Source: an optimization exercise on an open RTL-to-GDS flow (aim: small area, a short achievable clock period and few clock cycles). Production flows keep margins and buffers that such runs may drop.
RTL that was checked went through simulation tests only; none was proved equivalent to the original.
Some runs may be left out. An edit can pass the tests and still lose a function that they never use.
Only the layout flow was run in runs 12 to 18; the RTL was not checked for function there.

run_1/layer_met2.png
Drawn at 3 px/µm.
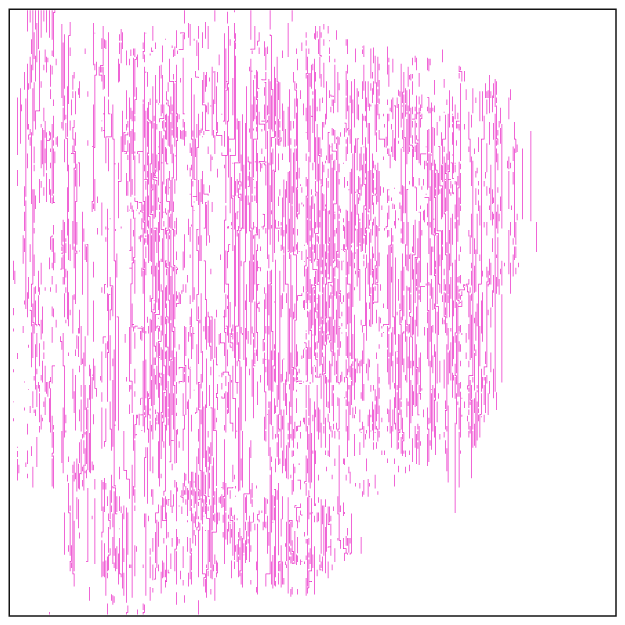
run_1/io_fan.png
Drawn at 3 px/µm.
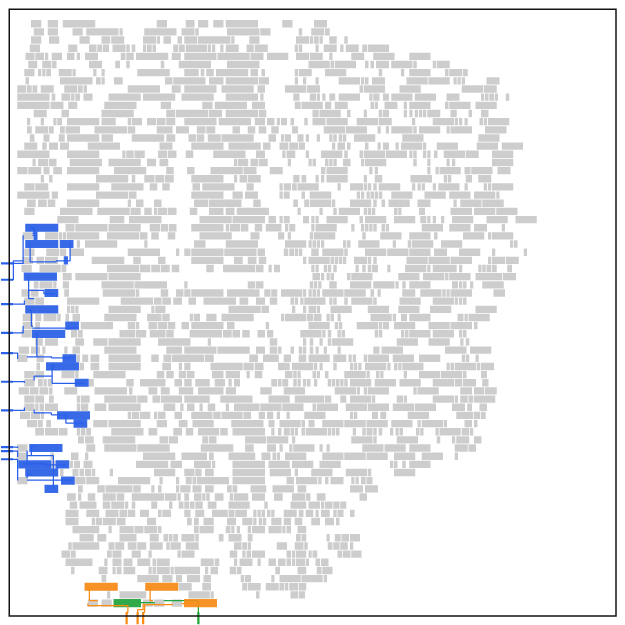
run_1/clocks.png
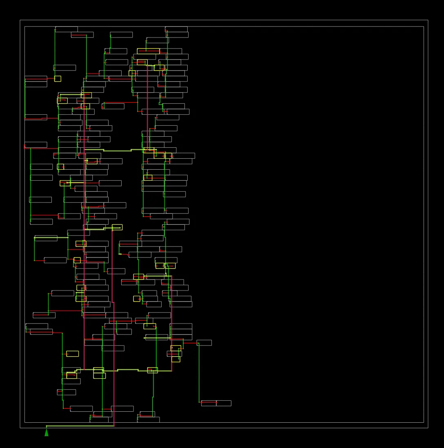
run_1/layer_met3.png
Drawn at 2 px/µm.
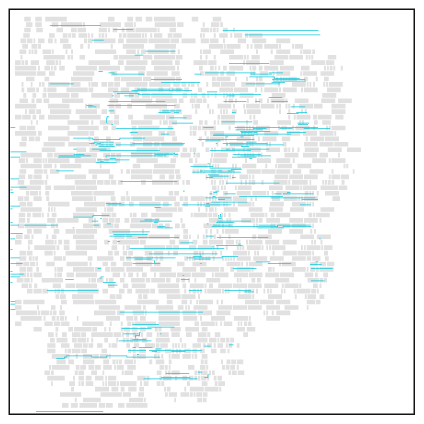
<file path="flow/run.sh">
#!/bin/bash
# synth_recipe.tcl (not shown) runs the flow's synth.tcl, then flattens the netlist and writes it again
# the make line also repeats each setting of config.mk as NAME=value (left out here)
make -C /OpenROAD-flow-scripts/flow DESIGN_CONFIG=/design/flow/config.mk WORK_HOME=/design/flow/orfs CLKGATE_MAP_FILE= SYNTH_SCRIPT=/design/flow/synth_recipe.tcl finish
</file>
<file path="flow/config.mk">
export PLATFORM = sky130hd
export DESIGN_NAME = PSE
export DESIGN_NICKNAME = PSE
export VERILOG_FILES = /design/flow/design.v
export SDC_FILE = /design/flow/constraint.sdc
export NUM_CORES = 4
export LEC_CHECK = 0
export CAP_MARGIN = 20
export CORE_MARGIN = 2
export CORE_UTILIZATION = 40
export CTS_BUF_LIST = sky130_fd_sc_hd__clkbuf_4 sky130_fd_sc_hd__clkbuf_8
export SETUP_SLACK_MARGIN = 4.0
export SLEW_MARGIN = 20
</file>
<file path="flow/constraint.sdc">
create_clock -name core_clock -period 11.0 [get_ports {clk}]
set_input_delay 2.2000 -clock core_clock [delete_from_list [all_inputs] [get_ports {clk}]]
set_output_delay 2.2000 -clock core_clock [all_outputs]
set_load 0.01 [all_outputs]
</file>
<file path="flow/design.v">
module cross_calculator(x0, y0, x1, y1, pos);
input  [10:0] x0;
input  [10:0] y0;
input  [10:0] x1;
input  [10:0] y1;
output        pos;
wire pp1 = x0[0] & y1[0];
wire pp2 = x0[0] & y1[1];
wire pp3 = x0[0] & y1[2];
wire pp4 = x0[0] & y1[3];
wire pp5 = x0[0] & y1[4];
wire pp6 = x0[0] & y1[5];
wire pp7 = x0[0] & y1[6];
wire pp8 = x0[0] & y1[7];
wire pp9 = x0[0] & y1[8];
wire pp10 = x0[0] & y1[9];
wire pp11 = ~(x0[0] & y1[10]);
wire pp12 = x0[1] & y1[0];
wire pp13 = x0[1] & y1[1];
wire pp14 = x0[1] & y1[2];
wire pp15 = x0[1] & y1[3];
wire pp16 = x0[1] & y1[4];
wire pp17 = x0[1] & y1[5];
wire pp18 = x0[1] & y1[6];
wire pp19 = x0[1] & y1[7];
wire pp20 = x0[1] & y1[8];
wire pp21 = x0[1] & y1[9];
wire pp22 = ~(x0[1] & y1[10]);
wire pp23 = x0[2] & y1[0];
wire pp24 = x0[2] & y1[1];
wire pp25 = x0[2] & y1[2];
wire pp26 = x0[2] & y1[3];
wire pp27 = x0[2] & y1[4];
wire pp28 = x0[2] & y1[5];
wire pp29 = x0[2] & y1[6];
wire pp30 = x0[2] & y1[7];
wire pp31 = x0[2] & y1[8];
wire pp32 = x0[2] & y1[9];
wire pp33 = ~(x0[2] & y1[10]);
wire pp34 = x0[3] & y1[0];
wire pp35 = x0[3] & y1[1];
wire pp36 = x0[3] & y1[2];
wire pp37 = x0[3] & y1[3];
wire pp38 = x0[3] & y1[4];
wire pp39 = x0[3] & y1[5];
wire pp40 = x0[3] & y1[6];
wire pp41 = x0[3] & y1[7];
wire pp42 = x0[3] & y1[8];
wire pp43 = x0[3] & y1[9];
wire pp44 = ~(x0[3] & y1[10]);
wire pp45 = x0[4] & y1[0];
wire pp46 = x0[4] & y1[1];
wire pp47 = x0[4] & y1[2];
wire pp48 = x0[4] & y1[3];
wire pp49 = x0[4] & y1[4];
wire pp50 = x0[4] & y1[5];
wire pp51 = x0[4] & y1[6];
wire pp52 = x0[4] & y1[7];
wire pp53 = x0[4] & y1[8];
wire pp54 = x0[4] & y1[9];
wire pp55 = ~(x0[4] & y1[10]);
wire pp56 = x0[5] & y1[0];
wire pp57 = x0[5] & y1[1];
wire pp58 = x0[5] & y1[2];
wire pp59 = x0[5] & y1[3];
wire pp60 = x0[5] & y1[4];
wire pp61 = x0[5] & y1[5];
wire pp62 = x0[5] & y1[6];
wire pp63 = x0[5] & y1[7];
wire pp64 = x0[5] & y1[8];
wire pp65 = x0[5] & y1[9];
wire pp66 = ~(x0[5] & y1[10]);
wire pp67 = x0[6] & y1[0];
wire pp68 = x0[6] & y1[1];
wire pp69 = x0[6] & y1[2];
wire pp70 = x0[6] & y1[3];
wire pp71 = x0[6] & y1[4];
wire pp72 = x0[6] & y1[5];
wire pp73 = x0[6] & y1[6];
wire pp74 = x0[6] & y1[7];
wire pp75 = x0[6] & y1[8];
wire pp76 = x0[6] & y1[9];
wire pp77 = ~(x0[6] & y1[10]);
wire pp78 = x0[7] & y1[0];
wire pp79 = x0[7] & y1[1];
wire pp80 = x0[7] & y1[2];
wire pp81 = x0[7] & y1[3];
wire pp82 = x0[7] & y1[4];
wire pp83 = x0[7] & y1[5];
wire pp84 = x0[7] & y1[6];
wire pp85 = x0[7] & y1[7];
wire pp86 = x0[7] & y1[8];
wire pp87 = x0[7] & y1[9];
wire pp88 = ~(x0[7] & y1[10]);
wire pp89 = x0[8] & y1[0];
wire pp90 = x0[8] & y1[1];
wire pp91 = x0[8] & y1[2];
wire pp92 = x0[8] & y1[3];
wire pp93 = x0[8] & y1[4];
wire pp94 = x0[8] & y1[5];
wire pp95 = x0[8] & y1[6];
wire pp96 = x0[8] & y1[7];
wire pp97 = x0[8] & y1[8];
wire pp98 = x0[8] & y1[9];
wire pp99 = ~(x0[8] & y1[10]);
wire pp100 = x0[9] & y1[0];
wire pp101 = x0[9] & y1[1];
wire pp102 = x0[9] & y1[2];
wire pp103 = x0[9] & y1[3];
wire pp104 = x0[9] & y1[4];
wire pp105 = x0[9] & y1[5];
wire pp106 = x0[9] & y1[6];
wire pp107 = x0[9] & y1[7];
wire pp108 = x0[9] & y1[8];
wire pp109 = x0[9] & y1[9];
wire pp110 = ~(x0[9] & y1[10]);
wire pp111 = ~(x0[10] & y1[0]);
wire pp112 = ~(x0[10] & y1[1]);
wire pp113 = ~(x0[10] & y1[2]);
wire pp114 = ~(x0[10] & y1[3]);
wire pp115 = ~(x0[10] & y1[4]);
wire pp116 = ~(x0[10] & y1[5]);
wire pp117 = ~(x0[10] & y1[6]);
wire pp118 = ~(x0[10] & y1[7]);
wire pp119 = ~(x0[10] & y1[8]);
wire pp120 = ~(x0[10] & y1[9]);
wire pp121 = x0[10] & y1[10];
wire pp122 = ~(y0[0] & x1[0]);
wire pp123 = ~(y0[0] & x1[1]);
wire pp124 = ~(y0[0] & x1[2]);
wire pp125 = ~(y0[0] & x1[3]);
wire pp126 = ~(y0[0] & x1[4]);
wire pp127 = ~(y0[0] & x1[5]);
wire pp128 = ~(y0[0] & x1[6]);
wire pp129 = ~(y0[0] & x1[7]);
wire pp130 = ~(y0[0] & x1[8]);
wire pp131 = ~(y0[0] & x1[9]);
wire pp132 = y0[0] & x1[10];
wire pp133 = ~(y0[1] & x1[0]);
wire pp134 = ~(y0[1] & x1[1]);
wire pp135 = ~(y0[1] & x1[2]);
wire pp136 = ~(y0[1] & x1[3]);
wire pp137 = ~(y0[1] & x1[4]);
wire pp138 = ~(y0[1] & x1[5]);
wire pp139 = ~(y0[1] & x1[6]);
wire pp140 = ~(y0[1] & x1[7]);
wire pp141 = ~(y0[1] & x1[8]);
wire pp142 = ~(y0[1] & x1[9]);
wire pp143 = y0[1] & x1[10];
wire pp144 = ~(y0[2] & x1[0]);
wire pp145 = ~(y0[2] & x1[1]);
wire pp146 = ~(y0[2] & x1[2]);
wire pp147 = ~(y0[2] & x1[3]);
wire pp148 = ~(y0[2] & x1[4]);
wire pp149 = ~(y0[2] & x1[5]);
wire pp150 = ~(y0[2] & x1[6]);
wire pp151 = ~(y0[2] & x1[7]);
wire pp152 = ~(y0[2] & x1[8]);
wire pp153 = ~(y0[2] & x1[9]);
wire pp154 = y0[2] & x1[10];
wire pp155 = ~(y0[3] & x1[0]);
wire pp156 = ~(y0[3] & x1[1]);
wire pp157 = ~(y0[3] & x1[2]);
wire pp158 = ~(y0[3] & x1[3]);
wire pp159 = ~(y0[3] & x1[4]);
wire pp160 = ~(y0[3] & x1[5]);
wire pp161 = ~(y0[3] & x1[6]);
wire pp162 = ~(y0[3] & x1[7]);
wire pp163 = ~(y0[3] & x1[8]);
wire pp164 = ~(y0[3] & x1[9]);
wire pp165 = y0[3] & x1[10];
wire pp166 = ~(y0[4] & x1[0]);
wire pp167 = ~(y0[4] & x1[1]);
wire pp168 = ~(y0[4] & x1[2]);
wire pp169 = ~(y0[4] & x1[3]);
wire pp170 = ~(y0[4] & x1[4]);
wire pp171 = ~(y0[4] & x1[5]);
wire pp172 = ~(y0[4] & x1[6]);
wire pp173 = ~(y0[4] & x1[7]);
wire pp174 = ~(y0[4] & x1[8]);
wire pp175 = ~(y0[4] & x1[9]);
wire pp176 = y0[4] & x1[10];
wire pp177 = ~(y0[5] & x1[0]);
wire pp178 = ~(y0[5] & x1[1]);
wire pp179 = ~(y0[5] & x1[2]);
wire pp180 = ~(y0[5] & x1[3]);
wire pp181 = ~(y0[5] & x1[4]);
wire pp182 = ~(y0[5] & x1[5]);
wire pp183 = ~(y0[5] & x1[6]);
wire pp184 = ~(y0[5] & x1[7]);
wire pp185 = ~(y0[5] & x1[8]);
wire pp186 = ~(y0[5] & x1[9]);
wire pp187 = y0[5] & x1[10];
wire pp188 = ~(y0[6] & x1[0]);
wire pp189 = ~(y0[6] & x1[1]);
wire pp190 = ~(y0[6] & x1[2]);
wire pp191 = ~(y0[6] & x1[3]);
wire pp192 = ~(y0[6] & x1[4]);
wire pp193 = ~(y0[6] & x1[5]);
wire pp194 = ~(y0[6] & x1[6]);
wire pp195 = ~(y0[6] & x1[7]);
wire pp196 = ~(y0[6] & x1[8]);
wire pp197 = ~(y0[6] & x1[9]);
wire pp198 = y0[6] & x1[10];
wire pp199 = ~(y0[7] & x1[0]);
wire pp200 = ~(y0[7] & x1[1]);
wire pp201 = ~(y0[7] & x1[2]);
wire pp202 = ~(y0[7] & x1[3]);
wire pp203 = ~(y0[7] & x1[4]);
wire pp204 = ~(y0[7] & x1[5]);
wire pp205 = ~(y0[7] & x1[6]);
wire pp206 = ~(y0[7] & x1[7]);
wire pp207 = ~(y0[7] & x1[8]);
wire pp208 = ~(y0[7] & x1[9]);
wire pp209 = y0[7] & x1[10];
wire pp210 = ~(y0[8] & x1[0]);
wire pp211 = ~(y0[8] & x1[1]);
wire pp212 = ~(y0[8] & x1[2]);
wire pp213 = ~(y0[8] & x1[3]);
wire pp214 = ~(y0[8] & x1[4]);
wire pp215 = ~(y0[8] & x1[5]);
wire pp216 = ~(y0[8] & x1[6]);
wire pp217 = ~(y0[8] & x1[7]);
wire pp218 = ~(y0[8] & x1[8]);
wire pp219 = ~(y0[8] & x1[9]);
wire pp220 = y0[8] & x1[10];
wire pp221 = ~(y0[9] & x1[0]);
wire pp222 = ~(y0[9] & x1[1]);
wire pp223 = ~(y0[9] & x1[2]);
wire pp224 = ~(y0[9] & x1[3]);
wire pp225 = ~(y0[9] & x1[4]);
wire pp226 = ~(y0[9] & x1[5]);
wire pp227 = ~(y0[9] & x1[6]);
wire pp228 = ~(y0[9] & x1[7]);
wire pp229 = ~(y0[9] & x1[8]);
wire pp230 = ~(y0[9] & x1[9]);
wire pp231 = y0[9] & x1[10];
wire pp232 = y0[10] & x1[0];
wire pp233 = y0[10] & x1[1];
wire pp234 = y0[10] & x1[2];
wire pp235 = y0[10] & x1[3];
wire pp236 = y0[10] & x1[4];
wire pp237 = y0[10] & x1[5];
wire pp238 = y0[10] & x1[6];
wire pp239 = y0[10] & x1[7];
wire pp240 = y0[10] & x1[8];
wire pp241 = y0[10] & x1[9];
wire pp242 = ~(y0[10] & x1[10]);
wire s243, c244;
assign {c244, s243} = pp10 + pp20 + pp30;
wire s245, c246;
assign {c246, s245} = pp11 + pp21 + pp31;
wire s247, c248;
assign {c248, s247} = pp41 + pp51 + pp61;
wire s249, c250;
assign {c250, s249} = pp71 + pp81;
wire s251, c252;
assign {c252, s251} = pp22 + pp32 + pp42;
wire s253, c254;
assign {c254, s253} = pp52 + pp62 + pp72;
wire s255, c256;
assign {c256, s255} = pp82 + pp92;
wire s257, c258;
assign {c258, s257} = pp33 + pp43 + pp53;
wire s259, c260;
assign {c260, s259} = pp7 + pp17 + pp27;
wire s261, c262;
assign {c262, s261} = pp8 + pp18 + pp28;
wire s263, c264;
assign {c264, s263} = pp38 + pp48 + pp58;
wire s265, c266;
assign {c266, s265} = pp68 + pp78;
wire s267, c268;
assign {c268, s267} = pp9 + pp19 + pp29;
wire s269, c270;
assign {c270, s269} = pp39 + pp49 + pp59;
wire s271, c272;
assign {c272, s271} = pp69 + pp79 + pp89;
wire s273, c274;
assign {c274, s273} = pp130 + pp140 + pp150;
wire s275, c276;
assign {c276, s275} = pp160 + pp170;
wire s277, c278;
assign {c278, s277} = pp40 + pp50 + pp60;
wire s279, c280;
assign {c280, s279} = pp70 + pp80 + pp90;
wire s281, c282;
assign {c282, s281} = pp100 + pp131 + pp141;
wire s283, c284;
assign {c284, s283} = pp151 + pp161 + pp171;
wire s285, c286;
assign {c286, s285} = pp181 + pp191 + pp201;
wire s287, c288;
assign {c288, s287} = pp211 + pp221;
wire s289, c290;
assign {c290, s289} = pp91 + pp101 + pp111;
wire s291, c292;
assign {c292, s291} = pp132 + pp142 + pp152;
wire s293, c294;
assign {c294, s293} = pp162 + pp172 + pp182;
wire s295, c296;
assign {c296, s295} = pp192 + pp202 + pp212;
wire s297, c298;
assign {c298, s297} = pp222 + pp232 + c244;
wire s299, c300;
assign {c300, s299} = s245 + s247 + s249;
wire s301, c302;
assign {c302, s301} = pp102 + pp112 + pp143;
wire s303, c304;
assign {c304, s303} = pp153 + pp163 + pp173;
wire s305, c306;
assign {c306, s305} = pp183 + pp193 + pp203;
wire s307, c308;
assign {c308, s307} = pp213 + pp223 + pp233;
wire s309, c310;
assign {c310, s309} = c246 + c248 + c250;
wire s311, c312;
assign {c312, s311} = s251 + s253 + s255;
wire s313, c314;
assign {c314, s313} = pp63 + pp73 + pp83;
wire s315, c316;
assign {c316, s315} = pp93 + pp103 + pp113;
wire s317, c318;
assign {c318, s317} = pp154 + pp164 + pp174;
wire s319, c320;
assign {c320, s319} = pp184 + pp194 + pp204;
wire s321, c322;
assign {c322, s321} = pp214 + pp224 + pp234;
wire s323, c324;
assign {c324, s323} = c252 + c254 + c256;
wire s325, c326;
assign {c326, s325} = pp44 + pp54 + pp64;
wire s327, c328;
assign {c328, s327} = pp74 + pp84 + pp94;
wire s329, c330;
assign {c330, s329} = pp104 + pp114 + pp165;
wire s331, c332;
assign {c332, s331} = pp175 + pp185 + pp195;
wire s333, c334;
assign {c334, s333} = pp205 + pp215 + pp225;
wire s335, c336;
assign {c336, s335} = pp55 + pp65 + pp75;
wire s337, c338;
assign {c338, s337} = pp85 + pp95 + pp105;
wire s339, c340;
assign {c340, s339} = pp115 + pp176 + pp186;
wire s341, c342;
assign {c342, s341} = pp66 + pp76 + pp86;
wire s343, c344;
assign {c344, s343} = pp5 + pp15 + pp25;
wire s345, c346;
assign {c346, s345} = pp6 + pp16 + pp26;
wire s347, c348;
assign {c348, s347} = pp36 + pp46 + pp56;
wire s349, c350;
assign {c350, s349} = pp127 + pp137;
wire s351, c352;
assign {c352, s351} = pp37 + pp47 + pp57;
wire s353, c354;
assign {c354, s353} = pp67 + pp128 + pp138;
wire s355, c356;
assign {c356, s355} = pp148 + pp158 + pp168;
wire s357, c358;
assign {c358, s357} = pp178 + pp188;
wire s359, c360;
assign {c360, s359} = pp129 + pp139 + pp149;
wire s361, c362;
assign {c362, s361} = pp159 + pp169 + pp179;
wire s363, c364;
assign {c364, s363} = pp189 + pp199 + c260;
wire s365, c366;
assign {c366, s365} = s261 + s263 + s265;
wire s367, c368;
assign {c368, s367} = pp180 + pp190 + pp200;
wire s369, c370;
assign {c370, s369} = pp210 + c262 + c264;
wire s371, c372;
assign {c372, s371} = c266 + s267 + s269;
wire s373, c374;
assign {c374, s373} = s271 + s273 + s275;
wire s375, c376;
assign {c376, s375} = s243 + c268 + c270;
wire s377, c378;
assign {c378, s377} = c272 + c274 + c276;
wire s379, c380;
assign {c380, s379} = s277 + s279 + s281;
wire s381, c382;
assign {c382, s381} = s283 + s285 + s287;
wire s383, c384;
assign {c384, s383} = c278 + c280 + c282;
wire s385, c386;
assign {c386, s385} = c284 + c286 + c288;
wire s387, c388;
assign {c388, s387} = s289 + s291 + s293;
wire s389, c390;
assign {c390, s389} = s295 + s297 + s299;
wire s391, c392;
assign {c392, s391} = c290 + c292 + c294;
wire s393, c394;
assign {c394, s393} = c296 + c298 + c300;
wire s395, c396;
assign {c396, s395} = s301 + s303 + s305;
wire s397, c398;
assign {c398, s397} = s307 + s309 + s311;
wire s399, c400;
assign {c400, s399} = s257 + c302 + c304;
wire s401, c402;
assign {c402, s401} = c306 + c308 + c310;
wire s403, c404;
assign {c404, s403} = c312 + s313 + s315;
wire s405, c406;
assign {c406, s405} = s317 + s319 + s321;
wire s407, c408;
assign {c408, s407} = pp235 + c258 + c314;
wire s409, c410;
assign {c410, s409} = c316 + c318 + c320;
wire s411, c412;
assign {c412, s411} = c322 + c324 + s325;
wire s413, c414;
assign {c414, s413} = s327 + s329 + s331;
wire s415, c416;
assign {c416, s415} = pp196 + pp206 + pp216;
wire s417, c418;
assign {c418, s417} = pp226 + pp236 + c326;
wire s419, c420;
assign {c420, s419} = c328 + c330 + c332;
wire s421, c422;
assign {c422, s421} = c334 + s335 + s337;
wire s423, c424;
assign {c424, s423} = pp96 + pp106 + pp116;
wire s425, c426;
assign {c426, s425} = pp187 + pp197 + pp207;
wire s427, c428;
assign {c428, s427} = pp217 + pp227 + pp237;
wire s429, c430;
assign {c430, s429} = c336 + c338 + c340;
wire s431, c432;
assign {c432, s431} = pp77 + pp87 + pp97;
wire s433, c434;
assign {c434, s433} = pp107 + pp117 + pp198;
wire s435, c436;
assign {c436, s435} = pp208 + pp218 + pp228;
wire s437, c438;
assign {c438, s437} = pp88 + pp98 + pp108;
wire s439, c440;
assign {c440, s439} = pp3 + pp13;
wire s441, c442;
assign {c442, s441} = pp4 + pp14 + pp24;
wire s443, c444;
assign {c444, s443} = pp34 + pp125 + pp135;
wire s445, c446;
assign {c446, s445} = pp35 + pp45 + pp126;
wire s447, c448;
assign {c448, s447} = pp136 + pp146 + pp156;
wire s449, c450;
assign {c450, s449} = pp166 + s343;
wire s451, c452;
assign {c452, s451} = pp147 + pp157 + pp167;
wire s453, c454;
assign {c454, s453} = pp177 + c344 + s345;
wire s455 = ~(s347 ^ s349);
wire c456 = s347 | s349;
wire s457, c458;
assign {c458, s457} = s259 + c346 + c348;
wire s459, c460;
assign {c460, s459} = c350 + s351 + s353;
wire s461 = ~(s355 ^ s357);
wire c462 = s355 | s357;
wire s463, c464;
assign {c464, s463} = c352 + c354 + c356;
wire s465, c466;
assign {c466, s465} = c358 + s359 + s361;
wire s467 = ~(s363 ^ s365);
wire c468 = s363 | s365;
wire s469, c470;
assign {c470, s469} = c360 + c362 + c364;
wire s471, c472;
assign {c472, s471} = c366 + s367 + s369;
wire s473 = ~(s371 ^ s373);
wire c474 = s371 | s373;
wire s475, c476;
assign {c476, s475} = c368 + c370 + c372;
wire s477, c478;
assign {c478, s477} = c374 + s375 + s377;
wire s479 = ~(s379 ^ s381);
wire c480 = s379 | s381;
wire s481, c482;
assign {c482, s481} = c376 + c378 + c380;
wire s483, c484;
assign {c484, s483} = c382 + s383 + s385;
wire s485 = ~(s387 ^ s389);
wire c486 = s387 | s389;
wire s487, c488;
assign {c488, s487} = c384 + c386 + c388;
wire s489, c490;
assign {c490, s489} = c390 + s391 + s393;
wire s491 = ~(s395 ^ s397);
wire c492 = s395 | s397;
wire s493, c494;
assign {c494, s493} = s323 + c392 + c394;
wire s495, c496;
assign {c496, s495} = c396 + c398 + s399;
wire s497, c498;
assign {c498, s497} = s401 + s403 + s405;
wire s499, c500;
assign {c500, s499} = s333 + c400 + c402;
wire s501, c502;
assign {c502, s501} = c404 + c406 + s407;
wire s503, c504;
assign {c504, s503} = s409 + s411 + s413;
wire s505, c506;
assign {c506, s505} = s339 + c408 + c410;
wire s507, c508;
assign {c508, s507} = c412 + c414 + s415;
wire s509, c510;
assign {c510, s509} = s417 + s419 + s421;
wire s511, c512;
assign {c512, s511} = s341 + c416 + c418;
wire s513, c514;
assign {c514, s513} = c420 + c422 + s423;
wire s515, c516;
assign {c516, s515} = s425 + s427 + s429;
wire s517, c518;
assign {c518, s517} = pp238 + c342 + c424;
wire s519, c520;
assign {c520, s519} = c426 + c428 + c430;
wire s521, c522;
assign {c522, s521} = s431 + s433 + s435;
wire s523, c524;
assign {c524, s523} = pp118 + pp209 + pp219;
wire s525, c526;
assign {c526, s525} = pp229 + pp239 + c432;
wire s527, c528;
assign {c528, s527} = c434 + c436 + s437;
wire s529, c530;
assign {c530, s529} = pp99 + pp109 + pp119;
wire s531, c532;
assign {c532, s531} = pp220 + pp230 + pp240;
wire s533, c534;
assign {c534, s533} = pp2 + pp12;
wire s535, c536;
assign {c536, s535} = pp23 + pp124 + pp134;
wire s537, c538;
assign {c538, s537} = pp144 + s439;
wire s539, c540;
assign {c540, s539} = pp145 + pp155 + c440;
wire s541 = ~(s441 ^ s443);
wire c542 = s441 | s443;
wire s543, c544;
assign {c544, s543} = c442 + c444 + s445;
wire s545 = ~(s447 ^ s449);
wire c546 = s447 | s449;
wire s547, c548;
assign {c548, s547} = c446 + c448 + c450;
wire s549, c550;
assign {c550, s549} = s451 + s453 + s455;
wire s551, c552;
assign {c552, s551} = c452 + c454 + c456;
wire s553, c554;
assign {c554, s553} = s457 + s459 + s461;
wire s555, c556;
assign {c556, s555} = c458 + c460 + c462;
wire s557, c558;
assign {c558, s557} = s463 + s465 + s467;
wire s559, c560;
assign {c560, s559} = c464 + c466 + c468;
wire s561, c562;
assign {c562, s561} = s469 + s471 + s473;
wire s563, c564;
assign {c564, s563} = c470 + c472 + c474;
wire s565, c566;
assign {c566, s565} = s475 + s477 + s479;
wire s567, c568;
assign {c568, s567} = c476 + c478 + c480;
wire s569, c570;
assign {c570, s569} = s481 + s483 + s485;
wire s571, c572;
assign {c572, s571} = c482 + c484 + c486;
wire s573, c574;
assign {c574, s573} = s487 + s489 + s491;
wire s575, c576;
assign {c576, s575} = c488 + c490 + c492;
wire s577, c578;
assign {c578, s577} = s493 + s495 + s497;
wire s579, c580;
assign {c580, s579} = c494 + c496 + c498;
wire s581, c582;
assign {c582, s581} = s499 + s501 + s503;
wire s583, c584;
assign {c584, s583} = c500 + c502 + c504;
wire s585, c586;
assign {c586, s585} = s505 + s507 + s509;
wire s587, c588;
assign {c588, s587} = c506 + c508 + c510;
wire s589, c590;
assign {c590, s589} = s511 + s513 + s515;
wire s591, c592;
assign {c592, s591} = c512 + c514 + c516;
wire s593, c594;
assign {c594, s593} = s517 + s519 + s521;
wire s595, c596;
assign {c596, s595} = c518 + c520 + c522;
wire s597, c598;
assign {c598, s597} = s523 + s525 + s527;
wire s599, c600;
assign {c600, s599} = c438 + c524 + c526;
wire s601, c602;
assign {c602, s601} = c528 + s529 + s531;
wire s603, c604;
assign {c604, s603} = pp110 + pp120 + pp231;
wire s605, c606;
assign {c606, s605} = pp241 + c530 + c532;
wire s607, c608;
assign {c608, s607} = pp123 + pp133;
wire s609, c610;
assign {c610, s609} = c534 + s535 + s537;
wire s611, c612;
assign {c612, s611} = c536 + c538 + s539;
wire s613, c614;
assign {c614, s613} = c540 + c542 + s543;
wire s615, c616;
assign {c616, s615} = c544 + c546 + s547;
wire s617, c618;
assign {c618, s617} = c548 + c550 + s551;
wire s619, c620;
assign {c620, s619} = c552 + c554 + s555;
wire s621, c622;
assign {c622, s621} = c556 + c558 + s559;
wire s623, c624;
assign {c624, s623} = c560 + c562 + s563;
wire s625, c626;
assign {c626, s625} = c564 + c566 + s567;
wire s627, c628;
assign {c628, s627} = c568 + c570 + s571;
wire s629, c630;
assign {c630, s629} = c572 + c574 + s575;
wire s631, c632;
assign {c632, s631} = c576 + c578 + s579;
wire s633, c634;
assign {c634, s633} = c580 + c582 + s583;
wire s635, c636;
assign {c636, s635} = c584 + c586 + s587;
wire s637, c638;
assign {c638, s637} = c588 + c590 + s591;
wire s639, c640;
assign {c640, s639} = c592 + c594 + s595;
wire s641, c642;
assign {c642, s641} = c596 + c598 + s599;
wire s643, c644;
assign {c644, s643} = c600 + c602 + s603;
wire s645, c646;
assign {c646, s645} = pp121 + pp242 + c604;
wire s647, c648;
assign {c648, s647} = pp1 + pp122;
wire s649 = ~(s533 ^ s607);
wire c650 = s533 | s607;
wire s651 = ~(c608 ^ s609);
wire c652 = c608 | s609;
wire s653, c654;
assign {c654, s653} = s541 + c610 + s611;
wire s655, c656;
assign {c656, s655} = s545 + c612 + s613;
wire s657, c658;
assign {c658, s657} = s549 + c614 + s615;
wire s659, c660;
assign {c660, s659} = s553 + c616 + s617;
wire s661, c662;
assign {c662, s661} = s557 + c618 + s619;
wire s663, c664;
assign {c664, s663} = s561 + c620 + s621;
wire s665, c666;
assign {c666, s665} = s565 + c622 + s623;
wire s667, c668;
assign {c668, s667} = s569 + c624 + s625;
wire s669, c670;
assign {c670, s669} = s573 + c626 + s627;
wire s671, c672;
assign {c672, s671} = s577 + c628 + s629;
wire s673, c674;
assign {c674, s673} = s581 + c630 + s631;
wire s675, c676;
assign {c676, s675} = s585 + c632 + s633;
wire s677, c678;
assign {c678, s677} = s589 + c634 + s635;
wire s679, c680;
assign {c680, s679} = s593 + c636 + s637;
wire s681, c682;
assign {c682, s681} = s597 + c638 + s639;
wire s683, c684;
assign {c684, s683} = s601 + c640 + s641;
wire s685, c686;
assign {c686, s685} = s605 + c642 + s643;
wire s687, c688;
assign {c688, s687} = c606 + c644 + s645;
wire [21:0] ra = {c646, c686, c684, c682, c680, c678, c676, c674, c672, c670, c668, c666, c664, c662, c660, c658, c656, c654, c652, c650, c648, s647};
wire [21:0] rb = {c688, s687, s685, s683, s681, s679, s677, s675, s673, s671, s669, s667, s665, s663, s661, s659, s657, s655, s653, s651, s649, 1'b1};
wire [21:0] sum = ra + rb;
assign pos = ~sum[21];
endmodule
module PSE ( clk,
			reset,
			Xin,
			Yin,
			point_num,
			valid,
			Xout,
			Yout);
input        clk;
input        reset;
input [9:0]  Xin;
input [9:0]  Yin;
input [2:0]  point_num;
output       valid;
output [9:0] Xout;
output [9:0] Yout;
reg  [3:0] cyc;
reg  [2:0] n;
reg  [9:0] p0x, p0y;
reg  [10:0] sx1, sy1, sx2, sy2, sx3, sy3, sx4, sy4, sx5, sy5;
reg  [3:0] xs;          
reg  [3:0] ys;          
reg  [4:0] osel;        
reg        vld;
reg        c12, c13, c23, b5first;
reg        mg;          
reg  [1:0] ia;          
reg  [1:0] ib;          
wire c;   
wire [10:0] ax = ({11{xs[0]}} & sx1) | ({11{xs[1]}} & sx2) | ({11{xs[2]}} & sx3) | ({11{xs[3]}} & sx4);
wire [10:0] ay = ({11{xs[0]}} & sy1) | ({11{xs[1]}} & sy2) | ({11{xs[2]}} & sy3) | ({11{xs[3]}} & sy4);
wire [10:0] bx = ({11{ys[0]}} & sx2) | ({11{ys[1]}} & sx3) | ({11{ys[2]}} & sx4) | ({11{ys[3]}} & sx5);
wire [10:0] by = ({11{ys[0]}} & sy2) | ({11{ys[1]}} & sy3) | ({11{ys[2]}} & sy4) | ({11{ys[3]}} & sy5);
cross_calculator CC(.x0(ax), .y0(ay), .x1(bx), .y1(by), .pos(c));
wire big = n[2] & (n[1] | n[0]);           
wire [3:0] start = big ? {1'b0, n} + 4'd1 : {1'b0, n};    
wire [3:0] stop  = start + {1'b0, n} - 4'd1;              
wire pre  = (cyc == start - 4'd1);         
function [3:0] headA;    
	input [1:0] k;
	input x12, x13, x23;
	input [2:0] nn;
	reg [1:0] r1, r2, r3;
	begin
		if (nn == 3'd3) begin
			r1 = 2'd0; r2 = 2'd3; r3 = 2'd3;
		end else if (nn == 3'd4) begin
			r1 = {1'b0, x12}; r2 = {1'b0, ~x12}; r3 = 2'd3;
		end else begin
			r1 = {1'b0, x12} + {1'b0, x13};
			r2 = {1'b0, ~x12} + {1'b0, x23};
			r3 = {1'b0, ~x13} + {1'b0, ~x23};
		end
		headA = {1'b0, r3 == k, r2 == k, r1 == k};
	end
endfunction
function [3:0] headB;
	input       k;
	input       b5;
	input [2:0] nn;
	begin
		case (nn)
			3'd3: headB = 4'b0001;
			3'd4: headB = 4'b0010;
			3'd5: headB = 4'b0100;
			default: headB = (k ^ b5) ? 4'b1000 : 4'b0100;
		endcase
	end
endfunction
wire [4:0] xslot = {1'b0, xs};
wire [4:0] yslot = {ys, 1'b0};
reg [3:0] xs_n [0:1];
reg [3:0] ys_n [0:1];
reg [4:0] osel_n [0:1];
reg       vld_n [0:1];
reg       mg_n [0:1];
reg [1:0] ia_n [0:1];
reg [1:0] ib_n [0:1];
reg       c12_n [0:1], c13_n [0:1], c23_n [0:1], b5_n [0:1];
reg [1:0] sizeA;
reg [1:0] sizeB;
reg       aLeft, bLeft;
reg       takeB;
integer v;
always @(*) begin
	sizeA = big ? 2'd3 : (n == 3'd4 ? 2'd2 : 2'd1);
	sizeB = (n == 3'd6) ? 2'd2 : 2'd1;
	aLeft = (ia < sizeA);
	bLeft = (ib < sizeB);
	for (v = 0; v < 2; v = v + 1) begin
		c12_n[v] = (cyc == 4'd3) ? v[0] : c12;
		c13_n[v] = (cyc == 4'd4) ? v[0] : c13;
		c23_n[v] = (cyc == 4'd5) ? v[0] : c23;
		b5_n[v]  = (cyc == 4'd6) ? v[0] : b5first;
		xs_n[v] = 4'b0000;
		ys_n[v] = 4'b0000;
		osel_n[v] = 5'b00000;
		vld_n[v] = 1'b0;
		mg_n[v] = 1'b0;
		ia_n[v] = 2'd0;
		ib_n[v] = 2'd0;
		takeB = bLeft & (~aLeft | v[0]);
		if (mg) begin
			vld_n[v] = 1'b1;
			osel_n[v] = takeB ? yslot : xslot;
			ia_n[v] = takeB ? ia : ia + 2'd1;
			ib_n[v] = takeB ? ib + 2'd1 : ib;
			mg_n[v] = (cyc != stop - 4'd1);
			xs_n[v] = headA(ia_n[v], c12, c13, c23, n);
			ys_n[v] = headB(ib_n[v][0], b5first, n);
		end else if (pre) begin
			vld_n[v] = 1'b1;
			mg_n[v] = 1'b1;
			xs_n[v] = headA(2'd0, c12_n[v], c13_n[v], c23_n[v], n);
			ys_n[v] = headB(1'b0, b5_n[v], n);
		end else begin
			case (cyc)
				4'd2: begin xs_n[v] = 4'b0001; ys_n[v] = 4'b0001; end   
				4'd3: begin xs_n[v] = 4'b0001; ys_n[v] = 4'b0010; end   
				4'd4: begin xs_n[v] = 4'b0010; ys_n[v] = 4'b0010; end   
				4'd5: begin xs_n[v] = 4'b1000; ys_n[v] = 4'b1000; end   
				default: ;
			endcase
		end
	end
end
always @(posedge clk or posedge reset) begin
	if (reset) begin
		cyc <= 4'd0;
		vld <= 1'b0;
		mg  <= 1'b0;
	end else begin
		cyc <= (cyc == stop) ? 4'd0 : cyc + 4'd1;
		vld <= (cyc != 4'd0) & (c ? vld_n[1] : vld_n[0]);
		mg  <= (cyc != 4'd0) & (c ? mg_n[1] : mg_n[0]);
	end
end
always @(posedge clk) begin
	if (cyc == 4'd0) begin
		p0x <= Xin;
		p0y <= Yin;
		n   <= point_num;
	end
	if (cyc == 4'd1) begin sx1 <= {1'b0, Xin} - {1'b0, p0x}; sy1 <= {1'b0, Yin} - {1'b0, p0y}; end
	if (cyc == 4'd2) begin sx2 <= {1'b0, Xin} - {1'b0, p0x}; sy2 <= {1'b0, Yin} - {1'b0, p0y}; end
	if (cyc == 4'd3) begin sx3 <= {1'b0, Xin} - {1'b0, p0x}; sy3 <= {1'b0, Yin} - {1'b0, p0y}; end
	if (cyc == 4'd4) begin sx4 <= {1'b0, Xin} - {1'b0, p0x}; sy4 <= {1'b0, Yin} - {1'b0, p0y}; end
	if (cyc == 4'd5) begin sx5 <= {1'b0, Xin} - {1'b0, p0x}; sy5 <= {1'b0, Yin} - {1'b0, p0y}; end
	xs    <= c ? xs_n[1] : xs_n[0];
	ys    <= c ? ys_n[1] : ys_n[0];
	osel  <= c ? osel_n[1] : osel_n[0];
	ia    <= c ? ia_n[1] : ia_n[0];
	ib    <= c ? ib_n[1] : ib_n[0];
	c12 <= c12_n[c];
	c13 <= c13_n[c];
	c23 <= c23_n[c];
	b5first <= b5_n[c];
end
wire [9:0] ovx = ({10{osel[0]}} & sx1[9:0]) | ({10{osel[1]}} & sx2[9:0]) | ({10{osel[2]}} & sx3[9:0])
               | ({10{osel[3]}} & sx4[9:0]) | ({10{osel[4]}} & sx5[9:0]);
wire [9:0] ovy = ({10{osel[0]}} & sy1[9:0]) | ({10{osel[1]}} & sy2[9:0]) | ({10{osel[2]}} & sy3[9:0])
               | ({10{osel[3]}} & sy4[9:0]) | ({10{osel[4]}} & sy5[9:0]);
assign valid = vld;
assign Xout = ovx + p0x;
assign Yout = ovy + p0y;
endmodule
</file>
==> metrics.yaml, run 1 <==
cts_buffer_depth: 2
max_cap_violations: 0
synth.distinct_cells: 68
rows: 72
fin_ws_ns: 4.18
fin_cells: 2108
synthArstFlopShare_pct: 3.75
synth-seq-cells: 160
portBuffers: 45
holdPathEnd: "ib[0]"
drt-pass1-iter-count: 7
post-place-ws_ns: 3.07
grt_use_total_pct: 21.4
outcome: "timing/DRC/antenna clean"
initial_core_util_pct: 40.5
clkSinkCount: 160
cts-root-buf: "clkbuf_8"
synth_area_per_cell_um2: 10.3
critPathLaunch: "xs[0]"
netlist_instances: 1515
r2r-end: "xs[2]"
grt_max_degree: 28
mostFrequentLayoutCell: "fa_1"
Testbench counts for the RTL of run 1, summed over its fixed seeds: cycles 22,671.
Back to the opening pictures, layer_met2.png:
1642 nets have wire on it. The layer holds 48% of the routed length. The wires run mostly vertical. The longest straight run is 92.5 µm. The layer carries 20.7 mm of wire.

Back to the opening pictures, io_fan.png:
Blue marks Yin, bits 10, direction input, end cells 21, buffers 10, wire 265 µm. Orange marks point_num, bits 3, direction input, end cells 3, buffers 3, wire 51.3 µm. Green marks valid, bits 1, direction output, end cells 1, buffers 1, wire 21.0 µm.

Back to the opening pictures, clocks.png:
clock latency on the worst-skew pair: 0.49 ns
Seq cells: 160
skew final: 0.0139 ns

Back to the opening pictures, layer_met3.png:
The longest straight run is 61.2 µm. The layer carries 2720 µm of wire.

[run 1: worst register-to-register path, cell delays in order, from the launching register on]
cell and delay (ns):
dfxtp_4 0.38, buf_8 0.16, a22o_1 0.22, a221oi_2 0.19
buf_4 0.21, inv_1 0.07, nand2_1 0.10, fa_1 0.41
fa_1 0.40, fa_1 0.51, fa_1 0.42, fa_1 0.53
fa_1 0.56, inv_1 0.06, fa_1 0.47, ha_1 0.28
and4_2 0.22, nand4_1 0.13, a2111o_1 0.42, nand4_1 0.27
xnor2_4 0.23, buf_6 0.16, mux2i_1 0.19, o32ai_1 0.09
[run 1: final cells by class]
type / instances / area, µm² / share of cell area [%]
flip-flops and latches: 160 / 4630 / 26.2
repair buffers: 106 / 1000 / 5.68
inverters: 200 / 751 / 4.25
well taps: 518 / 648 / 3.67
clock buffers: 17 / 234 / 1.33
multi-input cells: 1092 / 10200 / 57.8
clock inverters: 15 / 188 / 1.06
[run 1: state kept, by name, indices dropped and copies added (netlist names), 5 cells and up, named ones only]
register  flops
sx1          11
sy2          11
sy3          11
osel          5
sy5          11
sx4          11
p0y          10
sy1          11
sx2          11
sx5          11
sx3          11
p0x          10
sy4          11
[run 1: per-layer routing]
metal | routed length (µm) | track usage [%]
met3 | 2720 | 2.40
met5 | 0 | 0
met4 | 1110 | 6.72
met1 | 18900 | 29.4
met2 | 20700 | 35.6
[run 1: cell families after synthesis]
logic type | count (synthesis) | synth area share (%)
xor+xnor | 60 | 3.36
fa+ha+maj | 311 | 34.7
mux | 11 | 0.712
buf+inv | 263 | 6.39
simple gates | 441 | 12.8
compound gates | 269 | 12.6
flops | 160 | 29.5
[run 1: cell usage after synthesis, drive strengths merged (20+ instances only)]
master	instances	share of area, %
nor2	172	4.1
ha	107	8.6
a221oi	24	1.3
or2	21	0.84
clkbuf	55	1.3
a21o	21	1.0
xnor2	44	2.5
a222oi	20	1.3
nand2	146	3.5
a22oi	65	3.1
inv	200	4.8
a21oi	46	1.5
a22o	23	1.3
o21ai	28	0.90
edfxtp	138	26
nand2b	23	0.92
fa	204	26
and2	21	0.84
[run 1: timing repair]
item / CTS / global route
pin swaps: 4 / 18
gates resized for setup: 26 / 30
setup buffers: 8 / 13
setup endpoints to repair: 19 / 11
cloned: 0 / 2
run_1/wires.png
Drawn at 2 px/µm.
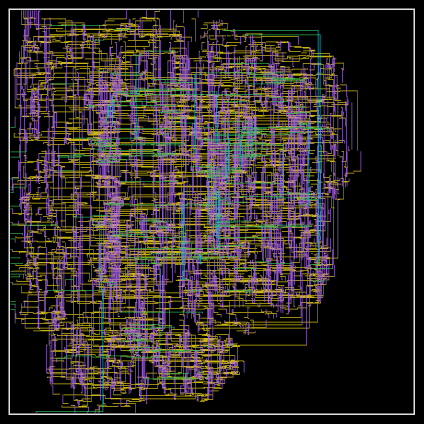

==> run 2: changes to the inputs <==
==> flow/config.mk (replaced) <==
export PLATFORM = sky130hd
export DESIGN_NAME = PSE
export DESIGN_NICKNAME = PSE
export VERILOG_FILES = /design/flow/design.v
export SDC_FILE = /design/flow/constraint.sdc
export NUM_CORES = 4
export LEC_CHECK = 0
export ABC_AREA = 1
export CAP_MARGIN = 20
export CORE_MARGIN = 2
export CORE_UTILIZATION = 40
export SETUP_SLACK_MARGIN = 4.0
export SLEW_MARGIN = 20
run_2/wires.png
Drawn at 2 px/µm.
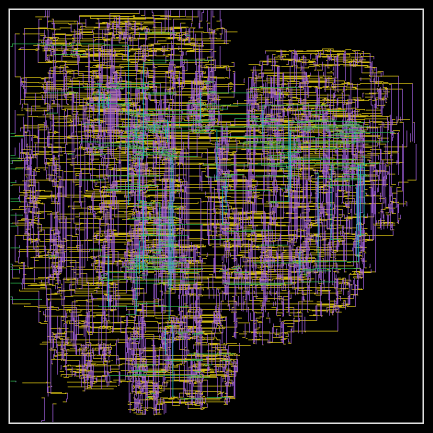
Green marks metal 3, wire length 3280 µm. Cyan marks metal 4, wire length 978 µm. Yellow marks metal 1, wire length 21.4 mm. Purple marks metal 2, wire length 22.5 mm.

run_2/clocks.png
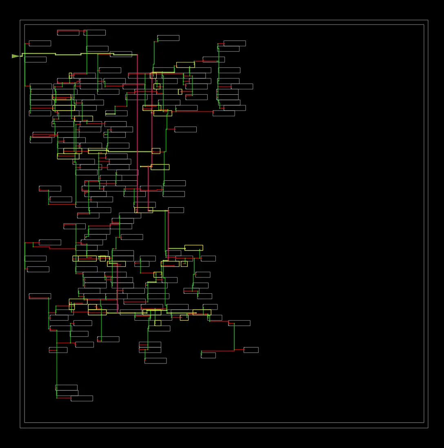
Clock Sinks: 160

run_2/layer_met2.png
Drawn at 3 px/µm.
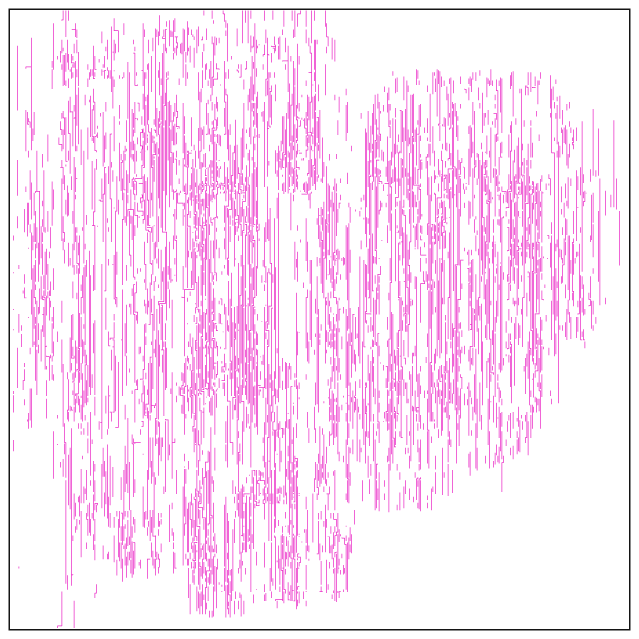
The wires run mostly vertical. 1877 nets have wire on it.

run_2/io_fan.png
Drawn at 3 px/µm.
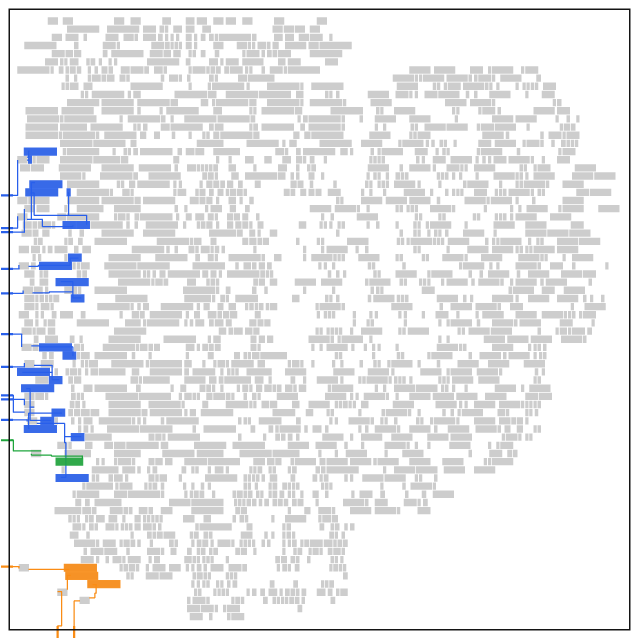
Green marks valid, bits 1, direction output, end cells 1, buffers 1, wire 32.2 µm. Orange marks point_num, bits 3, direction input, end cells 3, buffers 3, wire 56.0 µm. Blue marks Yin, bits 10, direction input, end cells 21, buffers 10, wire 303 µm.

==> run 2 against run 1 <==
Effect of this change:
- worst hold slack lost 0.018 ns
- via count rose by 13%
- area after synthesis increased by 4.6%
- clock-buffer cell count is the same
- wire length up 11%
- first-iteration DRC count grew 25%
- final cell count increased by 17%
- synthesized cell count is 23% higher
- largest cell class unchanged
==> metrics.yaml, run 2 <==
rows: 74
outcome: "timing/DRC/antenna clean"
cts-root-buf: "clkbuf_16"
worst_setup_path_end_kind: "flip-flop"
initial_core_util_pct: 40.3
max_cap_violations: 0
synth_area_per_cell_um2: 8.78
synth_most_common_cell: "inv_1"
synth_common_cells: "inv_1 (362), nand2_1 (328), nor2_1 (253)"
drc: 0
netlist_instances: 1864
drt-pass1-iter-count: 5
grt_use_total_pct: 22.9
critPathSlowestCell: "fa_1"
grt_setup_unrepaired: "false"
grt_max_degree: 26
portBuffers: 45
hpwl_mm: 37.9
synthArstFlopShare_pct: 3.75
fin_skew_ns: 0.00971
fin_ws_ns: 4.34
yosys.area.top_type: "edfxtp_1"
synth-seq-cells: 160
mostFrequentLayoutCell: "inv_1"
yosys-top-cells-area: "edfxtp_1 (25%), fa_1 (25%), inv_1 (8.3%), ha_1 (8.2%), nand2_1 (7.5%)"
cts_buffer_depth: 2
path_class: "reg2reg"
synth_top_area_share_pct: 25.3
grt_first_pass_wirelength_mm: 73.9
post-place-ws_ns: 3.74
-- run 2: changes by cell type in the layout (fill, tap and decap cells not counted), sizes merged, moves of 22 or more --
| cell | before | now |
|---|---|---|
| a221oi | 24 | 2 |
| o22ai | 4 | 68 |
| o21ai | 28 | 53 |
| inv | 208 | 370 |
| nand2b | 23 | 0 |
| a22oi | 65 | 0 |
| nand2 | 146 | 346 |
| nand3 | 9 | 73 |
| nor2 | 172 | 257 |
| xnor2 | 44 | 18 |
| buf | 59 | 31 |
-- run 2: repair_timing --
action / in CTS / in global routing
pin swaps: 0 / 1
gates cloned: 1 / 8
setup buffers: 0 / 12
setup endpoints to repair: 8 / 15
resized for setup: 10 / 22
-- run 2: metal layers --
metal | vias to the layer above | part of all wire, % | track usage, %
met4 | 0 | 2.0 | 5.41
li1 | 6084 | - | -
met5 | - | 0 | 0
met3 | 81 | 6.8 | 3.15
met1 | 6495 | 44 | 32.5
met2 | 580 | 47 | 37.3
-- run 2: layout make-up --
class / count / area [µm²]
clock buffer: 17 / 425
tap: 532 / 666
timing repair buffer: 76 / 691
fill: 4034 / 22400
inverter: 368 / 1400
clock inverter: 15 / 171
timing repair inverter: 8 / 40.0
multi-input combinational: 1300 / 10200
sequential: 160 / 4630
-- run 2: worst paths after layout --
path	startpoint	to	slack (ns)	depth (start not counted)
worst max-delay path	xs[0]	ib[1]	4.34	25
worst min-delay path	xs[0]	osel[0]	0.61	2
worst max register to register	xs[0]	ib[1]	4.34	25
worst min register to register	xs[0]	osel[0]	0.61	2
max in group asynchronous	reset	mg	8.83	2
min in group asynchronous	reset	cyc[0]	1.97	2
-- run 2: cells by family (layout without fill, tap and decap cells) --
logic type / Yosys count / count (layout) / share of synthesized area [%]
adder cells (fa/ha/maj): 311 / 311 / 33.1
flip-flops: 160 / 160 / 28.2
buffers and inverters: 405 / 484 / 9.59
AO/OA/AOI/OAI: 238 / 238 / 8.82
XOR/XNOR: 49 / 49 / 2.62
AND/OR/NAND/NOR: 701 / 702 / 17.7
run_2/layer_met3.png
Drawn at 2 px/µm.
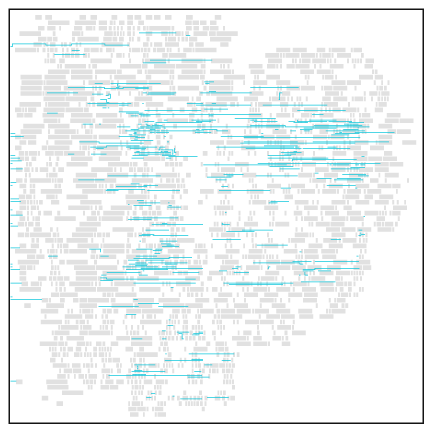

==> run 3: changes to the inputs <==
==> flow/config.mk (replaced) <==
export PLATFORM = sky130hd
export DESIGN_NAME = PSE
export DESIGN_NICKNAME = PSE
export VERILOG_FILES = /design/flow/design.v
export SDC_FILE = /design/flow/constraint.sdc
export NUM_CORES = 4
export LEC_CHECK = 0
export CAP_MARGIN = 0
export CORE_MARGIN = 2
export CORE_UTILIZATION = 40
export SETUP_SLACK_MARGIN = 4.0
export SLEW_MARGIN = 0
run_3/layer_met3.png
Drawn at 2 px/µm.
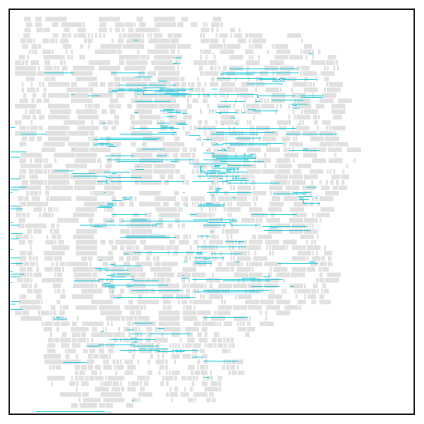
The wires run mostly horizontal. The layer holds 6.6% of the routed length.

run_3/wires.png
Drawn at 2 px/µm.
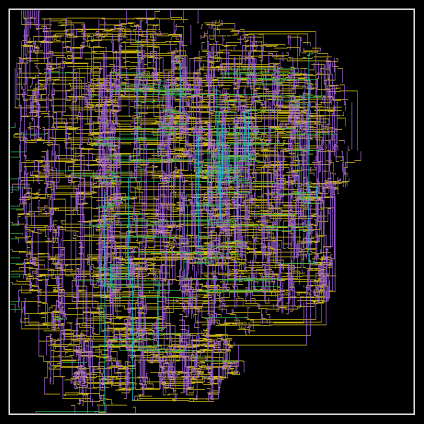
Green marks metal 3, wire length 2850 µm. Purple marks metal 2, wire length 20.3 mm. Yellow marks metal 1, wire length 18600 µm. Cyan marks metal 4, wire length 1330 µm.

run_3/io_fan.png
Drawn at 3 px/µm.
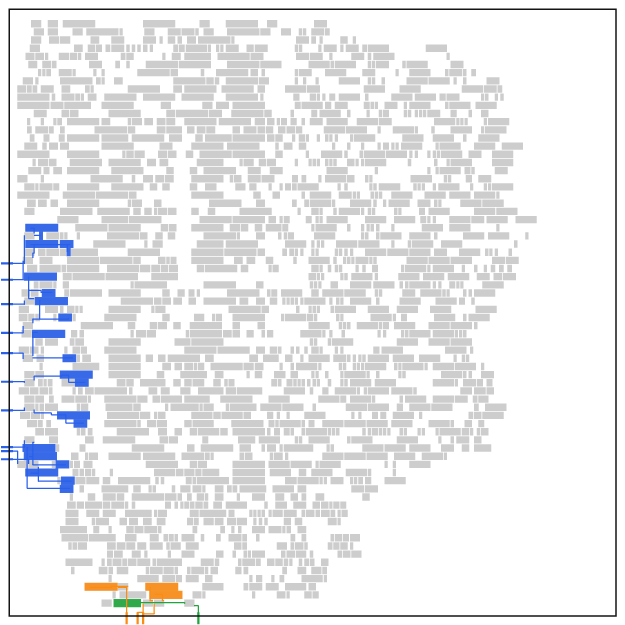
Orange marks point_num, bits 3, direction input, end cells 3, buffers 3, wire 48.0 µm. Green marks valid, bits 1, direction output, end cells 1, buffers 1, wire 19.3 µm. Blue marks Yin, bits 10, direction input, end cells 21, buffers 10, wire 266 µm.

run_3/clocks.png
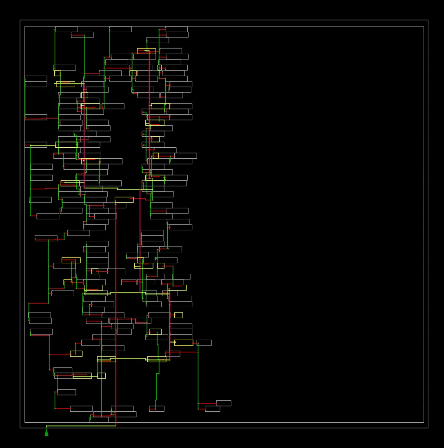
clock latency on the worst-skew pair: 0.45 ns
number of clock buffers in the layout: 17

==> run 3 against run 2 <==
Effect of this change:
- critical path depth is 1 lower
- critical path type unchanged
- still clean
- setup slack worse by 0.13 ns
- clock-buffer cell count stayed put
- via count is 11% lower
==> metrics.yaml, run 3 <==
synthArstFlopShare_pct: 3.75
yosys-top-cells-area: "edfxtp_1 (26%), fa_1 (26%), ha_1 (8.6%), inv_1 (4.8%), nor2_1 (4.1%)"
routedLengthMet1_mm: 18.6
worst_setup_path_end_kind: "flip-flop"
grt_max_degree: 28
crit-reg2reg-launch: "sy2[9]"
routabilityCongestion: 0.913
netlist_instances: 1515
vias_per_cell: 5.59
clkSinkCount: 160
synth-seq-cells: 160
holdPathEnd: "osel[0]"
drc: 0
fill_cells: 3593
mostFrequentLayoutCell: "fa_1"
wl_met3_mm: 2.85
grt_use_total_pct: 21.5
yosys.area.top_type: "edfxtp_1"
synth_top_area_share_pct: 26.5
fin_skew_ns: 0.00909
synth_area_per_cell_um2: 10.3
die_h_um: 202
utilization_pct: 45.8
hpwl_mm: 32.9
core_mm2: 0.0386
met2_usage_pct: 35.6
path_class: "reg2reg"
hp-start: "xs[0]"
grt_use_met1_pct: 29.0
io_pins: 46
hold_depth: 1
grt_setup_unrepaired: "false"
cts-root-buf: "clkbuf_16"
grt_use_met3_pct: 2.87
grt_first_pass_wirelength_mm: 66.9
r2r-end: "ys[3]"
busiest_layer: "met2"
num-nets-final: 1905
synth.distinct_cells: 68
portBuffers: 45
outcome: "timing/DRC/antenna clean"
rr_worst_depth: 24
rows: 72
synth_most_common_cell: "fa_1"
fin_crit_ns: 6.79
dieWidth_um: 202
synth_common_cells: "fa_1 (204), inv_1 (200), nor2_1 (172)"
cts_buffer_depth: 2
cts_inserted_buffers: 17
initial_core_util_pct: 40.5
drt-pass1-iter-count: 7
rrSetupSlack_ns: 4.21
max_cap_violations: 0
top_layer: "met4"
fmax_mhz: 147
[run 3: cell families (layout without fill, tap and decap cells)]
group	Yosys count	count (layout)	synth area share, %
xor+xnor	60	61	3.36
compound gates	269	269	12.6
simple gates	441	441	12.8
mux	11	11	0.712
fa+ha+maj	311	311	34.7
flops	160	160	29.5
buf+inv	263	329	6.39
[run 3: cell type report]
class	count	area (µm²)	area share, %
Clock buffer	17	425	2.40
Clock inverter	15	173	0.976
Inverter	200	751	4.24
Multi-Input combinational cell	1093	10200	57.6
Sequential cell	160	4630	26.2
Tap cell	518	648	3.66
Timing Repair Buffer	97	885	5.00
[run 3: worst max path at each step]
| stage | start | to | cells after the start |
|---|---|---|---|
| 6_report | sy2[9] | ys[3] | 24 |
| 5_1_grt | sy2[9] | xs[2] | 23 |
| 4_1_cts | sy3[8] | xs[2] | 22 |
| 3_5_place_dp | ys[1] | ib[1] | 19 |
| 3_3_place_gp | ys[1] | ib[1] | 19 |
| 2_1_floorplan | ys[1] | ib[1] | 22 |
[run 3: worst max-delay path, stage by stage (launching register included)]
cell and delay, ns:
edfxtp_1 0.43, a22o_1 0.28, a221oi_4 0.23, buf_6 0.17
buf_4 0.12, nor2_1 0.05, fa_1 0.46, fa_1 0.45
inv_1 0.09, fa_1 0.41, fa_1 0.45, fa_1 0.47
fa_1 0.51, fa_1 0.54, inv_1 0.04, ha_1 0.31
and4_1 0.24, nand4_1 0.13, a2111o_1 0.36, nand4_1 0.16
buf_12 0.14, xnor2_4 0.16, buf_4 0.17, mux2i_1 0.17
o22ai_1 0.11
[run 3: what timing repair did]
| action | in CTS | in global routing |
|---|---|---|
| cloned | 1 | 1 |
| pin swaps | 3 | 6 |
| gates resized for setup | 20 | 23 |
| endpoints found under the setup margin | 19 | 15 |
| setup buffers | 5 | 10 |
[run 3: per-stage QoR]
stage / hold slack (ns) / setup WS (ns) / cells
global route: 0.603 / 3.96 / 2100
detailed placement: 0.623 / 3.09 / 2051
finish: 0.597 / 4.21 / 2100
CTS: 0.598 / 4.02 / 2089
global placement: 0.609 / 3.20 / 2051
floorplan: 0.550 / 4.06 / 1515
run_3/layer_met2.png
Drawn at 3 px/µm.
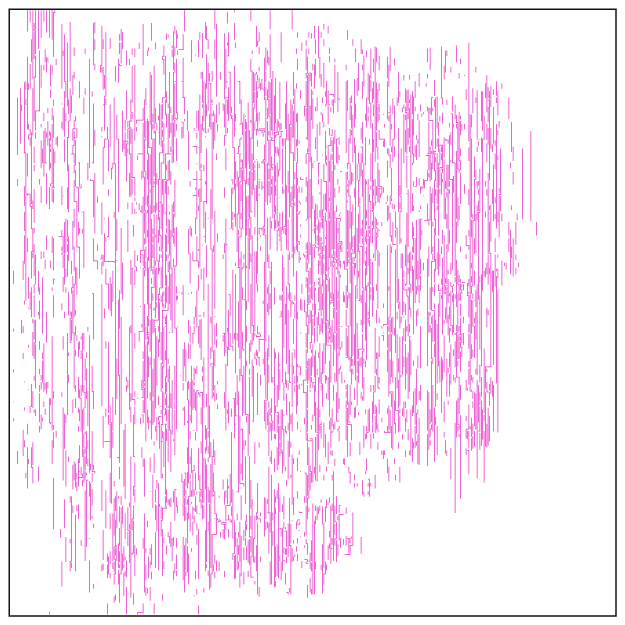

==> run 4: changes to the inputs <==
==> flow/config.mk (replaced) <==
export PLATFORM = sky130hd
export DESIGN_NAME = PSE
export DESIGN_NICKNAME = PSE
export VERILOG_FILES = /design/flow/design.v
export SDC_FILE = /design/flow/constraint.sdc
export NUM_CORES = 4
export LEC_CHECK = 0
export CAP_MARGIN = 20
export CORE_MARGIN = 2
export CORE_UTILIZATION = 40
export SETUP_SLACK_MARGIN = 4.5
export SLEW_MARGIN = 20
run_4/layer_met2.png
Drawn at 3 px/µm.
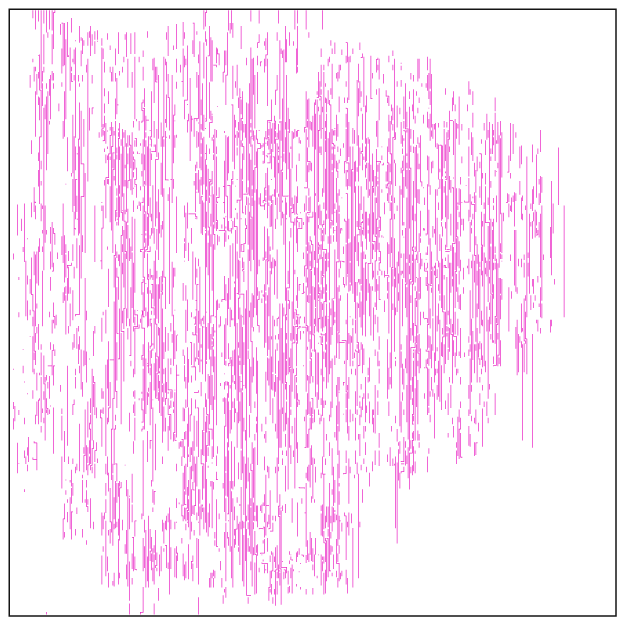
The layer holds 46% of the routed length. 1619 nets have wire on it. The longest straight run is 104 µm. The layer carries 20.7 mm of wire.

run_4/wires.png
Drawn at 2 px/µm.
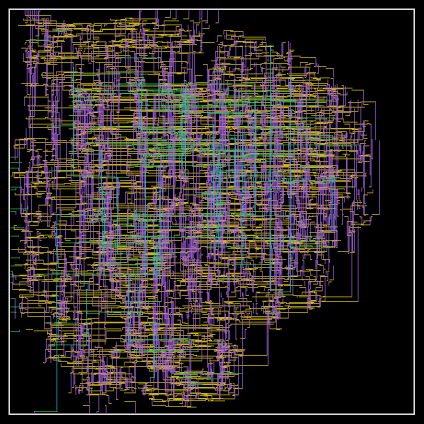
Cyan marks metal 4, wire length 1200 µm. Yellow marks metal 1, wire length 19500 µm. Green marks metal 3, wire length 3240 µm. Purple marks metal 2, wire length 20.7 mm.

run_4/io_fan.png
Drawn at 3 px/µm.
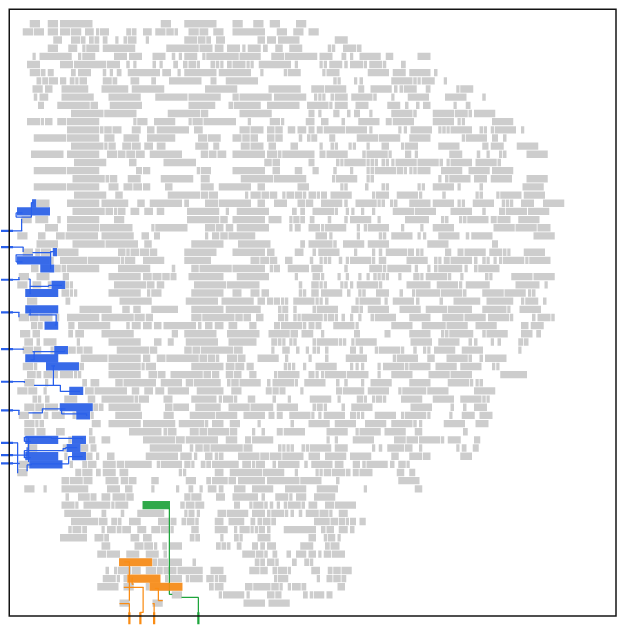
Orange marks point_num, bits 3, direction input, end cells 3, buffers 3, wire 51.0 µm. Green marks valid, bits 1, direction output, end cells 1, buffers 1, wire 41.0 µm. Blue marks Yin, bits 10, direction input, end cells 21, buffers 10, wire 266 µm.

run_4/layer_met3.png
Drawn at 2 px/µm.
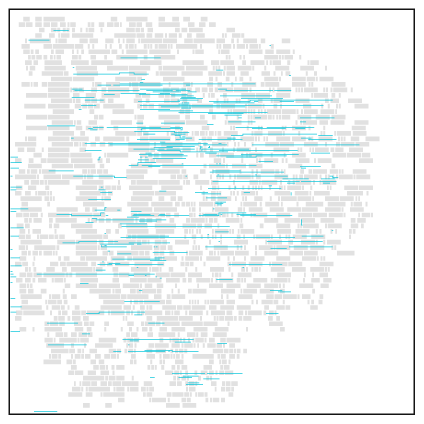
The wires run mostly horizontal. The layer holds 7.2% of the routed length. The layer carries 3240 µm of wire. The longest straight run is 91.5 µm.

==> run 4 against run 3 <==
Effect of this change:
- die area unchanged
- largest cell class unchanged
- final cell count increased by 0.90%
- clock-buffer cell count increased by 1
- wire length increased by 3.6%
- cell area increased by 2.4%
- core utilization increased by 1.1 points
- clock skew decreased by 0.0012 ns
- sequential cell count unchanged
- critical path depth decreased by 1
- first-iteration DRC count decreased by 2.6%
- global-route usage increased by 0.99 points
==> metrics.yaml, run 4 <==
hold_depth: 1
clock_latency_ns: 0.44
routabilityCongestion: 0.874
max_stage_delay_ns: 0.59
crit_family: "adder cells"
grt_max_degree: 28
rrSetupSlack_ns: 4.39
hpwl_mm: 32.8
rr_worst_depth: 23
outcome: "timing/DRC/antenna clean"
r2r-end: "ia[1]"
portBuffers: 45
io_pins: 46
hp-start: "cyc[0]"
crit-reg2reg-launch: "ys[0]"
holdPathEnd: "cyc[0]"
critPathSlowestCell: "fa_1"
fin_ws_ns: 4.39
worstPathCellList: "buf_12 -> buf_12 -> a22o_1 -> a221oi_1 -> buf_4 -> nor2_1 -> fa_1 -> fa_1 -> fa_2 -> fa_1 -> fa_1 -> inv_2 -> fa_1 -> ha_1 -> and4_4 -> nand4_1 -> a2111o_1 -> buf_4 -> o211ai_1 -> nor3_4 -> buf_12 -> o211ai_1 -> o31ai_1"
post-place-ws_ns: 3.59
drc: 0
vias_per_cell: 5.53
synth_area_per_cell_um2: 10.3
cts_inserted_buffers: 17
fin_skew_ns: 0.00785
cp_common_cell: "fa_1"
path_class: "reg2reg"
synth.distinct_cells: 68
synth_top_area_share_pct: 26.5
cts_buffer_depth: 2
synth-seq-cells: 160
synthArstFlopShare_pct: 3.75
netlist_instances: 1515
mostFrequentLayoutCell: "fa_1"
grt_first_pass_wirelength_mm: 70.2
rows: 72
==> run 4: cell counts after synthesis <==
No cell type changed its count.
==> run 4: worst max-delay path by stage <==
stage	cells past startpoint	endpoint
2_1_floorplan	24	ib[1]
3_3_place_gp	22	osel[3]
3_5_place_dp	22	osel[1]
4_1_cts	23	xs[2]
5_1_grt	24	ia[1]
6_report	23	ia[1]
==> run 4: cell type report <==
| cell class | instances | area [µm²] |
|---|---|---|
| multi-input cells | 1092 | 10300 |
| clock buffers | 18 | 429 |
| inverters | 200 | 751 |
| well taps | 518 | 648 |
| fillers | 3542 | 20500 |
| repair buffers | 117 | 1170 |
| flip-flops and latches | 160 | 4630 |
| clock inverters | 14 | 178 |
==> run 4: what timing repair did <==
action                                  in CTS  in global routing
gates cloned                                 2                  0
endpoints found under the setup margin      19                 20
setup buffers                               30                  5
resized for setup                           82                 18
pin swaps                                   40                 13
==> run 4: cells by family (layout without fill, tap and decap cells) <==
group | after synthesis | after routing | synth area share, %
mux | 11 | 11 | 0.712
fa+ha+maj | 311 | 311 | 34.7
compound gates | 269 | 269 | 12.6
simple gates | 441 | 441 | 12.8
flops | 160 | 160 | 29.5
buf+inv | 263 | 349 | 6.39
xor+xnor | 60 | 60 | 3.36
==> run 4: routing by layer <==
layer / up-vias / GRT usage (%) / routed length [µm] / part of all wire, %
li1: 5301 / - / - / -
met1: 5853 / 30.8 / 19500 / 44
met2: 502 / 36.5 / 20700 / 46
met3: 70 / 3.79 / 3240 / 7.3
met4: 0 / 7.17 / 1200 / 2.7
met5: - / 0 / 0 / 0
==> run 4: stage by stage <==
stage               std cells  utilization [%]  instance area, µm²  hold WS (ns)
finish                   2119             46.9               18100         0.625
global route             2119             46.9               18100         0.669
CTS                      2114             46.7               18000         0.628
detailed placement       2050             43.5               16800         0.616
global placement         2050             43.5               16800         0.614
floorplan                1515                -               15700         0.550
run_4/clocks.png
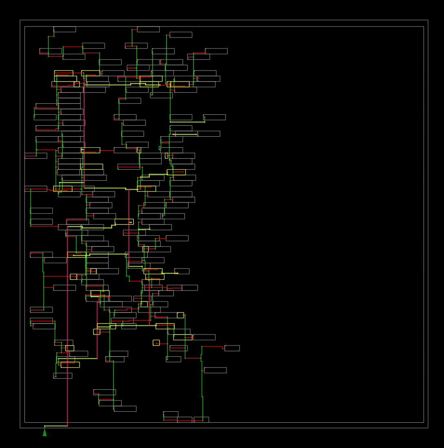

==> run 5: changes to the inputs <==
--- a/flow/config.mk
+++ b/flow/config.mk
@@ -8,5 +8,5 @@
 export CAP_MARGIN = 20
 export CORE_MARGIN = 2
 export CORE_UTILIZATION = 40
-export SETUP_SLACK_MARGIN = 4.5
+export SETUP_SLACK_MARGIN = 4.0
 export SLEW_MARGIN = 20
run_5/clocks.png
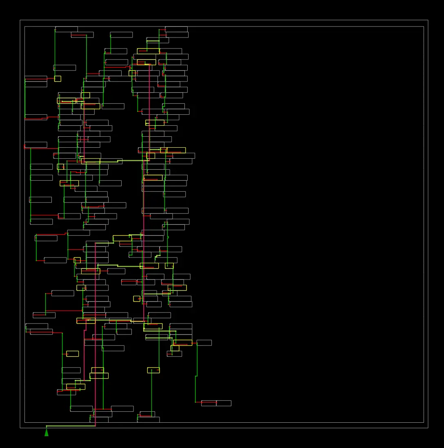
clock latency on the worst-skew pair: 0.44 ns
skew final: 0.00856 ns
CTS Buf Count: 17

run_5/io_fan.png
Drawn at 3 px/µm.
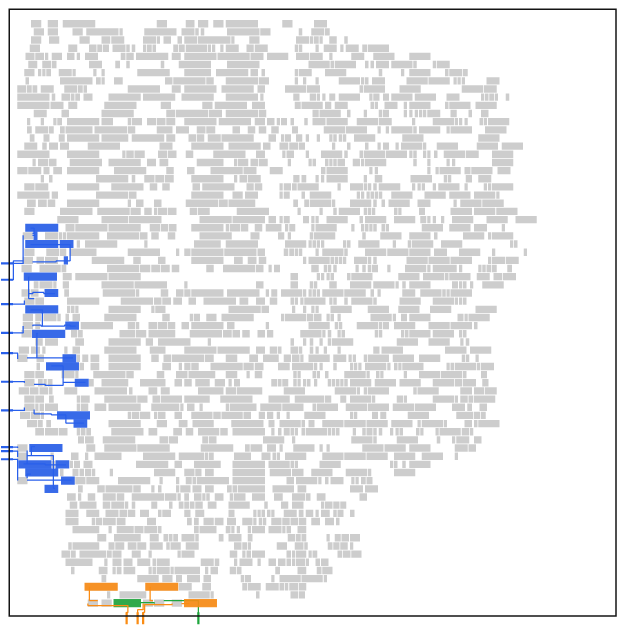
Green marks valid, bits 1, direction output, end cells 1, buffers 1, wire 21.0 µm. Orange marks point_num, bits 3, direction input, end cells 3, buffers 3, wire 51.3 µm. Blue marks Yin, bits 10, direction input, end cells 21, buffers 10, wire 275 µm.

run_5/layer_met3.png
Drawn at 2 px/µm.
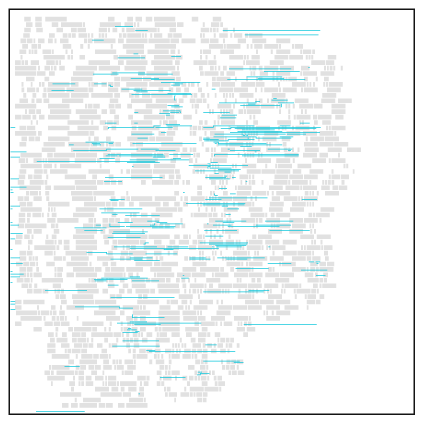
The longest straight run is 58.9 µm. The layer carries 2970 µm of wire.

run_5/layer_met2.png
Drawn at 3 px/µm.
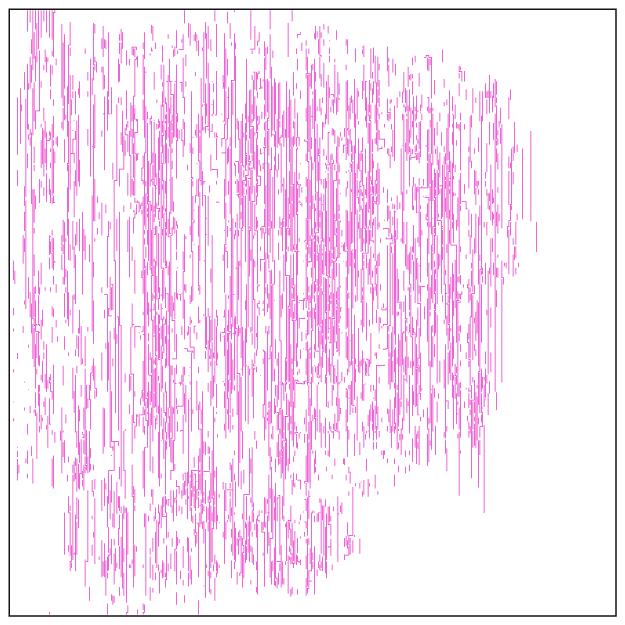
The layer holds 47% of the routed length. The longest straight run is 92.5 µm. The wires run mostly vertical. The layer carries 20.5 mm of wire. 1638 nets have wire on it.

==> run 5 against run 4 <==
Effect of this change:
- clock-buffer cell count is 1 lower
- setup slack worse by 0.17 ns
- highest routed layer unchanged
- first-iteration DRC count is 12% higher
- critical path type unchanged
- worst hold slack worse by 0.071 ns
- core utilization is 0.91 points lower
- cell area is 1.9% lower
- final cell count is 0.66% lower
- still clean
- wire length is 3.3% lower
- non-clock buffer count is 15 lower
==> metrics.yaml, run 5 <==
core_mm2: 0.0386
clkSinkCount: 160
multi_input_area_mm2: 0.0102
rr_worst_depth: 25
routabilityCongestion: 0.913
critPathSlowestCell: "fa_1"
grt_use_total_pct: 21.5
crit-reg2reg-launch: "sy2[9]"
die_h_um: 202
post-place-ws_ns: 3.07
outcome: "timing/DRC/antenna clean"
drc: 0
synth_common_cells: "fa_1 (204), inv_1 (200), nor2_1 (172)"
initial_core_util_pct: 40.5
holdPathEnd: "osel[0]"
rows: 72
drive_gt1_share_pct: 9.64
crit_family: "adder cells"
hp-start: "xs[0]"
antenna_cells: 0
synth_top_area_share_pct: 26.5
worst_setup_path_end_kind: "flip-flop"
r2r-end: "osel[2]"
synthArstFlopShare_pct: 3.75
fmax_mhz: 148
cts-root-buf: "clkbuf_16"
hold_depth: 1
io_pins: 46
grt_max_degree: 28
yosys.area.top_type: "edfxtp_1"
num-nets-final: 1910
synth_most_common_cell: "fa_1"
path_class: "reg2reg"
max_stage_delay_ns: 0.54
drt-pass1-iter-count: 6
yosys-top-cells-area: "edfxtp_1 (26%), fa_1 (26%), ha_1 (8.6%), inv_1 (4.8%), nor2_1 (4.1%)"
fin_crit_ns: 6.78
ys_seq_area_share_pct: 29.5
portBuffers: 45
synth-seq-cells: 160
cp.buffers_inverters: 7
utilization_pct: 46.0
dieWidth_um: 202
vias_per_cell: 5.54
hpwl_mm: 33.0
synth_area_per_cell_um2: 10.3
grt_first_pass_wirelength_mm: 66.8
cts_buffer_depth: 2
fin_ws_ns: 4.22
cp_common_cell: "fa_1"
synth.distinct_cells: 68
rrSetupSlack_ns: 4.22
regArea_mm2: 0.00463
fill_cells: 3566
mostFrequentLayoutCell: "fa_1"
netlist_instances: 1515
max_cap_violations: 0
## run 5: cell counts after synthesis
Identical to the previous run, type by type.
## run 5: worst max-delay path by stage
stage	start	to	slack (ns)	cells past startpoint
floorplan	ys[1]	ib[1]	4.06	22
global placement	ys[1]	ib[1]	3.20	19
detailed placement	ys[2]	ib[1]	3.07	20
CTS	sy3[8]	xs[2]	4.00	22
global route	sy2[9]	osel[2]	3.96	25
finish	sy2[9]	osel[2]	4.22	25
## run 5: final cells by class
type	instances	share of cell area, %
Clock buffer	17	2.39
Clock inverter	15	1.06
Inverter	200	4.22
Multi-Input combinational cell	1093	57.4
Sequential cell	160	26.1
Tap cell	518	3.65
Timing Repair Buffer	102	5.26
## run 5: logic make-up after synthesis
logic type | after synthesis | share of synthesized area, %
flops | 160 | 29.5
xor+xnor | 60 | 3.36
simple gates | 441 | 12.8
compound gates | 269 | 12.6
buf+inv | 263 | 6.39
fa+ha+maj | 311 | 34.7
mux | 11 | 0.712
## run 5: metrics by stage
stage	instance area (µm²)	instances	hold WS (ns)
finish	17800	2105	0.554
global route	17800	2105	0.560
CTS	17500	2090	0.594
detailed placement	16800	2052	0.615
global placement	16800	2051	0.609
floorplan	15600	1515	0.550
## run 5: per-layer routing
layer	routed length, µm	GRT usage [%]	part of all wire (%)
met1	18600	29.2	43
met2	20500	35.3	47
met3	2970	3.18	6.9
met4	1130	7.17	2.6
met5	0	0	0
## run 5: timing repair
action | 4_1_cts | 5_1_grt
hold endpoints to repair | 0 | 0
pin swaps | 3 | 10
gates resized for setup | 22 | 24
cloned | 1 | 1
endpoints found under the setup margin | 19 | 15
buffers inserted | 5 | 13
run_5/wires.png
Drawn at 2 px/µm.
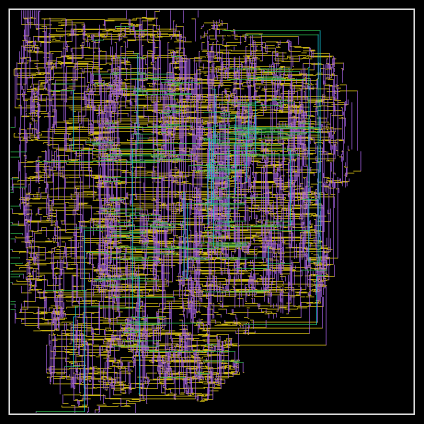

==> run 6: changes to the inputs <==
--- a/flow/config.mk
+++ b/flow/config.mk
@@ -8,5 +8,8 @@
 export CAP_MARGIN = 20
 export CORE_MARGIN = 2
 export CORE_UTILIZATION = 40
-export SETUP_SLACK_MARGIN = 4.0
+export CTS_BUF_LIST = sky130_fd_sc_hd__clkbuf_8
+export CTS_CLUSTER_DIAMETER = 100
+export CTS_CLUSTER_SIZE = 40
+export SETUP_SLACK_MARGIN = 4.5
 export SLEW_MARGIN = 20
run_6/wires.png
Drawn at 2 px/µm.
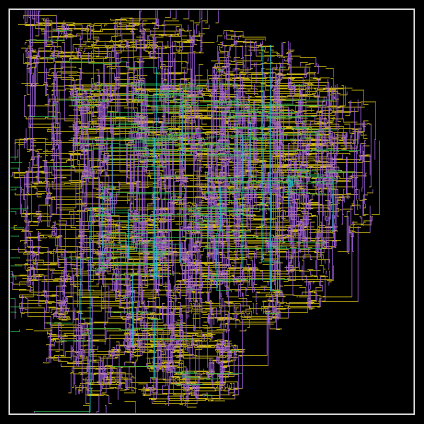
Green marks metal 3, wire length 3360 µm. Cyan marks metal 4, wire length 1340 µm. Purple marks metal 2, wire length 20.8 mm. Yellow marks metal 1, wire length 19300 µm.

run_6/clocks.png
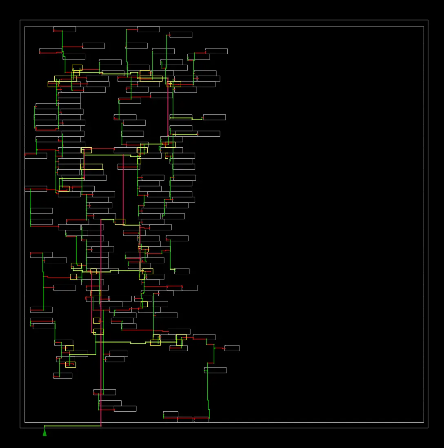
skew final: 0.0134 ns
clock latency on the worst-skew pair: 0.47 ns

==> run 6 against run 5 <==
Effect of this change:
- synthesized cell count stayed put
- worst hold slack better by 0.074 ns
- critical endpoint is now ia[1]
- register-to-register slack improved by 0.16 ns
- clock skew up 0.0049 ns
==> metrics.yaml, run 6 <==
outcome: "timing/DRC/antenna clean"
num-nets-final: 1948
fmax_mhz: 151
grt_use_total_pct: 22.4
clock_area_share_pct: 2.29
netlist_instances: 1515
synth_top_area_share_pct: 26.5
die_h_um: 202
hpwl_mm: 32.8
synth_area_per_cell_um2: 10.3
synth-seq-cells: 160
worst_setup_path_end_kind: "flip-flop"
vias_per_cell: 5.51
synth.distinct_cells: 68
cts-root-buf: "clkbuf_8"
crit-reg2reg-launch: "xs[0]"
drt-pass1-iter-count: 6
max_cap_violations: 0
core_mm2: 0.0386
utilization_pct: 47.0
yosys-top-cells-area: "edfxtp_1 (26%), fa_1 (26%), ha_1 (8.6%), inv_1 (4.8%), nor2_1 (4.1%)"
regArea_mm2: 0.00463
routabilityCongestion: 0.874
grt_max_degree: 28
mostFrequentLayoutCell: "inv_1"
portBuffers: 45
fill_cells: 3570
synthArstFlopShare_pct: 3.75
hp-start: "cyc[0]"
ys_seq_area_share_pct: 29.5
tap_cells: 518
path_class: "reg2reg"
grt_setup_unrepaired: "true"
critPathLaunch: "xs[0]"
buf_share_pct: 7.38
seq_cells: 160
grt_first_pass_wirelength_mm: 70.0
run_6/layer_met3.png
Drawn at 2 px/µm.
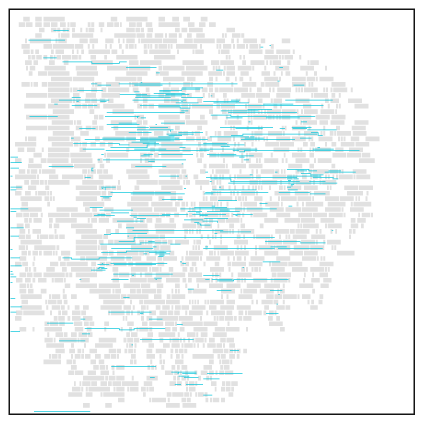
The longest straight run is 91.5 µm. 185 nets have wire on it. The layer holds 7.5% of the routed length. The layer carries 3360 µm of wire.

run_6/io_fan.png
Drawn at 3 px/µm.
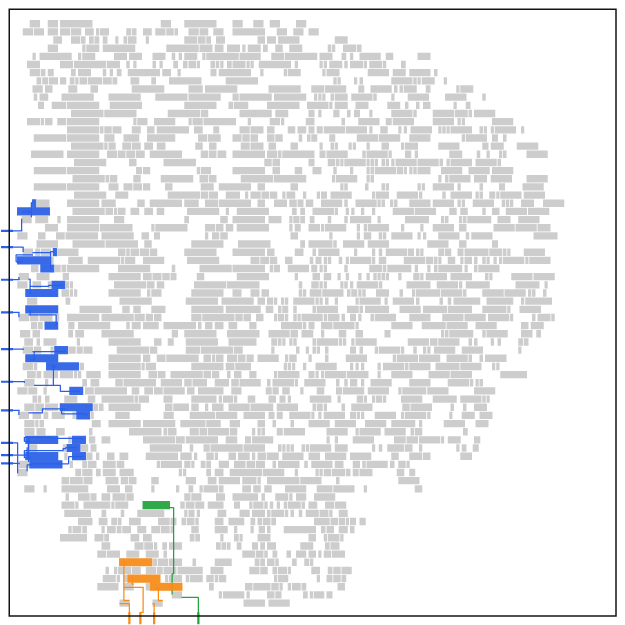
Orange marks point_num, bits 3, direction input, end cells 3, buffers 3, wire 51.4 µm. Blue marks Yin, bits 10, direction input, end cells 21, buffers 10, wire 260 µm. Green marks valid, bits 1, direction output, end cells 1, buffers 1, wire 41.9 µm.

[run 6: routing by layer]
metal | track usage (%) | routed length, µm | vias to the layer above | share of wire, %
met1 | 31.1 | 19300 | 5859 | 43
met3 | 3.66 | 3360 | 71 | 7.5
met4 | 7.85 | 1340 | 0 | 3.0
li1 | - | - | 5350 | -
met5 | 0 | 0 | - | 0
met2 | 35.6 | 20800 | 543 | 46
[run 6: logic make-up (layout without fill, tap and decap cells)]
kind of cell             Yosys count  after routing  synth area share, %
buffers and inverters            263            373                 6.39
AND/OR/NAND/NOR                  441            441                 12.8
adder cells (fa/ha/maj)          311            311                 34.7
multiplexers                      11             11                0.712
flip-flops                       160            160                 29.5
XOR/XNOR                          60             60                 3.36
AO/OA/AOI/OAI                    269            269                 12.6
other                              0              1                    0
[run 6: through the flow]
step                      area [µm²]  instances  hold WS (ns)  worst slack [ns]
after detailed placement       16800       2050         0.616              3.59
after global placement         16800       2050         0.614              3.70
after CTS                      17900       2133         0.631              4.39
after floorplan                15700       1515         0.550              4.59
after global routing           18200       2143         0.670              4.18
final                          18200       2144         0.627              4.38
[run 6: critical path, stage by stage, from the launching register on]
cell and delay (ns):
dfxtp_1 0.32, buf_6 0.17, a22o_1 0.25, a221oi_4 0.23
buf_12 0.16, inv_4 0.03, nand2_2 0.06, fa_1 0.44
fa_2 0.56, inv_2 0.04, fa_2 0.32, inv_2 0.06
fa_2 0.46, fa_2 0.41, fa_1 0.55, inv_2 0.04
fa_1 0.44, ha_1 0.30, and4_4 0.20, nand4_1 0.14
a2111o_1 0.36, buf_4 0.15, o211ai_1 0.28, nor3_4 0.09
buf_12 0.16, o211ai_1 0.15, o31ai_1 0.09
[run 6: final timing paths]
| check | end | slack [ns] | cells past startpoint |
|---|---|---|---|
| worst max-delay path | ia[1] | 4.38 | 26 |
| worst min-delay path | cyc[0] | 0.63 | 1 |
| worst max register to register | ia[1] | 4.38 | 26 |
| worst min register to register | cyc[0] | 0.63 | 1 |
| max in group asynchronous | cyc[3] | 8.86 | 2 |
| min in group asynchronous | vld | 1.94 | 2 |
run_6/layer_met2.png
Drawn at 3 px/µm.
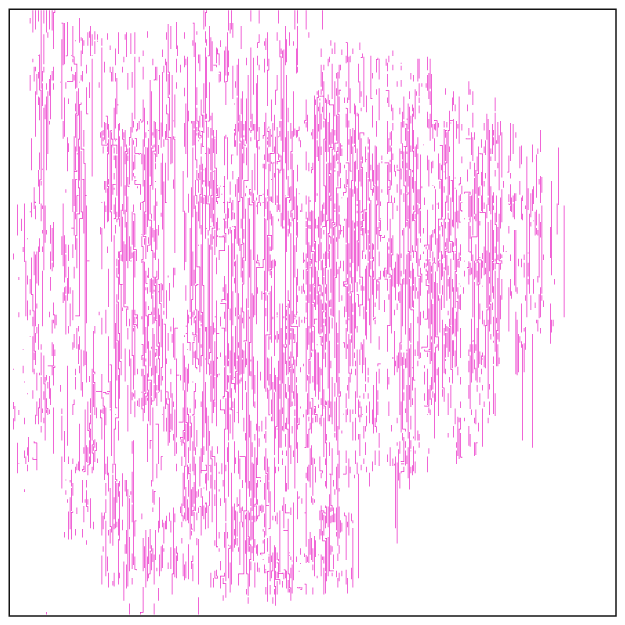

==> run 7: changes to the inputs <==
==> flow/flow/run.sh (new file) <==
#!/bin/bash
# The standard layout (standard.sh), with plain buffers on the ports
# instead of delay buffers. Each tool's output goes to standard.log here and
# to the ORFS logs under orfs/logs/.
export BUFFER_PORTS_ARGS="-buffer_cell sky130_fd_sc_hd__buf_1"
bash standard.sh > standard.log 2>&1
==> flow/standard.sh (new file) <==
#!/bin/bash
# synth_recipe.tcl (not shown) runs the flow's synth.tcl, then flattens the netlist and writes it again
# the make line also repeats each setting of config.mk as NAME=value (left out here)
make -C /OpenROAD-flow-scripts/flow DESIGN_CONFIG=/design/flow/config.mk WORK_HOME=/design/flow/orfs CLKGATE_MAP_FILE= SYNTH_SCRIPT=/design/flow/synth_recipe.tcl "${@:-finish}"
--- a/flow/config.mk
+++ b/flow/config.mk
@@ -8,8 +8,5 @@
 export CAP_MARGIN = 20
 export CORE_MARGIN = 2
 export CORE_UTILIZATION = 40
-export CTS_BUF_LIST = sky130_fd_sc_hd__clkbuf_8
-export CTS_CLUSTER_DIAMETER = 100
-export CTS_CLUSTER_SIZE = 40
 export SETUP_SLACK_MARGIN = 4.5
 export SLEW_MARGIN = 20
removed: flow/run.sh
run_7/layer_met2.png
Drawn at 3 px/µm.
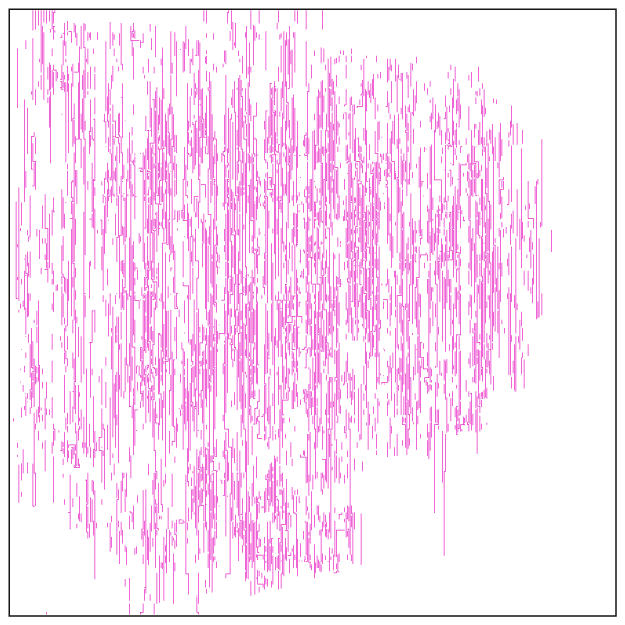
The layer carries 21.3 mm of wire. 1662 nets have wire on it.

run_7/clocks.png
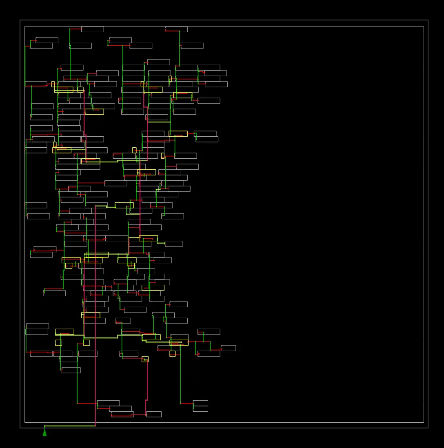
clock latency on the worst-skew pair: 0.44 ns
skew final: 0.0116 ns

==> run 7 against run 6 <==
Effect of this change:
- critical endpoint is now xs[2]
- critical path depth fell by 2
- critical path type unchanged
- highest routed layer unchanged
- wire length rose by 0.48%
- area after synthesis did not move
- synthesized cell count did not move
==> metrics.yaml, run 7 <==
synth_most_common_cell: "fa_1"
die_h_um: 202
drt-pass1-iter-count: 6
grt_max_degree: 28
synth_xor_area_share_pct: 3.36
synth_compound_gate_area_share_pct: 12.6
initial_core_util_pct: 40.5
cts-root-buf: "clkbuf_16"
rrSetupSlack_ns: 4.41
critPathSlowestCell: "fa_1"
synth_top_family_by_area: "adder cells"
worst_setup_path_end_kind: "flip-flop"
synth.distinct_cells: 68
num-nets-final: 1948
fin_cells: 2143
yosys.area_share.simple_pct: 12.8
path_class: "reg2reg"
vias_per_cell: 5.56
worstPathCellList: "buf_12 -> buf_16 -> a22oi_2 -> and2_4 -> nor2_2 -> fa_1 -> inv_1 -> fa_2 -> fa_1 -> fa_2 -> fa_1 -> fa_1 -> inv_1 -> fa_1 -> ha_1 -> and4_4 -> nand4_1 -> a2111o_1 -> nand4_1 -> xnor2_4 -> buf_12 -> buf_6 -> mux2i_2 -> o32ai_2"
synthArstFlopShare_pct: 3.75
hpwl_mm: 33.2
rows: 72
antenna_cells: 0
netlist_instances: 1515
synth_common_cells: "fa_1 (204), inv_1 (200), nor2_1 (172)"
area_delta_synth_final_pct: 16.4
drc: 0
grt_use_total_pct: 22.6
synthMuxAreaShare_pct: 0.712
routabilityCongestion: 0.922
synth-seq-cells: 160
synth_adder_area_share_pct: 34.7
dp_cells: 2049
cp.buffers_inverters: 6
fin_ws_ns: 4.41
clkSinkCount: 160
mostFrequentLayoutCell: "inv_1"
post-place-ws_ns: 3.50
max_cap_violations: 0
yosys.area.top_type: "edfxtp_1"
dieWidth_um: 202
cts_inserted_buffers: 17
fin_crit_ns: 6.59
io_pins: 46
synth_area_per_cell_um2: 10.3
core_mm2: 0.0386
outcome: "timing/DRC/antenna clean"
cp_common_cell: "fa_1"
synth_top_area_share_pct: 26.5
final_area_mm2: 0.0182
run_7/layer_met3.png
Drawn at 2 px/µm.
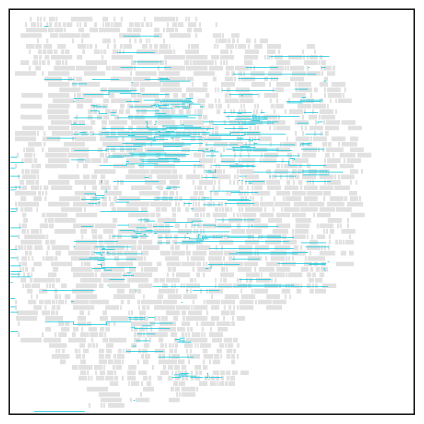
The layer holds 7.9% of the routed length. The longest straight run is 87.4 µm. 197 nets have wire on it.

run_7/wires.png
Drawn at 2 px/µm.
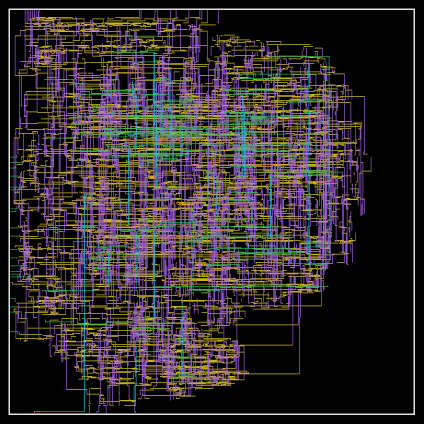
Yellow marks metal 1, wire length 18800 µm. Green marks metal 3, wire length 3560 µm. Purple marks metal 2, wire length 21.3 mm. Cyan marks metal 4, wire length 1370 µm.

[run 7: logic make-up (layout without fill, tap and decap cells)]
logic type / after synthesis / count (layout)
AO/OA/AOI/OAI: 269 / 269
flip-flops: 160 / 160
multiplexers: 11 / 11
XOR/XNOR: 60 / 60
adder cells (fa/ha/maj): 311 / 311
buffers and inverters: 263 / 373
AND/OR/NAND/NOR: 441 / 441
[run 7: final cells by class]
class	instances	area, µm²
Clock buffer	19	433
Clock inverter	13	135
Fill cell	3562	20400
Inverter	200	751
Multi-Input combinational cell	1092	10500
Sequential cell	160	4640
Tap cell	518	648
Timing Repair Buffer	141	1120
[run 7: timing repair]
item / 4_1_cts / 5_1_grt
endpoints found under the hold margin: 0 / 0
endpoints found under the setup margin: 19 / 19
pin swaps: 35 / 44
resized for setup: 73 / 51
cloned: 2 / 0
buffers inserted: 43 / 17
[run 7: worst paths after layout]
path                            endpoint  startpoint  cells after the start
min in group asynchronous             mg       reset                      2
max in group asynchronous         cyc[3]       reset                      2
worst min-delay path               ib[0]       ib[0]                      2
worst max-delay path               xs[2]       xs[1]                     24
worst min register to register     ib[0]       ib[0]                      2
worst max register to register     xs[2]       xs[1]                     24
[run 7: layer usage]
layer / global-route usage (%) / vias up / part of all wire [%]
met5: 0 / - / 0
met4: 8.74 / 0 / 3.0
met3: 3.74 / 74 / 7.9
met2: 36.1 / 546 / 47
met1: 30.8 / 5943 / 42
li1: - / 5347 / -
[run 7: metrics by stage]
step                hold WS, ns  util, %
finish                    0.613     47.1
global placement          0.588     42.8
detailed placement        0.594     42.9
global route              0.638     47.1
CTS                       0.613     46.1
floorplan                 0.550        -
run_7/io_fan.png
Drawn at 3 px/µm.
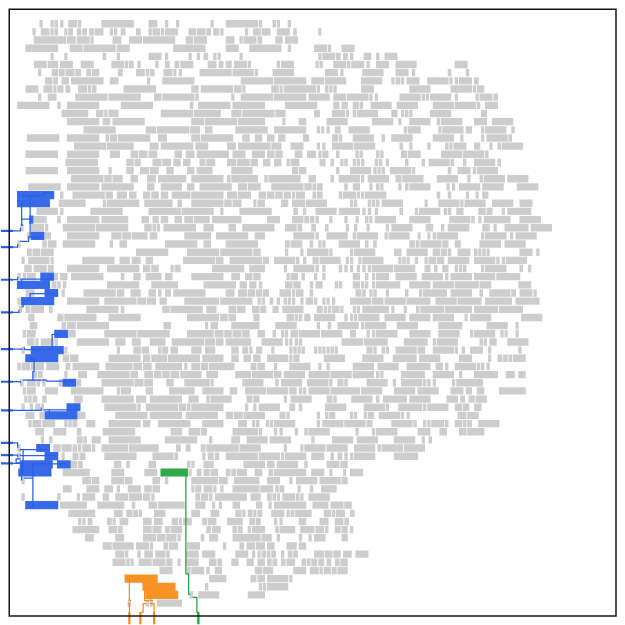

==> run 8: changes to the inputs <==
==> flow/flow/run.sh (replaced) <==
#!/bin/bash
# The standard layout (standard.sh), with plain buffers on the ports
# instead of delay buffers. The tools' output goes to standard.log here and to
# the ORFS logs under orfs/logs/.
export BUFFER_PORTS_ARGS="-buffer_cell sky130_fd_sc_hd__buf_2"
bash standard.sh > standard.log 2>&1
--- a/flow/config.mk
+++ b/flow/config.mk
@@ -8,5 +8,5 @@
 export CAP_MARGIN = 20
 export CORE_MARGIN = 2
 export CORE_UTILIZATION = 40
-export SETUP_SLACK_MARGIN = 4.5
+export SETUP_SLACK_MARGIN = 4.0
 export SLEW_MARGIN = 20
run_8/io_fan.png
Drawn at 3 px/µm.
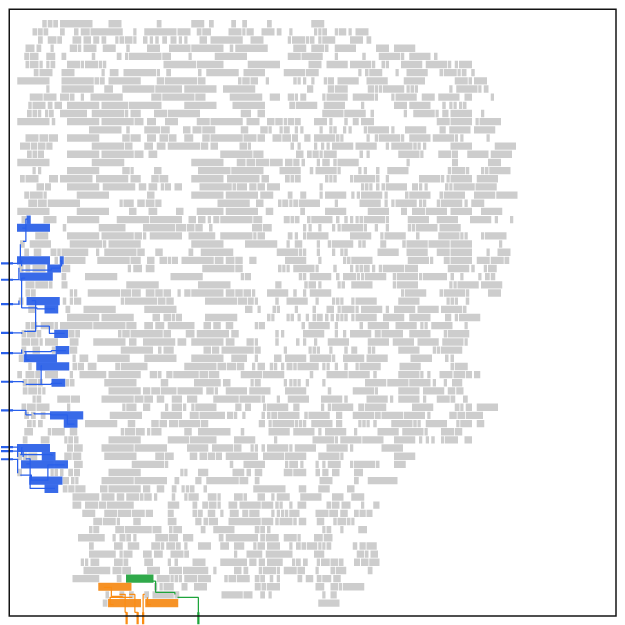
Blue marks Yin, bits 10, direction input, end cells 21, buffers 10, wire 246 µm. Orange marks point_num, bits 3, direction input, end cells 3, buffers 3, wire 49.1 µm. Green marks valid, bits 1, direction output, end cells 1, buffers 1, wire 24.3 µm.

run_8/wires.png
Drawn at 2 px/µm.
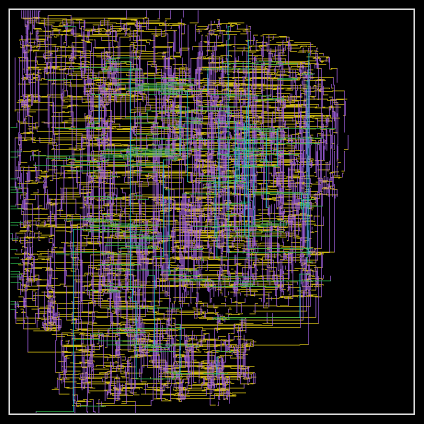
Purple marks metal 2, wire length 20000 µm. Cyan marks metal 4, wire length 1300 µm. Green marks metal 3, wire length 3140 µm. Yellow marks metal 1, wire length 18500 µm.

run_8/layer_met3.png
Drawn at 2 px/µm.
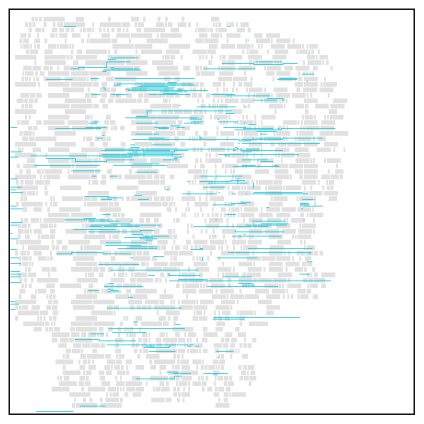
The layer holds 7.3% of the routed length. 161 nets have wire on it.

run_8/clocks.png
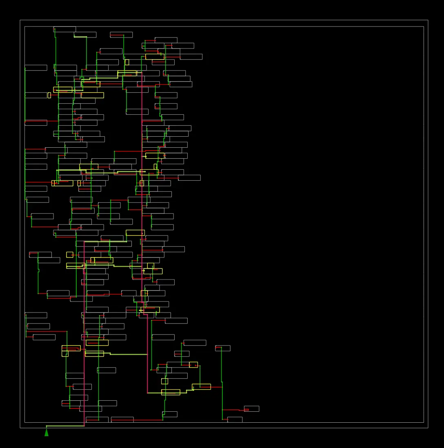
number of clock buffers in the layout: 19
skew final: 0.00956 ns

==> run 8 against run 7 <==
Effect of this change:
- core utilization decreased by 2.1 points
- sequential cell count stayed put
- global-route usage shrank 0.88 points
- area after synthesis is the same
- register-to-register slack got worse by 0.12 ns
- critical path depth did not move
- still clean
- setup slack worse by 0.12 ns
==> metrics.yaml, run 8 <==
outcome: "timing/DRC/antenna clean"
synth_area_per_cell_um2: 10.3
holdPathEnd: "cyc[0]"
r2r-end: "ys[3]"
synth.distinct_cells: 68
num-nets-final: 1901
worstPathCellList: "a22o_1 -> a221oi_2 -> buf_4 -> nor2_1 -> fa_1 -> inv_1 -> fa_1 -> inv_1 -> fa_1 -> inv_1 -> fa_1 -> fa_2 -> fa_1 -> fa_1 -> inv_1 -> ha_1 -> and4_1 -> nand4_1 -> a2111o_1 -> nand4_1 -> xnor2_4 -> buf_4 -> mux2i_1 -> o22ai_1"
mostFrequentLayoutCell: "fa_1"
htreeDepth: 4
core_mm2: 0.0386
final_area_mm2: 0.0174
fin_crit_ns: 6.71
die_area_mm2: 0.0407
rows: 72
yosys.area.top_type: "edfxtp_1"
grt_max_degree: 28
crit-reg2reg-launch: "ys[1]"
area_delta_synth_final_pct: 11.1
fmax_mhz: 149
vias_per_cell: 5.52
synth-seq-cells: 160
grt_use_total_pct: 21.7
hpwl_mm: 33.0
drc: 0
cts_inserted_buffers: 17
antenna_cells: 0
io_pins: 46
dpl_cell_area_mm2: 0.0166
post-place-ws_ns: 3.48
fin_cells: 2096
critPathLaunch: "ys[1]"
netlist_instances: 1515
endpoint: "ys[3]"
critPathSlowestCell: "fa_1"
ys_seq_area_share_pct: 29.5
synth_top_area_share_pct: 26.5
clock_latency_ns: 0.43
die_h_um: 202
drt-pass1-iter-count: 8
path_class: "reg2reg"
clkSinkCount: 160
cts_buffer_depth: 2
worst_slew_pin_slew_ns: 0.969
fin_ws_ns: 4.29
drive_gt1_share_pct: 11.8
cp_common_cell: "fa_1"
dp_cells: 2052
hold_depth: 1
yosys-top-cells-area: "edfxtp_1 (26%), fa_1 (26%), ha_1 (8.6%), inv_1 (4.8%), nor2_1 (4.1%)"
dieWidth_um: 202
grt_setup_unrepaired: "true"
rr_worst_depth: 24
max_cap_violations: 0
portBuffers: 45
==> run 8: layout make-up <==
type / count / area [µm²]
fillers: 3633 / 21300
multi-input cells: 1092 / 10200
flip-flops and latches: 160 / 4630
inverters: 200 / 751
well taps: 518 / 648
repair buffers: 94 / 618
clock buffers: 19 / 433
clock inverters: 13 / 138
==> run 8: metal layers <==
| metal | GRT usage [%] | routed length (µm) | share of wire [%] | vias up |
|---|---|---|---|---|
| met5 | 0 | 0 | 0 | - |
| met4 | 8.40 | 1300 | 3.0 | 0 |
| met3 | 4.29 | 3140 | 7.3 | 69 |
| met2 | 34.6 | 20000 | 47 | 474 |
| met1 | 29.3 | 18500 | 43 | 5769 |
| li1 | - | - | - | 5259 |
==> run 8: kinds of logic (layout without fill, tap and decap cells) <==
| group | after synthesis | in the layout | share of synthesized area [%] |
|---|---|---|---|
| buffers and inverters | 263 | 326 | 6.39 |
| multiplexers | 11 | 11 | 0.712 |
| AND/OR/NAND/NOR | 441 | 441 | 12.8 |
| adder cells (fa/ha/maj) | 311 | 311 | 34.7 |
| XOR/XNOR | 60 | 60 | 3.36 |
| flip-flops | 160 | 160 | 29.5 |
| AO/OA/AOI/OAI | 269 | 269 | 12.6 |
==> run 8: what timing repair did <==
item	CTS	global route
pin swaps	3	6
buffers inserted	11	1
endpoints found under the hold margin	0	0
endpoints found under the setup margin	19	18
gates resized for setup	24	18
==> run 8: through the flow <==
step           util [%]  hold WS [ns]
2_1_floorplan         -         0.550
3_3_place_gp       42.9         0.606
3_5_place_dp       42.9         0.613
4_1_cts            44.8         0.621
5_1_grt            45.0         0.665
6_report           45.0         0.622
==> run 8: worst max-delay path, delay by kind of cell (launching register included) <==
| kind | cells | cell delay (ns) |
|---|---|---|
| AND/OR/NAND/NOR | 4 | 0.65 |
| AO/OA/AOI/OAI | 4 | 0.90 |
| adder cells (fa/ha/maj) | 8 | 3.62 |
| multiplexers | 1 | 0.17 |
| flip-flops | 1 | 0.44 |
| XOR/XNOR | 1 | 0.20 |
| buffers and inverters | 6 | 0.59 |
run_8/layer_met2.png
Drawn at 3 px/µm.
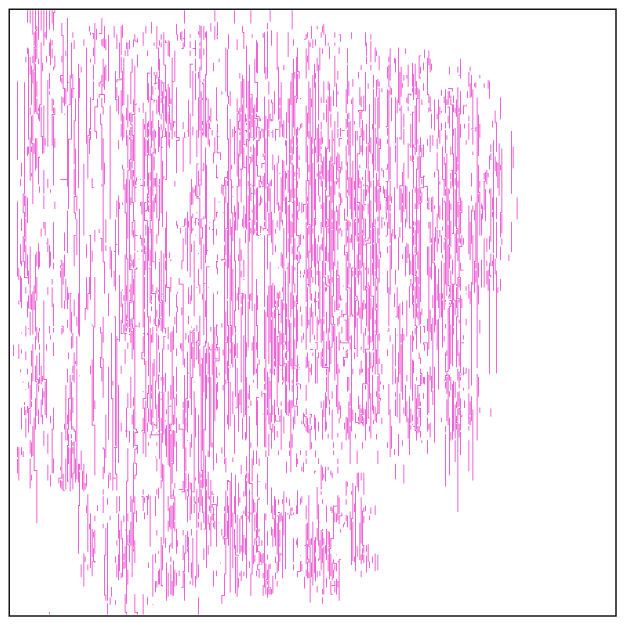

==> run 9: changes to the inputs <==
--- a/flow/config.mk
+++ b/flow/config.mk
@@ -10,3 +10,4 @@
 export CORE_UTILIZATION = 40
 export SETUP_SLACK_MARGIN = 4.0
 export SLEW_MARGIN = 20
+export SYNTH_HIERARCHICAL = 1
run_9/layer_met2.png
Drawn at 3 px/µm.
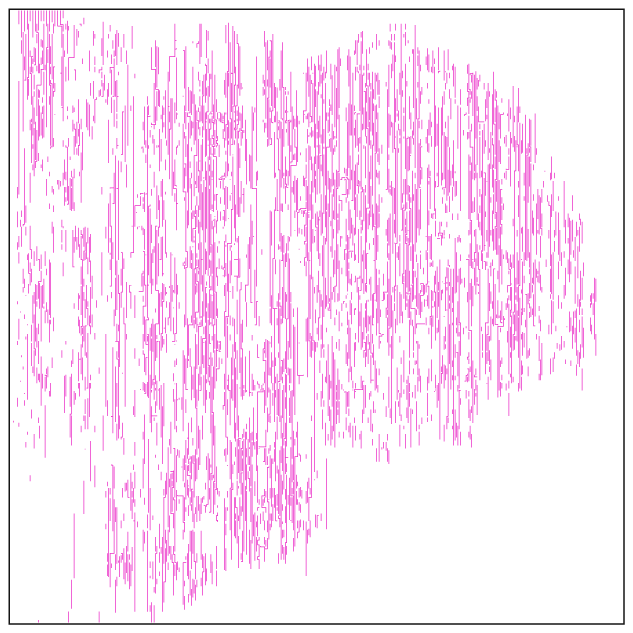
The longest straight run is 70.4 µm. The wires run mostly vertical. The layer holds 47% of the routed length. The layer carries 20.1 mm of wire. 1680 nets have wire on it.

run_9/layer_met3.png
Drawn at 2 px/µm.
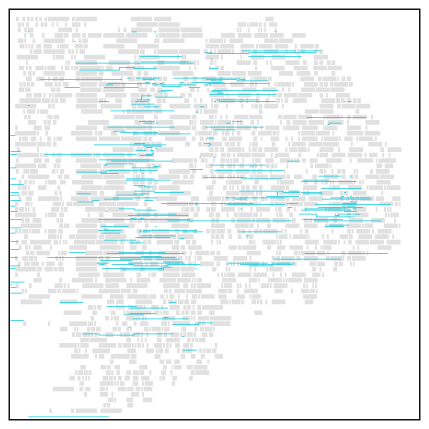
The layer holds 7.4% of the routed length. The layer carries 3150 µm of wire.

==> run 9 against run 8 <==
Effect of this change:
- via count is 1.4% higher
- die area grew 2.7%
- non-clock buffer count increased by 9
- maximum frequency is 2.9% lower
- clock skew down 0.0014 ns
- sequential share of layout area decreased by 0.88 points
- highest routed layer unchanged
- critical path type unchanged
- area after synthesis increased by 2.7%
- clock-buffer cell count fell by 2
- sequential cell count stayed put
- register-to-register slack worse by 0.20 ns
==> metrics.yaml, run 9 <==
initial_core_util_pct: 40.4
final_area_mm2: 0.0180
holdPathEnd: "cyc[0]"
post-place-ws_ns: 3.10
path_class: "reg2reg"
synth_area_per_cell_um2: 10.2
clock_latency_ns: 0.44
drc: 0
cts_inserted_buffers: 17
max_cap_violations: 0
clkSinkCount: 160
fin_skew_ns: 0.00813
whs_ns: 0.640
grt_max_degree: 26
grt_setup_unrepaired: "true"
fin_crit_ns: 6.91
hpwl_mm: 31.6
yosys-top-cells-area: "edfxtp_1 (26%), fa_1 (25%), ha_1 (8.1%), and2_1 (6.4%), inv_1 (5.5%)"
synthArstFlopShare_pct: 3.75
rows: 73
drive_gt1_share_pct: 14.4
worst_setup_path_end_kind: "flip-flop"
fin_cells: 2155
synth.distinct_cells: 73
utilization_pct: 45.3
ys_seq_area_share_pct: 28.7
synth-seq-cells: 160
fmax_mhz: 145
synth_most_common_cell: "inv_1"
yosys.area.top_type: "edfxtp_1"
synth_common_cells: "inv_1 (235), fa_1 (204), nand2_1 (193)"
dp_cells: 2078
htreeDepth: 4
rr_worst_depth: 27
hp-start: "cyc[0]"
worst_slew_pin_slew_ns: 0.878
mostFrequentLayoutCell: "inv_1"
r2r-end: "ys[3]"
routabilityCongestion: 0.883
critPathLaunch: "ys[2]"
fill_cells: 3708
core_mm2: 0.0397
die_area_mm2: 0.0418
area_delta_synth_final_pct: 12.1
outcome: "timing/DRC/antenna clean"
cts-root-buf: "clkbuf_16"
io_pins: 46
vias_per_cell: 5.44
fin_ws_ns: 4.09
run_9/wires.png
Drawn at 2 px/µm.
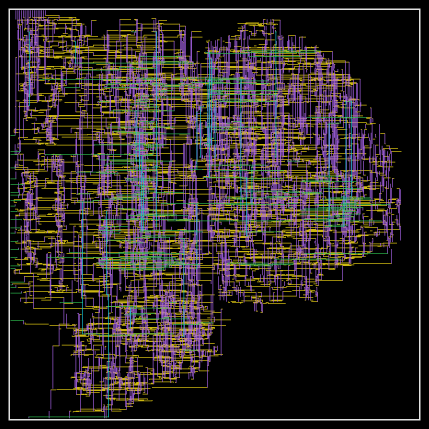
Cyan marks metal 4, wire length 1070 µm. Yellow marks metal 1, wire length 18100 µm. Green marks metal 3, wire length 3150 µm. Purple marks metal 2, wire length 20.1 mm.

run_9/io_fan.png
Drawn at 3 px/µm.
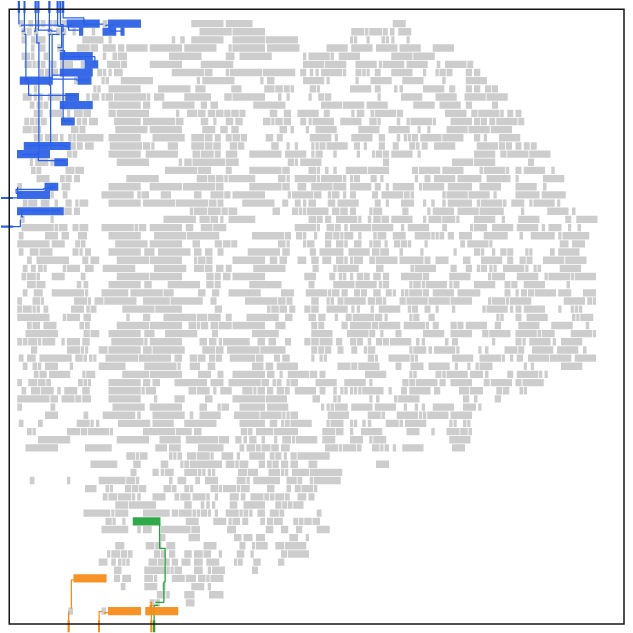
Green marks valid, bits 1, direction output, end cells 1, buffers 1, wire 38.2 µm. Blue marks Yin, bits 10, direction input, end cells 21, buffers 10, wire 388 µm. Orange marks point_num, bits 3, direction input, end cells 3, buffers 3, wire 33.6 µm.

-- run 9: changes by cell type in the layout (fill, tap and decap cells not counted), sizes merged, moves of 22 or more --
cell    delta
a22oi     +45
and2     +145
inv       +39
nor2     -138
a221oi    -22
a22o      -23
nand2     +47
-- run 9: critical path, stage by stage (launching register included) --
cell,delay (ns)
dfxtp_4,0.36
buf_8,0.14
a22oi_2,0.21
nand2_2,0.15
and2_4,0.19
fa_1,0.51
inv_2,0.05
fa_2,0.55
inv_1,0.05
fa_2,0.33
inv_2,0.07
fa_1,0.44
fa_2,0.40
fa_1,0.48
inv_1,0.05
fa_1,0.44
ha_1,0.29
nand4_1,0.16
nor4_4,0.29
nand4_1,0.14
o211ai_2,0.25
xnor2_1,0.12
buf_6,0.15
a211oi_4,0.25
nor2_4,0.08
xnor3_1,0.24
nor2_1,0.05
or3_1,0.33
-- run 9: per-layer routing --
layer  global-route usage [%]  part of all wire [%]  up-vias
li1                         -                     -     5354
met1                     28.8                    43     5855
met2                     33.8                    47      458
met4                     6.73                   2.5        0
met3                     2.85                   7.4       64
met5                        0                     0        -
-- run 9: repair_timing --
item	in CTS	in global routing
hold buffers	0	0
setup buffers	22	23
pin swaps	17	47
resized for setup	38	68
setup endpoints to repair	15	11
-- run 9: area by class of cell --
| class | instances | area (µm²) | area share, % |
|---|---|---|---|
| Multi-Input combinational cell | 1099 | 10500 | 58.4 |
| Sequential cell | 160 | 4640 | 25.7 |
| Inverter | 236 | 888 | 4.93 |
| Timing Repair Buffer | 103 | 721 | 4.00 |
| Tap cell | 525 | 657 | 3.65 |
| Clock buffer | 17 | 425 | 2.36 |
| Clock inverter | 15 | 173 | 0.958 |
-- run 9: Yosys stat by module, one instance, submodules excluded --
module	area (µm²)	copies in the design	flip-flops and latches	cells inside
PSE	9220	1	160	850
cross_calculator	6850	1	0	730
-- run 9: kinds of logic after synthesis --
kind of cell	share of synthesized area, %
buf+inv	7.54
compound gates	11.6
xor+xnor	2.87
flops	28.7
fa+ha+maj	33.5
simple gates	15.5
mux	0.265
run_9/clocks.png
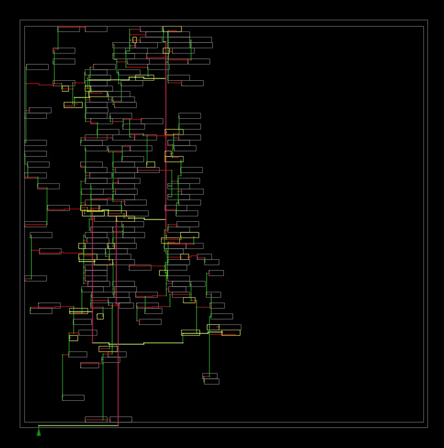

==> run 10: changes to the inputs <==
--- a/flow/config.mk
+++ b/flow/config.mk
@@ -7,7 +7,7 @@
 export LEC_CHECK = 0
 export CAP_MARGIN = 20
 export CORE_MARGIN = 2
-export CORE_UTILIZATION = 40
+export CORE_UTILIZATION = 60
+export PLACE_DENSITY = 0.8
 export SETUP_SLACK_MARGIN = 4.0
 export SLEW_MARGIN = 20
-export SYNTH_HIERARCHICAL = 1
run_10/clocks.png
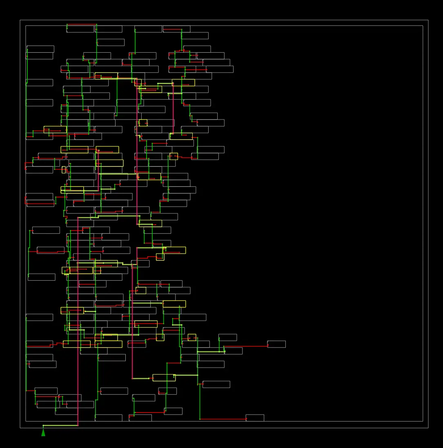
number of clock buffers in the layout: 17
skew final: 0.0113 ns

run_10/io_fan.png
Drawn at 3 px/µm.
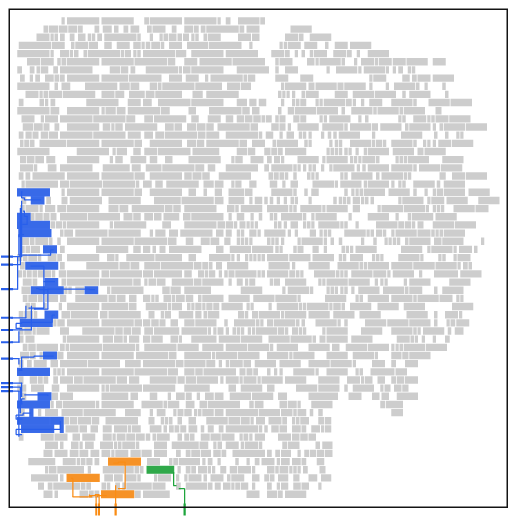
Blue marks Yin, bits 10, direction input, end cells 21, buffers 10, wire 302 µm. Green marks valid, bits 1, direction output, end cells 1, buffers 1, wire 12.8 µm. Orange marks point_num, bits 3, direction input, end cells 3, buffers 3, wire 49.4 µm.

run_10/layer_met3.png
Drawn at 3 px/µm.
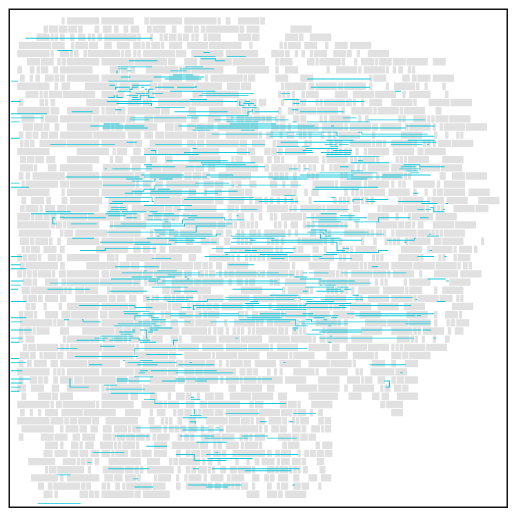
The wires run mostly horizontal. The layer carries 4970 µm of wire. The longest straight run is 71.8 µm. The layer holds 11% of the routed length.

run_10/layer_met2.png
Drawn at 3 px/µm.
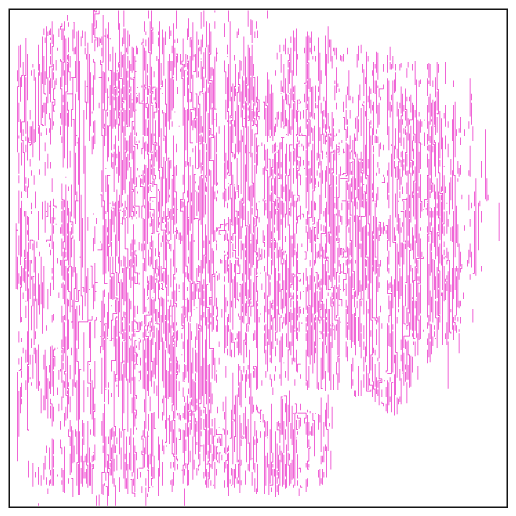
The layer carries 20.6 mm of wire. The wires run mostly vertical.

==> run 10 against run 9 <==
Effect of this change:
- critical path type unchanged
- sequential cell count did not move
- final cell count shrank 11%
- largest cell class unchanged
==> metrics.yaml, run 10 <==
outcome: "timing/DRC/antenna clean"
synth-seq-cells: 160
tap_cells: 335
buf_share_pct: 3.93
routabilityCongestion: 1.01
yosys-top-cells-area: "edfxtp_1 (26%), fa_1 (26%), ha_1 (8.6%), inv_1 (4.8%), nor2_1 (4.1%)"
synth.distinct_cells: 68
grt_first_pass_wirelength_mm: 67.9
seq_cells: 160
die_h_um: 165
grt_setup_unrepaired: "false"
hpwl_mm: 31.8
cts_inserted_buffers: 17
ys_seq_area_share_pct: 29.5
rrSetupSlack_ns: 4.19
mostFrequentLayoutCell: "fa_1"
critPathLaunch: "xs[0]"
yosys.area.top_type: "edfxtp_1"
sh_seq_area_pct: 26.7
core_mm2: 0.0258
cp_common_cell: "fa_1"
rows: 59
die_area_mm2: 0.0274
rr_worst_depth: 25
vias_per_cell: 6.38
dieWidth_um: 165
run 10: changes by cell type in the layout (fill, tap and decap cells not counted), moves of 15 or more:
| cell | delta |
|---|---|
| a21oi_1 | +18 |
| and2_1 | -143 |
| nand2_1 | -17 |
| xnor2_1 | +15 |
| nand2b_1 | +18 |
| or2_2 | +18 |
| nand2_2 | -29 |
| a22o_1 | +23 |
| a22oi_1 | -37 |
| inv_1 | -31 |
| nor2_1 | +140 |
run 10: stage by stage:
| stage | worst slack (ns) | cell area [µm²] |
|---|---|---|
| 2_1_floorplan | 4.06 | 15600 |
| 3_3_place_gp | 3.41 | 16400 |
| 3_5_place_dp | 3.14 | 16400 |
| 4_1_cts | 4.01 | 17100 |
| 5_1_grt | 3.98 | 17300 |
| 6_report | 4.19 | 17300 |
run 10: cells by family after synthesis:
group | after synthesis | synth area share (%)
xor+xnor | 60 | 3.36
flops | 160 | 29.5
compound gates | 269 | 12.6
fa+ha+maj | 311 | 34.7
simple gates | 441 | 12.8
buf+inv | 263 | 6.39
mux | 11 | 0.712
run 10: worst max-delay path, delay by kind of cell, from the launching register on:
family / cells / cell delay, ns
buffers and inverters: 7 / 0.78
flip-flops: 1 / 0.32
AO/OA/AOI/OAI: 4 / 0.75
multiplexers: 1 / 0.24
AND/OR/NAND/NOR: 4 / 0.68
adder cells (fa/ha/maj): 8 / 3.52
XOR/XNOR: 1 / 0.34
run 10: routing by layer:
metal	track usage (%)	up-vias	wire (µm)
met5	0	-	0
li1	-	5262	-
met4	11.5	0	1620
met3	7.04	147	4970
met1	44.5	5987	16100
met2	53.6	841	20600
run 10: timing repair:
item                                    4_1_cts  5_1_grt
pin swaps                                     3        4
endpoints found under the setup margin       19       17
buffers inserted                              4       16
gates resized for setup                      20       22
run_10/wires.png
Drawn at 3 px/µm.
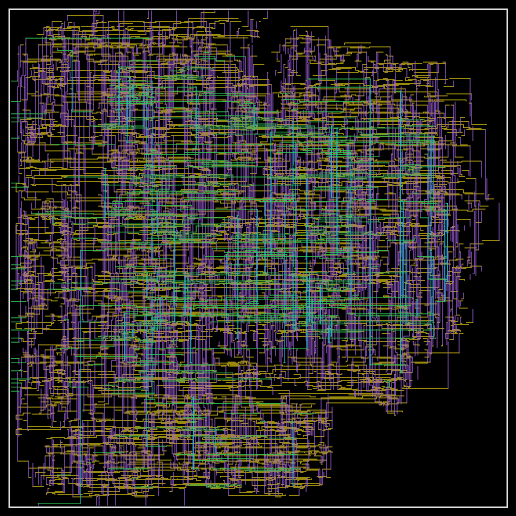

==> run 11: changes to the inputs <==
--- a/flow/design.v
+++ b/flow/design.v
@@ -714,7 +714,7 @@
 output [9:0] Xout;
 output [9:0] Yout;
 reg  [3:0] cyc;
-reg  [2:0] n;
+wire [2:0] n = point_num;    
 reg  [9:0] p0x, p0y;
 reg  [10:0] sx1, sy1, sx2, sy2, sx3, sy3, sx4, sy4, sx5, sy5;
 reg  [3:0] xs;          
@@ -732,8 +732,16 @@
 wire [10:0] by = ({11{ys[0]}} & sy2) | ({11{ys[1]}} & sy3) | ({11{ys[2]}} & sy4) | ({11{ys[3]}} & sy5);
 cross_calculator CC(.x0(ax), .y0(ay), .x1(bx), .y1(by), .pos(c));
 wire big = n[2] & (n[1] | n[0]);           
-wire [3:0] start = big ? {1'b0, n} + 4'd1 : {1'b0, n};    
-wire [3:0] stop  = start + {1'b0, n} - 4'd1;              
+reg  [3:0] start;       
+reg  [3:0] stop;        
+always @(*) begin
+	case (n)
+		3'd3:    begin start = 4'd3; stop = 4'd5;  end
+		3'd4:    begin start = 4'd4; stop = 4'd7;  end
+		3'd5:    begin start = 4'd6; stop = 4'd10; end
+		default: begin start = 4'd7; stop = 4'd12; end
+	endcase
+end
 wire pre  = (cyc == start - 4'd1);         
 function [3:0] headA;    
 	input [1:0] k;
@@ -838,7 +846,6 @@
 	if (cyc == 4'd0) begin
 		p0x <= Xin;
 		p0y <= Yin;
-		n   <= point_num;
 	end
 	if (cyc == 4'd1) begin sx1 <= {1'b0, Xin} - {1'b0, p0x}; sy1 <= {1'b0, Yin} - {1'b0, p0y}; end
 	if (cyc == 4'd2) begin sx2 <= {1'b0, Xin} - {1'b0, p0x}; sy2 <= {1'b0, Yin} - {1'b0, p0y}; end
--- a/flow/config.mk
+++ b/flow/config.mk
@@ -7,7 +7,6 @@
 export LEC_CHECK = 0
 export CAP_MARGIN = 20
 export CORE_MARGIN = 2
-export CORE_UTILIZATION = 60
-export PLACE_DENSITY = 0.8
+export CORE_UTILIZATION = 40
 export SETUP_SLACK_MARGIN = 4.0
 export SLEW_MARGIN = 20
run_11/wires.png
Drawn at 2 px/µm.
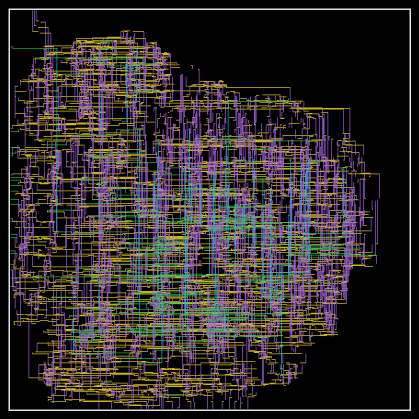
Green marks metal 3, wire length 3410 µm. Purple marks metal 2, wire length 19800 µm. Yellow marks metal 1, wire length 17900 µm. Cyan marks metal 4, wire length 1520 µm.

run_11/layer_met2.png
Drawn at 3 px/µm.
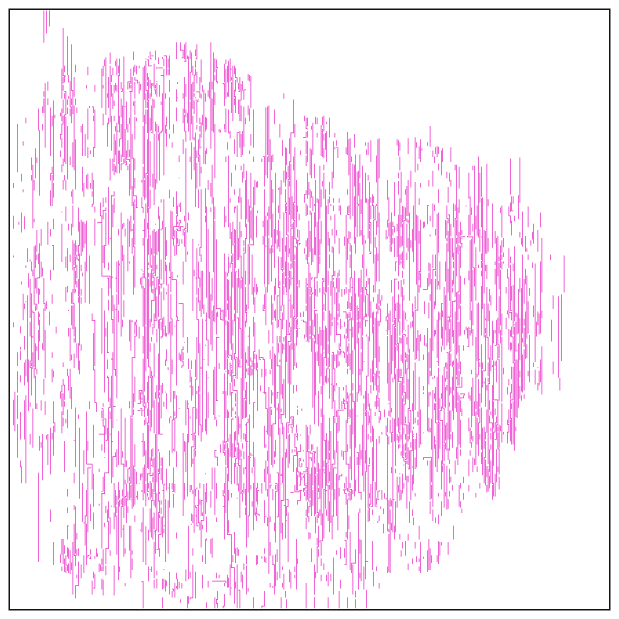
The longest straight run is 68.8 µm. 1601 nets have wire on it. The wires run mostly vertical.

==> run 11 against run 10 <==
Effect of this change:
- global-route usage fell by 11 points
- critical endpoint is now xs[1]
- sequential cell count fell by 3
- wire length fell by 1.7%
- setup slack improved by 0.12 ns
- via count fell by 4.9%
- area after synthesis fell by 2.1%
- clock-buffer cell count did not move
- core utilization fell by 22 points
- register-to-register slack improved by 0.12 ns
==> metrics.yaml, run 11 <==
mostFrequentLayoutCell: "fa_1"
yosys-top-cells-area: "fa_1 (27%), edfxtp_1 (26%), ha_1 (8.0%), inv_1 (4.7%), nor2_1 (4.1%)"
vias_per_cell: 5.63
critPathSlowestCell: "fa_1"
worst_slew_pin_slew_ns: 0.911
portBuffers: 45
cts_buffer_depth: 2
initial_core_util_pct: 40.7
die_h_um: 200
antenna_found_initial: 0
yosys.area.top_type: "fa_1"
drive_gt1_share_pct: 10.9
worstPathCellList: "a22o_1 -> a221oi_2 -> buf_4 -> nor2_1 -> fa_1 -> inv_1 -> fa_1 -> fa_1 -> fa_1 -> fa_1 -> fa_1 -> fa_1 -> inv_1 -> ha_1 -> a21oi_1 -> nand3_1 -> nand2_1 -> o211a_1 -> xor2_4 -> inv_2 -> a311oi_1 -> o22ai_1"
synth_most_common_cell: "fa_1"
max_cap_violations: 0
fin_crit_ns: 6.68
synth_area_per_cell_um2: 10.2
cp.buffers_inverters: 4
grt_setup_unrepaired: "false"
final_area_mm2: 0.0170
ctsHoldBuffers: 0
synth_common_cells: "fa_1 (203), inv_1 (192), nor2_1 (166)"
rows: 71
cts_resized: 7
outcome: "timing/DRC/antenna clean"
cts_setup_buffers: 2
hpwl_mm: 32.3
path_class: "reg2reg"
grt_max_degree: 29
synth-seq-cells: 157
antenna_cells: 0
worst_setup_path_end_kind: "flip-flop"
synth.distinct_cells: 64
io_pins: 46
fmax_mhz: 150
htreeDepth: 4
synthArstFlopShare_pct: 3.82
max_stage_delay_ns: 0.54
die_area_mm2: 0.0399
grt_first_pass_wirelength_mm: 66.9
cts_inserted_buffers: 17
num-nets-final: 1869
area_delta_synth_final_pct: 11.0
grt_use_total_pct: 22.3
core_mm2: 0.0377
dieWidth_um: 200
drt-pass1-iter-count: 6
fin_skew_ns: 0.00646
synth_top_area_share_pct: 26.5
Testbench counts for the RTL of run 11, summed over its fixed seeds: cycles 22,671.
run_11/layer_met3.png
Drawn at 2 px/µm.
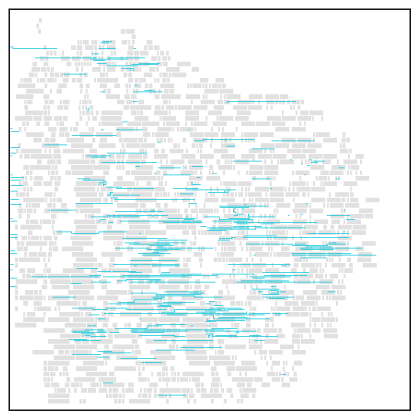
175 nets have wire on it. The longest straight run is 71.1 µm. The layer holds 8.0% of the routed length.

run_11/clocks.png
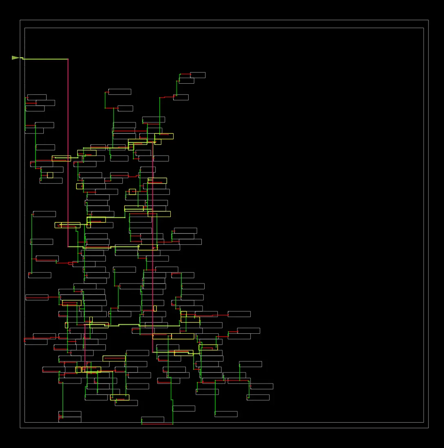
Clock Sinks: 157
clock latency on the worst-skew pair: 0.43 ns

-- run 11: cell count changes in the layout (fill, tap and decap cells not counted), moves of 8 or more --
| cell | previous run | this run |
|---|---|---|
| a21o_1 | 21 | 12 |
| a21oi_1 | 46 | 55 |
| a221oi_1 | 13 | 21 |
| ha_1 | 107 | 98 |
| inv_1 | 199 | 191 |
| xnor2_1 | 43 | 32 |
-- run 11: logic make-up after synthesis --
group | after synthesis | synth area share, %
buffers and inverters | 263 | 6.48
adders and majority gates | 301 | 34.5
xor gates and xnor gates | 51 | 2.92
and+or+nand+nor | 458 | 13.6
muxes | 5 | 0.335
DFF | 157 | 29.5
AOI/OAI and AO/OA | 267 | 12.6
-- run 11: routing by layer --
metal	routed length [µm]	GRT usage, %
met2	19800	35.8
met3	3410	4.52
met4	1520	9.19
met1	17900	29.6
met5	0	0
-- run 11: final timing paths --
kind,startpoint,end,slack [ns],cells past startpoint
worst max-delay path,ys[1],xs[1],4.32,22
worst min-delay path,cyc[0],cyc[0],0.59,1
worst max register to register,ys[1],xs[1],4.32,22
worst min register to register,cyc[0],cyc[0],0.59,1
max in group asynchronous,reset,mg,9.15,2
min in group asynchronous,reset,vld,1.67,2
-- run 11: final cells by class --
cell class | count | area [µm²] | area share [%]
Multi-Input combinational cell | 1082 | 9880 | 58.1
Clock buffer | 17 | 425 | 2.50
Sequential cell | 157 | 4540 | 26.7
Inverter | 193 | 726 | 4.27
Tap cell | 511 | 639 | 3.76
Timing Repair Buffer | 92 | 622 | 3.66
Clock inverter | 15 | 171 | 1.01
-- run 11: stage by stage --
step                      instances  utilization, %  setup slack (ns)  hold slack (ns)
after floorplan                1502               -              4.16            0.516
after global placement         2024            43.0              3.52            0.574
after detailed placement       2024            43.0              3.34            0.584
after CTS                      2058            44.7              3.95            0.593
after global routing           2067            45.1              3.95            0.619
final                          2067            45.1              4.32            0.586
run_11/io_fan.png
Drawn at 3 px/µm.
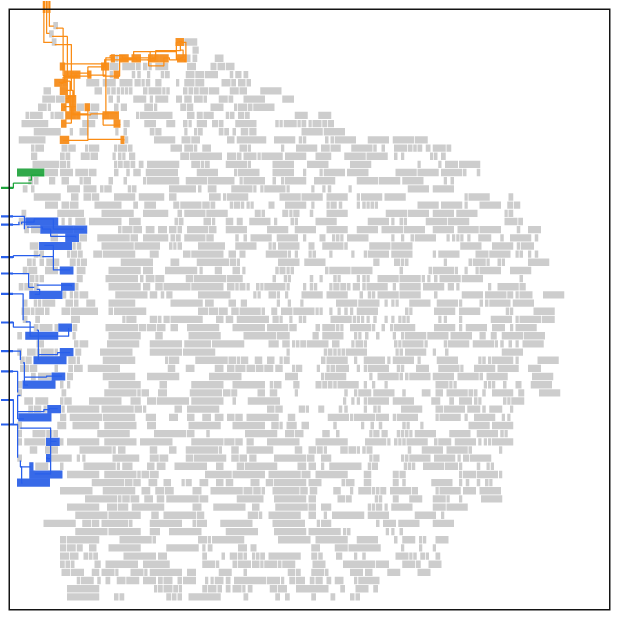

==> run 12: changes to the inputs <==
--- a/flow/design.v
+++ b/flow/design.v
@@ -714,17 +714,22 @@
 output [9:0] Xout;
 output [9:0] Yout;
 reg  [3:0] cyc;
-wire [2:0] n = point_num;    
+reg  [2:0] n;
 reg  [9:0] p0x, p0y;
 reg  [10:0] sx1, sy1, sx2, sy2, sx3, sy3, sx4, sy4, sx5, sy5;
-reg  [3:0] xs;          
-reg  [3:0] ys;          
+reg        cr;          
+reg  [3:0] xs0, xs1;    
+reg  [3:0] ys0, ys1;    
+wire [3:0] xs = cr ? xs1 : xs0;
+wire [3:0] ys = cr ? ys1 : ys0;
 reg  [4:0] osel;        
 reg        vld;
 reg        c12, c13, c23, b5first;
 reg        mg;          
-reg  [1:0] ia;          
-reg  [1:0] ib;          
+reg  [1:0] ia0, ia1;    
+reg  [1:0] ib0, ib1;    
+wire [1:0] ia = cr ? ia1 : ia0;
+wire [1:0] ib = cr ? ib1 : ib0;
 wire c;   
 wire [10:0] ax = ({11{xs[0]}} & sx1) | ({11{xs[1]}} & sx2) | ({11{xs[2]}} & sx3) | ({11{xs[3]}} & sx4);
 wire [10:0] ay = ({11{xs[0]}} & sy1) | ({11{xs[1]}} & sy2) | ({11{xs[2]}} & sy3) | ({11{xs[3]}} & sy4);
@@ -732,16 +737,8 @@
 wire [10:0] by = ({11{ys[0]}} & sy2) | ({11{ys[1]}} & sy3) | ({11{ys[2]}} & sy4) | ({11{ys[3]}} & sy5);
 cross_calculator CC(.x0(ax), .y0(ay), .x1(bx), .y1(by), .pos(c));
 wire big = n[2] & (n[1] | n[0]);           
-reg  [3:0] start;       
-reg  [3:0] stop;        
-always @(*) begin
-	case (n)
-		3'd3:    begin start = 4'd3; stop = 4'd5;  end
-		3'd4:    begin start = 4'd4; stop = 4'd7;  end
-		3'd5:    begin start = 4'd6; stop = 4'd10; end
-		default: begin start = 4'd7; stop = 4'd12; end
-	endcase
-end
+wire [3:0] start = big ? {1'b0, n} + 4'd1 : {1'b0, n};    
+wire [3:0] stop  = start + {1'b0, n} - 4'd1;              
 wire pre  = (cyc == start - 4'd1);         
 function [3:0] headA;    
 	input [1:0] k;
@@ -846,17 +843,23 @@
 	if (cyc == 4'd0) begin
 		p0x <= Xin;
 		p0y <= Yin;
+		n   <= point_num;
 	end
 	if (cyc == 4'd1) begin sx1 <= {1'b0, Xin} - {1'b0, p0x}; sy1 <= {1'b0, Yin} - {1'b0, p0y}; end
 	if (cyc == 4'd2) begin sx2 <= {1'b0, Xin} - {1'b0, p0x}; sy2 <= {1'b0, Yin} - {1'b0, p0y}; end
 	if (cyc == 4'd3) begin sx3 <= {1'b0, Xin} - {1'b0, p0x}; sy3 <= {1'b0, Yin} - {1'b0, p0y}; end
 	if (cyc == 4'd4) begin sx4 <= {1'b0, Xin} - {1'b0, p0x}; sy4 <= {1'b0, Yin} - {1'b0, p0y}; end
 	if (cyc == 4'd5) begin sx5 <= {1'b0, Xin} - {1'b0, p0x}; sy5 <= {1'b0, Yin} - {1'b0, p0y}; end
-	xs    <= c ? xs_n[1] : xs_n[0];
-	ys    <= c ? ys_n[1] : ys_n[0];
+	cr    <= c;
+	xs0   <= xs_n[0];
+	xs1   <= xs_n[1];
+	ys0   <= ys_n[0];
+	ys1   <= ys_n[1];
 	osel  <= c ? osel_n[1] : osel_n[0];
-	ia    <= c ? ia_n[1] : ia_n[0];
-	ib    <= c ? ib_n[1] : ib_n[0];
+	ia0   <= ia_n[0];
+	ia1   <= ia_n[1];
+	ib0   <= ib_n[0];
+	ib1   <= ib_n[1];
 	c12 <= c12_n[c];
 	c13 <= c13_n[c];
 	c23 <= c23_n[c];
==> flow/run.sh (new file) <==
#!/bin/bash
# synth_recipe.tcl (not shown) runs the flow's synth.tcl, then flattens the netlist and writes it again
# the make line also repeats each setting of config.mk as NAME=value (left out here)
make -C /OpenROAD-flow-scripts/flow DESIGN_CONFIG=/design/flow/config.mk WORK_HOME=/design/flow/orfs CLKGATE_MAP_FILE= SYNTH_SCRIPT=/design/flow/synth_recipe.tcl finish
--- a/flow/config.mk
+++ b/flow/config.mk
@@ -8,5 +8,5 @@
 export CAP_MARGIN = 20
 export CORE_MARGIN = 2
 export CORE_UTILIZATION = 40
-export SETUP_SLACK_MARGIN = 4.0
+export SETUP_SLACK_MARGIN = 4.5
 export SLEW_MARGIN = 20
removed: flow/flow/run.sh
removed: flow/standard.sh
run_12/io_fan.png
Drawn at 3 px/µm.
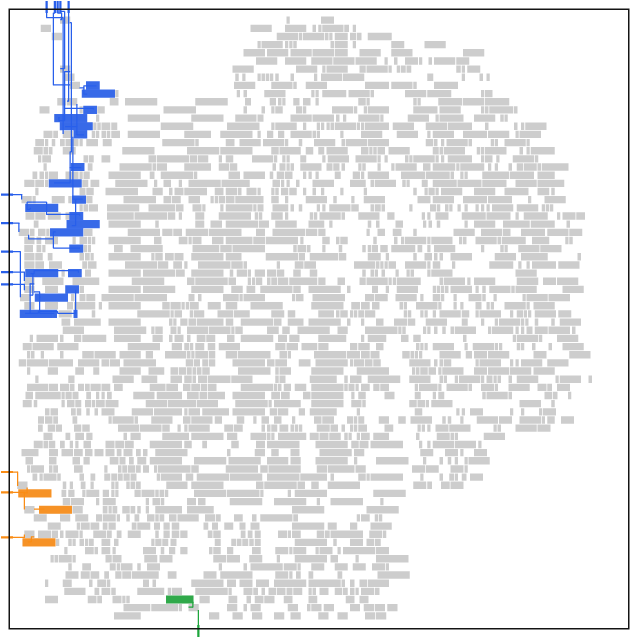
Orange marks point_num, bits 3, direction input, end cells 3, buffers 3, wire 31.9 µm. Blue marks Yin, bits 10, direction input, end cells 21, buffers 10, wire 458 µm. Green marks valid, bits 1, direction output, end cells 1, buffers 1, wire 8.70 µm.

run_12/clocks.png
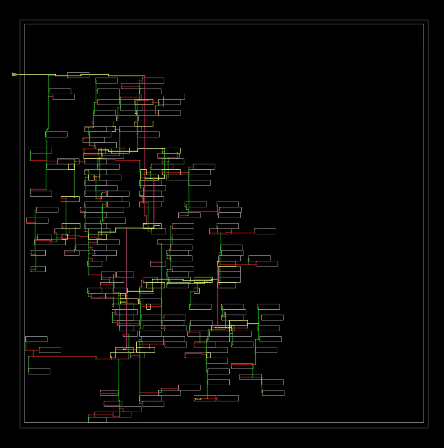
Clock Sinks: 170

==> run 12 against run 11 <==
Effect of this change:
- clock skew is 0.0079 ns higher
- synthesized cell count is 7.5% higher
- first-iteration DRC count up 7.6%
- cell area grew 14%
- non-clock buffer count grew 63
- worst hold slack better by 0.0059 ns
- still clean
- sequential cell count grew 13
- global-route usage is 2.1 points higher
==> metrics.yaml, run 12 <==
fin_crit_ns: 6.63
area_delta_synth_final_pct: 18.5
routedLengthMet1_mm: 19.6
dpl_cell_area_mm2: 0.0174
outcome: "timing/DRC/antenna clean"
die_area_mm2: 0.0424
cts-root-buf: "clkbuf_16"
max_cap_violations: 0
met2_usage_pct: 40.9
rr_worst_depth: 22
worst_slew_pin_slew_ns: 1.06
top_layer: "met4"
cts_buffer_depth: 2
portBuffers: 45
mostFrequentLayoutCell: "nand2_1"
synthArstFlopShare_pct: 3.53
fin_skew_ns: 0.0144
die_h_um: 206
critPathLaunch: "cr"
fin_cells: 2276
initial_core_util_pct: 40.3
cts_inserted_buffers: 17
netlist_instances: 1614
synth_common_cells: "nand2_1 (214), fa_1 (204), inv_1 (200)"
grt_use_total_pct: 24.4
ys_seq_area_share_pct: 29.4
busiest_layer: "met2"
antenna_found_initial: 0
grt_use_met3_pct: 3.80
run_12/layer_met3.png
Drawn at 2 px/µm.
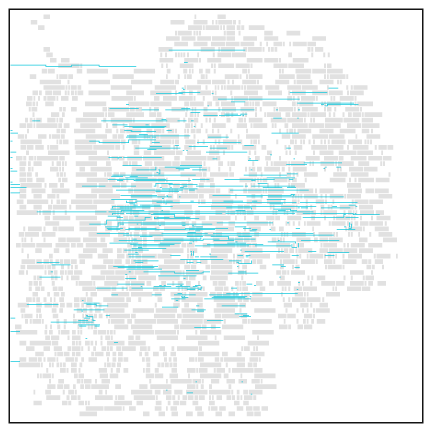
The wires run mostly horizontal. The layer holds 7.4% of the routed length.

run_12/wires.png
Drawn at 2 px/µm.
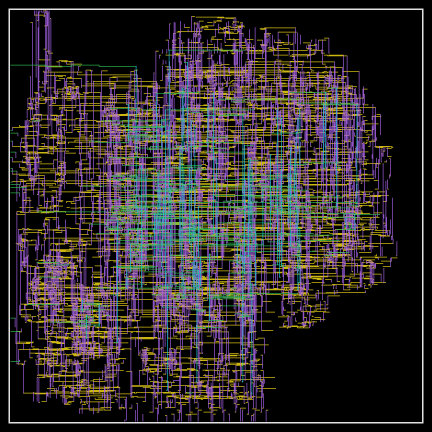
Green marks metal 3, wire length 3670 µm. Purple marks metal 2, wire length 24.1 mm. Cyan marks metal 4, wire length 2580 µm. Yellow marks metal 1, wire length 19600 µm.

## run 12: cell count changes after synthesis, sizes merged, moves of 10 or more
cell	change
xnor2	+10
a22oi	-38
or2	-12
and4	+13
nand4	+19
nand2	+67
dfxtp	+11
clkbuf	-24
buf	+21
a21oi	-13
a221o	+15
## run 12: critical path: stages, from the launching register on
cell	delay, ns
dfxtp_4	0.41
buf_6	0.11
mux2_8	0.39
a221oi_4	0.41
buf_4	0.18
buf_4	0.11
nor2_1	0.06
fa_2	0.42
fa_2	0.35
inv_2	0.06
fa_2	0.43
fa_2	0.36
fa_2	0.56
fa_2	0.43
fa_1	0.53
inv_2	0.05
ha_4	0.28
nand2_4	0.08
nor4_4	0.37
o211a_4	0.25
nand3b_1	0.22
xnor2_2	0.13
buf_4	0.19
## run 12: logic make-up (layout without fill, tap and decap cells)
kind of cell | Yosys count | count (layout) | synth area share (%)
adders and majority gates | 310 | 310 | 33.1
muxes | 12 | 22 | 0.996
buffers and inverters | 268 | 388 | 6.42
and+or+nand+nor | 547 | 547 | 15.3
xor gates and xnor gates | 55 | 55 | 2.95
AOI/OAI and AO/OA | 252 | 252 | 11.7
DFF | 170 | 170 | 29.4
## run 12: how the worst min path moves through the flow
stage                     cells past startpoint  startpoint      to
after floorplan                               1      cyc[0]  cyc[0]
after global placement                        1      cyc[0]  cyc[0]
after detailed placement                      1      cyc[0]  cyc[0]
after CTS                                     1      cyc[0]  cyc[0]
after global routing                          1      cyc[0]  cyc[0]
final                                         1      cyc[0]  cyc[0]
## run 12: final cells by class
cell class                      count  area (µm²)
Fill cell                        3783       21200
Inverter                          201         754
Timing Repair Buffer              155        1410
Clock inverter                     11        80.1
Clock buffer                       21         504
Tap cell                          532         666
Sequential cell                   170        4810
Multi-Input combinational cell   1186       11100
## run 12: repair_timing
action / in CTS / in global routing
endpoints found under the setup margin: 10 / 11
cloned: 11 / 0
hold endpoints to repair: 0 / 0
gates resized for setup: 124 / 12
buffers inserted: 78 / 4
pin swaps: 62 / 12
run_12/layer_met2.png
Drawn at 3 px/µm.
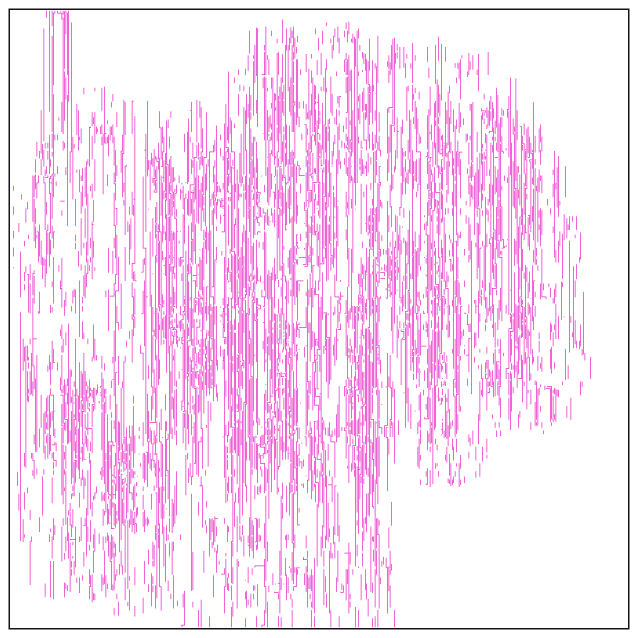

==> run 13: changes to the inputs <==
==> flow/flow/run.sh (new file) <==
#!/bin/bash
# The standard layout (standard.sh), with plain buffers on the ports
# instead of delay buffers. Each tool's output goes to standard.log here and
# to the ORFS logs under orfs/logs/.
export BUFFER_PORTS_ARGS="-buffer_cell sky130_fd_sc_hd__buf_2"
bash standard.sh > standard.log 2>&1
==> flow/standard.sh (new file) <==
#!/bin/bash
# synth_recipe.tcl (not shown) runs the flow's synth.tcl, then flattens the netlist and writes it again
# the make line also repeats each setting of config.mk as NAME=value (left out here)
make -C /OpenROAD-flow-scripts/flow DESIGN_CONFIG=/design/flow/config.mk WORK_HOME=/design/flow/orfs CLKGATE_MAP_FILE= SYNTH_SCRIPT=/design/flow/synth_recipe.tcl "${@:-finish}"
removed: flow/run.sh
run_13/layer_met2.png
Drawn at 3 px/µm.
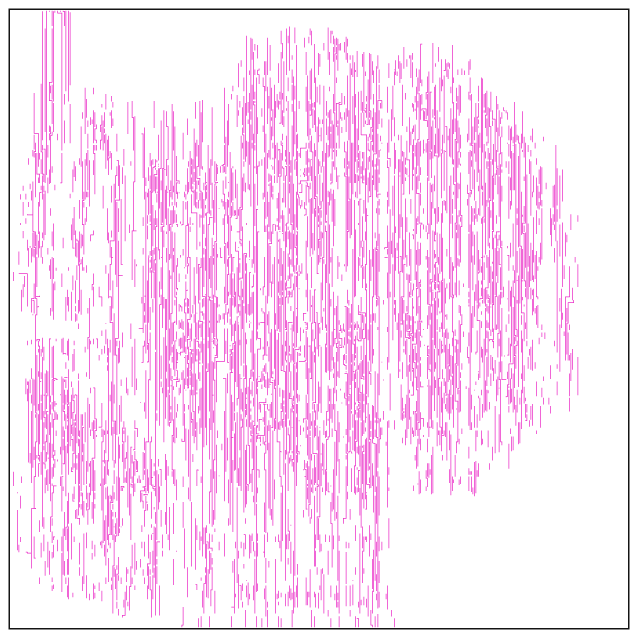
The layer holds 48% of the routed length. The longest straight run is 70.0 µm.

run_13/clocks.png
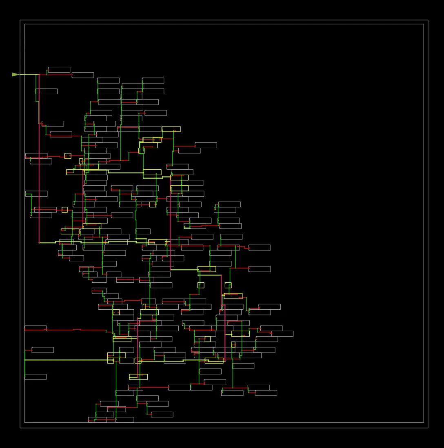
skew final: 0.00826 ns
Seq cells: 170
clock latency on the worst-skew pair: 0.44 ns

==> run 13 against run 12 <==
Effect of this change:
- still clean on timing, DRC and antenna
- first-iteration DRC count decreased by 3.7%
- via count increased by 0.34%
- final cell count decreased by 0.48%
- synthesized cell count unchanged
- global-route usage about the same
- wire length increased by 0.72%
- sequential cell count unchanged
- core utilization decreased by 1.4 points
- non-clock buffer count decreased by 7
==> metrics.yaml, run 13 <==
antenna_found_initial: 0
worst_slew_pin_slew_ns: 1.07
final_area_mm2: 0.0188
area_delta_synth_final_pct: 15.1
synthArstFlopShare_pct: 3.53
r2r-end: "osel[0]"
drive_gt1_share_pct: 17.3
whs_ns: 0.584
ctsHoldBuffers: 0
ant_nets: 0
ys_seq_area_share_pct: 29.4
num-nets-final: 2055
critPathLaunch: "cr"
worst_setup_path_end_kind: "flip-flop"
vias_per_cell: 5.78
dpl_cell_area_mm2: 0.0172
rr_worst_depth: 25
grt_first_pass_wirelength_mm: 77.2
grt_max_degree: 29
synth_top_area_share_pct: 25.2
synth.distinct_cells: 74
fin_crit_ns: 6.79
core_mm2: 0.0406
critPathSlowestCell: "fa_2"
die_area_mm2: 0.0424
fin_cells: 2265
hpwl_mm: 35.9
outcome: "timing/DRC/antenna clean"
dieWidth_um: 206
cts_inserted_buffers: 17
netlist_instances: 1614
synth_area_per_cell_um2: 10.1
utilization_pct: 46.3
yosys.area.top_type: "edfxtp_1"
rrSetupSlack_ns: 4.21
grt_use_total_pct: 24.4
rows: 74
io_pins: 46
path_class: "reg2reg"
grt_setup_unrepaired: "true"
htreeDepth: 4
synth-seq-cells: 170
layout_common_cells: "nand2_1 (209), inv_1 (191), fa_1 (179)"
cts-root-buf: "clkbuf_16"
mostFrequentLayoutCell: "nand2_1"
dp_cells: 2150
path_depth: 25
routabilityCongestion: 0.931
fmax_mhz: 147
max_cap_violations: 0
portBuffers: 45
endpoint: "osel[0]"
initial_core_util_pct: 40.3
max_stage_delay_ns: 0.56
die_h_um: 206
cp.buffers_inverters: 8
cp_common_cell: "fa_2"
crit-reg2reg-launch: "cr"
run_13/io_fan.png
Drawn at 3 px/µm.
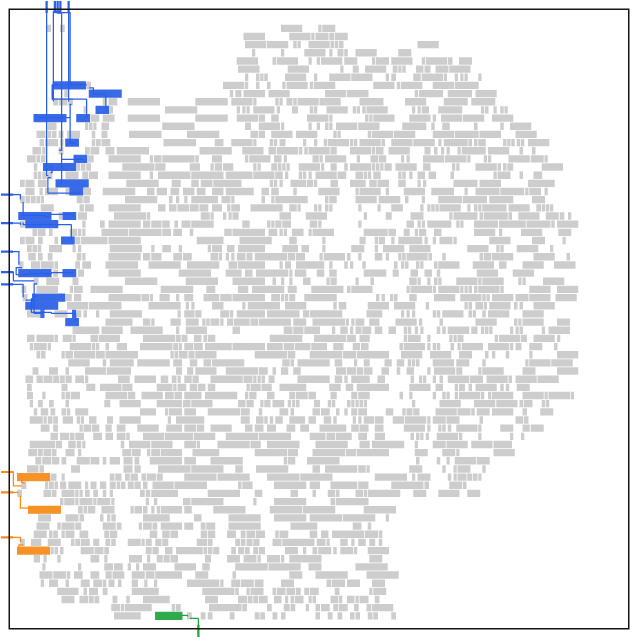
Orange marks point_num, bits 3, direction input, end cells 3, buffers 3, wire 31.3 µm. Green marks valid, bits 1, direction output, end cells 1, buffers 1, wire 7.80 µm. Blue marks Yin, bits 10, direction input, end cells 21, buffers 10, wire 446 µm.

run_13/wires.png
Drawn at 2 px/µm.
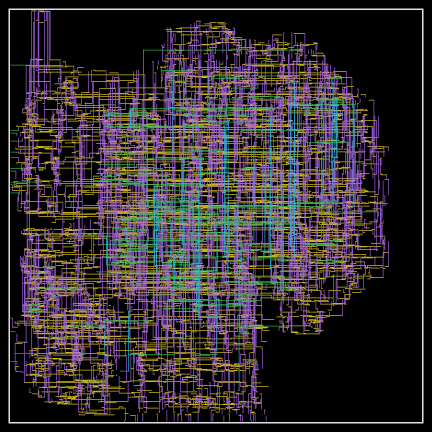
Green marks metal 3, wire length 3730 µm. Yellow marks metal 1, wire length 19800 µm. Cyan marks metal 4, wire length 2490 µm. Purple marks metal 2, wire length 24.3 mm.

==> run 13: metal layers <==
| metal | wire length [µm] | GRT usage (%) | up-vias |
|---|---|---|---|
| met4 | 2490 | 11.7 | 0 |
| met5 | 0 | 0 | - |
| met3 | 3730 | 3.26 | 143 |
| met1 | 19800 | 30.7 | 6567 |
| li1 | - | - | 5767 |
| met2 | 24300 | 41.4 | 613 |
==> run 13: logic make-up (layout without fill, tap and decap cells) <==
group / count (synthesis) / in the layout / synth area share (%)
buffers and inverters: 268 / 381 / 6.42
adders and majority gates: 310 / 310 / 33.1
and+or+nand+nor: 547 / 547 / 15.3
DFF: 170 / 170 / 29.4
AOI/OAI and AO/OA: 252 / 252 / 11.7
xor gates and xnor gates: 55 / 55 / 2.95
muxes: 12 / 18 / 0.996
==> run 13: what timing repair did <==
action | 4_1_cts | 5_1_grt
cloned | 6 | 0
buffers inserted | 71 | 6
resized for setup | 91 | 11
endpoints found under the setup margin | 10 | 10
pin swaps | 61 | 3
==> run 13: worst min-delay path by stage <==
stage,from,endpoint,slack [ns],depth (start not counted)
after floorplan,cyc[0],cyc[0],0.51,1
after global placement,cyc[0],cyc[0],0.57,1
after detailed placement,cyc[0],cyc[0],0.58,1
after CTS,cyc[0],cyc[0],0.59,1
after global routing,cyc[0],cyc[0],0.64,1
final,cyc[0],cyc[0],0.58,1
==> run 13: through the flow <==
stage / setup slack (ns)
after global routing: 4.04
after floorplan: 4.56
final: 4.21
after global placement: 2.95
after detailed placement: 2.85
after CTS: 4.28
==> run 13: area by class of cell <==
type | count | area [µm²]
clock buffers | 19 | 454
clock inverters | 13 | 106
fillers | 3856 | 21800
inverters | 201 | 754
multi-input cells | 1182 | 10900
flip-flops and latches | 170 | 4810
well taps | 532 | 666
repair buffers | 148 | 1060
run_13/layer_met3.png
Drawn at 2 px/µm.
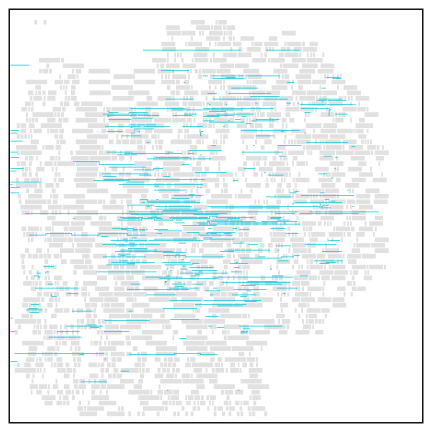

==> run 14: changes to the inputs <==
--- a/flow/design.v
+++ b/flow/design.v
@@ -718,19 +718,26 @@
 reg  [9:0] p0x, p0y;
 reg  [10:0] sx1, sy1, sx2, sy2, sx3, sy3, sx4, sy4, sx5, sy5;
 reg        cr;          
+assign cr_ = cr;
 reg  [3:0] xs0, xs1;    
 reg  [3:0] ys0, ys1;    
 wire [3:0] xs = cr ? xs1 : xs0;
 wire [3:0] ys = cr ? ys1 : ys0;
-reg  [4:0] osel;        
+reg  [4:0] osel0, osel1;  
+wire [4:0] osel = cr ? osel1 : osel0;
 reg        vld;
-reg        c12, c13, c23, b5first;
+reg        c12r, c13r, c23r, b5r;    
 reg        mg;          
 reg  [1:0] ia0, ia1;    
 reg  [1:0] ib0, ib1;    
 wire [1:0] ia = cr ? ia1 : ia0;
 wire [1:0] ib = cr ? ib1 : ib0;
 wire c;   
+wire cr_;
+wire c12     = (cyc == 4'd4) ? cr_ : c12r;
+wire c13     = (cyc == 4'd5) ? cr_ : c13r;
+wire c23     = (cyc == 4'd6) ? cr_ : c23r;
+wire b5first = (cyc == 4'd7) ? cr_ : b5r;
 wire [10:0] ax = ({11{xs[0]}} & sx1) | ({11{xs[1]}} & sx2) | ({11{xs[2]}} & sx3) | ({11{xs[3]}} & sx4);
 wire [10:0] ay = ({11{xs[0]}} & sy1) | ({11{xs[1]}} & sy2) | ({11{xs[2]}} & sy3) | ({11{xs[3]}} & sy4);
 wire [10:0] bx = ({11{ys[0]}} & sx2) | ({11{ys[1]}} & sx3) | ({11{ys[2]}} & sx4) | ({11{ys[3]}} & sx5);
@@ -855,15 +862,16 @@
 	xs1   <= xs_n[1];
 	ys0   <= ys_n[0];
 	ys1   <= ys_n[1];
-	osel  <= c ? osel_n[1] : osel_n[0];
+	osel0 <= osel_n[0];
+	osel1 <= osel_n[1];
 	ia0   <= ia_n[0];
 	ia1   <= ia_n[1];
 	ib0   <= ib_n[0];
 	ib1   <= ib_n[1];
-	c12 <= c12_n[c];
-	c13 <= c13_n[c];
-	c23 <= c23_n[c];
-	b5first <= b5_n[c];
+	c12r <= c12;
+	c13r <= c13;
+	c23r <= c23;
+	b5r  <= b5first;
 end
 wire [9:0] ovx = ({10{osel[0]}} & sx1[9:0]) | ({10{osel[1]}} & sx2[9:0]) | ({10{osel[2]}} & sx3[9:0])
                | ({10{osel[3]}} & sx4[9:0]) | ({10{osel[4]}} & sx5[9:0]);
--- a/flow/config.mk
+++ b/flow/config.mk
@@ -8,5 +8,5 @@
 export CAP_MARGIN = 20
 export CORE_MARGIN = 2
 export CORE_UTILIZATION = 40
-export SETUP_SLACK_MARGIN = 4.5
+export SETUP_SLACK_MARGIN = 4.0
 export SLEW_MARGIN = 20
run_14/layer_met3.png
Drawn at 2 px/µm.
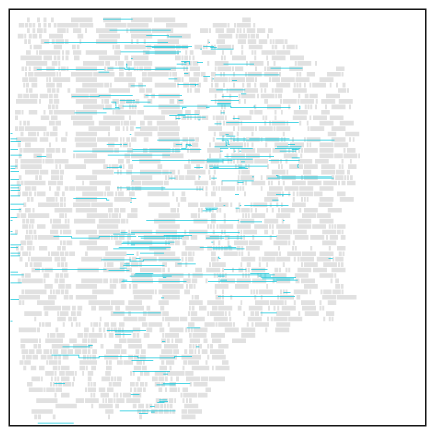
171 nets have wire on it. The layer carries 2760 µm of wire. The longest straight run is 69.9 µm. The wires run mostly horizontal.

run_14/clocks.png
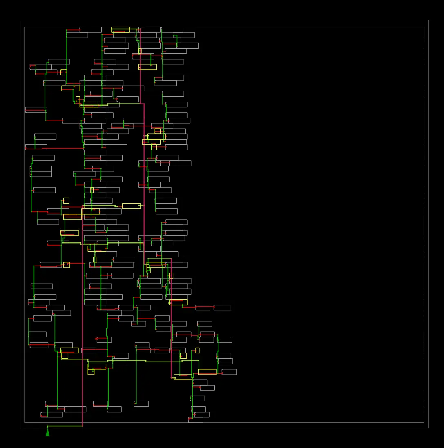
Clock Sinks: 175
number of clock buffers in the layout: 18
skew final: 0.00831 ns
Seq cells: 175

run_14/wires.png
Drawn at 2 px/µm.
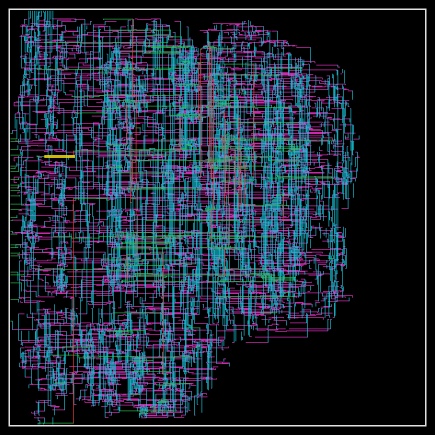
Cyan marks metal 2, wire length 21.3 mm. Yellow marks metal 5, wire length 13.8 µm. Magenta marks metal 1, wire length 19400 µm. Red marks metal 4, wire length 994 µm. Green marks metal 3, wire length 2760 µm.

run_14/layer_met2.png
Drawn at 3 px/µm.
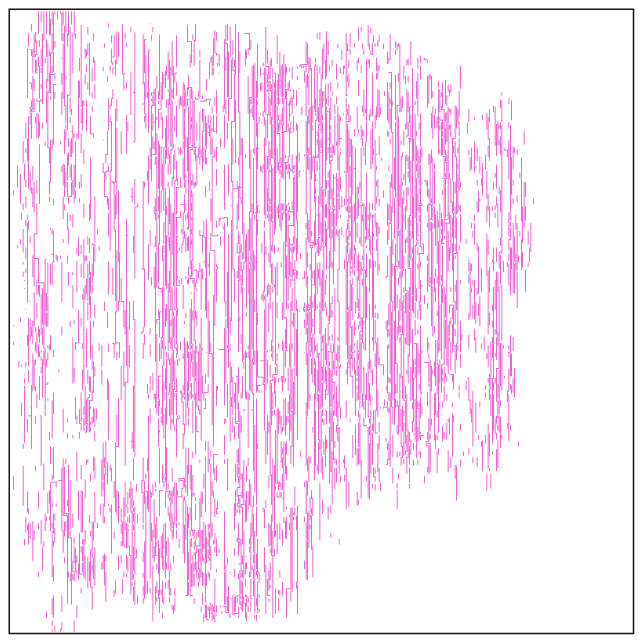
The longest straight run is 81.6 µm. The wires run mostly vertical. 1702 nets have wire on it. The layer holds 48% of the routed length.

==> run 14 against run 13 <==
Effect of this change:
- via count shrank 6.9%
- register-to-register slack improved by 0.09 ns
- final cell count is 2.8% lower
- synthesized cell count increased by 0.43%
- largest cell class unchanged
- sequential cell count grew 5
- sequential share of layout area increased by 1.3 points
- area after synthesis is 1.5% higher
- critical path type unchanged
- first-iteration DRC count shrank 25%
==> metrics.yaml, run 14 <==
outcome: "timing/DRC/antenna clean"
worst_slew_pin_slew_ns: 0.818
io_pins: 46
grt_use_total_pct: 20.5
synth_xor_area_share_pct: 3.01
regArea_mm2: 0.00487
drc: 0
netlist_instances: 1621
fmax_mhz: 149
cts_inserted_buffers: 17
fin_crit_ns: 6.70
synth_adder_area_share_pct: 32.6
yosys-top-cells-area: "fa_1 (25%), edfxtp_1 (24%), ha_1 (8.0%), nand2_1 (5.0%), inv_1 (4.4%)"
antenna_found_initial: 1
grt_setup_unrepaired: "false"
initial_core_util_pct: 40.6
rows: 74
synth_top_family_by_area: "adder cells"
path_class: "reg2reg"
fill_cells: 3811
synth_common_cells: "nand2_1 (222), fa_1 (204), inv_1 (196)"
synth_area_per_cell_um2: 10.2
cts-root-buf: "clkbuf_16"
ys_seq_area_share_pct: 29.4
synthArstFlopShare_pct: 3.43
vias_per_cell: 5.53
drt-pass1-iter-count: 6
synth_most_common_cell: "nand2_1"
final_hold_viol_count: 0
htreeDepth: 4
drtIter0Drc: 1004
num-nets-final: 1992
clock_latency_ns: 0.44
multi_input_area_mm2: 0.0108
cts_buffer_depth: 2
synthMuxAreaShare_pct: 1.95
grt_max_degree: 36
mostFrequentLayoutCell: "nand2_1"
dieWidth_um: 208
max_cap_violations: 0
synth-seq-cells: 175
hpwl_mm: 34.1
die_h_um: 208
ant_nets: 0
area_delta_synth_final_pct: 9.15
utilization_pct: 44.3
routabilityCongestion: 0.938
synth_top_area_share_pct: 24.6
synth.distinct_cells: 82
core_mm2: 0.0408
portBuffers: 45
==> run 14: final cells by class <==
type | count | area share [%]
multi-input cells | 1183 | 59.5
flip-flops and latches | 175 | 26.9
inverters | 202 | 4.20
well taps | 532 | 3.68
repair buffers | 78 | 2.82
clock buffers | 18 | 2.37
clock inverters | 14 | 0.526
==> run 14: path summary, 6_finish.rpt <==
check                           slack [ns]  endpoint   from  depth (start not counted)
max in group asynchronous             9.14    cyc[3]  reset                          2
worst max-delay path                  4.30        cr     cr                         21
min in group asynchronous             1.66    cyc[0]  reset                          2
worst max register to register        4.30        cr     cr                         21
worst min register to register        0.58      c13r   c13r                          2
worst min-delay path                  0.58      c13r   c13r                          2
==> run 14: worst max-delay path, stage by stage (launching register included) <==
cell,delay (ns)
dfxtp_4,0.39
buf_12,0.17
mux2_8,0.49
a221o_2,0.49
inv_1,0.13
nor2_1,0.07
fa_1,0.49
fa_1,0.43
inv_1,0.08
fa_1,0.44
fa_1,0.48
fa_1,0.49
fa_1,0.52
fa_1,0.54
inv_1,0.04
ha_1,0.31
nand4_1,0.13
nor2_1,0.07
a211oi_2,0.23
a211oi_2,0.14
a2111oi_4,0.31
xnor2_1,0.16
==> run 14: per-stage QoR <==
stage | hold slack (ns) | std cells | setup WS (ns) | cell area, µm²
2_1_floorplan | 0.487 | 1621 | 4.35 | 16600
3_3_place_gp | 0.538 | 2155 | 3.17 | 17300
3_5_place_dp | 0.554 | 2155 | 3.12 | 17300
4_1_cts | 0.576 | 2187 | 4.02 | 17900
5_1_grt | 0.621 | 2202 | 4.03 | 18100
6_report | 0.576 | 2202 | 4.30 | 18100
==> run 14: timing repair <==
action / CTS / global route
hold buffers: 0 / 0
cloned: 0 / 2
pin swaps: 1 / 6
gates resized for setup: 10 / 23
buffers inserted: 0 / 13
setup endpoints to repair: 1 / 1
==> run 14: routing by layer <==
metal	up-vias	GRT usage, %	part of all wire (%)
met2	425	34.1	48
met5	-	0	0.029
met1	6093	27.4	44
li1	5602	-	-
met3	65	3.25	6.2
met4	2	7.02	2.2
run_14/io_fan.png
Drawn at 3 px/µm.
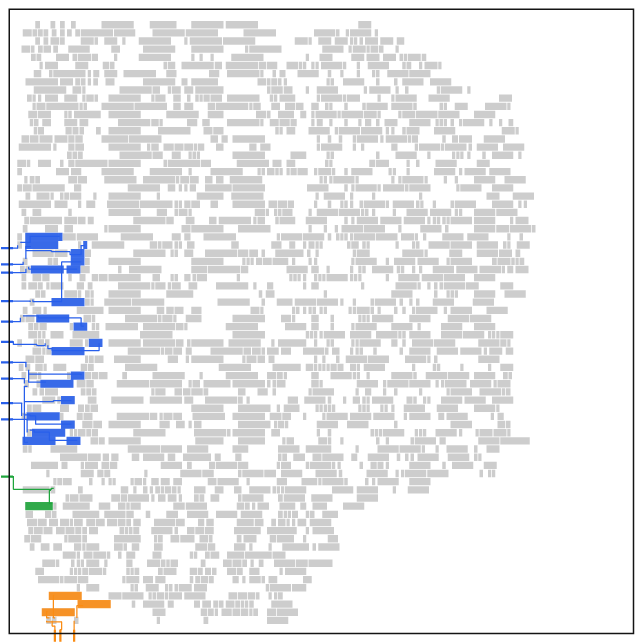

==> run 15: changes to the inputs <==
--- a/flow/config.mk
+++ b/flow/config.mk
@@ -8,5 +8,5 @@
 export CAP_MARGIN = 20
 export CORE_MARGIN = 2
 export CORE_UTILIZATION = 40
-export SETUP_SLACK_MARGIN = 4.0
+export SETUP_SLACK_MARGIN = 4.5
 export SLEW_MARGIN = 20
run_15/io_fan.png
Drawn at 3 px/µm.
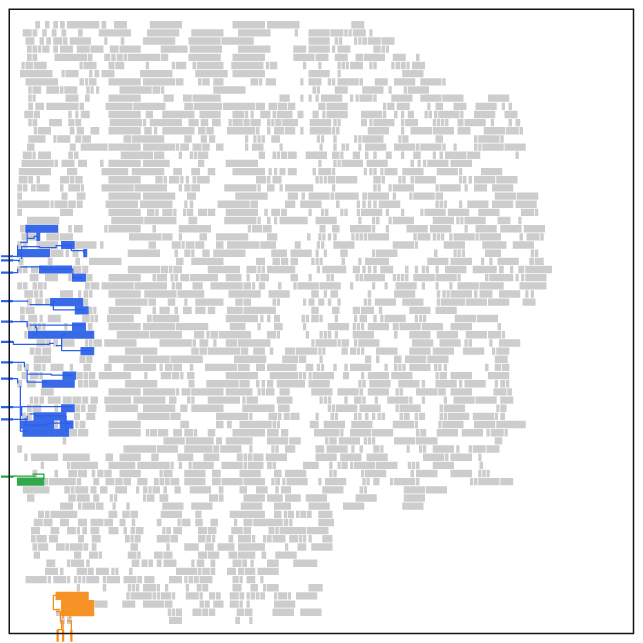
Orange marks point_num, bits 3, direction input, end cells 3, buffers 3, wire 36.8 µm. Green marks valid, bits 1, direction output, end cells 1, buffers 1, wire 13.6 µm. Blue marks Yin, bits 10, direction input, end cells 21, buffers 10, wire 287 µm.

run_15/wires.png
Drawn at 2 px/µm.
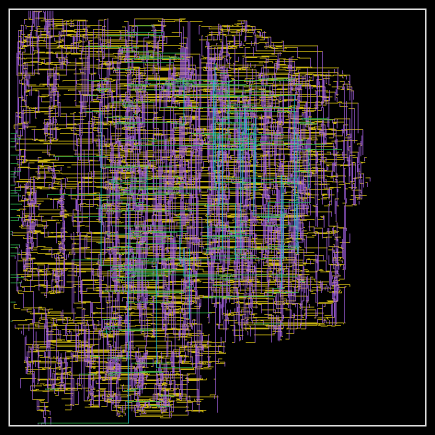
Yellow marks metal 1, wire length 20.0 mm. Purple marks metal 2, wire length 22.2 mm. Green marks metal 3, wire length 3230 µm. Cyan marks metal 4, wire length 1130 µm.

==> run 15 against run 14 <==
Effect of this change:
- core utilization increased by 1.5 points
- cell area increased by 3.3%
- clock-buffer cell count decreased by 1
- still clean on timing, DRC and antenna
- wire length increased by 5.0%
- sequential share of layout area decreased by 0.86 points
- maximum frequency increased by 4.4%
- clock skew decreased by 0.0020 ns
- synthesized cell count unchanged
- area after synthesis unchanged
==> metrics.yaml, run 15 <==
r2r-end: "cr"
critPathSlowestCell: "fa_2"
crit_family: "adder cells"
synth-seq-cells: 175
fmax_mhz: 156
cts_buffer_depth: 2
htreeDepth: 4
cts-root-buf: "clkbuf_16"
yosys.area.top_type: "fa_1"
max_stage_delay_ns: 0.55
worst_setup_path_end_kind: "flip-flop"
mostFrequentLayoutCell: "nand2_1"
core_mm2: 0.0408
die_area_mm2: 0.0431
layout_common_cells: "nand2_1 (220), fa_1 (196), inv_1 (194)"
grt_first_pass_wirelength_mm: 73.1
outcome: "timing/DRC/antenna clean"
ys_seq_area_share_pct: 29.4
grt_max_degree: 26
clock_latency_ns: 0.43
synth_most_common_cell: "nand2_1"
final_hold_viol_count: 0
endpoint: "cr"
cp_common_cell: "fa_1"
multi_input_area_mm2: 0.0110
critPathLaunch: "cr"
rr_worst_depth: 23
initial_core_util_pct: 40.6
regArea_mm2: 0.00487
run_15/layer_met2.png
Drawn at 3 px/µm.
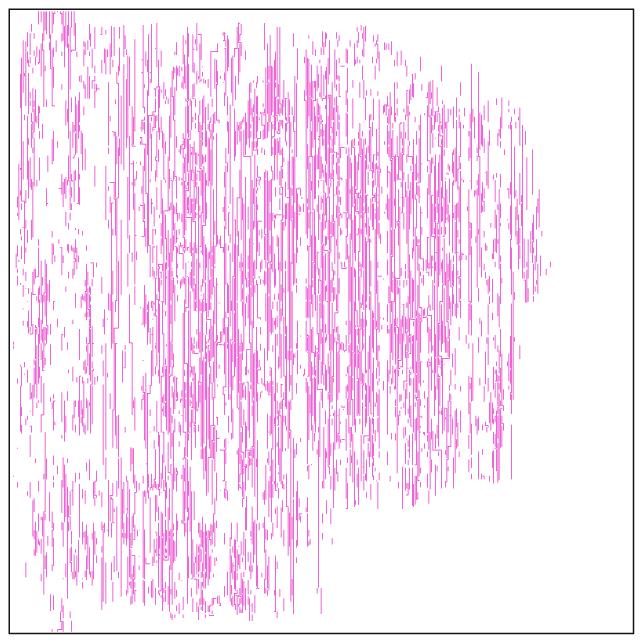
The longest straight run is 91.5 µm. The wires run mostly vertical. The layer carries 22.2 mm of wire. The layer holds 48% of the routed length. 1718 nets have wire on it.

run_15/layer_met3.png
Drawn at 2 px/µm.
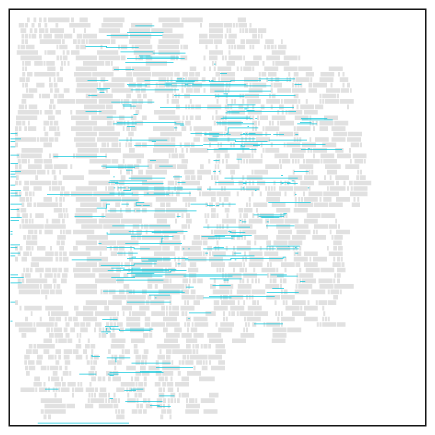
The layer carries 3230 µm of wire. The wires run mostly horizontal. The longest straight run is 66.7 µm. 181 nets have wire on it. The layer holds 6.9% of the routed length.

==> run 15: kinds of logic after synthesis <==
kind of cell	synth area share, %
buffers and inverters	6.44
adder cells (fa/ha/maj)	32.6
multiplexers	1.95
XOR/XNOR	3.01
AO/OA/AOI/OAI	11.5
AND/OR/NAND/NOR	15.1
flip-flops	29.4
==> run 15: final cells by class <==
| cell class | instances | area share (%) |
|---|---|---|
| clock buffers | 17 | 2.28 |
| clock inverters | 15 | 0.904 |
| inverters | 202 | 4.06 |
| multi-input cells | 1189 | 58.9 |
| flip-flops and latches | 175 | 26.1 |
| well taps | 532 | 3.56 |
| repair buffers | 108 | 4.25 |
==> run 15: per-stage QoR <==
| stage | util [%] | instance area (µm²) | worst slack (ns) | instances |
|---|---|---|---|---|
| 6_report | 45.8 | 18700 | 4.59 | 2238 |
| 2_1_floorplan | - | 16600 | 4.52 | 1621 |
| 3_3_place_gp | 42.4 | 17300 | 3.41 | 2153 |
| 5_1_grt | 45.8 | 18700 | 4.42 | 2238 |
| 3_5_place_dp | 42.4 | 17300 | 3.36 | 2153 |
| 4_1_cts | 45.2 | 18400 | 4.51 | 2218 |
==> run 15: worst min-delay path by stage <==
stage               startpoint  endpoint  slack [ns]  depth (start not counted)
detailed placement        c13r      c13r        0.54                          2
CTS                     xs1[3]  osel1[3]        0.56                          2
floorplan                  b5r       b5r        0.49                          2
finish                    c13r      c13r        0.56                          2
global placement           b5r       b5r        0.54                          2
global route              c13r      c13r        0.59                          2
==> run 15: repair_timing <==
action                                  CTS  global route
pin swaps                                14            23
endpoints found under the setup margin    1             5
buffers inserted                         24            19
hold endpoints to repair                  0             0
cloned                                    9             1
gates resized for setup                  43            21
==> run 15: per-layer routing <==
metal | share of wire [%] | global-route usage [%]
met3 | 6.9 | 3.03
met5 | 0 | 0
met1 | 43 | 29.6
met2 | 48 | 36.4
met4 | 2.4 | 6.80
run_15/clocks.png
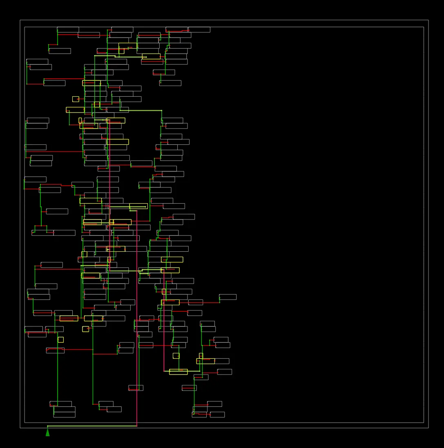

==> run 16: changes to the inputs <==
--- a/flow/design.v
+++ b/flow/design.v
@@ -717,27 +717,16 @@
 reg  [2:0] n;
 reg  [9:0] p0x, p0y;
 reg  [10:0] sx1, sy1, sx2, sy2, sx3, sy3, sx4, sy4, sx5, sy5;
-reg        cr;          
-assign cr_ = cr;
-reg  [3:0] xs0, xs1;    
-reg  [3:0] ys0, ys1;    
-wire [3:0] xs = cr ? xs1 : xs0;
-wire [3:0] ys = cr ? ys1 : ys0;
-reg  [4:0] osel0, osel1;  
-wire [4:0] osel = cr ? osel1 : osel0;
+reg  [3:0] xs;          
+reg  [3:0] ys;          
+reg  [4:0] osel;        
 reg        vld;
-reg        c12r, c13r, c23r, b5r;    
+reg        c12, c13, c23, b5first;
 reg        mg;          
-reg  [1:0] ia0, ia1;    
-reg  [1:0] ib0, ib1;    
-wire [1:0] ia = cr ? ia1 : ia0;
-wire [1:0] ib = cr ? ib1 : ib0;
+reg  [1:0] ia;          
+reg  [1:0] ib;          
 wire c;   
-wire cr_;
-wire c12     = (cyc == 4'd4) ? cr_ : c12r;
-wire c13     = (cyc == 4'd5) ? cr_ : c13r;
-wire c23     = (cyc == 4'd6) ? cr_ : c23r;
-wire b5first = (cyc == 4'd7) ? cr_ : b5r;
+wire [10:0] ux, uy;
 wire [10:0] ax = ({11{xs[0]}} & sx1) | ({11{xs[1]}} & sx2) | ({11{xs[2]}} & sx3) | ({11{xs[3]}} & sx4);
 wire [10:0] ay = ({11{xs[0]}} & sy1) | ({11{xs[1]}} & sy2) | ({11{xs[2]}} & sy3) | ({11{xs[3]}} & sy4);
 wire [10:0] bx = ({11{ys[0]}} & sx2) | ({11{ys[1]}} & sx3) | ({11{ys[2]}} & sx4) | ({11{ys[3]}} & sx5);
@@ -852,32 +841,28 @@
 		p0y <= Yin;
 		n   <= point_num;
 	end
-	if (cyc == 4'd1) begin sx1 <= {1'b0, Xin} - {1'b0, p0x}; sy1 <= {1'b0, Yin} - {1'b0, p0y}; end
-	if (cyc == 4'd2) begin sx2 <= {1'b0, Xin} - {1'b0, p0x}; sy2 <= {1'b0, Yin} - {1'b0, p0y}; end
-	if (cyc == 4'd3) begin sx3 <= {1'b0, Xin} - {1'b0, p0x}; sy3 <= {1'b0, Yin} - {1'b0, p0y}; end
-	if (cyc == 4'd4) begin sx4 <= {1'b0, Xin} - {1'b0, p0x}; sy4 <= {1'b0, Yin} - {1'b0, p0y}; end
-	if (cyc == 4'd5) begin sx5 <= {1'b0, Xin} - {1'b0, p0x}; sy5 <= {1'b0, Yin} - {1'b0, p0y}; end
-	cr    <= c;
-	xs0   <= xs_n[0];
-	xs1   <= xs_n[1];
-	ys0   <= ys_n[0];
-	ys1   <= ys_n[1];
-	osel0 <= osel_n[0];
-	osel1 <= osel_n[1];
-	ia0   <= ia_n[0];
-	ia1   <= ia_n[1];
-	ib0   <= ib_n[0];
-	ib1   <= ib_n[1];
-	c12r <= c12;
-	c13r <= c13;
-	c23r <= c23;
-	b5r  <= b5first;
+	if (cyc == 4'd1) begin sx1 <= ux; sy1 <= uy; end
+	if (cyc == 4'd2) begin sx2 <= ux; sy2 <= uy; end
+	if (cyc == 4'd3) begin sx3 <= ux; sy3 <= uy; end
+	if (cyc == 4'd4) begin sx4 <= ux; sy4 <= uy; end
+	if (cyc == 4'd5) begin sx5 <= ux; sy5 <= uy; end
+	xs    <= c ? xs_n[1] : xs_n[0];
+	ys    <= c ? ys_n[1] : ys_n[0];
+	osel  <= c ? osel_n[1] : osel_n[0];
+	ia    <= c ? ia_n[1] : ia_n[0];
+	ib    <= c ? ib_n[1] : ib_n[0];
+	c12 <= c12_n[c];
+	c13 <= c13_n[c];
+	c23 <= c23_n[c];
+	b5first <= b5_n[c];
 end
 wire [9:0] ovx = ({10{osel[0]}} & sx1[9:0]) | ({10{osel[1]}} & sx2[9:0]) | ({10{osel[2]}} & sx3[9:0])
                | ({10{osel[3]}} & sx4[9:0]) | ({10{osel[4]}} & sx5[9:0]);
 wire [9:0] ovy = ({10{osel[0]}} & sy1[9:0]) | ({10{osel[1]}} & sy2[9:0]) | ({10{osel[2]}} & sy3[9:0])
                | ({10{osel[3]}} & sy4[9:0]) | ({10{osel[4]}} & sy5[9:0]);
+assign ux = (vld ? {1'b0, ovx} : {1'b0, Xin}) + ({1'b0, p0x} ^ {11{~vld}}) + {10'd0, ~vld};
+assign uy = (vld ? {1'b0, ovy} : {1'b0, Yin}) + ({1'b0, p0y} ^ {11{~vld}}) + {10'd0, ~vld};
 assign valid = vld;
-assign Xout = ovx + p0x;
-assign Yout = ovy + p0y;
+assign Xout = ux[9:0];
+assign Yout = uy[9:0];
 endmodule
==> flow/run.sh (new file) <==
#!/bin/bash
# synth_recipe.tcl (not shown) runs the flow's synth.tcl, then flattens the netlist and writes it again
# the make line also repeats each setting of config.mk as NAME=value (left out here)
make -C /OpenROAD-flow-scripts/flow DESIGN_CONFIG=/design/flow/config.mk WORK_HOME=/design/flow/orfs CLKGATE_MAP_FILE= SYNTH_SCRIPT=/design/flow/synth_recipe.tcl finish
--- a/flow/config.mk
+++ b/flow/config.mk
@@ -8,5 +8,5 @@
 export CAP_MARGIN = 20
 export CORE_MARGIN = 2
 export CORE_UTILIZATION = 40
-export SETUP_SLACK_MARGIN = 4.5
+export SETUP_SLACK_MARGIN = 4.0
 export SLEW_MARGIN = 20
removed: flow/flow/run.sh
removed: flow/standard.sh
run_16/clocks.png
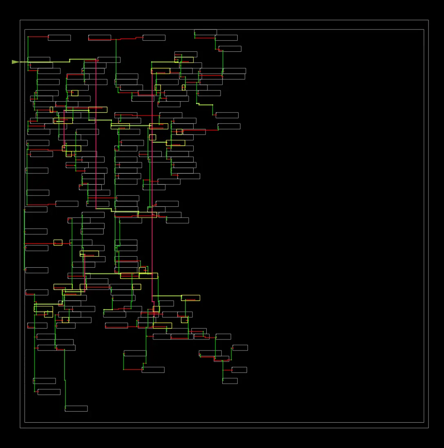
clock latency on the worst-skew pair: 0.43 ns
Seq cells: 160

run_16/io_fan.png
Drawn at 3 px/µm.
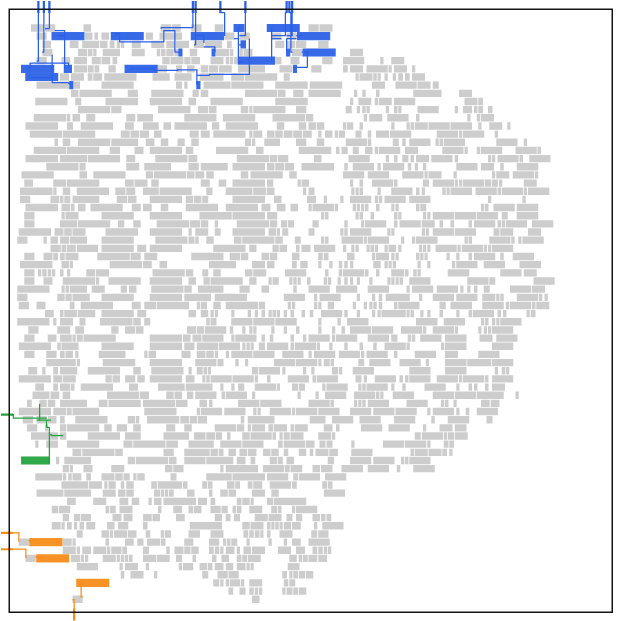
Orange marks point_num, bits 3, direction input, end cells 3, buffers 3, wire 26.3 µm. Green marks valid, bits 1, direction output, end cells 1, buffers 1, wire 43.2 µm. Blue marks Yin, bits 10, direction input, end cells 21, buffers 10, wire 341 µm.

run_16/layer_met2.png
Drawn at 3 px/µm.
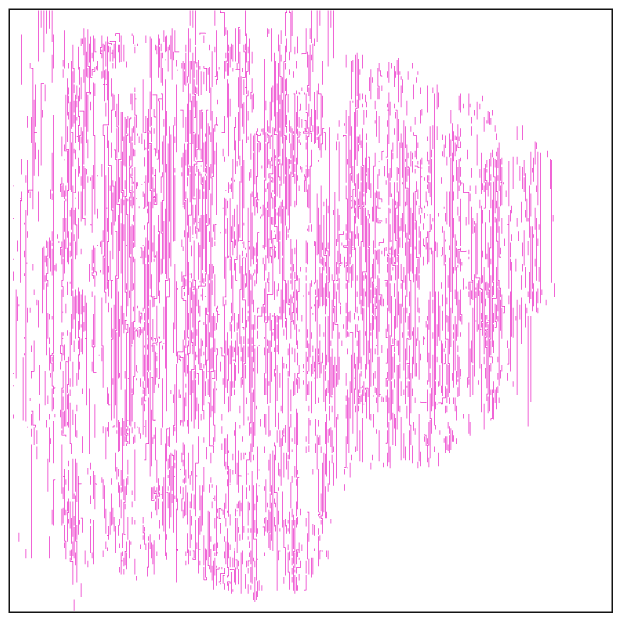
1591 nets have wire on it. The wires run mostly vertical. The longest straight run is 111 µm. The layer carries 20.7 mm of wire.

run_16/wires.png
Drawn at 2 px/µm.
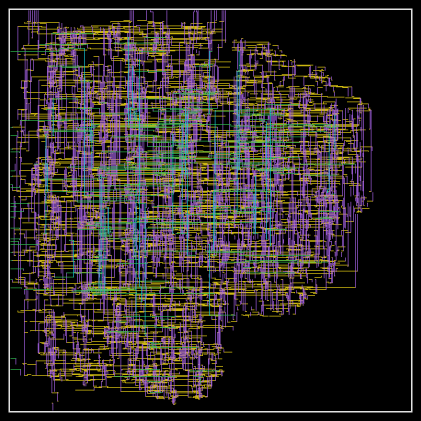
Cyan marks metal 4, wire length 1400 µm. Yellow marks metal 1, wire length 18800 µm. Green marks metal 3, wire length 3430 µm. Purple marks metal 2, wire length 20.7 mm.

==> run 16 against run 15 <==
Effect of this change:
- still clean on timing, DRC and antenna
- core utilization increased by 0.57 points
- final cell count down 7.8%
- area after synthesis is 6.8% lower
- sequential share of layout area rose by 0.38 points
- non-clock buffer count fell by 2
- maximum frequency down 9.9%
- synthesized cell count down 7.3%
- cell area is 6.2% lower
- global-route usage grew 0.20 points
- largest cell class unchanged
- highest routed layer unchanged
==> metrics.yaml, run 16 <==
outcome: "timing/DRC/antenna clean"
drive_gt1_share_pct: 12.0
initial_core_util_pct: 40.8
dieWidth_um: 200
rows: 71
htreeDepth: 4
synth_area_per_cell_um2: 10.3
cts_inserted_buffers: 17
worst_setup_path_end_kind: "output pin"
max_stage_delay_ns: 0.46
vias_per_cell: 5.68
clkSinkCount: 160
cts_buffer_depth: 2
cts-root-buf: "clkbuf_16"
synthArstFlopShare_pct: 3.75
netlist_instances: 1502
fin_skew_ns: 0.00959
cp.buffers_inverters: 2
hpwl_mm: 32.9
die_area_mm2: 0.0402
yosys-top-cells-area: "edfxtp_1 (27%), fa_1 (26%), ha_1 (7.0%), nor2_1 (4.7%), inv_1 (4.2%)"
portBuffers: 45
synth_top_area_share_pct: 26.8
grt_setup_unrepaired: "true"
antenna_cells: 0
antenna_found_initial: 0
die_h_um: 200
drt-pass1-iter-count: 8
## run 16: changes by cell type in the layout (fill, tap and decap cells not counted), moves of 12 or more
| cell | delta |
|---|---|
| a22oi_1 | +29 |
| nand2b_1 | +25 |
| mux2_4 | -12 |
| dfxtp_1 | -24 |
| a31oi_1 | +18 |
| nand4_1 | -16 |
| nand2_1 | -99 |
| a221oi_1 | +13 |
| ha_1 | -18 |
| buf_2 | -46 |
| inv_1 | -22 |
| clkdlybuf4s50_1 | +36 |
## run 16: final cells by class
cell class	count	area, µm²
clock inverter	15	125
clock buffer	17	425
fill	3601	20300
sequential	160	4630
timing repair buffer	106	953
tap	511	639
inverter	172	646
multi-input combinational	1082	10100
## run 16: metrics by stage
step	std cells	hold WS (ns)	area (µm²)	util (%)
after global routing	2063	0.564	17500	46.3
final	2063	0.535	17500	46.3
after floorplan	1502	0.501	15400	-
after global placement	2010	0.497	16400	43.4
after CTS	2055	0.512	17200	45.6
after detailed placement	2010	0.497	16400	43.4
## run 16: cell families (layout without fill, tap and decap cells)
kind of cell	after synthesis	in the layout	synth area share, %
buffers and inverters	260	310	6.84
AOI/OAI and AO/OA	269	269	12.7
DFF	160	160	29.9
muxes	10	10	0.753
adders and majority gates	288	288	33.2
xor gates and xnor gates	59	59	3.35
and+or+nand+nor	456	456	13.3
## run 16: repair_timing
| item | CTS | global route |
|---|---|---|
| hold buffers | 0 | 0 |
| setup endpoints to repair | 33 | 31 |
| pin swaps | 7 | 16 |
| setup buffers | 13 | 7 |
| resized for setup | 41 | 59 |
| cloned | 0 | 1 |
## run 16: metal layers
layer / global-route usage (%) / vias up / wire (µm)
met4: 7.67 / 0 / 1400
met5: 0 / - / 0
met1: 30.0 / 5911 / 18800
li1: - / 5206 / -
met2: 36.1 / 518 / 20700
met3: 3.34 / 85 / 3430
## run 16: path summary, 6_finish.rpt
kind,from,endpoint,depth (start not counted)
worst max-delay path,Xin[0],Xout[8],11
worst min-delay path,xs[3],osel[3],2
worst max register to register,xs[1],ys[3],24
worst min register to register,xs[3],osel[3],2
max in group asynchronous,reset,vld,2
min in group asynchronous,reset,mg,2
run_16/layer_met3.png
Drawn at 2 px/µm.
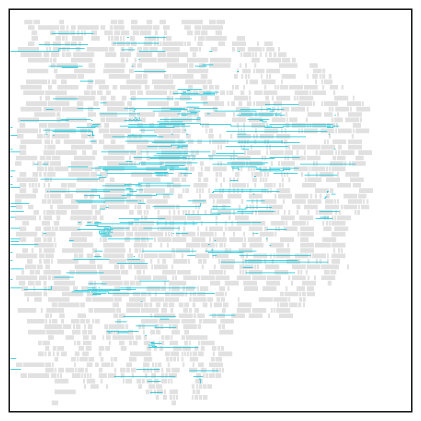

--- run 17: outline of the changes from run 16 ---
flow/design.v: 868 -> 1081 lines; modules unchanged: 0
  cross_calculator: edited, 699 -> 911 lines
  PSE: edited, 169 -> 170 lines
==> module PSE as of run 17 <==
module PSE ( clk,
			reset,
			Xin,
			Yin,
			point_num,
			valid,
			Xout,
			Yout);
input        clk;
input        reset;
input [9:0]  Xin;
input [9:0]  Yin;
input [2:0]  point_num;
output       valid;
output [9:0] Xout;
output [9:0] Yout;
reg  [3:0] cyc;
reg  [2:0] n;
reg  [9:0] p0x, p0y;
reg  [10:0] sx1, sy1, sx2, sy2, sx3, sy3, sx4, sy4, sx5, sy5;
reg  [3:0] xs;          
reg  [3:0] ys;          
reg  [4:0] osel;        
reg        vld;
reg        c12, c13, c23, b5first;
reg        mg;          
reg  [1:0] ia;          
reg        ib;          
reg        aLeft, bLeft;
wire c;   
wire [10:0] ax = ({11{xs[0]}} & sx1) | ({11{xs[1]}} & sx2) | ({11{xs[2]}} & sx3) | ({11{xs[3]}} & sx4);
wire [10:0] ay = ({11{xs[0]}} & sy1) | ({11{xs[1]}} & sy2) | ({11{xs[2]}} & sy3) | ({11{xs[3]}} & sy4);
wire [10:0] bx = ({11{ys[0]}} & sx2) | ({11{ys[1]}} & sx3) | ({11{ys[2]}} & sx4) | ({11{ys[3]}} & sx5);
wire [10:0] by = ({11{ys[0]}} & sy2) | ({11{ys[1]}} & sy3) | ({11{ys[2]}} & sy4) | ({11{ys[3]}} & sy5);
cross_calculator CC(.x0(ax), .y0(ay), .x1(bx), .y1(by), .pos(c));
wire big = n[2] & (n[1] | n[0]);           
wire [3:0] start = big ? {1'b0, n} + 4'd1 : {1'b0, n};    
wire [3:0] stop  = start + {1'b0, n} - 4'd1;              
wire pre  = (cyc == start - 4'd1);         
function [3:0] headA;    
	input [1:0] k;
	input x12, x13, x23;
	input [2:0] nn;
	reg [1:0] r1, r2, r3;
	begin
		if (nn == 3'd3) begin
			r1 = 2'd0; r2 = 2'd3; r3 = 2'd3;
		end else if (nn == 3'd4) begin
			r1 = {1'b0, x12}; r2 = {1'b0, ~x12}; r3 = 2'd3;
		end else begin
			r1 = {1'b0, x12} + {1'b0, x13};
			r2 = {1'b0, ~x12} + {1'b0, x23};
			r3 = {1'b0, ~x13} + {1'b0, ~x23};
		end
		headA = {1'b0, r3 == k, r2 == k, r1 == k};
	end
endfunction
function [3:0] headB;
	input       k;
	input       b5;
	input [2:0] nn;
	begin
		case (nn)
			3'd3: headB = 4'b0001;
			3'd4: headB = 4'b0010;
			3'd5: headB = 4'b0100;
			default: headB = (k ^ b5) ? 4'b1000 : 4'b0100;
		endcase
	end
endfunction
wire [4:0] xslot = {1'b0, xs};
wire [4:0] yslot = {ys, 1'b0};
reg [3:0] xs_n [0:1];
reg [3:0] ys_n [0:1];
reg [4:0] osel_n [0:1];
reg       vld_n [0:1];
reg       mg_n [0:1];
reg [1:0] ia_n [0:1];
reg       ib_n [0:1];
reg       aL_n [0:1];
reg       bL_n [0:1];
reg       c12_n [0:1], c13_n [0:1], c23_n [0:1], b5_n [0:1];
reg [1:0] sizeA;
reg       takeB;
integer v;
always @(*) begin
	sizeA = big ? 2'd3 : (n == 3'd4 ? 2'd2 : 2'd1);
	for (v = 0; v < 2; v = v + 1) begin
		c12_n[v] = (cyc == 4'd3) ? v[0] : c12;
		c13_n[v] = (cyc == 4'd4) ? v[0] : c13;
		c23_n[v] = (cyc == 4'd5) ? v[0] : c23;
		b5_n[v]  = (cyc == 4'd6) ? v[0] : b5first;
		xs_n[v] = 4'b0000;
		ys_n[v] = 4'b0000;
		osel_n[v] = 5'b00000;
		vld_n[v] = 1'b0;
		mg_n[v] = 1'b0;
		ia_n[v] = 2'd0;
		ib_n[v] = 1'b0;
		aL_n[v] = 1'b1;
		bL_n[v] = 1'b1;
		takeB = bLeft & (~aLeft | v[0]);
		if (mg) begin
			vld_n[v] = 1'b1;
			osel_n[v] = takeB ? yslot : xslot;
			ia_n[v] = takeB ? ia : ia + 2'd1;
			ib_n[v] = takeB ? 1'b1 : ib;
			aL_n[v] = takeB ? aLeft : (ia + 2'd1 < sizeA);
			bL_n[v] = takeB ? (n == 3'd6 && !ib) : bLeft;
			mg_n[v] = (cyc != stop - 4'd1);
			xs_n[v] = headA(ia_n[v], c12, c13, c23, n);
			ys_n[v] = headB(ib_n[v], b5first, n);
		end else if (pre) begin
			vld_n[v] = 1'b1;
			mg_n[v] = 1'b1;
			xs_n[v] = headA(2'd0, c12_n[v], c13_n[v], c23_n[v], n);
			ys_n[v] = headB(1'b0, b5_n[v], n);
		end else begin
			case (cyc)
				4'd2: begin xs_n[v] = 4'b0001; ys_n[v] = 4'b0001; end   
				4'd3: begin xs_n[v] = 4'b0001; ys_n[v] = 4'b0010; end   
				4'd4: begin xs_n[v] = 4'b0010; ys_n[v] = 4'b0010; end   
				4'd5: begin xs_n[v] = 4'b1000; ys_n[v] = 4'b1000; end   
				default: ;
			endcase
		end
	end
end
always @(posedge clk or posedge reset) begin
	if (reset) begin
		cyc <= 4'd0;
		vld <= 1'b0;
		mg  <= 1'b0;
	end else begin
		cyc <= (cyc == stop) ? 4'd0 : cyc + 4'd1;
		vld <= (cyc != 4'd0) & (c ? vld_n[1] : vld_n[0]);
		mg  <= (cyc != 4'd0) & (c ? mg_n[1] : mg_n[0]);
	end
end
always @(posedge clk) begin
	if (cyc == 4'd0) begin
		p0x <= Xin;
		p0y <= Yin;
		n   <= point_num;
	end
	if (cyc == 4'd1) begin sx1 <= {1'b0, Xin} - {1'b0, p0x}; sy1 <= {1'b0, Yin} - {1'b0, p0y}; end
	if (cyc == 4'd2) begin sx2 <= {1'b0, Xin} - {1'b0, p0x}; sy2 <= {1'b0, Yin} - {1'b0, p0y}; end
	if (cyc == 4'd3) begin sx3 <= {1'b0, Xin} - {1'b0, p0x}; sy3 <= {1'b0, Yin} - {1'b0, p0y}; end
	if (cyc == 4'd4) begin sx4 <= {1'b0, Xin} - {1'b0, p0x}; sy4 <= {1'b0, Yin} - {1'b0, p0y}; end
	if (cyc == 4'd5) begin sx5 <= {1'b0, Xin} - {1'b0, p0x}; sy5 <= {1'b0, Yin} - {1'b0, p0y}; end
	xs    <= c ? xs_n[1] : xs_n[0];
	ys    <= c ? ys_n[1] : ys_n[0];
	osel  <= c ? osel_n[1] : osel_n[0];
	ia    <= c ? ia_n[1] : ia_n[0];
	ib    <= c ? ib_n[1] : ib_n[0];
	aLeft <= c ? aL_n[1] : aL_n[0];
	bLeft <= c ? bL_n[1] : bL_n[0];
	c12 <= c12_n[c];
	c13 <= c13_n[c];
	c23 <= c23_n[c];
	b5first <= b5_n[c];
end
wire [9:0] ovx = ({10{osel[0]}} & sx1[9:0]) | ({10{osel[1]}} & sx2[9:0]) | ({10{osel[2]}} & sx3[9:0])
               | ({10{osel[3]}} & sx4[9:0]) | ({10{osel[4]}} & sx5[9:0]);
wire [9:0] ovy = ({10{osel[0]}} & sy1[9:0]) | ({10{osel[1]}} & sy2[9:0]) | ({10{osel[2]}} & sy3[9:0])
               | ({10{osel[3]}} & sy4[9:0]) | ({10{osel[4]}} & sy5[9:0]);
assign valid = vld;
assign Xout = ovx + p0x;
assign Yout = ovy + p0y;
endmodule
--- a/flow/config.mk
+++ b/flow/config.mk
@@ -6,7 +6,8 @@
 export NUM_CORES = 4
 export LEC_CHECK = 0
+export ABC_CLOCK_PERIOD_IN_PS = 5500
 export CAP_MARGIN = 20
 export CORE_MARGIN = 2
 export CORE_UTILIZATION = 40
-export SETUP_SLACK_MARGIN = 4.0
+export SETUP_SLACK_MARGIN = 4.5
 export SLEW_MARGIN = 20
run_17/layer_met3.png
Drawn at 2 px/µm.
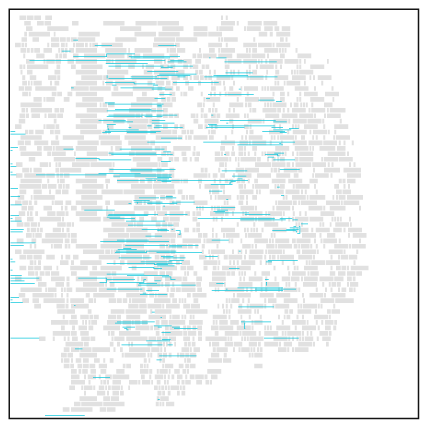
The longest straight run is 67.6 µm. The layer holds 6.6% of the routed length. 179 nets have wire on it.

run_17/io_fan.png
Drawn at 3 px/µm.
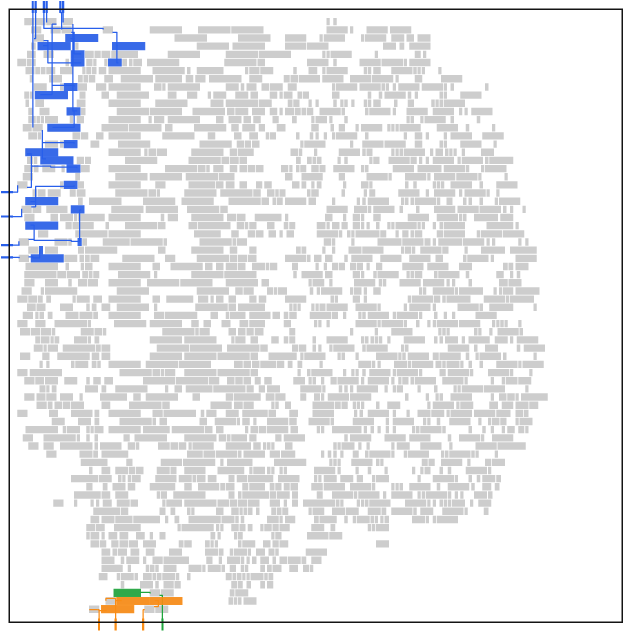
Green marks valid, bits 1, direction output, end cells 1, buffers 1, wire 12.8 µm. Blue marks Yin, bits 10, direction input, end cells 21, buffers 10, wire 348 µm. Orange marks point_num, bits 3, direction input, end cells 3, buffers 3, wire 31.1 µm.

==> run 17 against run 16 <==
Effect of this change:
- die area grew 3.3%
- clock-buffer cell count rose by 1
- register-to-register slack gained 0.35 ns
- worst hold slack gained 0.0023 ns
- sequential share of layout area down 1.3 points
- global-route usage decreased by 1.2 points
- maximum frequency is 10% higher
- synthesized cell count increased by 7.9%
- core utilization up 0.60 points
- setup slack better by 0.66 ns
- non-clock buffer count increased by 14
==> metrics.yaml, run 17 <==
outcome: "timing/DRC/antenna clean"
netlist_instances: 1621
drt-pass1-iter-count: 5
dp_cells: 2150
max_cap_violations: 0
ctsHoldBuffers: 0
hpwl_mm: 33.3
utilization_pct: 46.9
mostFrequentLayoutCell: "inv_1"
num-nets-final: 2034
worst_slew_pin_slew_ns: 1.18
ant_nets: 0
vias_per_cell: 5.31
final_hold_viol_count: 0
yosys.area.top_type: "edfxtp_1"
dpl_cell_area_mm2: 0.0170
synth.distinct_cells: 60
crit_family: "adder cells"
fill_cells: 3640
cts_inserted_buffers: 17
cp.buffers_inverters: 6
cts-root-buf: "clkbuf_16"
routabilityCongestion: 0.944
cp_common_cell: "fa_1"
cts_buffer_depth: 2
layout_common_cells: "inv_1 (301), fa_1 (192), nand2_1 (190)"
fmax_mhz: 155
synth_most_common_cell: "inv_1"
path_class: "reg2reg"
initial_core_util_pct: 40.4
grt_setup_unrepaired: "true"
dieWidth_um: 204
post-place-ws_ns: 3.01
synth_top_area_share_pct: 26.1
die_area_mm2: 0.0415
drc: 0
synth-seq-cells: 161
core_mm2: 0.0395
rows: 73
synthArstFlopShare_pct: 3.73
worstPathCellList: "clkbuf_16 -> a22oi_1 -> nand2_1 -> and2_1 -> fa_1 -> fa_1 -> fa_2 -> inv_1 -> fa_2 -> fa_1 -> inv_1 -> fa_1 -> inv_1 -> ha_1 -> and4_1 -> nand3_2 -> o21a_1 -> nand2_2 -> nor2_4 -> xor2_4 -> buf_12 -> buf_6 -> a311oi_2 -> a22oi_2"
synth_common_cells: "inv_1 (311), nand2_1 (213), fa_1 (204)"
grt_use_total_pct: 20.9
synth_area_per_cell_um2: 9.85
io_pins: 46
portBuffers: 45
whs_ns: 0.537
grt_max_degree: 26
ys_seq_area_share_pct: 29.1
final_area_mm2: 0.0186
htreeDepth: 4
run_17/layer_met2.png
Drawn at 3 px/µm.
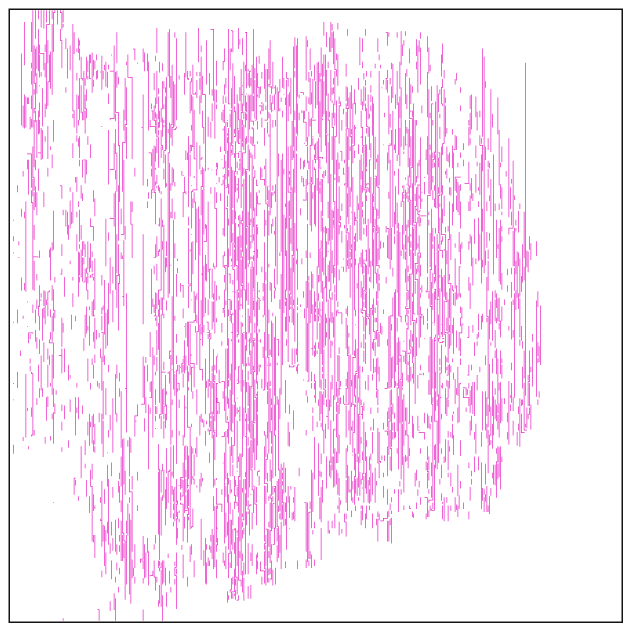
The layer carries 20.4 mm of wire. The wires run mostly vertical.

run_17/clocks.png
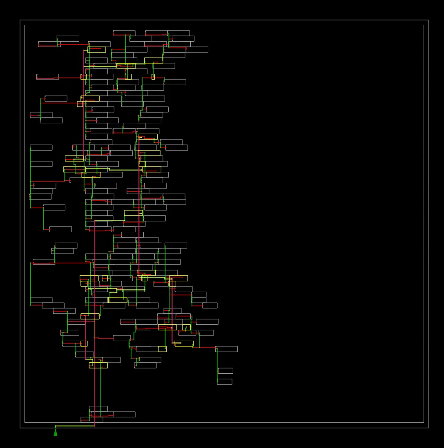
Seq cells: 161
Clock Sinks: 161
clock latency on the worst-skew pair: 0.44 ns
skew final: 0.0103 ns

==> run 17: changes by cell type after synthesis, sizes merged, moves of 13 or more <==
| cell | before | now |
|---|---|---|
| a31oi | 23 | 5 |
| ha | 86 | 107 |
| xnor2 | 49 | 35 |
| a21oi | 42 | 55 |
| inv | 172 | 312 |
| buf | 28 | 6 |
| a22oi | 65 | 95 |
| nor2 | 195 | 109 |
| nand2 | 129 | 213 |
| a221oi | 23 | 9 |
| xor2 | 10 | 23 |
| a22o | 21 | 8 |
==> run 17: layer usage <==
metal  track usage [%]  up-vias  routed length [µm]
li1                  -     5461                   -
met2              34.4      465               20400
met1              29.2     5898               19000
met5                 0        -                   0
met4              6.13        0                 950
met3              2.18       53                2850
==> run 17: kinds of logic after synthesis <==
kind of cell	Yosys count	synth area share [%]
DFF	161	29.1
buffers and inverters	375	8.89
and+or+nand+nor	445	12.6
muxes	14	0.917
adders and majority gates	311	34.0
xor gates and xnor gates	58	3.18
AOI/OAI and AO/OA	257	11.4
==> run 17: path summary, 6_finish.rpt <==
kind / start / endpoint / slack (ns) / cells after the start
max: ys[1] / ys[2] / 4.54 / 24
min: ib / ib / 0.54 / 2
max reg2reg: ys[1] / ys[2] / 4.54 / 24
min reg2reg: ib / ib / 0.54 / 2
max in group asynchronous: reset / mg / 8.80 / 2
min in group asynchronous: reset / cyc[0] / 1.99 / 2
==> run 17: area by class of cell <==
class	count	area [µm²]	share of cell area (%)
Multi-Input combinational cell	1085	10300	55.6
Sequential cell	161	4660	25.1
Inverter	313	1170	6.33
Timing Repair Buffer	120	1140	6.14
Tap cell	525	657	3.54
Clock buffer	18	429	2.31
Clock inverter	14	173	0.930
==> run 17: what timing repair did <==
| action | CTS | global route |
|---|---|---|
| resized for setup | 66 | 85 |
| setup buffers | 19 | 33 |
| setup endpoints to repair | 20 | 20 |
| cloned | 0 | 2 |
| hold endpoints to repair | 0 | 0 |
| pin swaps | 9 | 44 |
run_17/wires.png
Drawn at 2 px/µm.
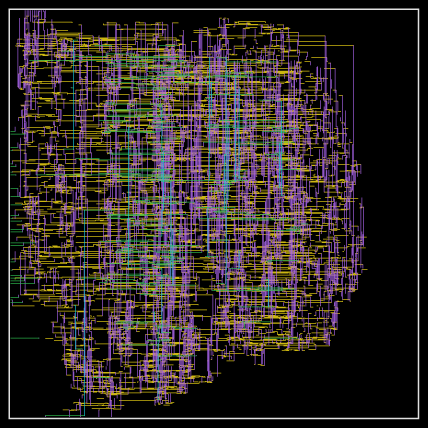

==> run 18: changes to the inputs <==
==> flow/config.mk (replaced) <==
export PLATFORM = sky130hd
export DESIGN_NAME = PSE
export DESIGN_NICKNAME = PSE
export VERILOG_FILES = /design/flow/design.v
export SDC_FILE = /design/flow/constraint.sdc
export NUM_CORES = 4
export LEC_CHECK = 0
export CAP_MARGIN = 20
export CORE_MARGIN = 2
export CORE_UTILIZATION = 40
export SLEW_MARGIN = 20
run_18/wires.png
Drawn at 2 px/µm.
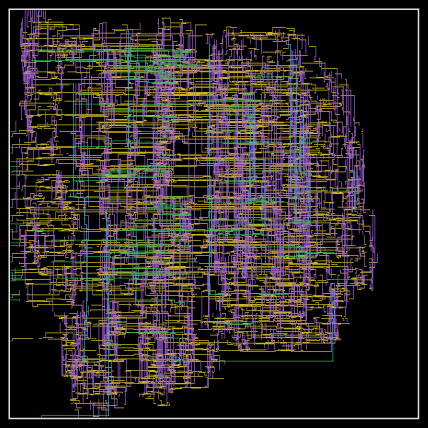
Green marks metal 3, wire length 3280 µm. Purple marks metal 2, wire length 18800 µm. Cyan marks metal 4, wire length 903 µm. Yellow marks metal 1, wire length 18400 µm.

run_18/clocks.png
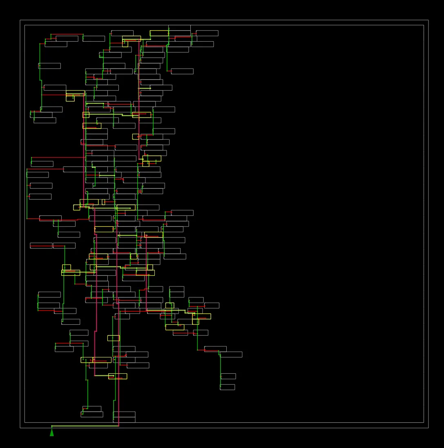
skew final: 0.00545 ns

==> run 18 against run 17 <==
Effect of this change:
- setup slack got worse by 1.4 ns
- sequential share of layout area increased by 1.3 points
- critical path type unchanged
- via count decreased by 2.4%
- global-route usage decreased by 0.15 points
- core utilization decreased by 2.5 points
- maximum frequency decreased by 17%
- highest routed layer unchanged
==> metrics.yaml, run 18 <==
outcome: "timing/DRC/antenna clean"
mostFrequentLayoutCell: "inv_1"
whs_ns: 0.522
clkSinkCount: 161
netlist_instances: 1621
cts_setup_buffers: 0
cts_resized: 0
synth_common_cells: "inv_1 (311), nand2_1 (213), fa_1 (204)"
grt_first_pass_wirelength_mm: 66.3
clock_latency_ns: 0.44
crit-reg2reg-launch: "xs[0]"
die_area_mm2: 0.0415
synth.distinct_cells: 60
drive_gt1_share_pct: 4.41
fmax_mhz: 128
rrSetupSlack_ns: 3.19
wl_met2_mm: 18.8
cts-root-buf: "clkbuf_16"
critPathSlowestCell: "dfxtp_1"
holdPathEnd: "ib"
synth-seq-cells: 161
synth_top_area_share_pct: 26.1
routabilityCongestion: 0.919
hpwl_mm: 33.5
worst_slew_pin_slew_ns: 1.02
worst_setup_path_end_kind: "flip-flop"
antenna_found_initial: 1
fill_cells: 3792
max_stage_delay_ns: 0.91
rr_worst_depth: 23
crit_family: "adder cells"
run_18/layer_met3.png
Drawn at 2 px/µm.
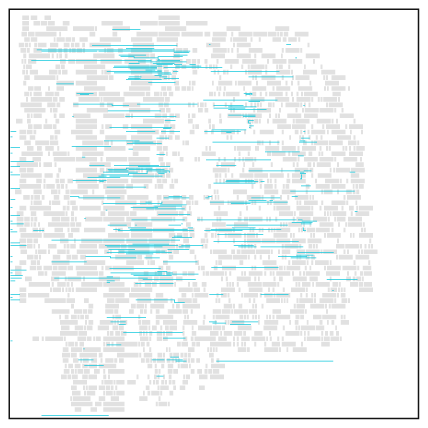
The layer holds 7.9% of the routed length. The longest straight run is 68.5 µm. 179 nets have wire on it.

run_18/io_fan.png
Drawn at 3 px/µm.
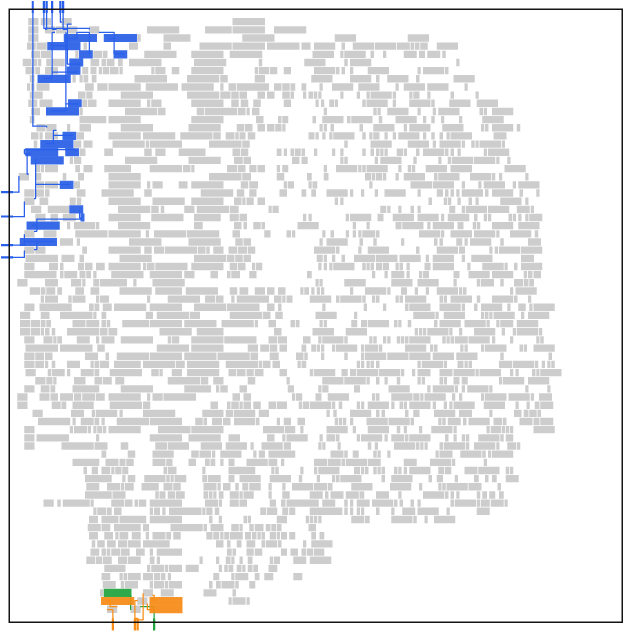
Orange marks point_num, bits 3, direction input, end cells 3, buffers 3, wire 38.0 µm. Green marks valid, bits 1, direction output, end cells 1, buffers 1, wire 13.9 µm. Blue marks Yin, bits 10, direction input, end cells 21, buffers 10, wire 349 µm.

-- run 18: cell counts after synthesis --
No cell type changed its count.
-- run 18: worst max path at each step --
stage / cells after the start / slack [ns] / endpoint / from
floorplan: 23 / 4.20 / ys[3] / sx1[4]
global placement: 22 / 3.36 / ys[2] / ys[1]
detailed placement: 23 / 3.23 / ys[2] / xs[2]
CTS: 23 / 3.23 / ys[2] / xs[2]
global route: 20 / 2.82 / ys[2] / ys[1]
finish: 23 / 3.19 / ys[2] / xs[0]
-- run 18: logic make-up after synthesis --
group                    share of synthesized area (%)
AND/OR/NAND/NOR                                   12.6
AO/OA/AOI/OAI                                     11.4
buffers and inverters                             8.89
adder cells (fa/ha/maj)                           34.0
multiplexers                                     0.917
flip-flops                                        29.1
XOR/XNOR                                          3.18
-- run 18: routing by layer --
metal / track usage [%] / vias up
met5: 0 / -
met4: 7.01 / 0
met3: 3.60 / 46
met2: 32.6 / 485
met1: 29.1 / 5688
li1: - / 5369
-- run 18: area by class of cell --
cell class                      count  area [µm²]  share of cell area [%]
Antenna cell                        1        2.50                  0.0142
Clock buffer                       18         429                    2.44
Clock inverter                     14         143                   0.812
Inverter                          313        1170                    6.69
Multi-Input combinational cell   1085        9910                    56.4
Sequential cell                   161        4640                    26.4
Tap cell                          525         657                    3.74
Timing Repair Buffer               65         601                    3.42
-- run 18: metrics by stage --
step	util, %	setup WS, ns	area, µm²
after floorplan	-	4.20	16000
after global placement	43.0	3.36	17000
after detailed placement	43.0	3.23	17000
after CTS	44.4	3.23	17600
after global routing	44.4	2.82	17600
final	44.4	3.19	17600

port drivers added, routing unchanged:
Ports are ideal in the flow. The routed layouts listed here were re-timed in OpenROAD. Step 1 (the two cells are an assumption about what drives the block):
set clk [get_ports {clk}]
set_driving_cell -lib_cell sky130_fd_sc_hd__clkbuf_16 $clk
set_driving_cell -lib_cell sky130_fd_sc_hd__buf_2 [delete_from_list [all_inputs] $clk]
Step 2 adds t to the input delays and takes it off the output delays; t is the mean of the earliest and latest rising clock arrival at the registers after step 1. Input paths then give back, and output paths get back, about the clock's delay inside the block. Three values: ideal ports, drivers, drivers and shift; two values: the first two.
| run | t (ns) | setup slack, ns | hold slack, ns | slew at the worst register clock pin (ns) | worst data-port slew with drivers (ns) |
|---|---|---|---|---|---|
| run 1 | 0.528 | 4.183 / 4.183 / 4.183 | 0.623 / 0.623 / 0.623 | 0.10 / 0.10 | 0.04 |
| run 2 | 0.480 | 4.340 / 4.340 / 4.340 | 0.605 / 0.605 / 0.605 | 0.07 / 0.07 | 0.06 |
| run 3 | 0.490 | 4.213 / 4.213 / 4.213 | 0.597 / 0.597 / 0.597 | 0.07 / 0.07 | 0.04 |
| run 4 | 0.476 | 4.391 / 4.391 / 4.391 | 0.625 / 0.625 / 0.625 | 0.07 / 0.07 | 0.04 |
| run 5 | 0.479 | 4.222 / 4.222 / 4.222 | 0.554 / 0.554 / 0.554 | 0.07 / 0.07 | 0.04 |
| run 6 | 0.507 | 4.381 / 4.381 / 4.381 | 0.627 / 0.627 / 0.627 | 0.09 / 0.09 | 0.04 |
| run 7 | 0.479 | 4.409 / 4.409 / 4.409 | 0.613 / 0.613 / 0.613 | 0.07 / 0.07 | 0.04 |
| run 8 | 0.475 | 4.286 / 4.286 / 4.286 | 0.622 / 0.622 / 0.622 | 0.06 / 0.06 | 0.03 |
| run 9 | 0.484 | 4.086 / 4.086 / 4.086 | 0.640 / 0.640 / 0.640 | 0.07 / 0.07 | 0.03 |
| run 10 | 0.482 | 4.195 / 4.195 / 4.195 | 0.633 / 0.633 / 0.633 | 0.07 / 0.07 | 0.04 |
| run 11 | 0.474 | 4.317 / 4.317 / 4.317 | 0.586 / 0.586 / 0.586 | 0.06 / 0.06 | 0.04 |
| run 12 | 0.479 | 4.370 / 4.370 / 4.370 | 0.592 / 0.592 / 0.592 | 0.07 / 0.07 | 0.05 |
| run 13 | 0.483 | 4.208 / 4.208 / 4.208 | 0.584 / 0.584 / 0.584 | 0.07 / 0.07 | 0.06 |
| run 14 | 0.484 | 4.302 / 4.302 / 4.302 | 0.576 / 0.576 / 0.576 | 0.07 / 0.07 | 0.03 |
| run 15 | 0.476 | 4.587 / 4.587 / 4.587 | 0.555 / 0.555 / 0.555 | 0.07 / 0.07 | 0.03 |
| run 16 | 0.478 | 3.885 / 3.860 / 3.860 | 0.535 / 0.535 / 0.535 | 0.07 / 0.07 | 0.04 |
| run 17 | 0.477 | 4.544 / 4.544 / 4.544 | 0.537 / 0.537 / 0.537 | 0.07 / 0.07 | 0.05 |
| run 18 | 0.485 | 3.192 / 3.192 / 3.192 | 0.522 / 0.522 / 0.522 | 0.07 / 0.07 | 0.05 |
After both steps setup and hold are still met in every run listed. For run 16, which loses most, drivers alone change the setup slack by -0.025 ns; drivers and shift together by -0.025 ns.
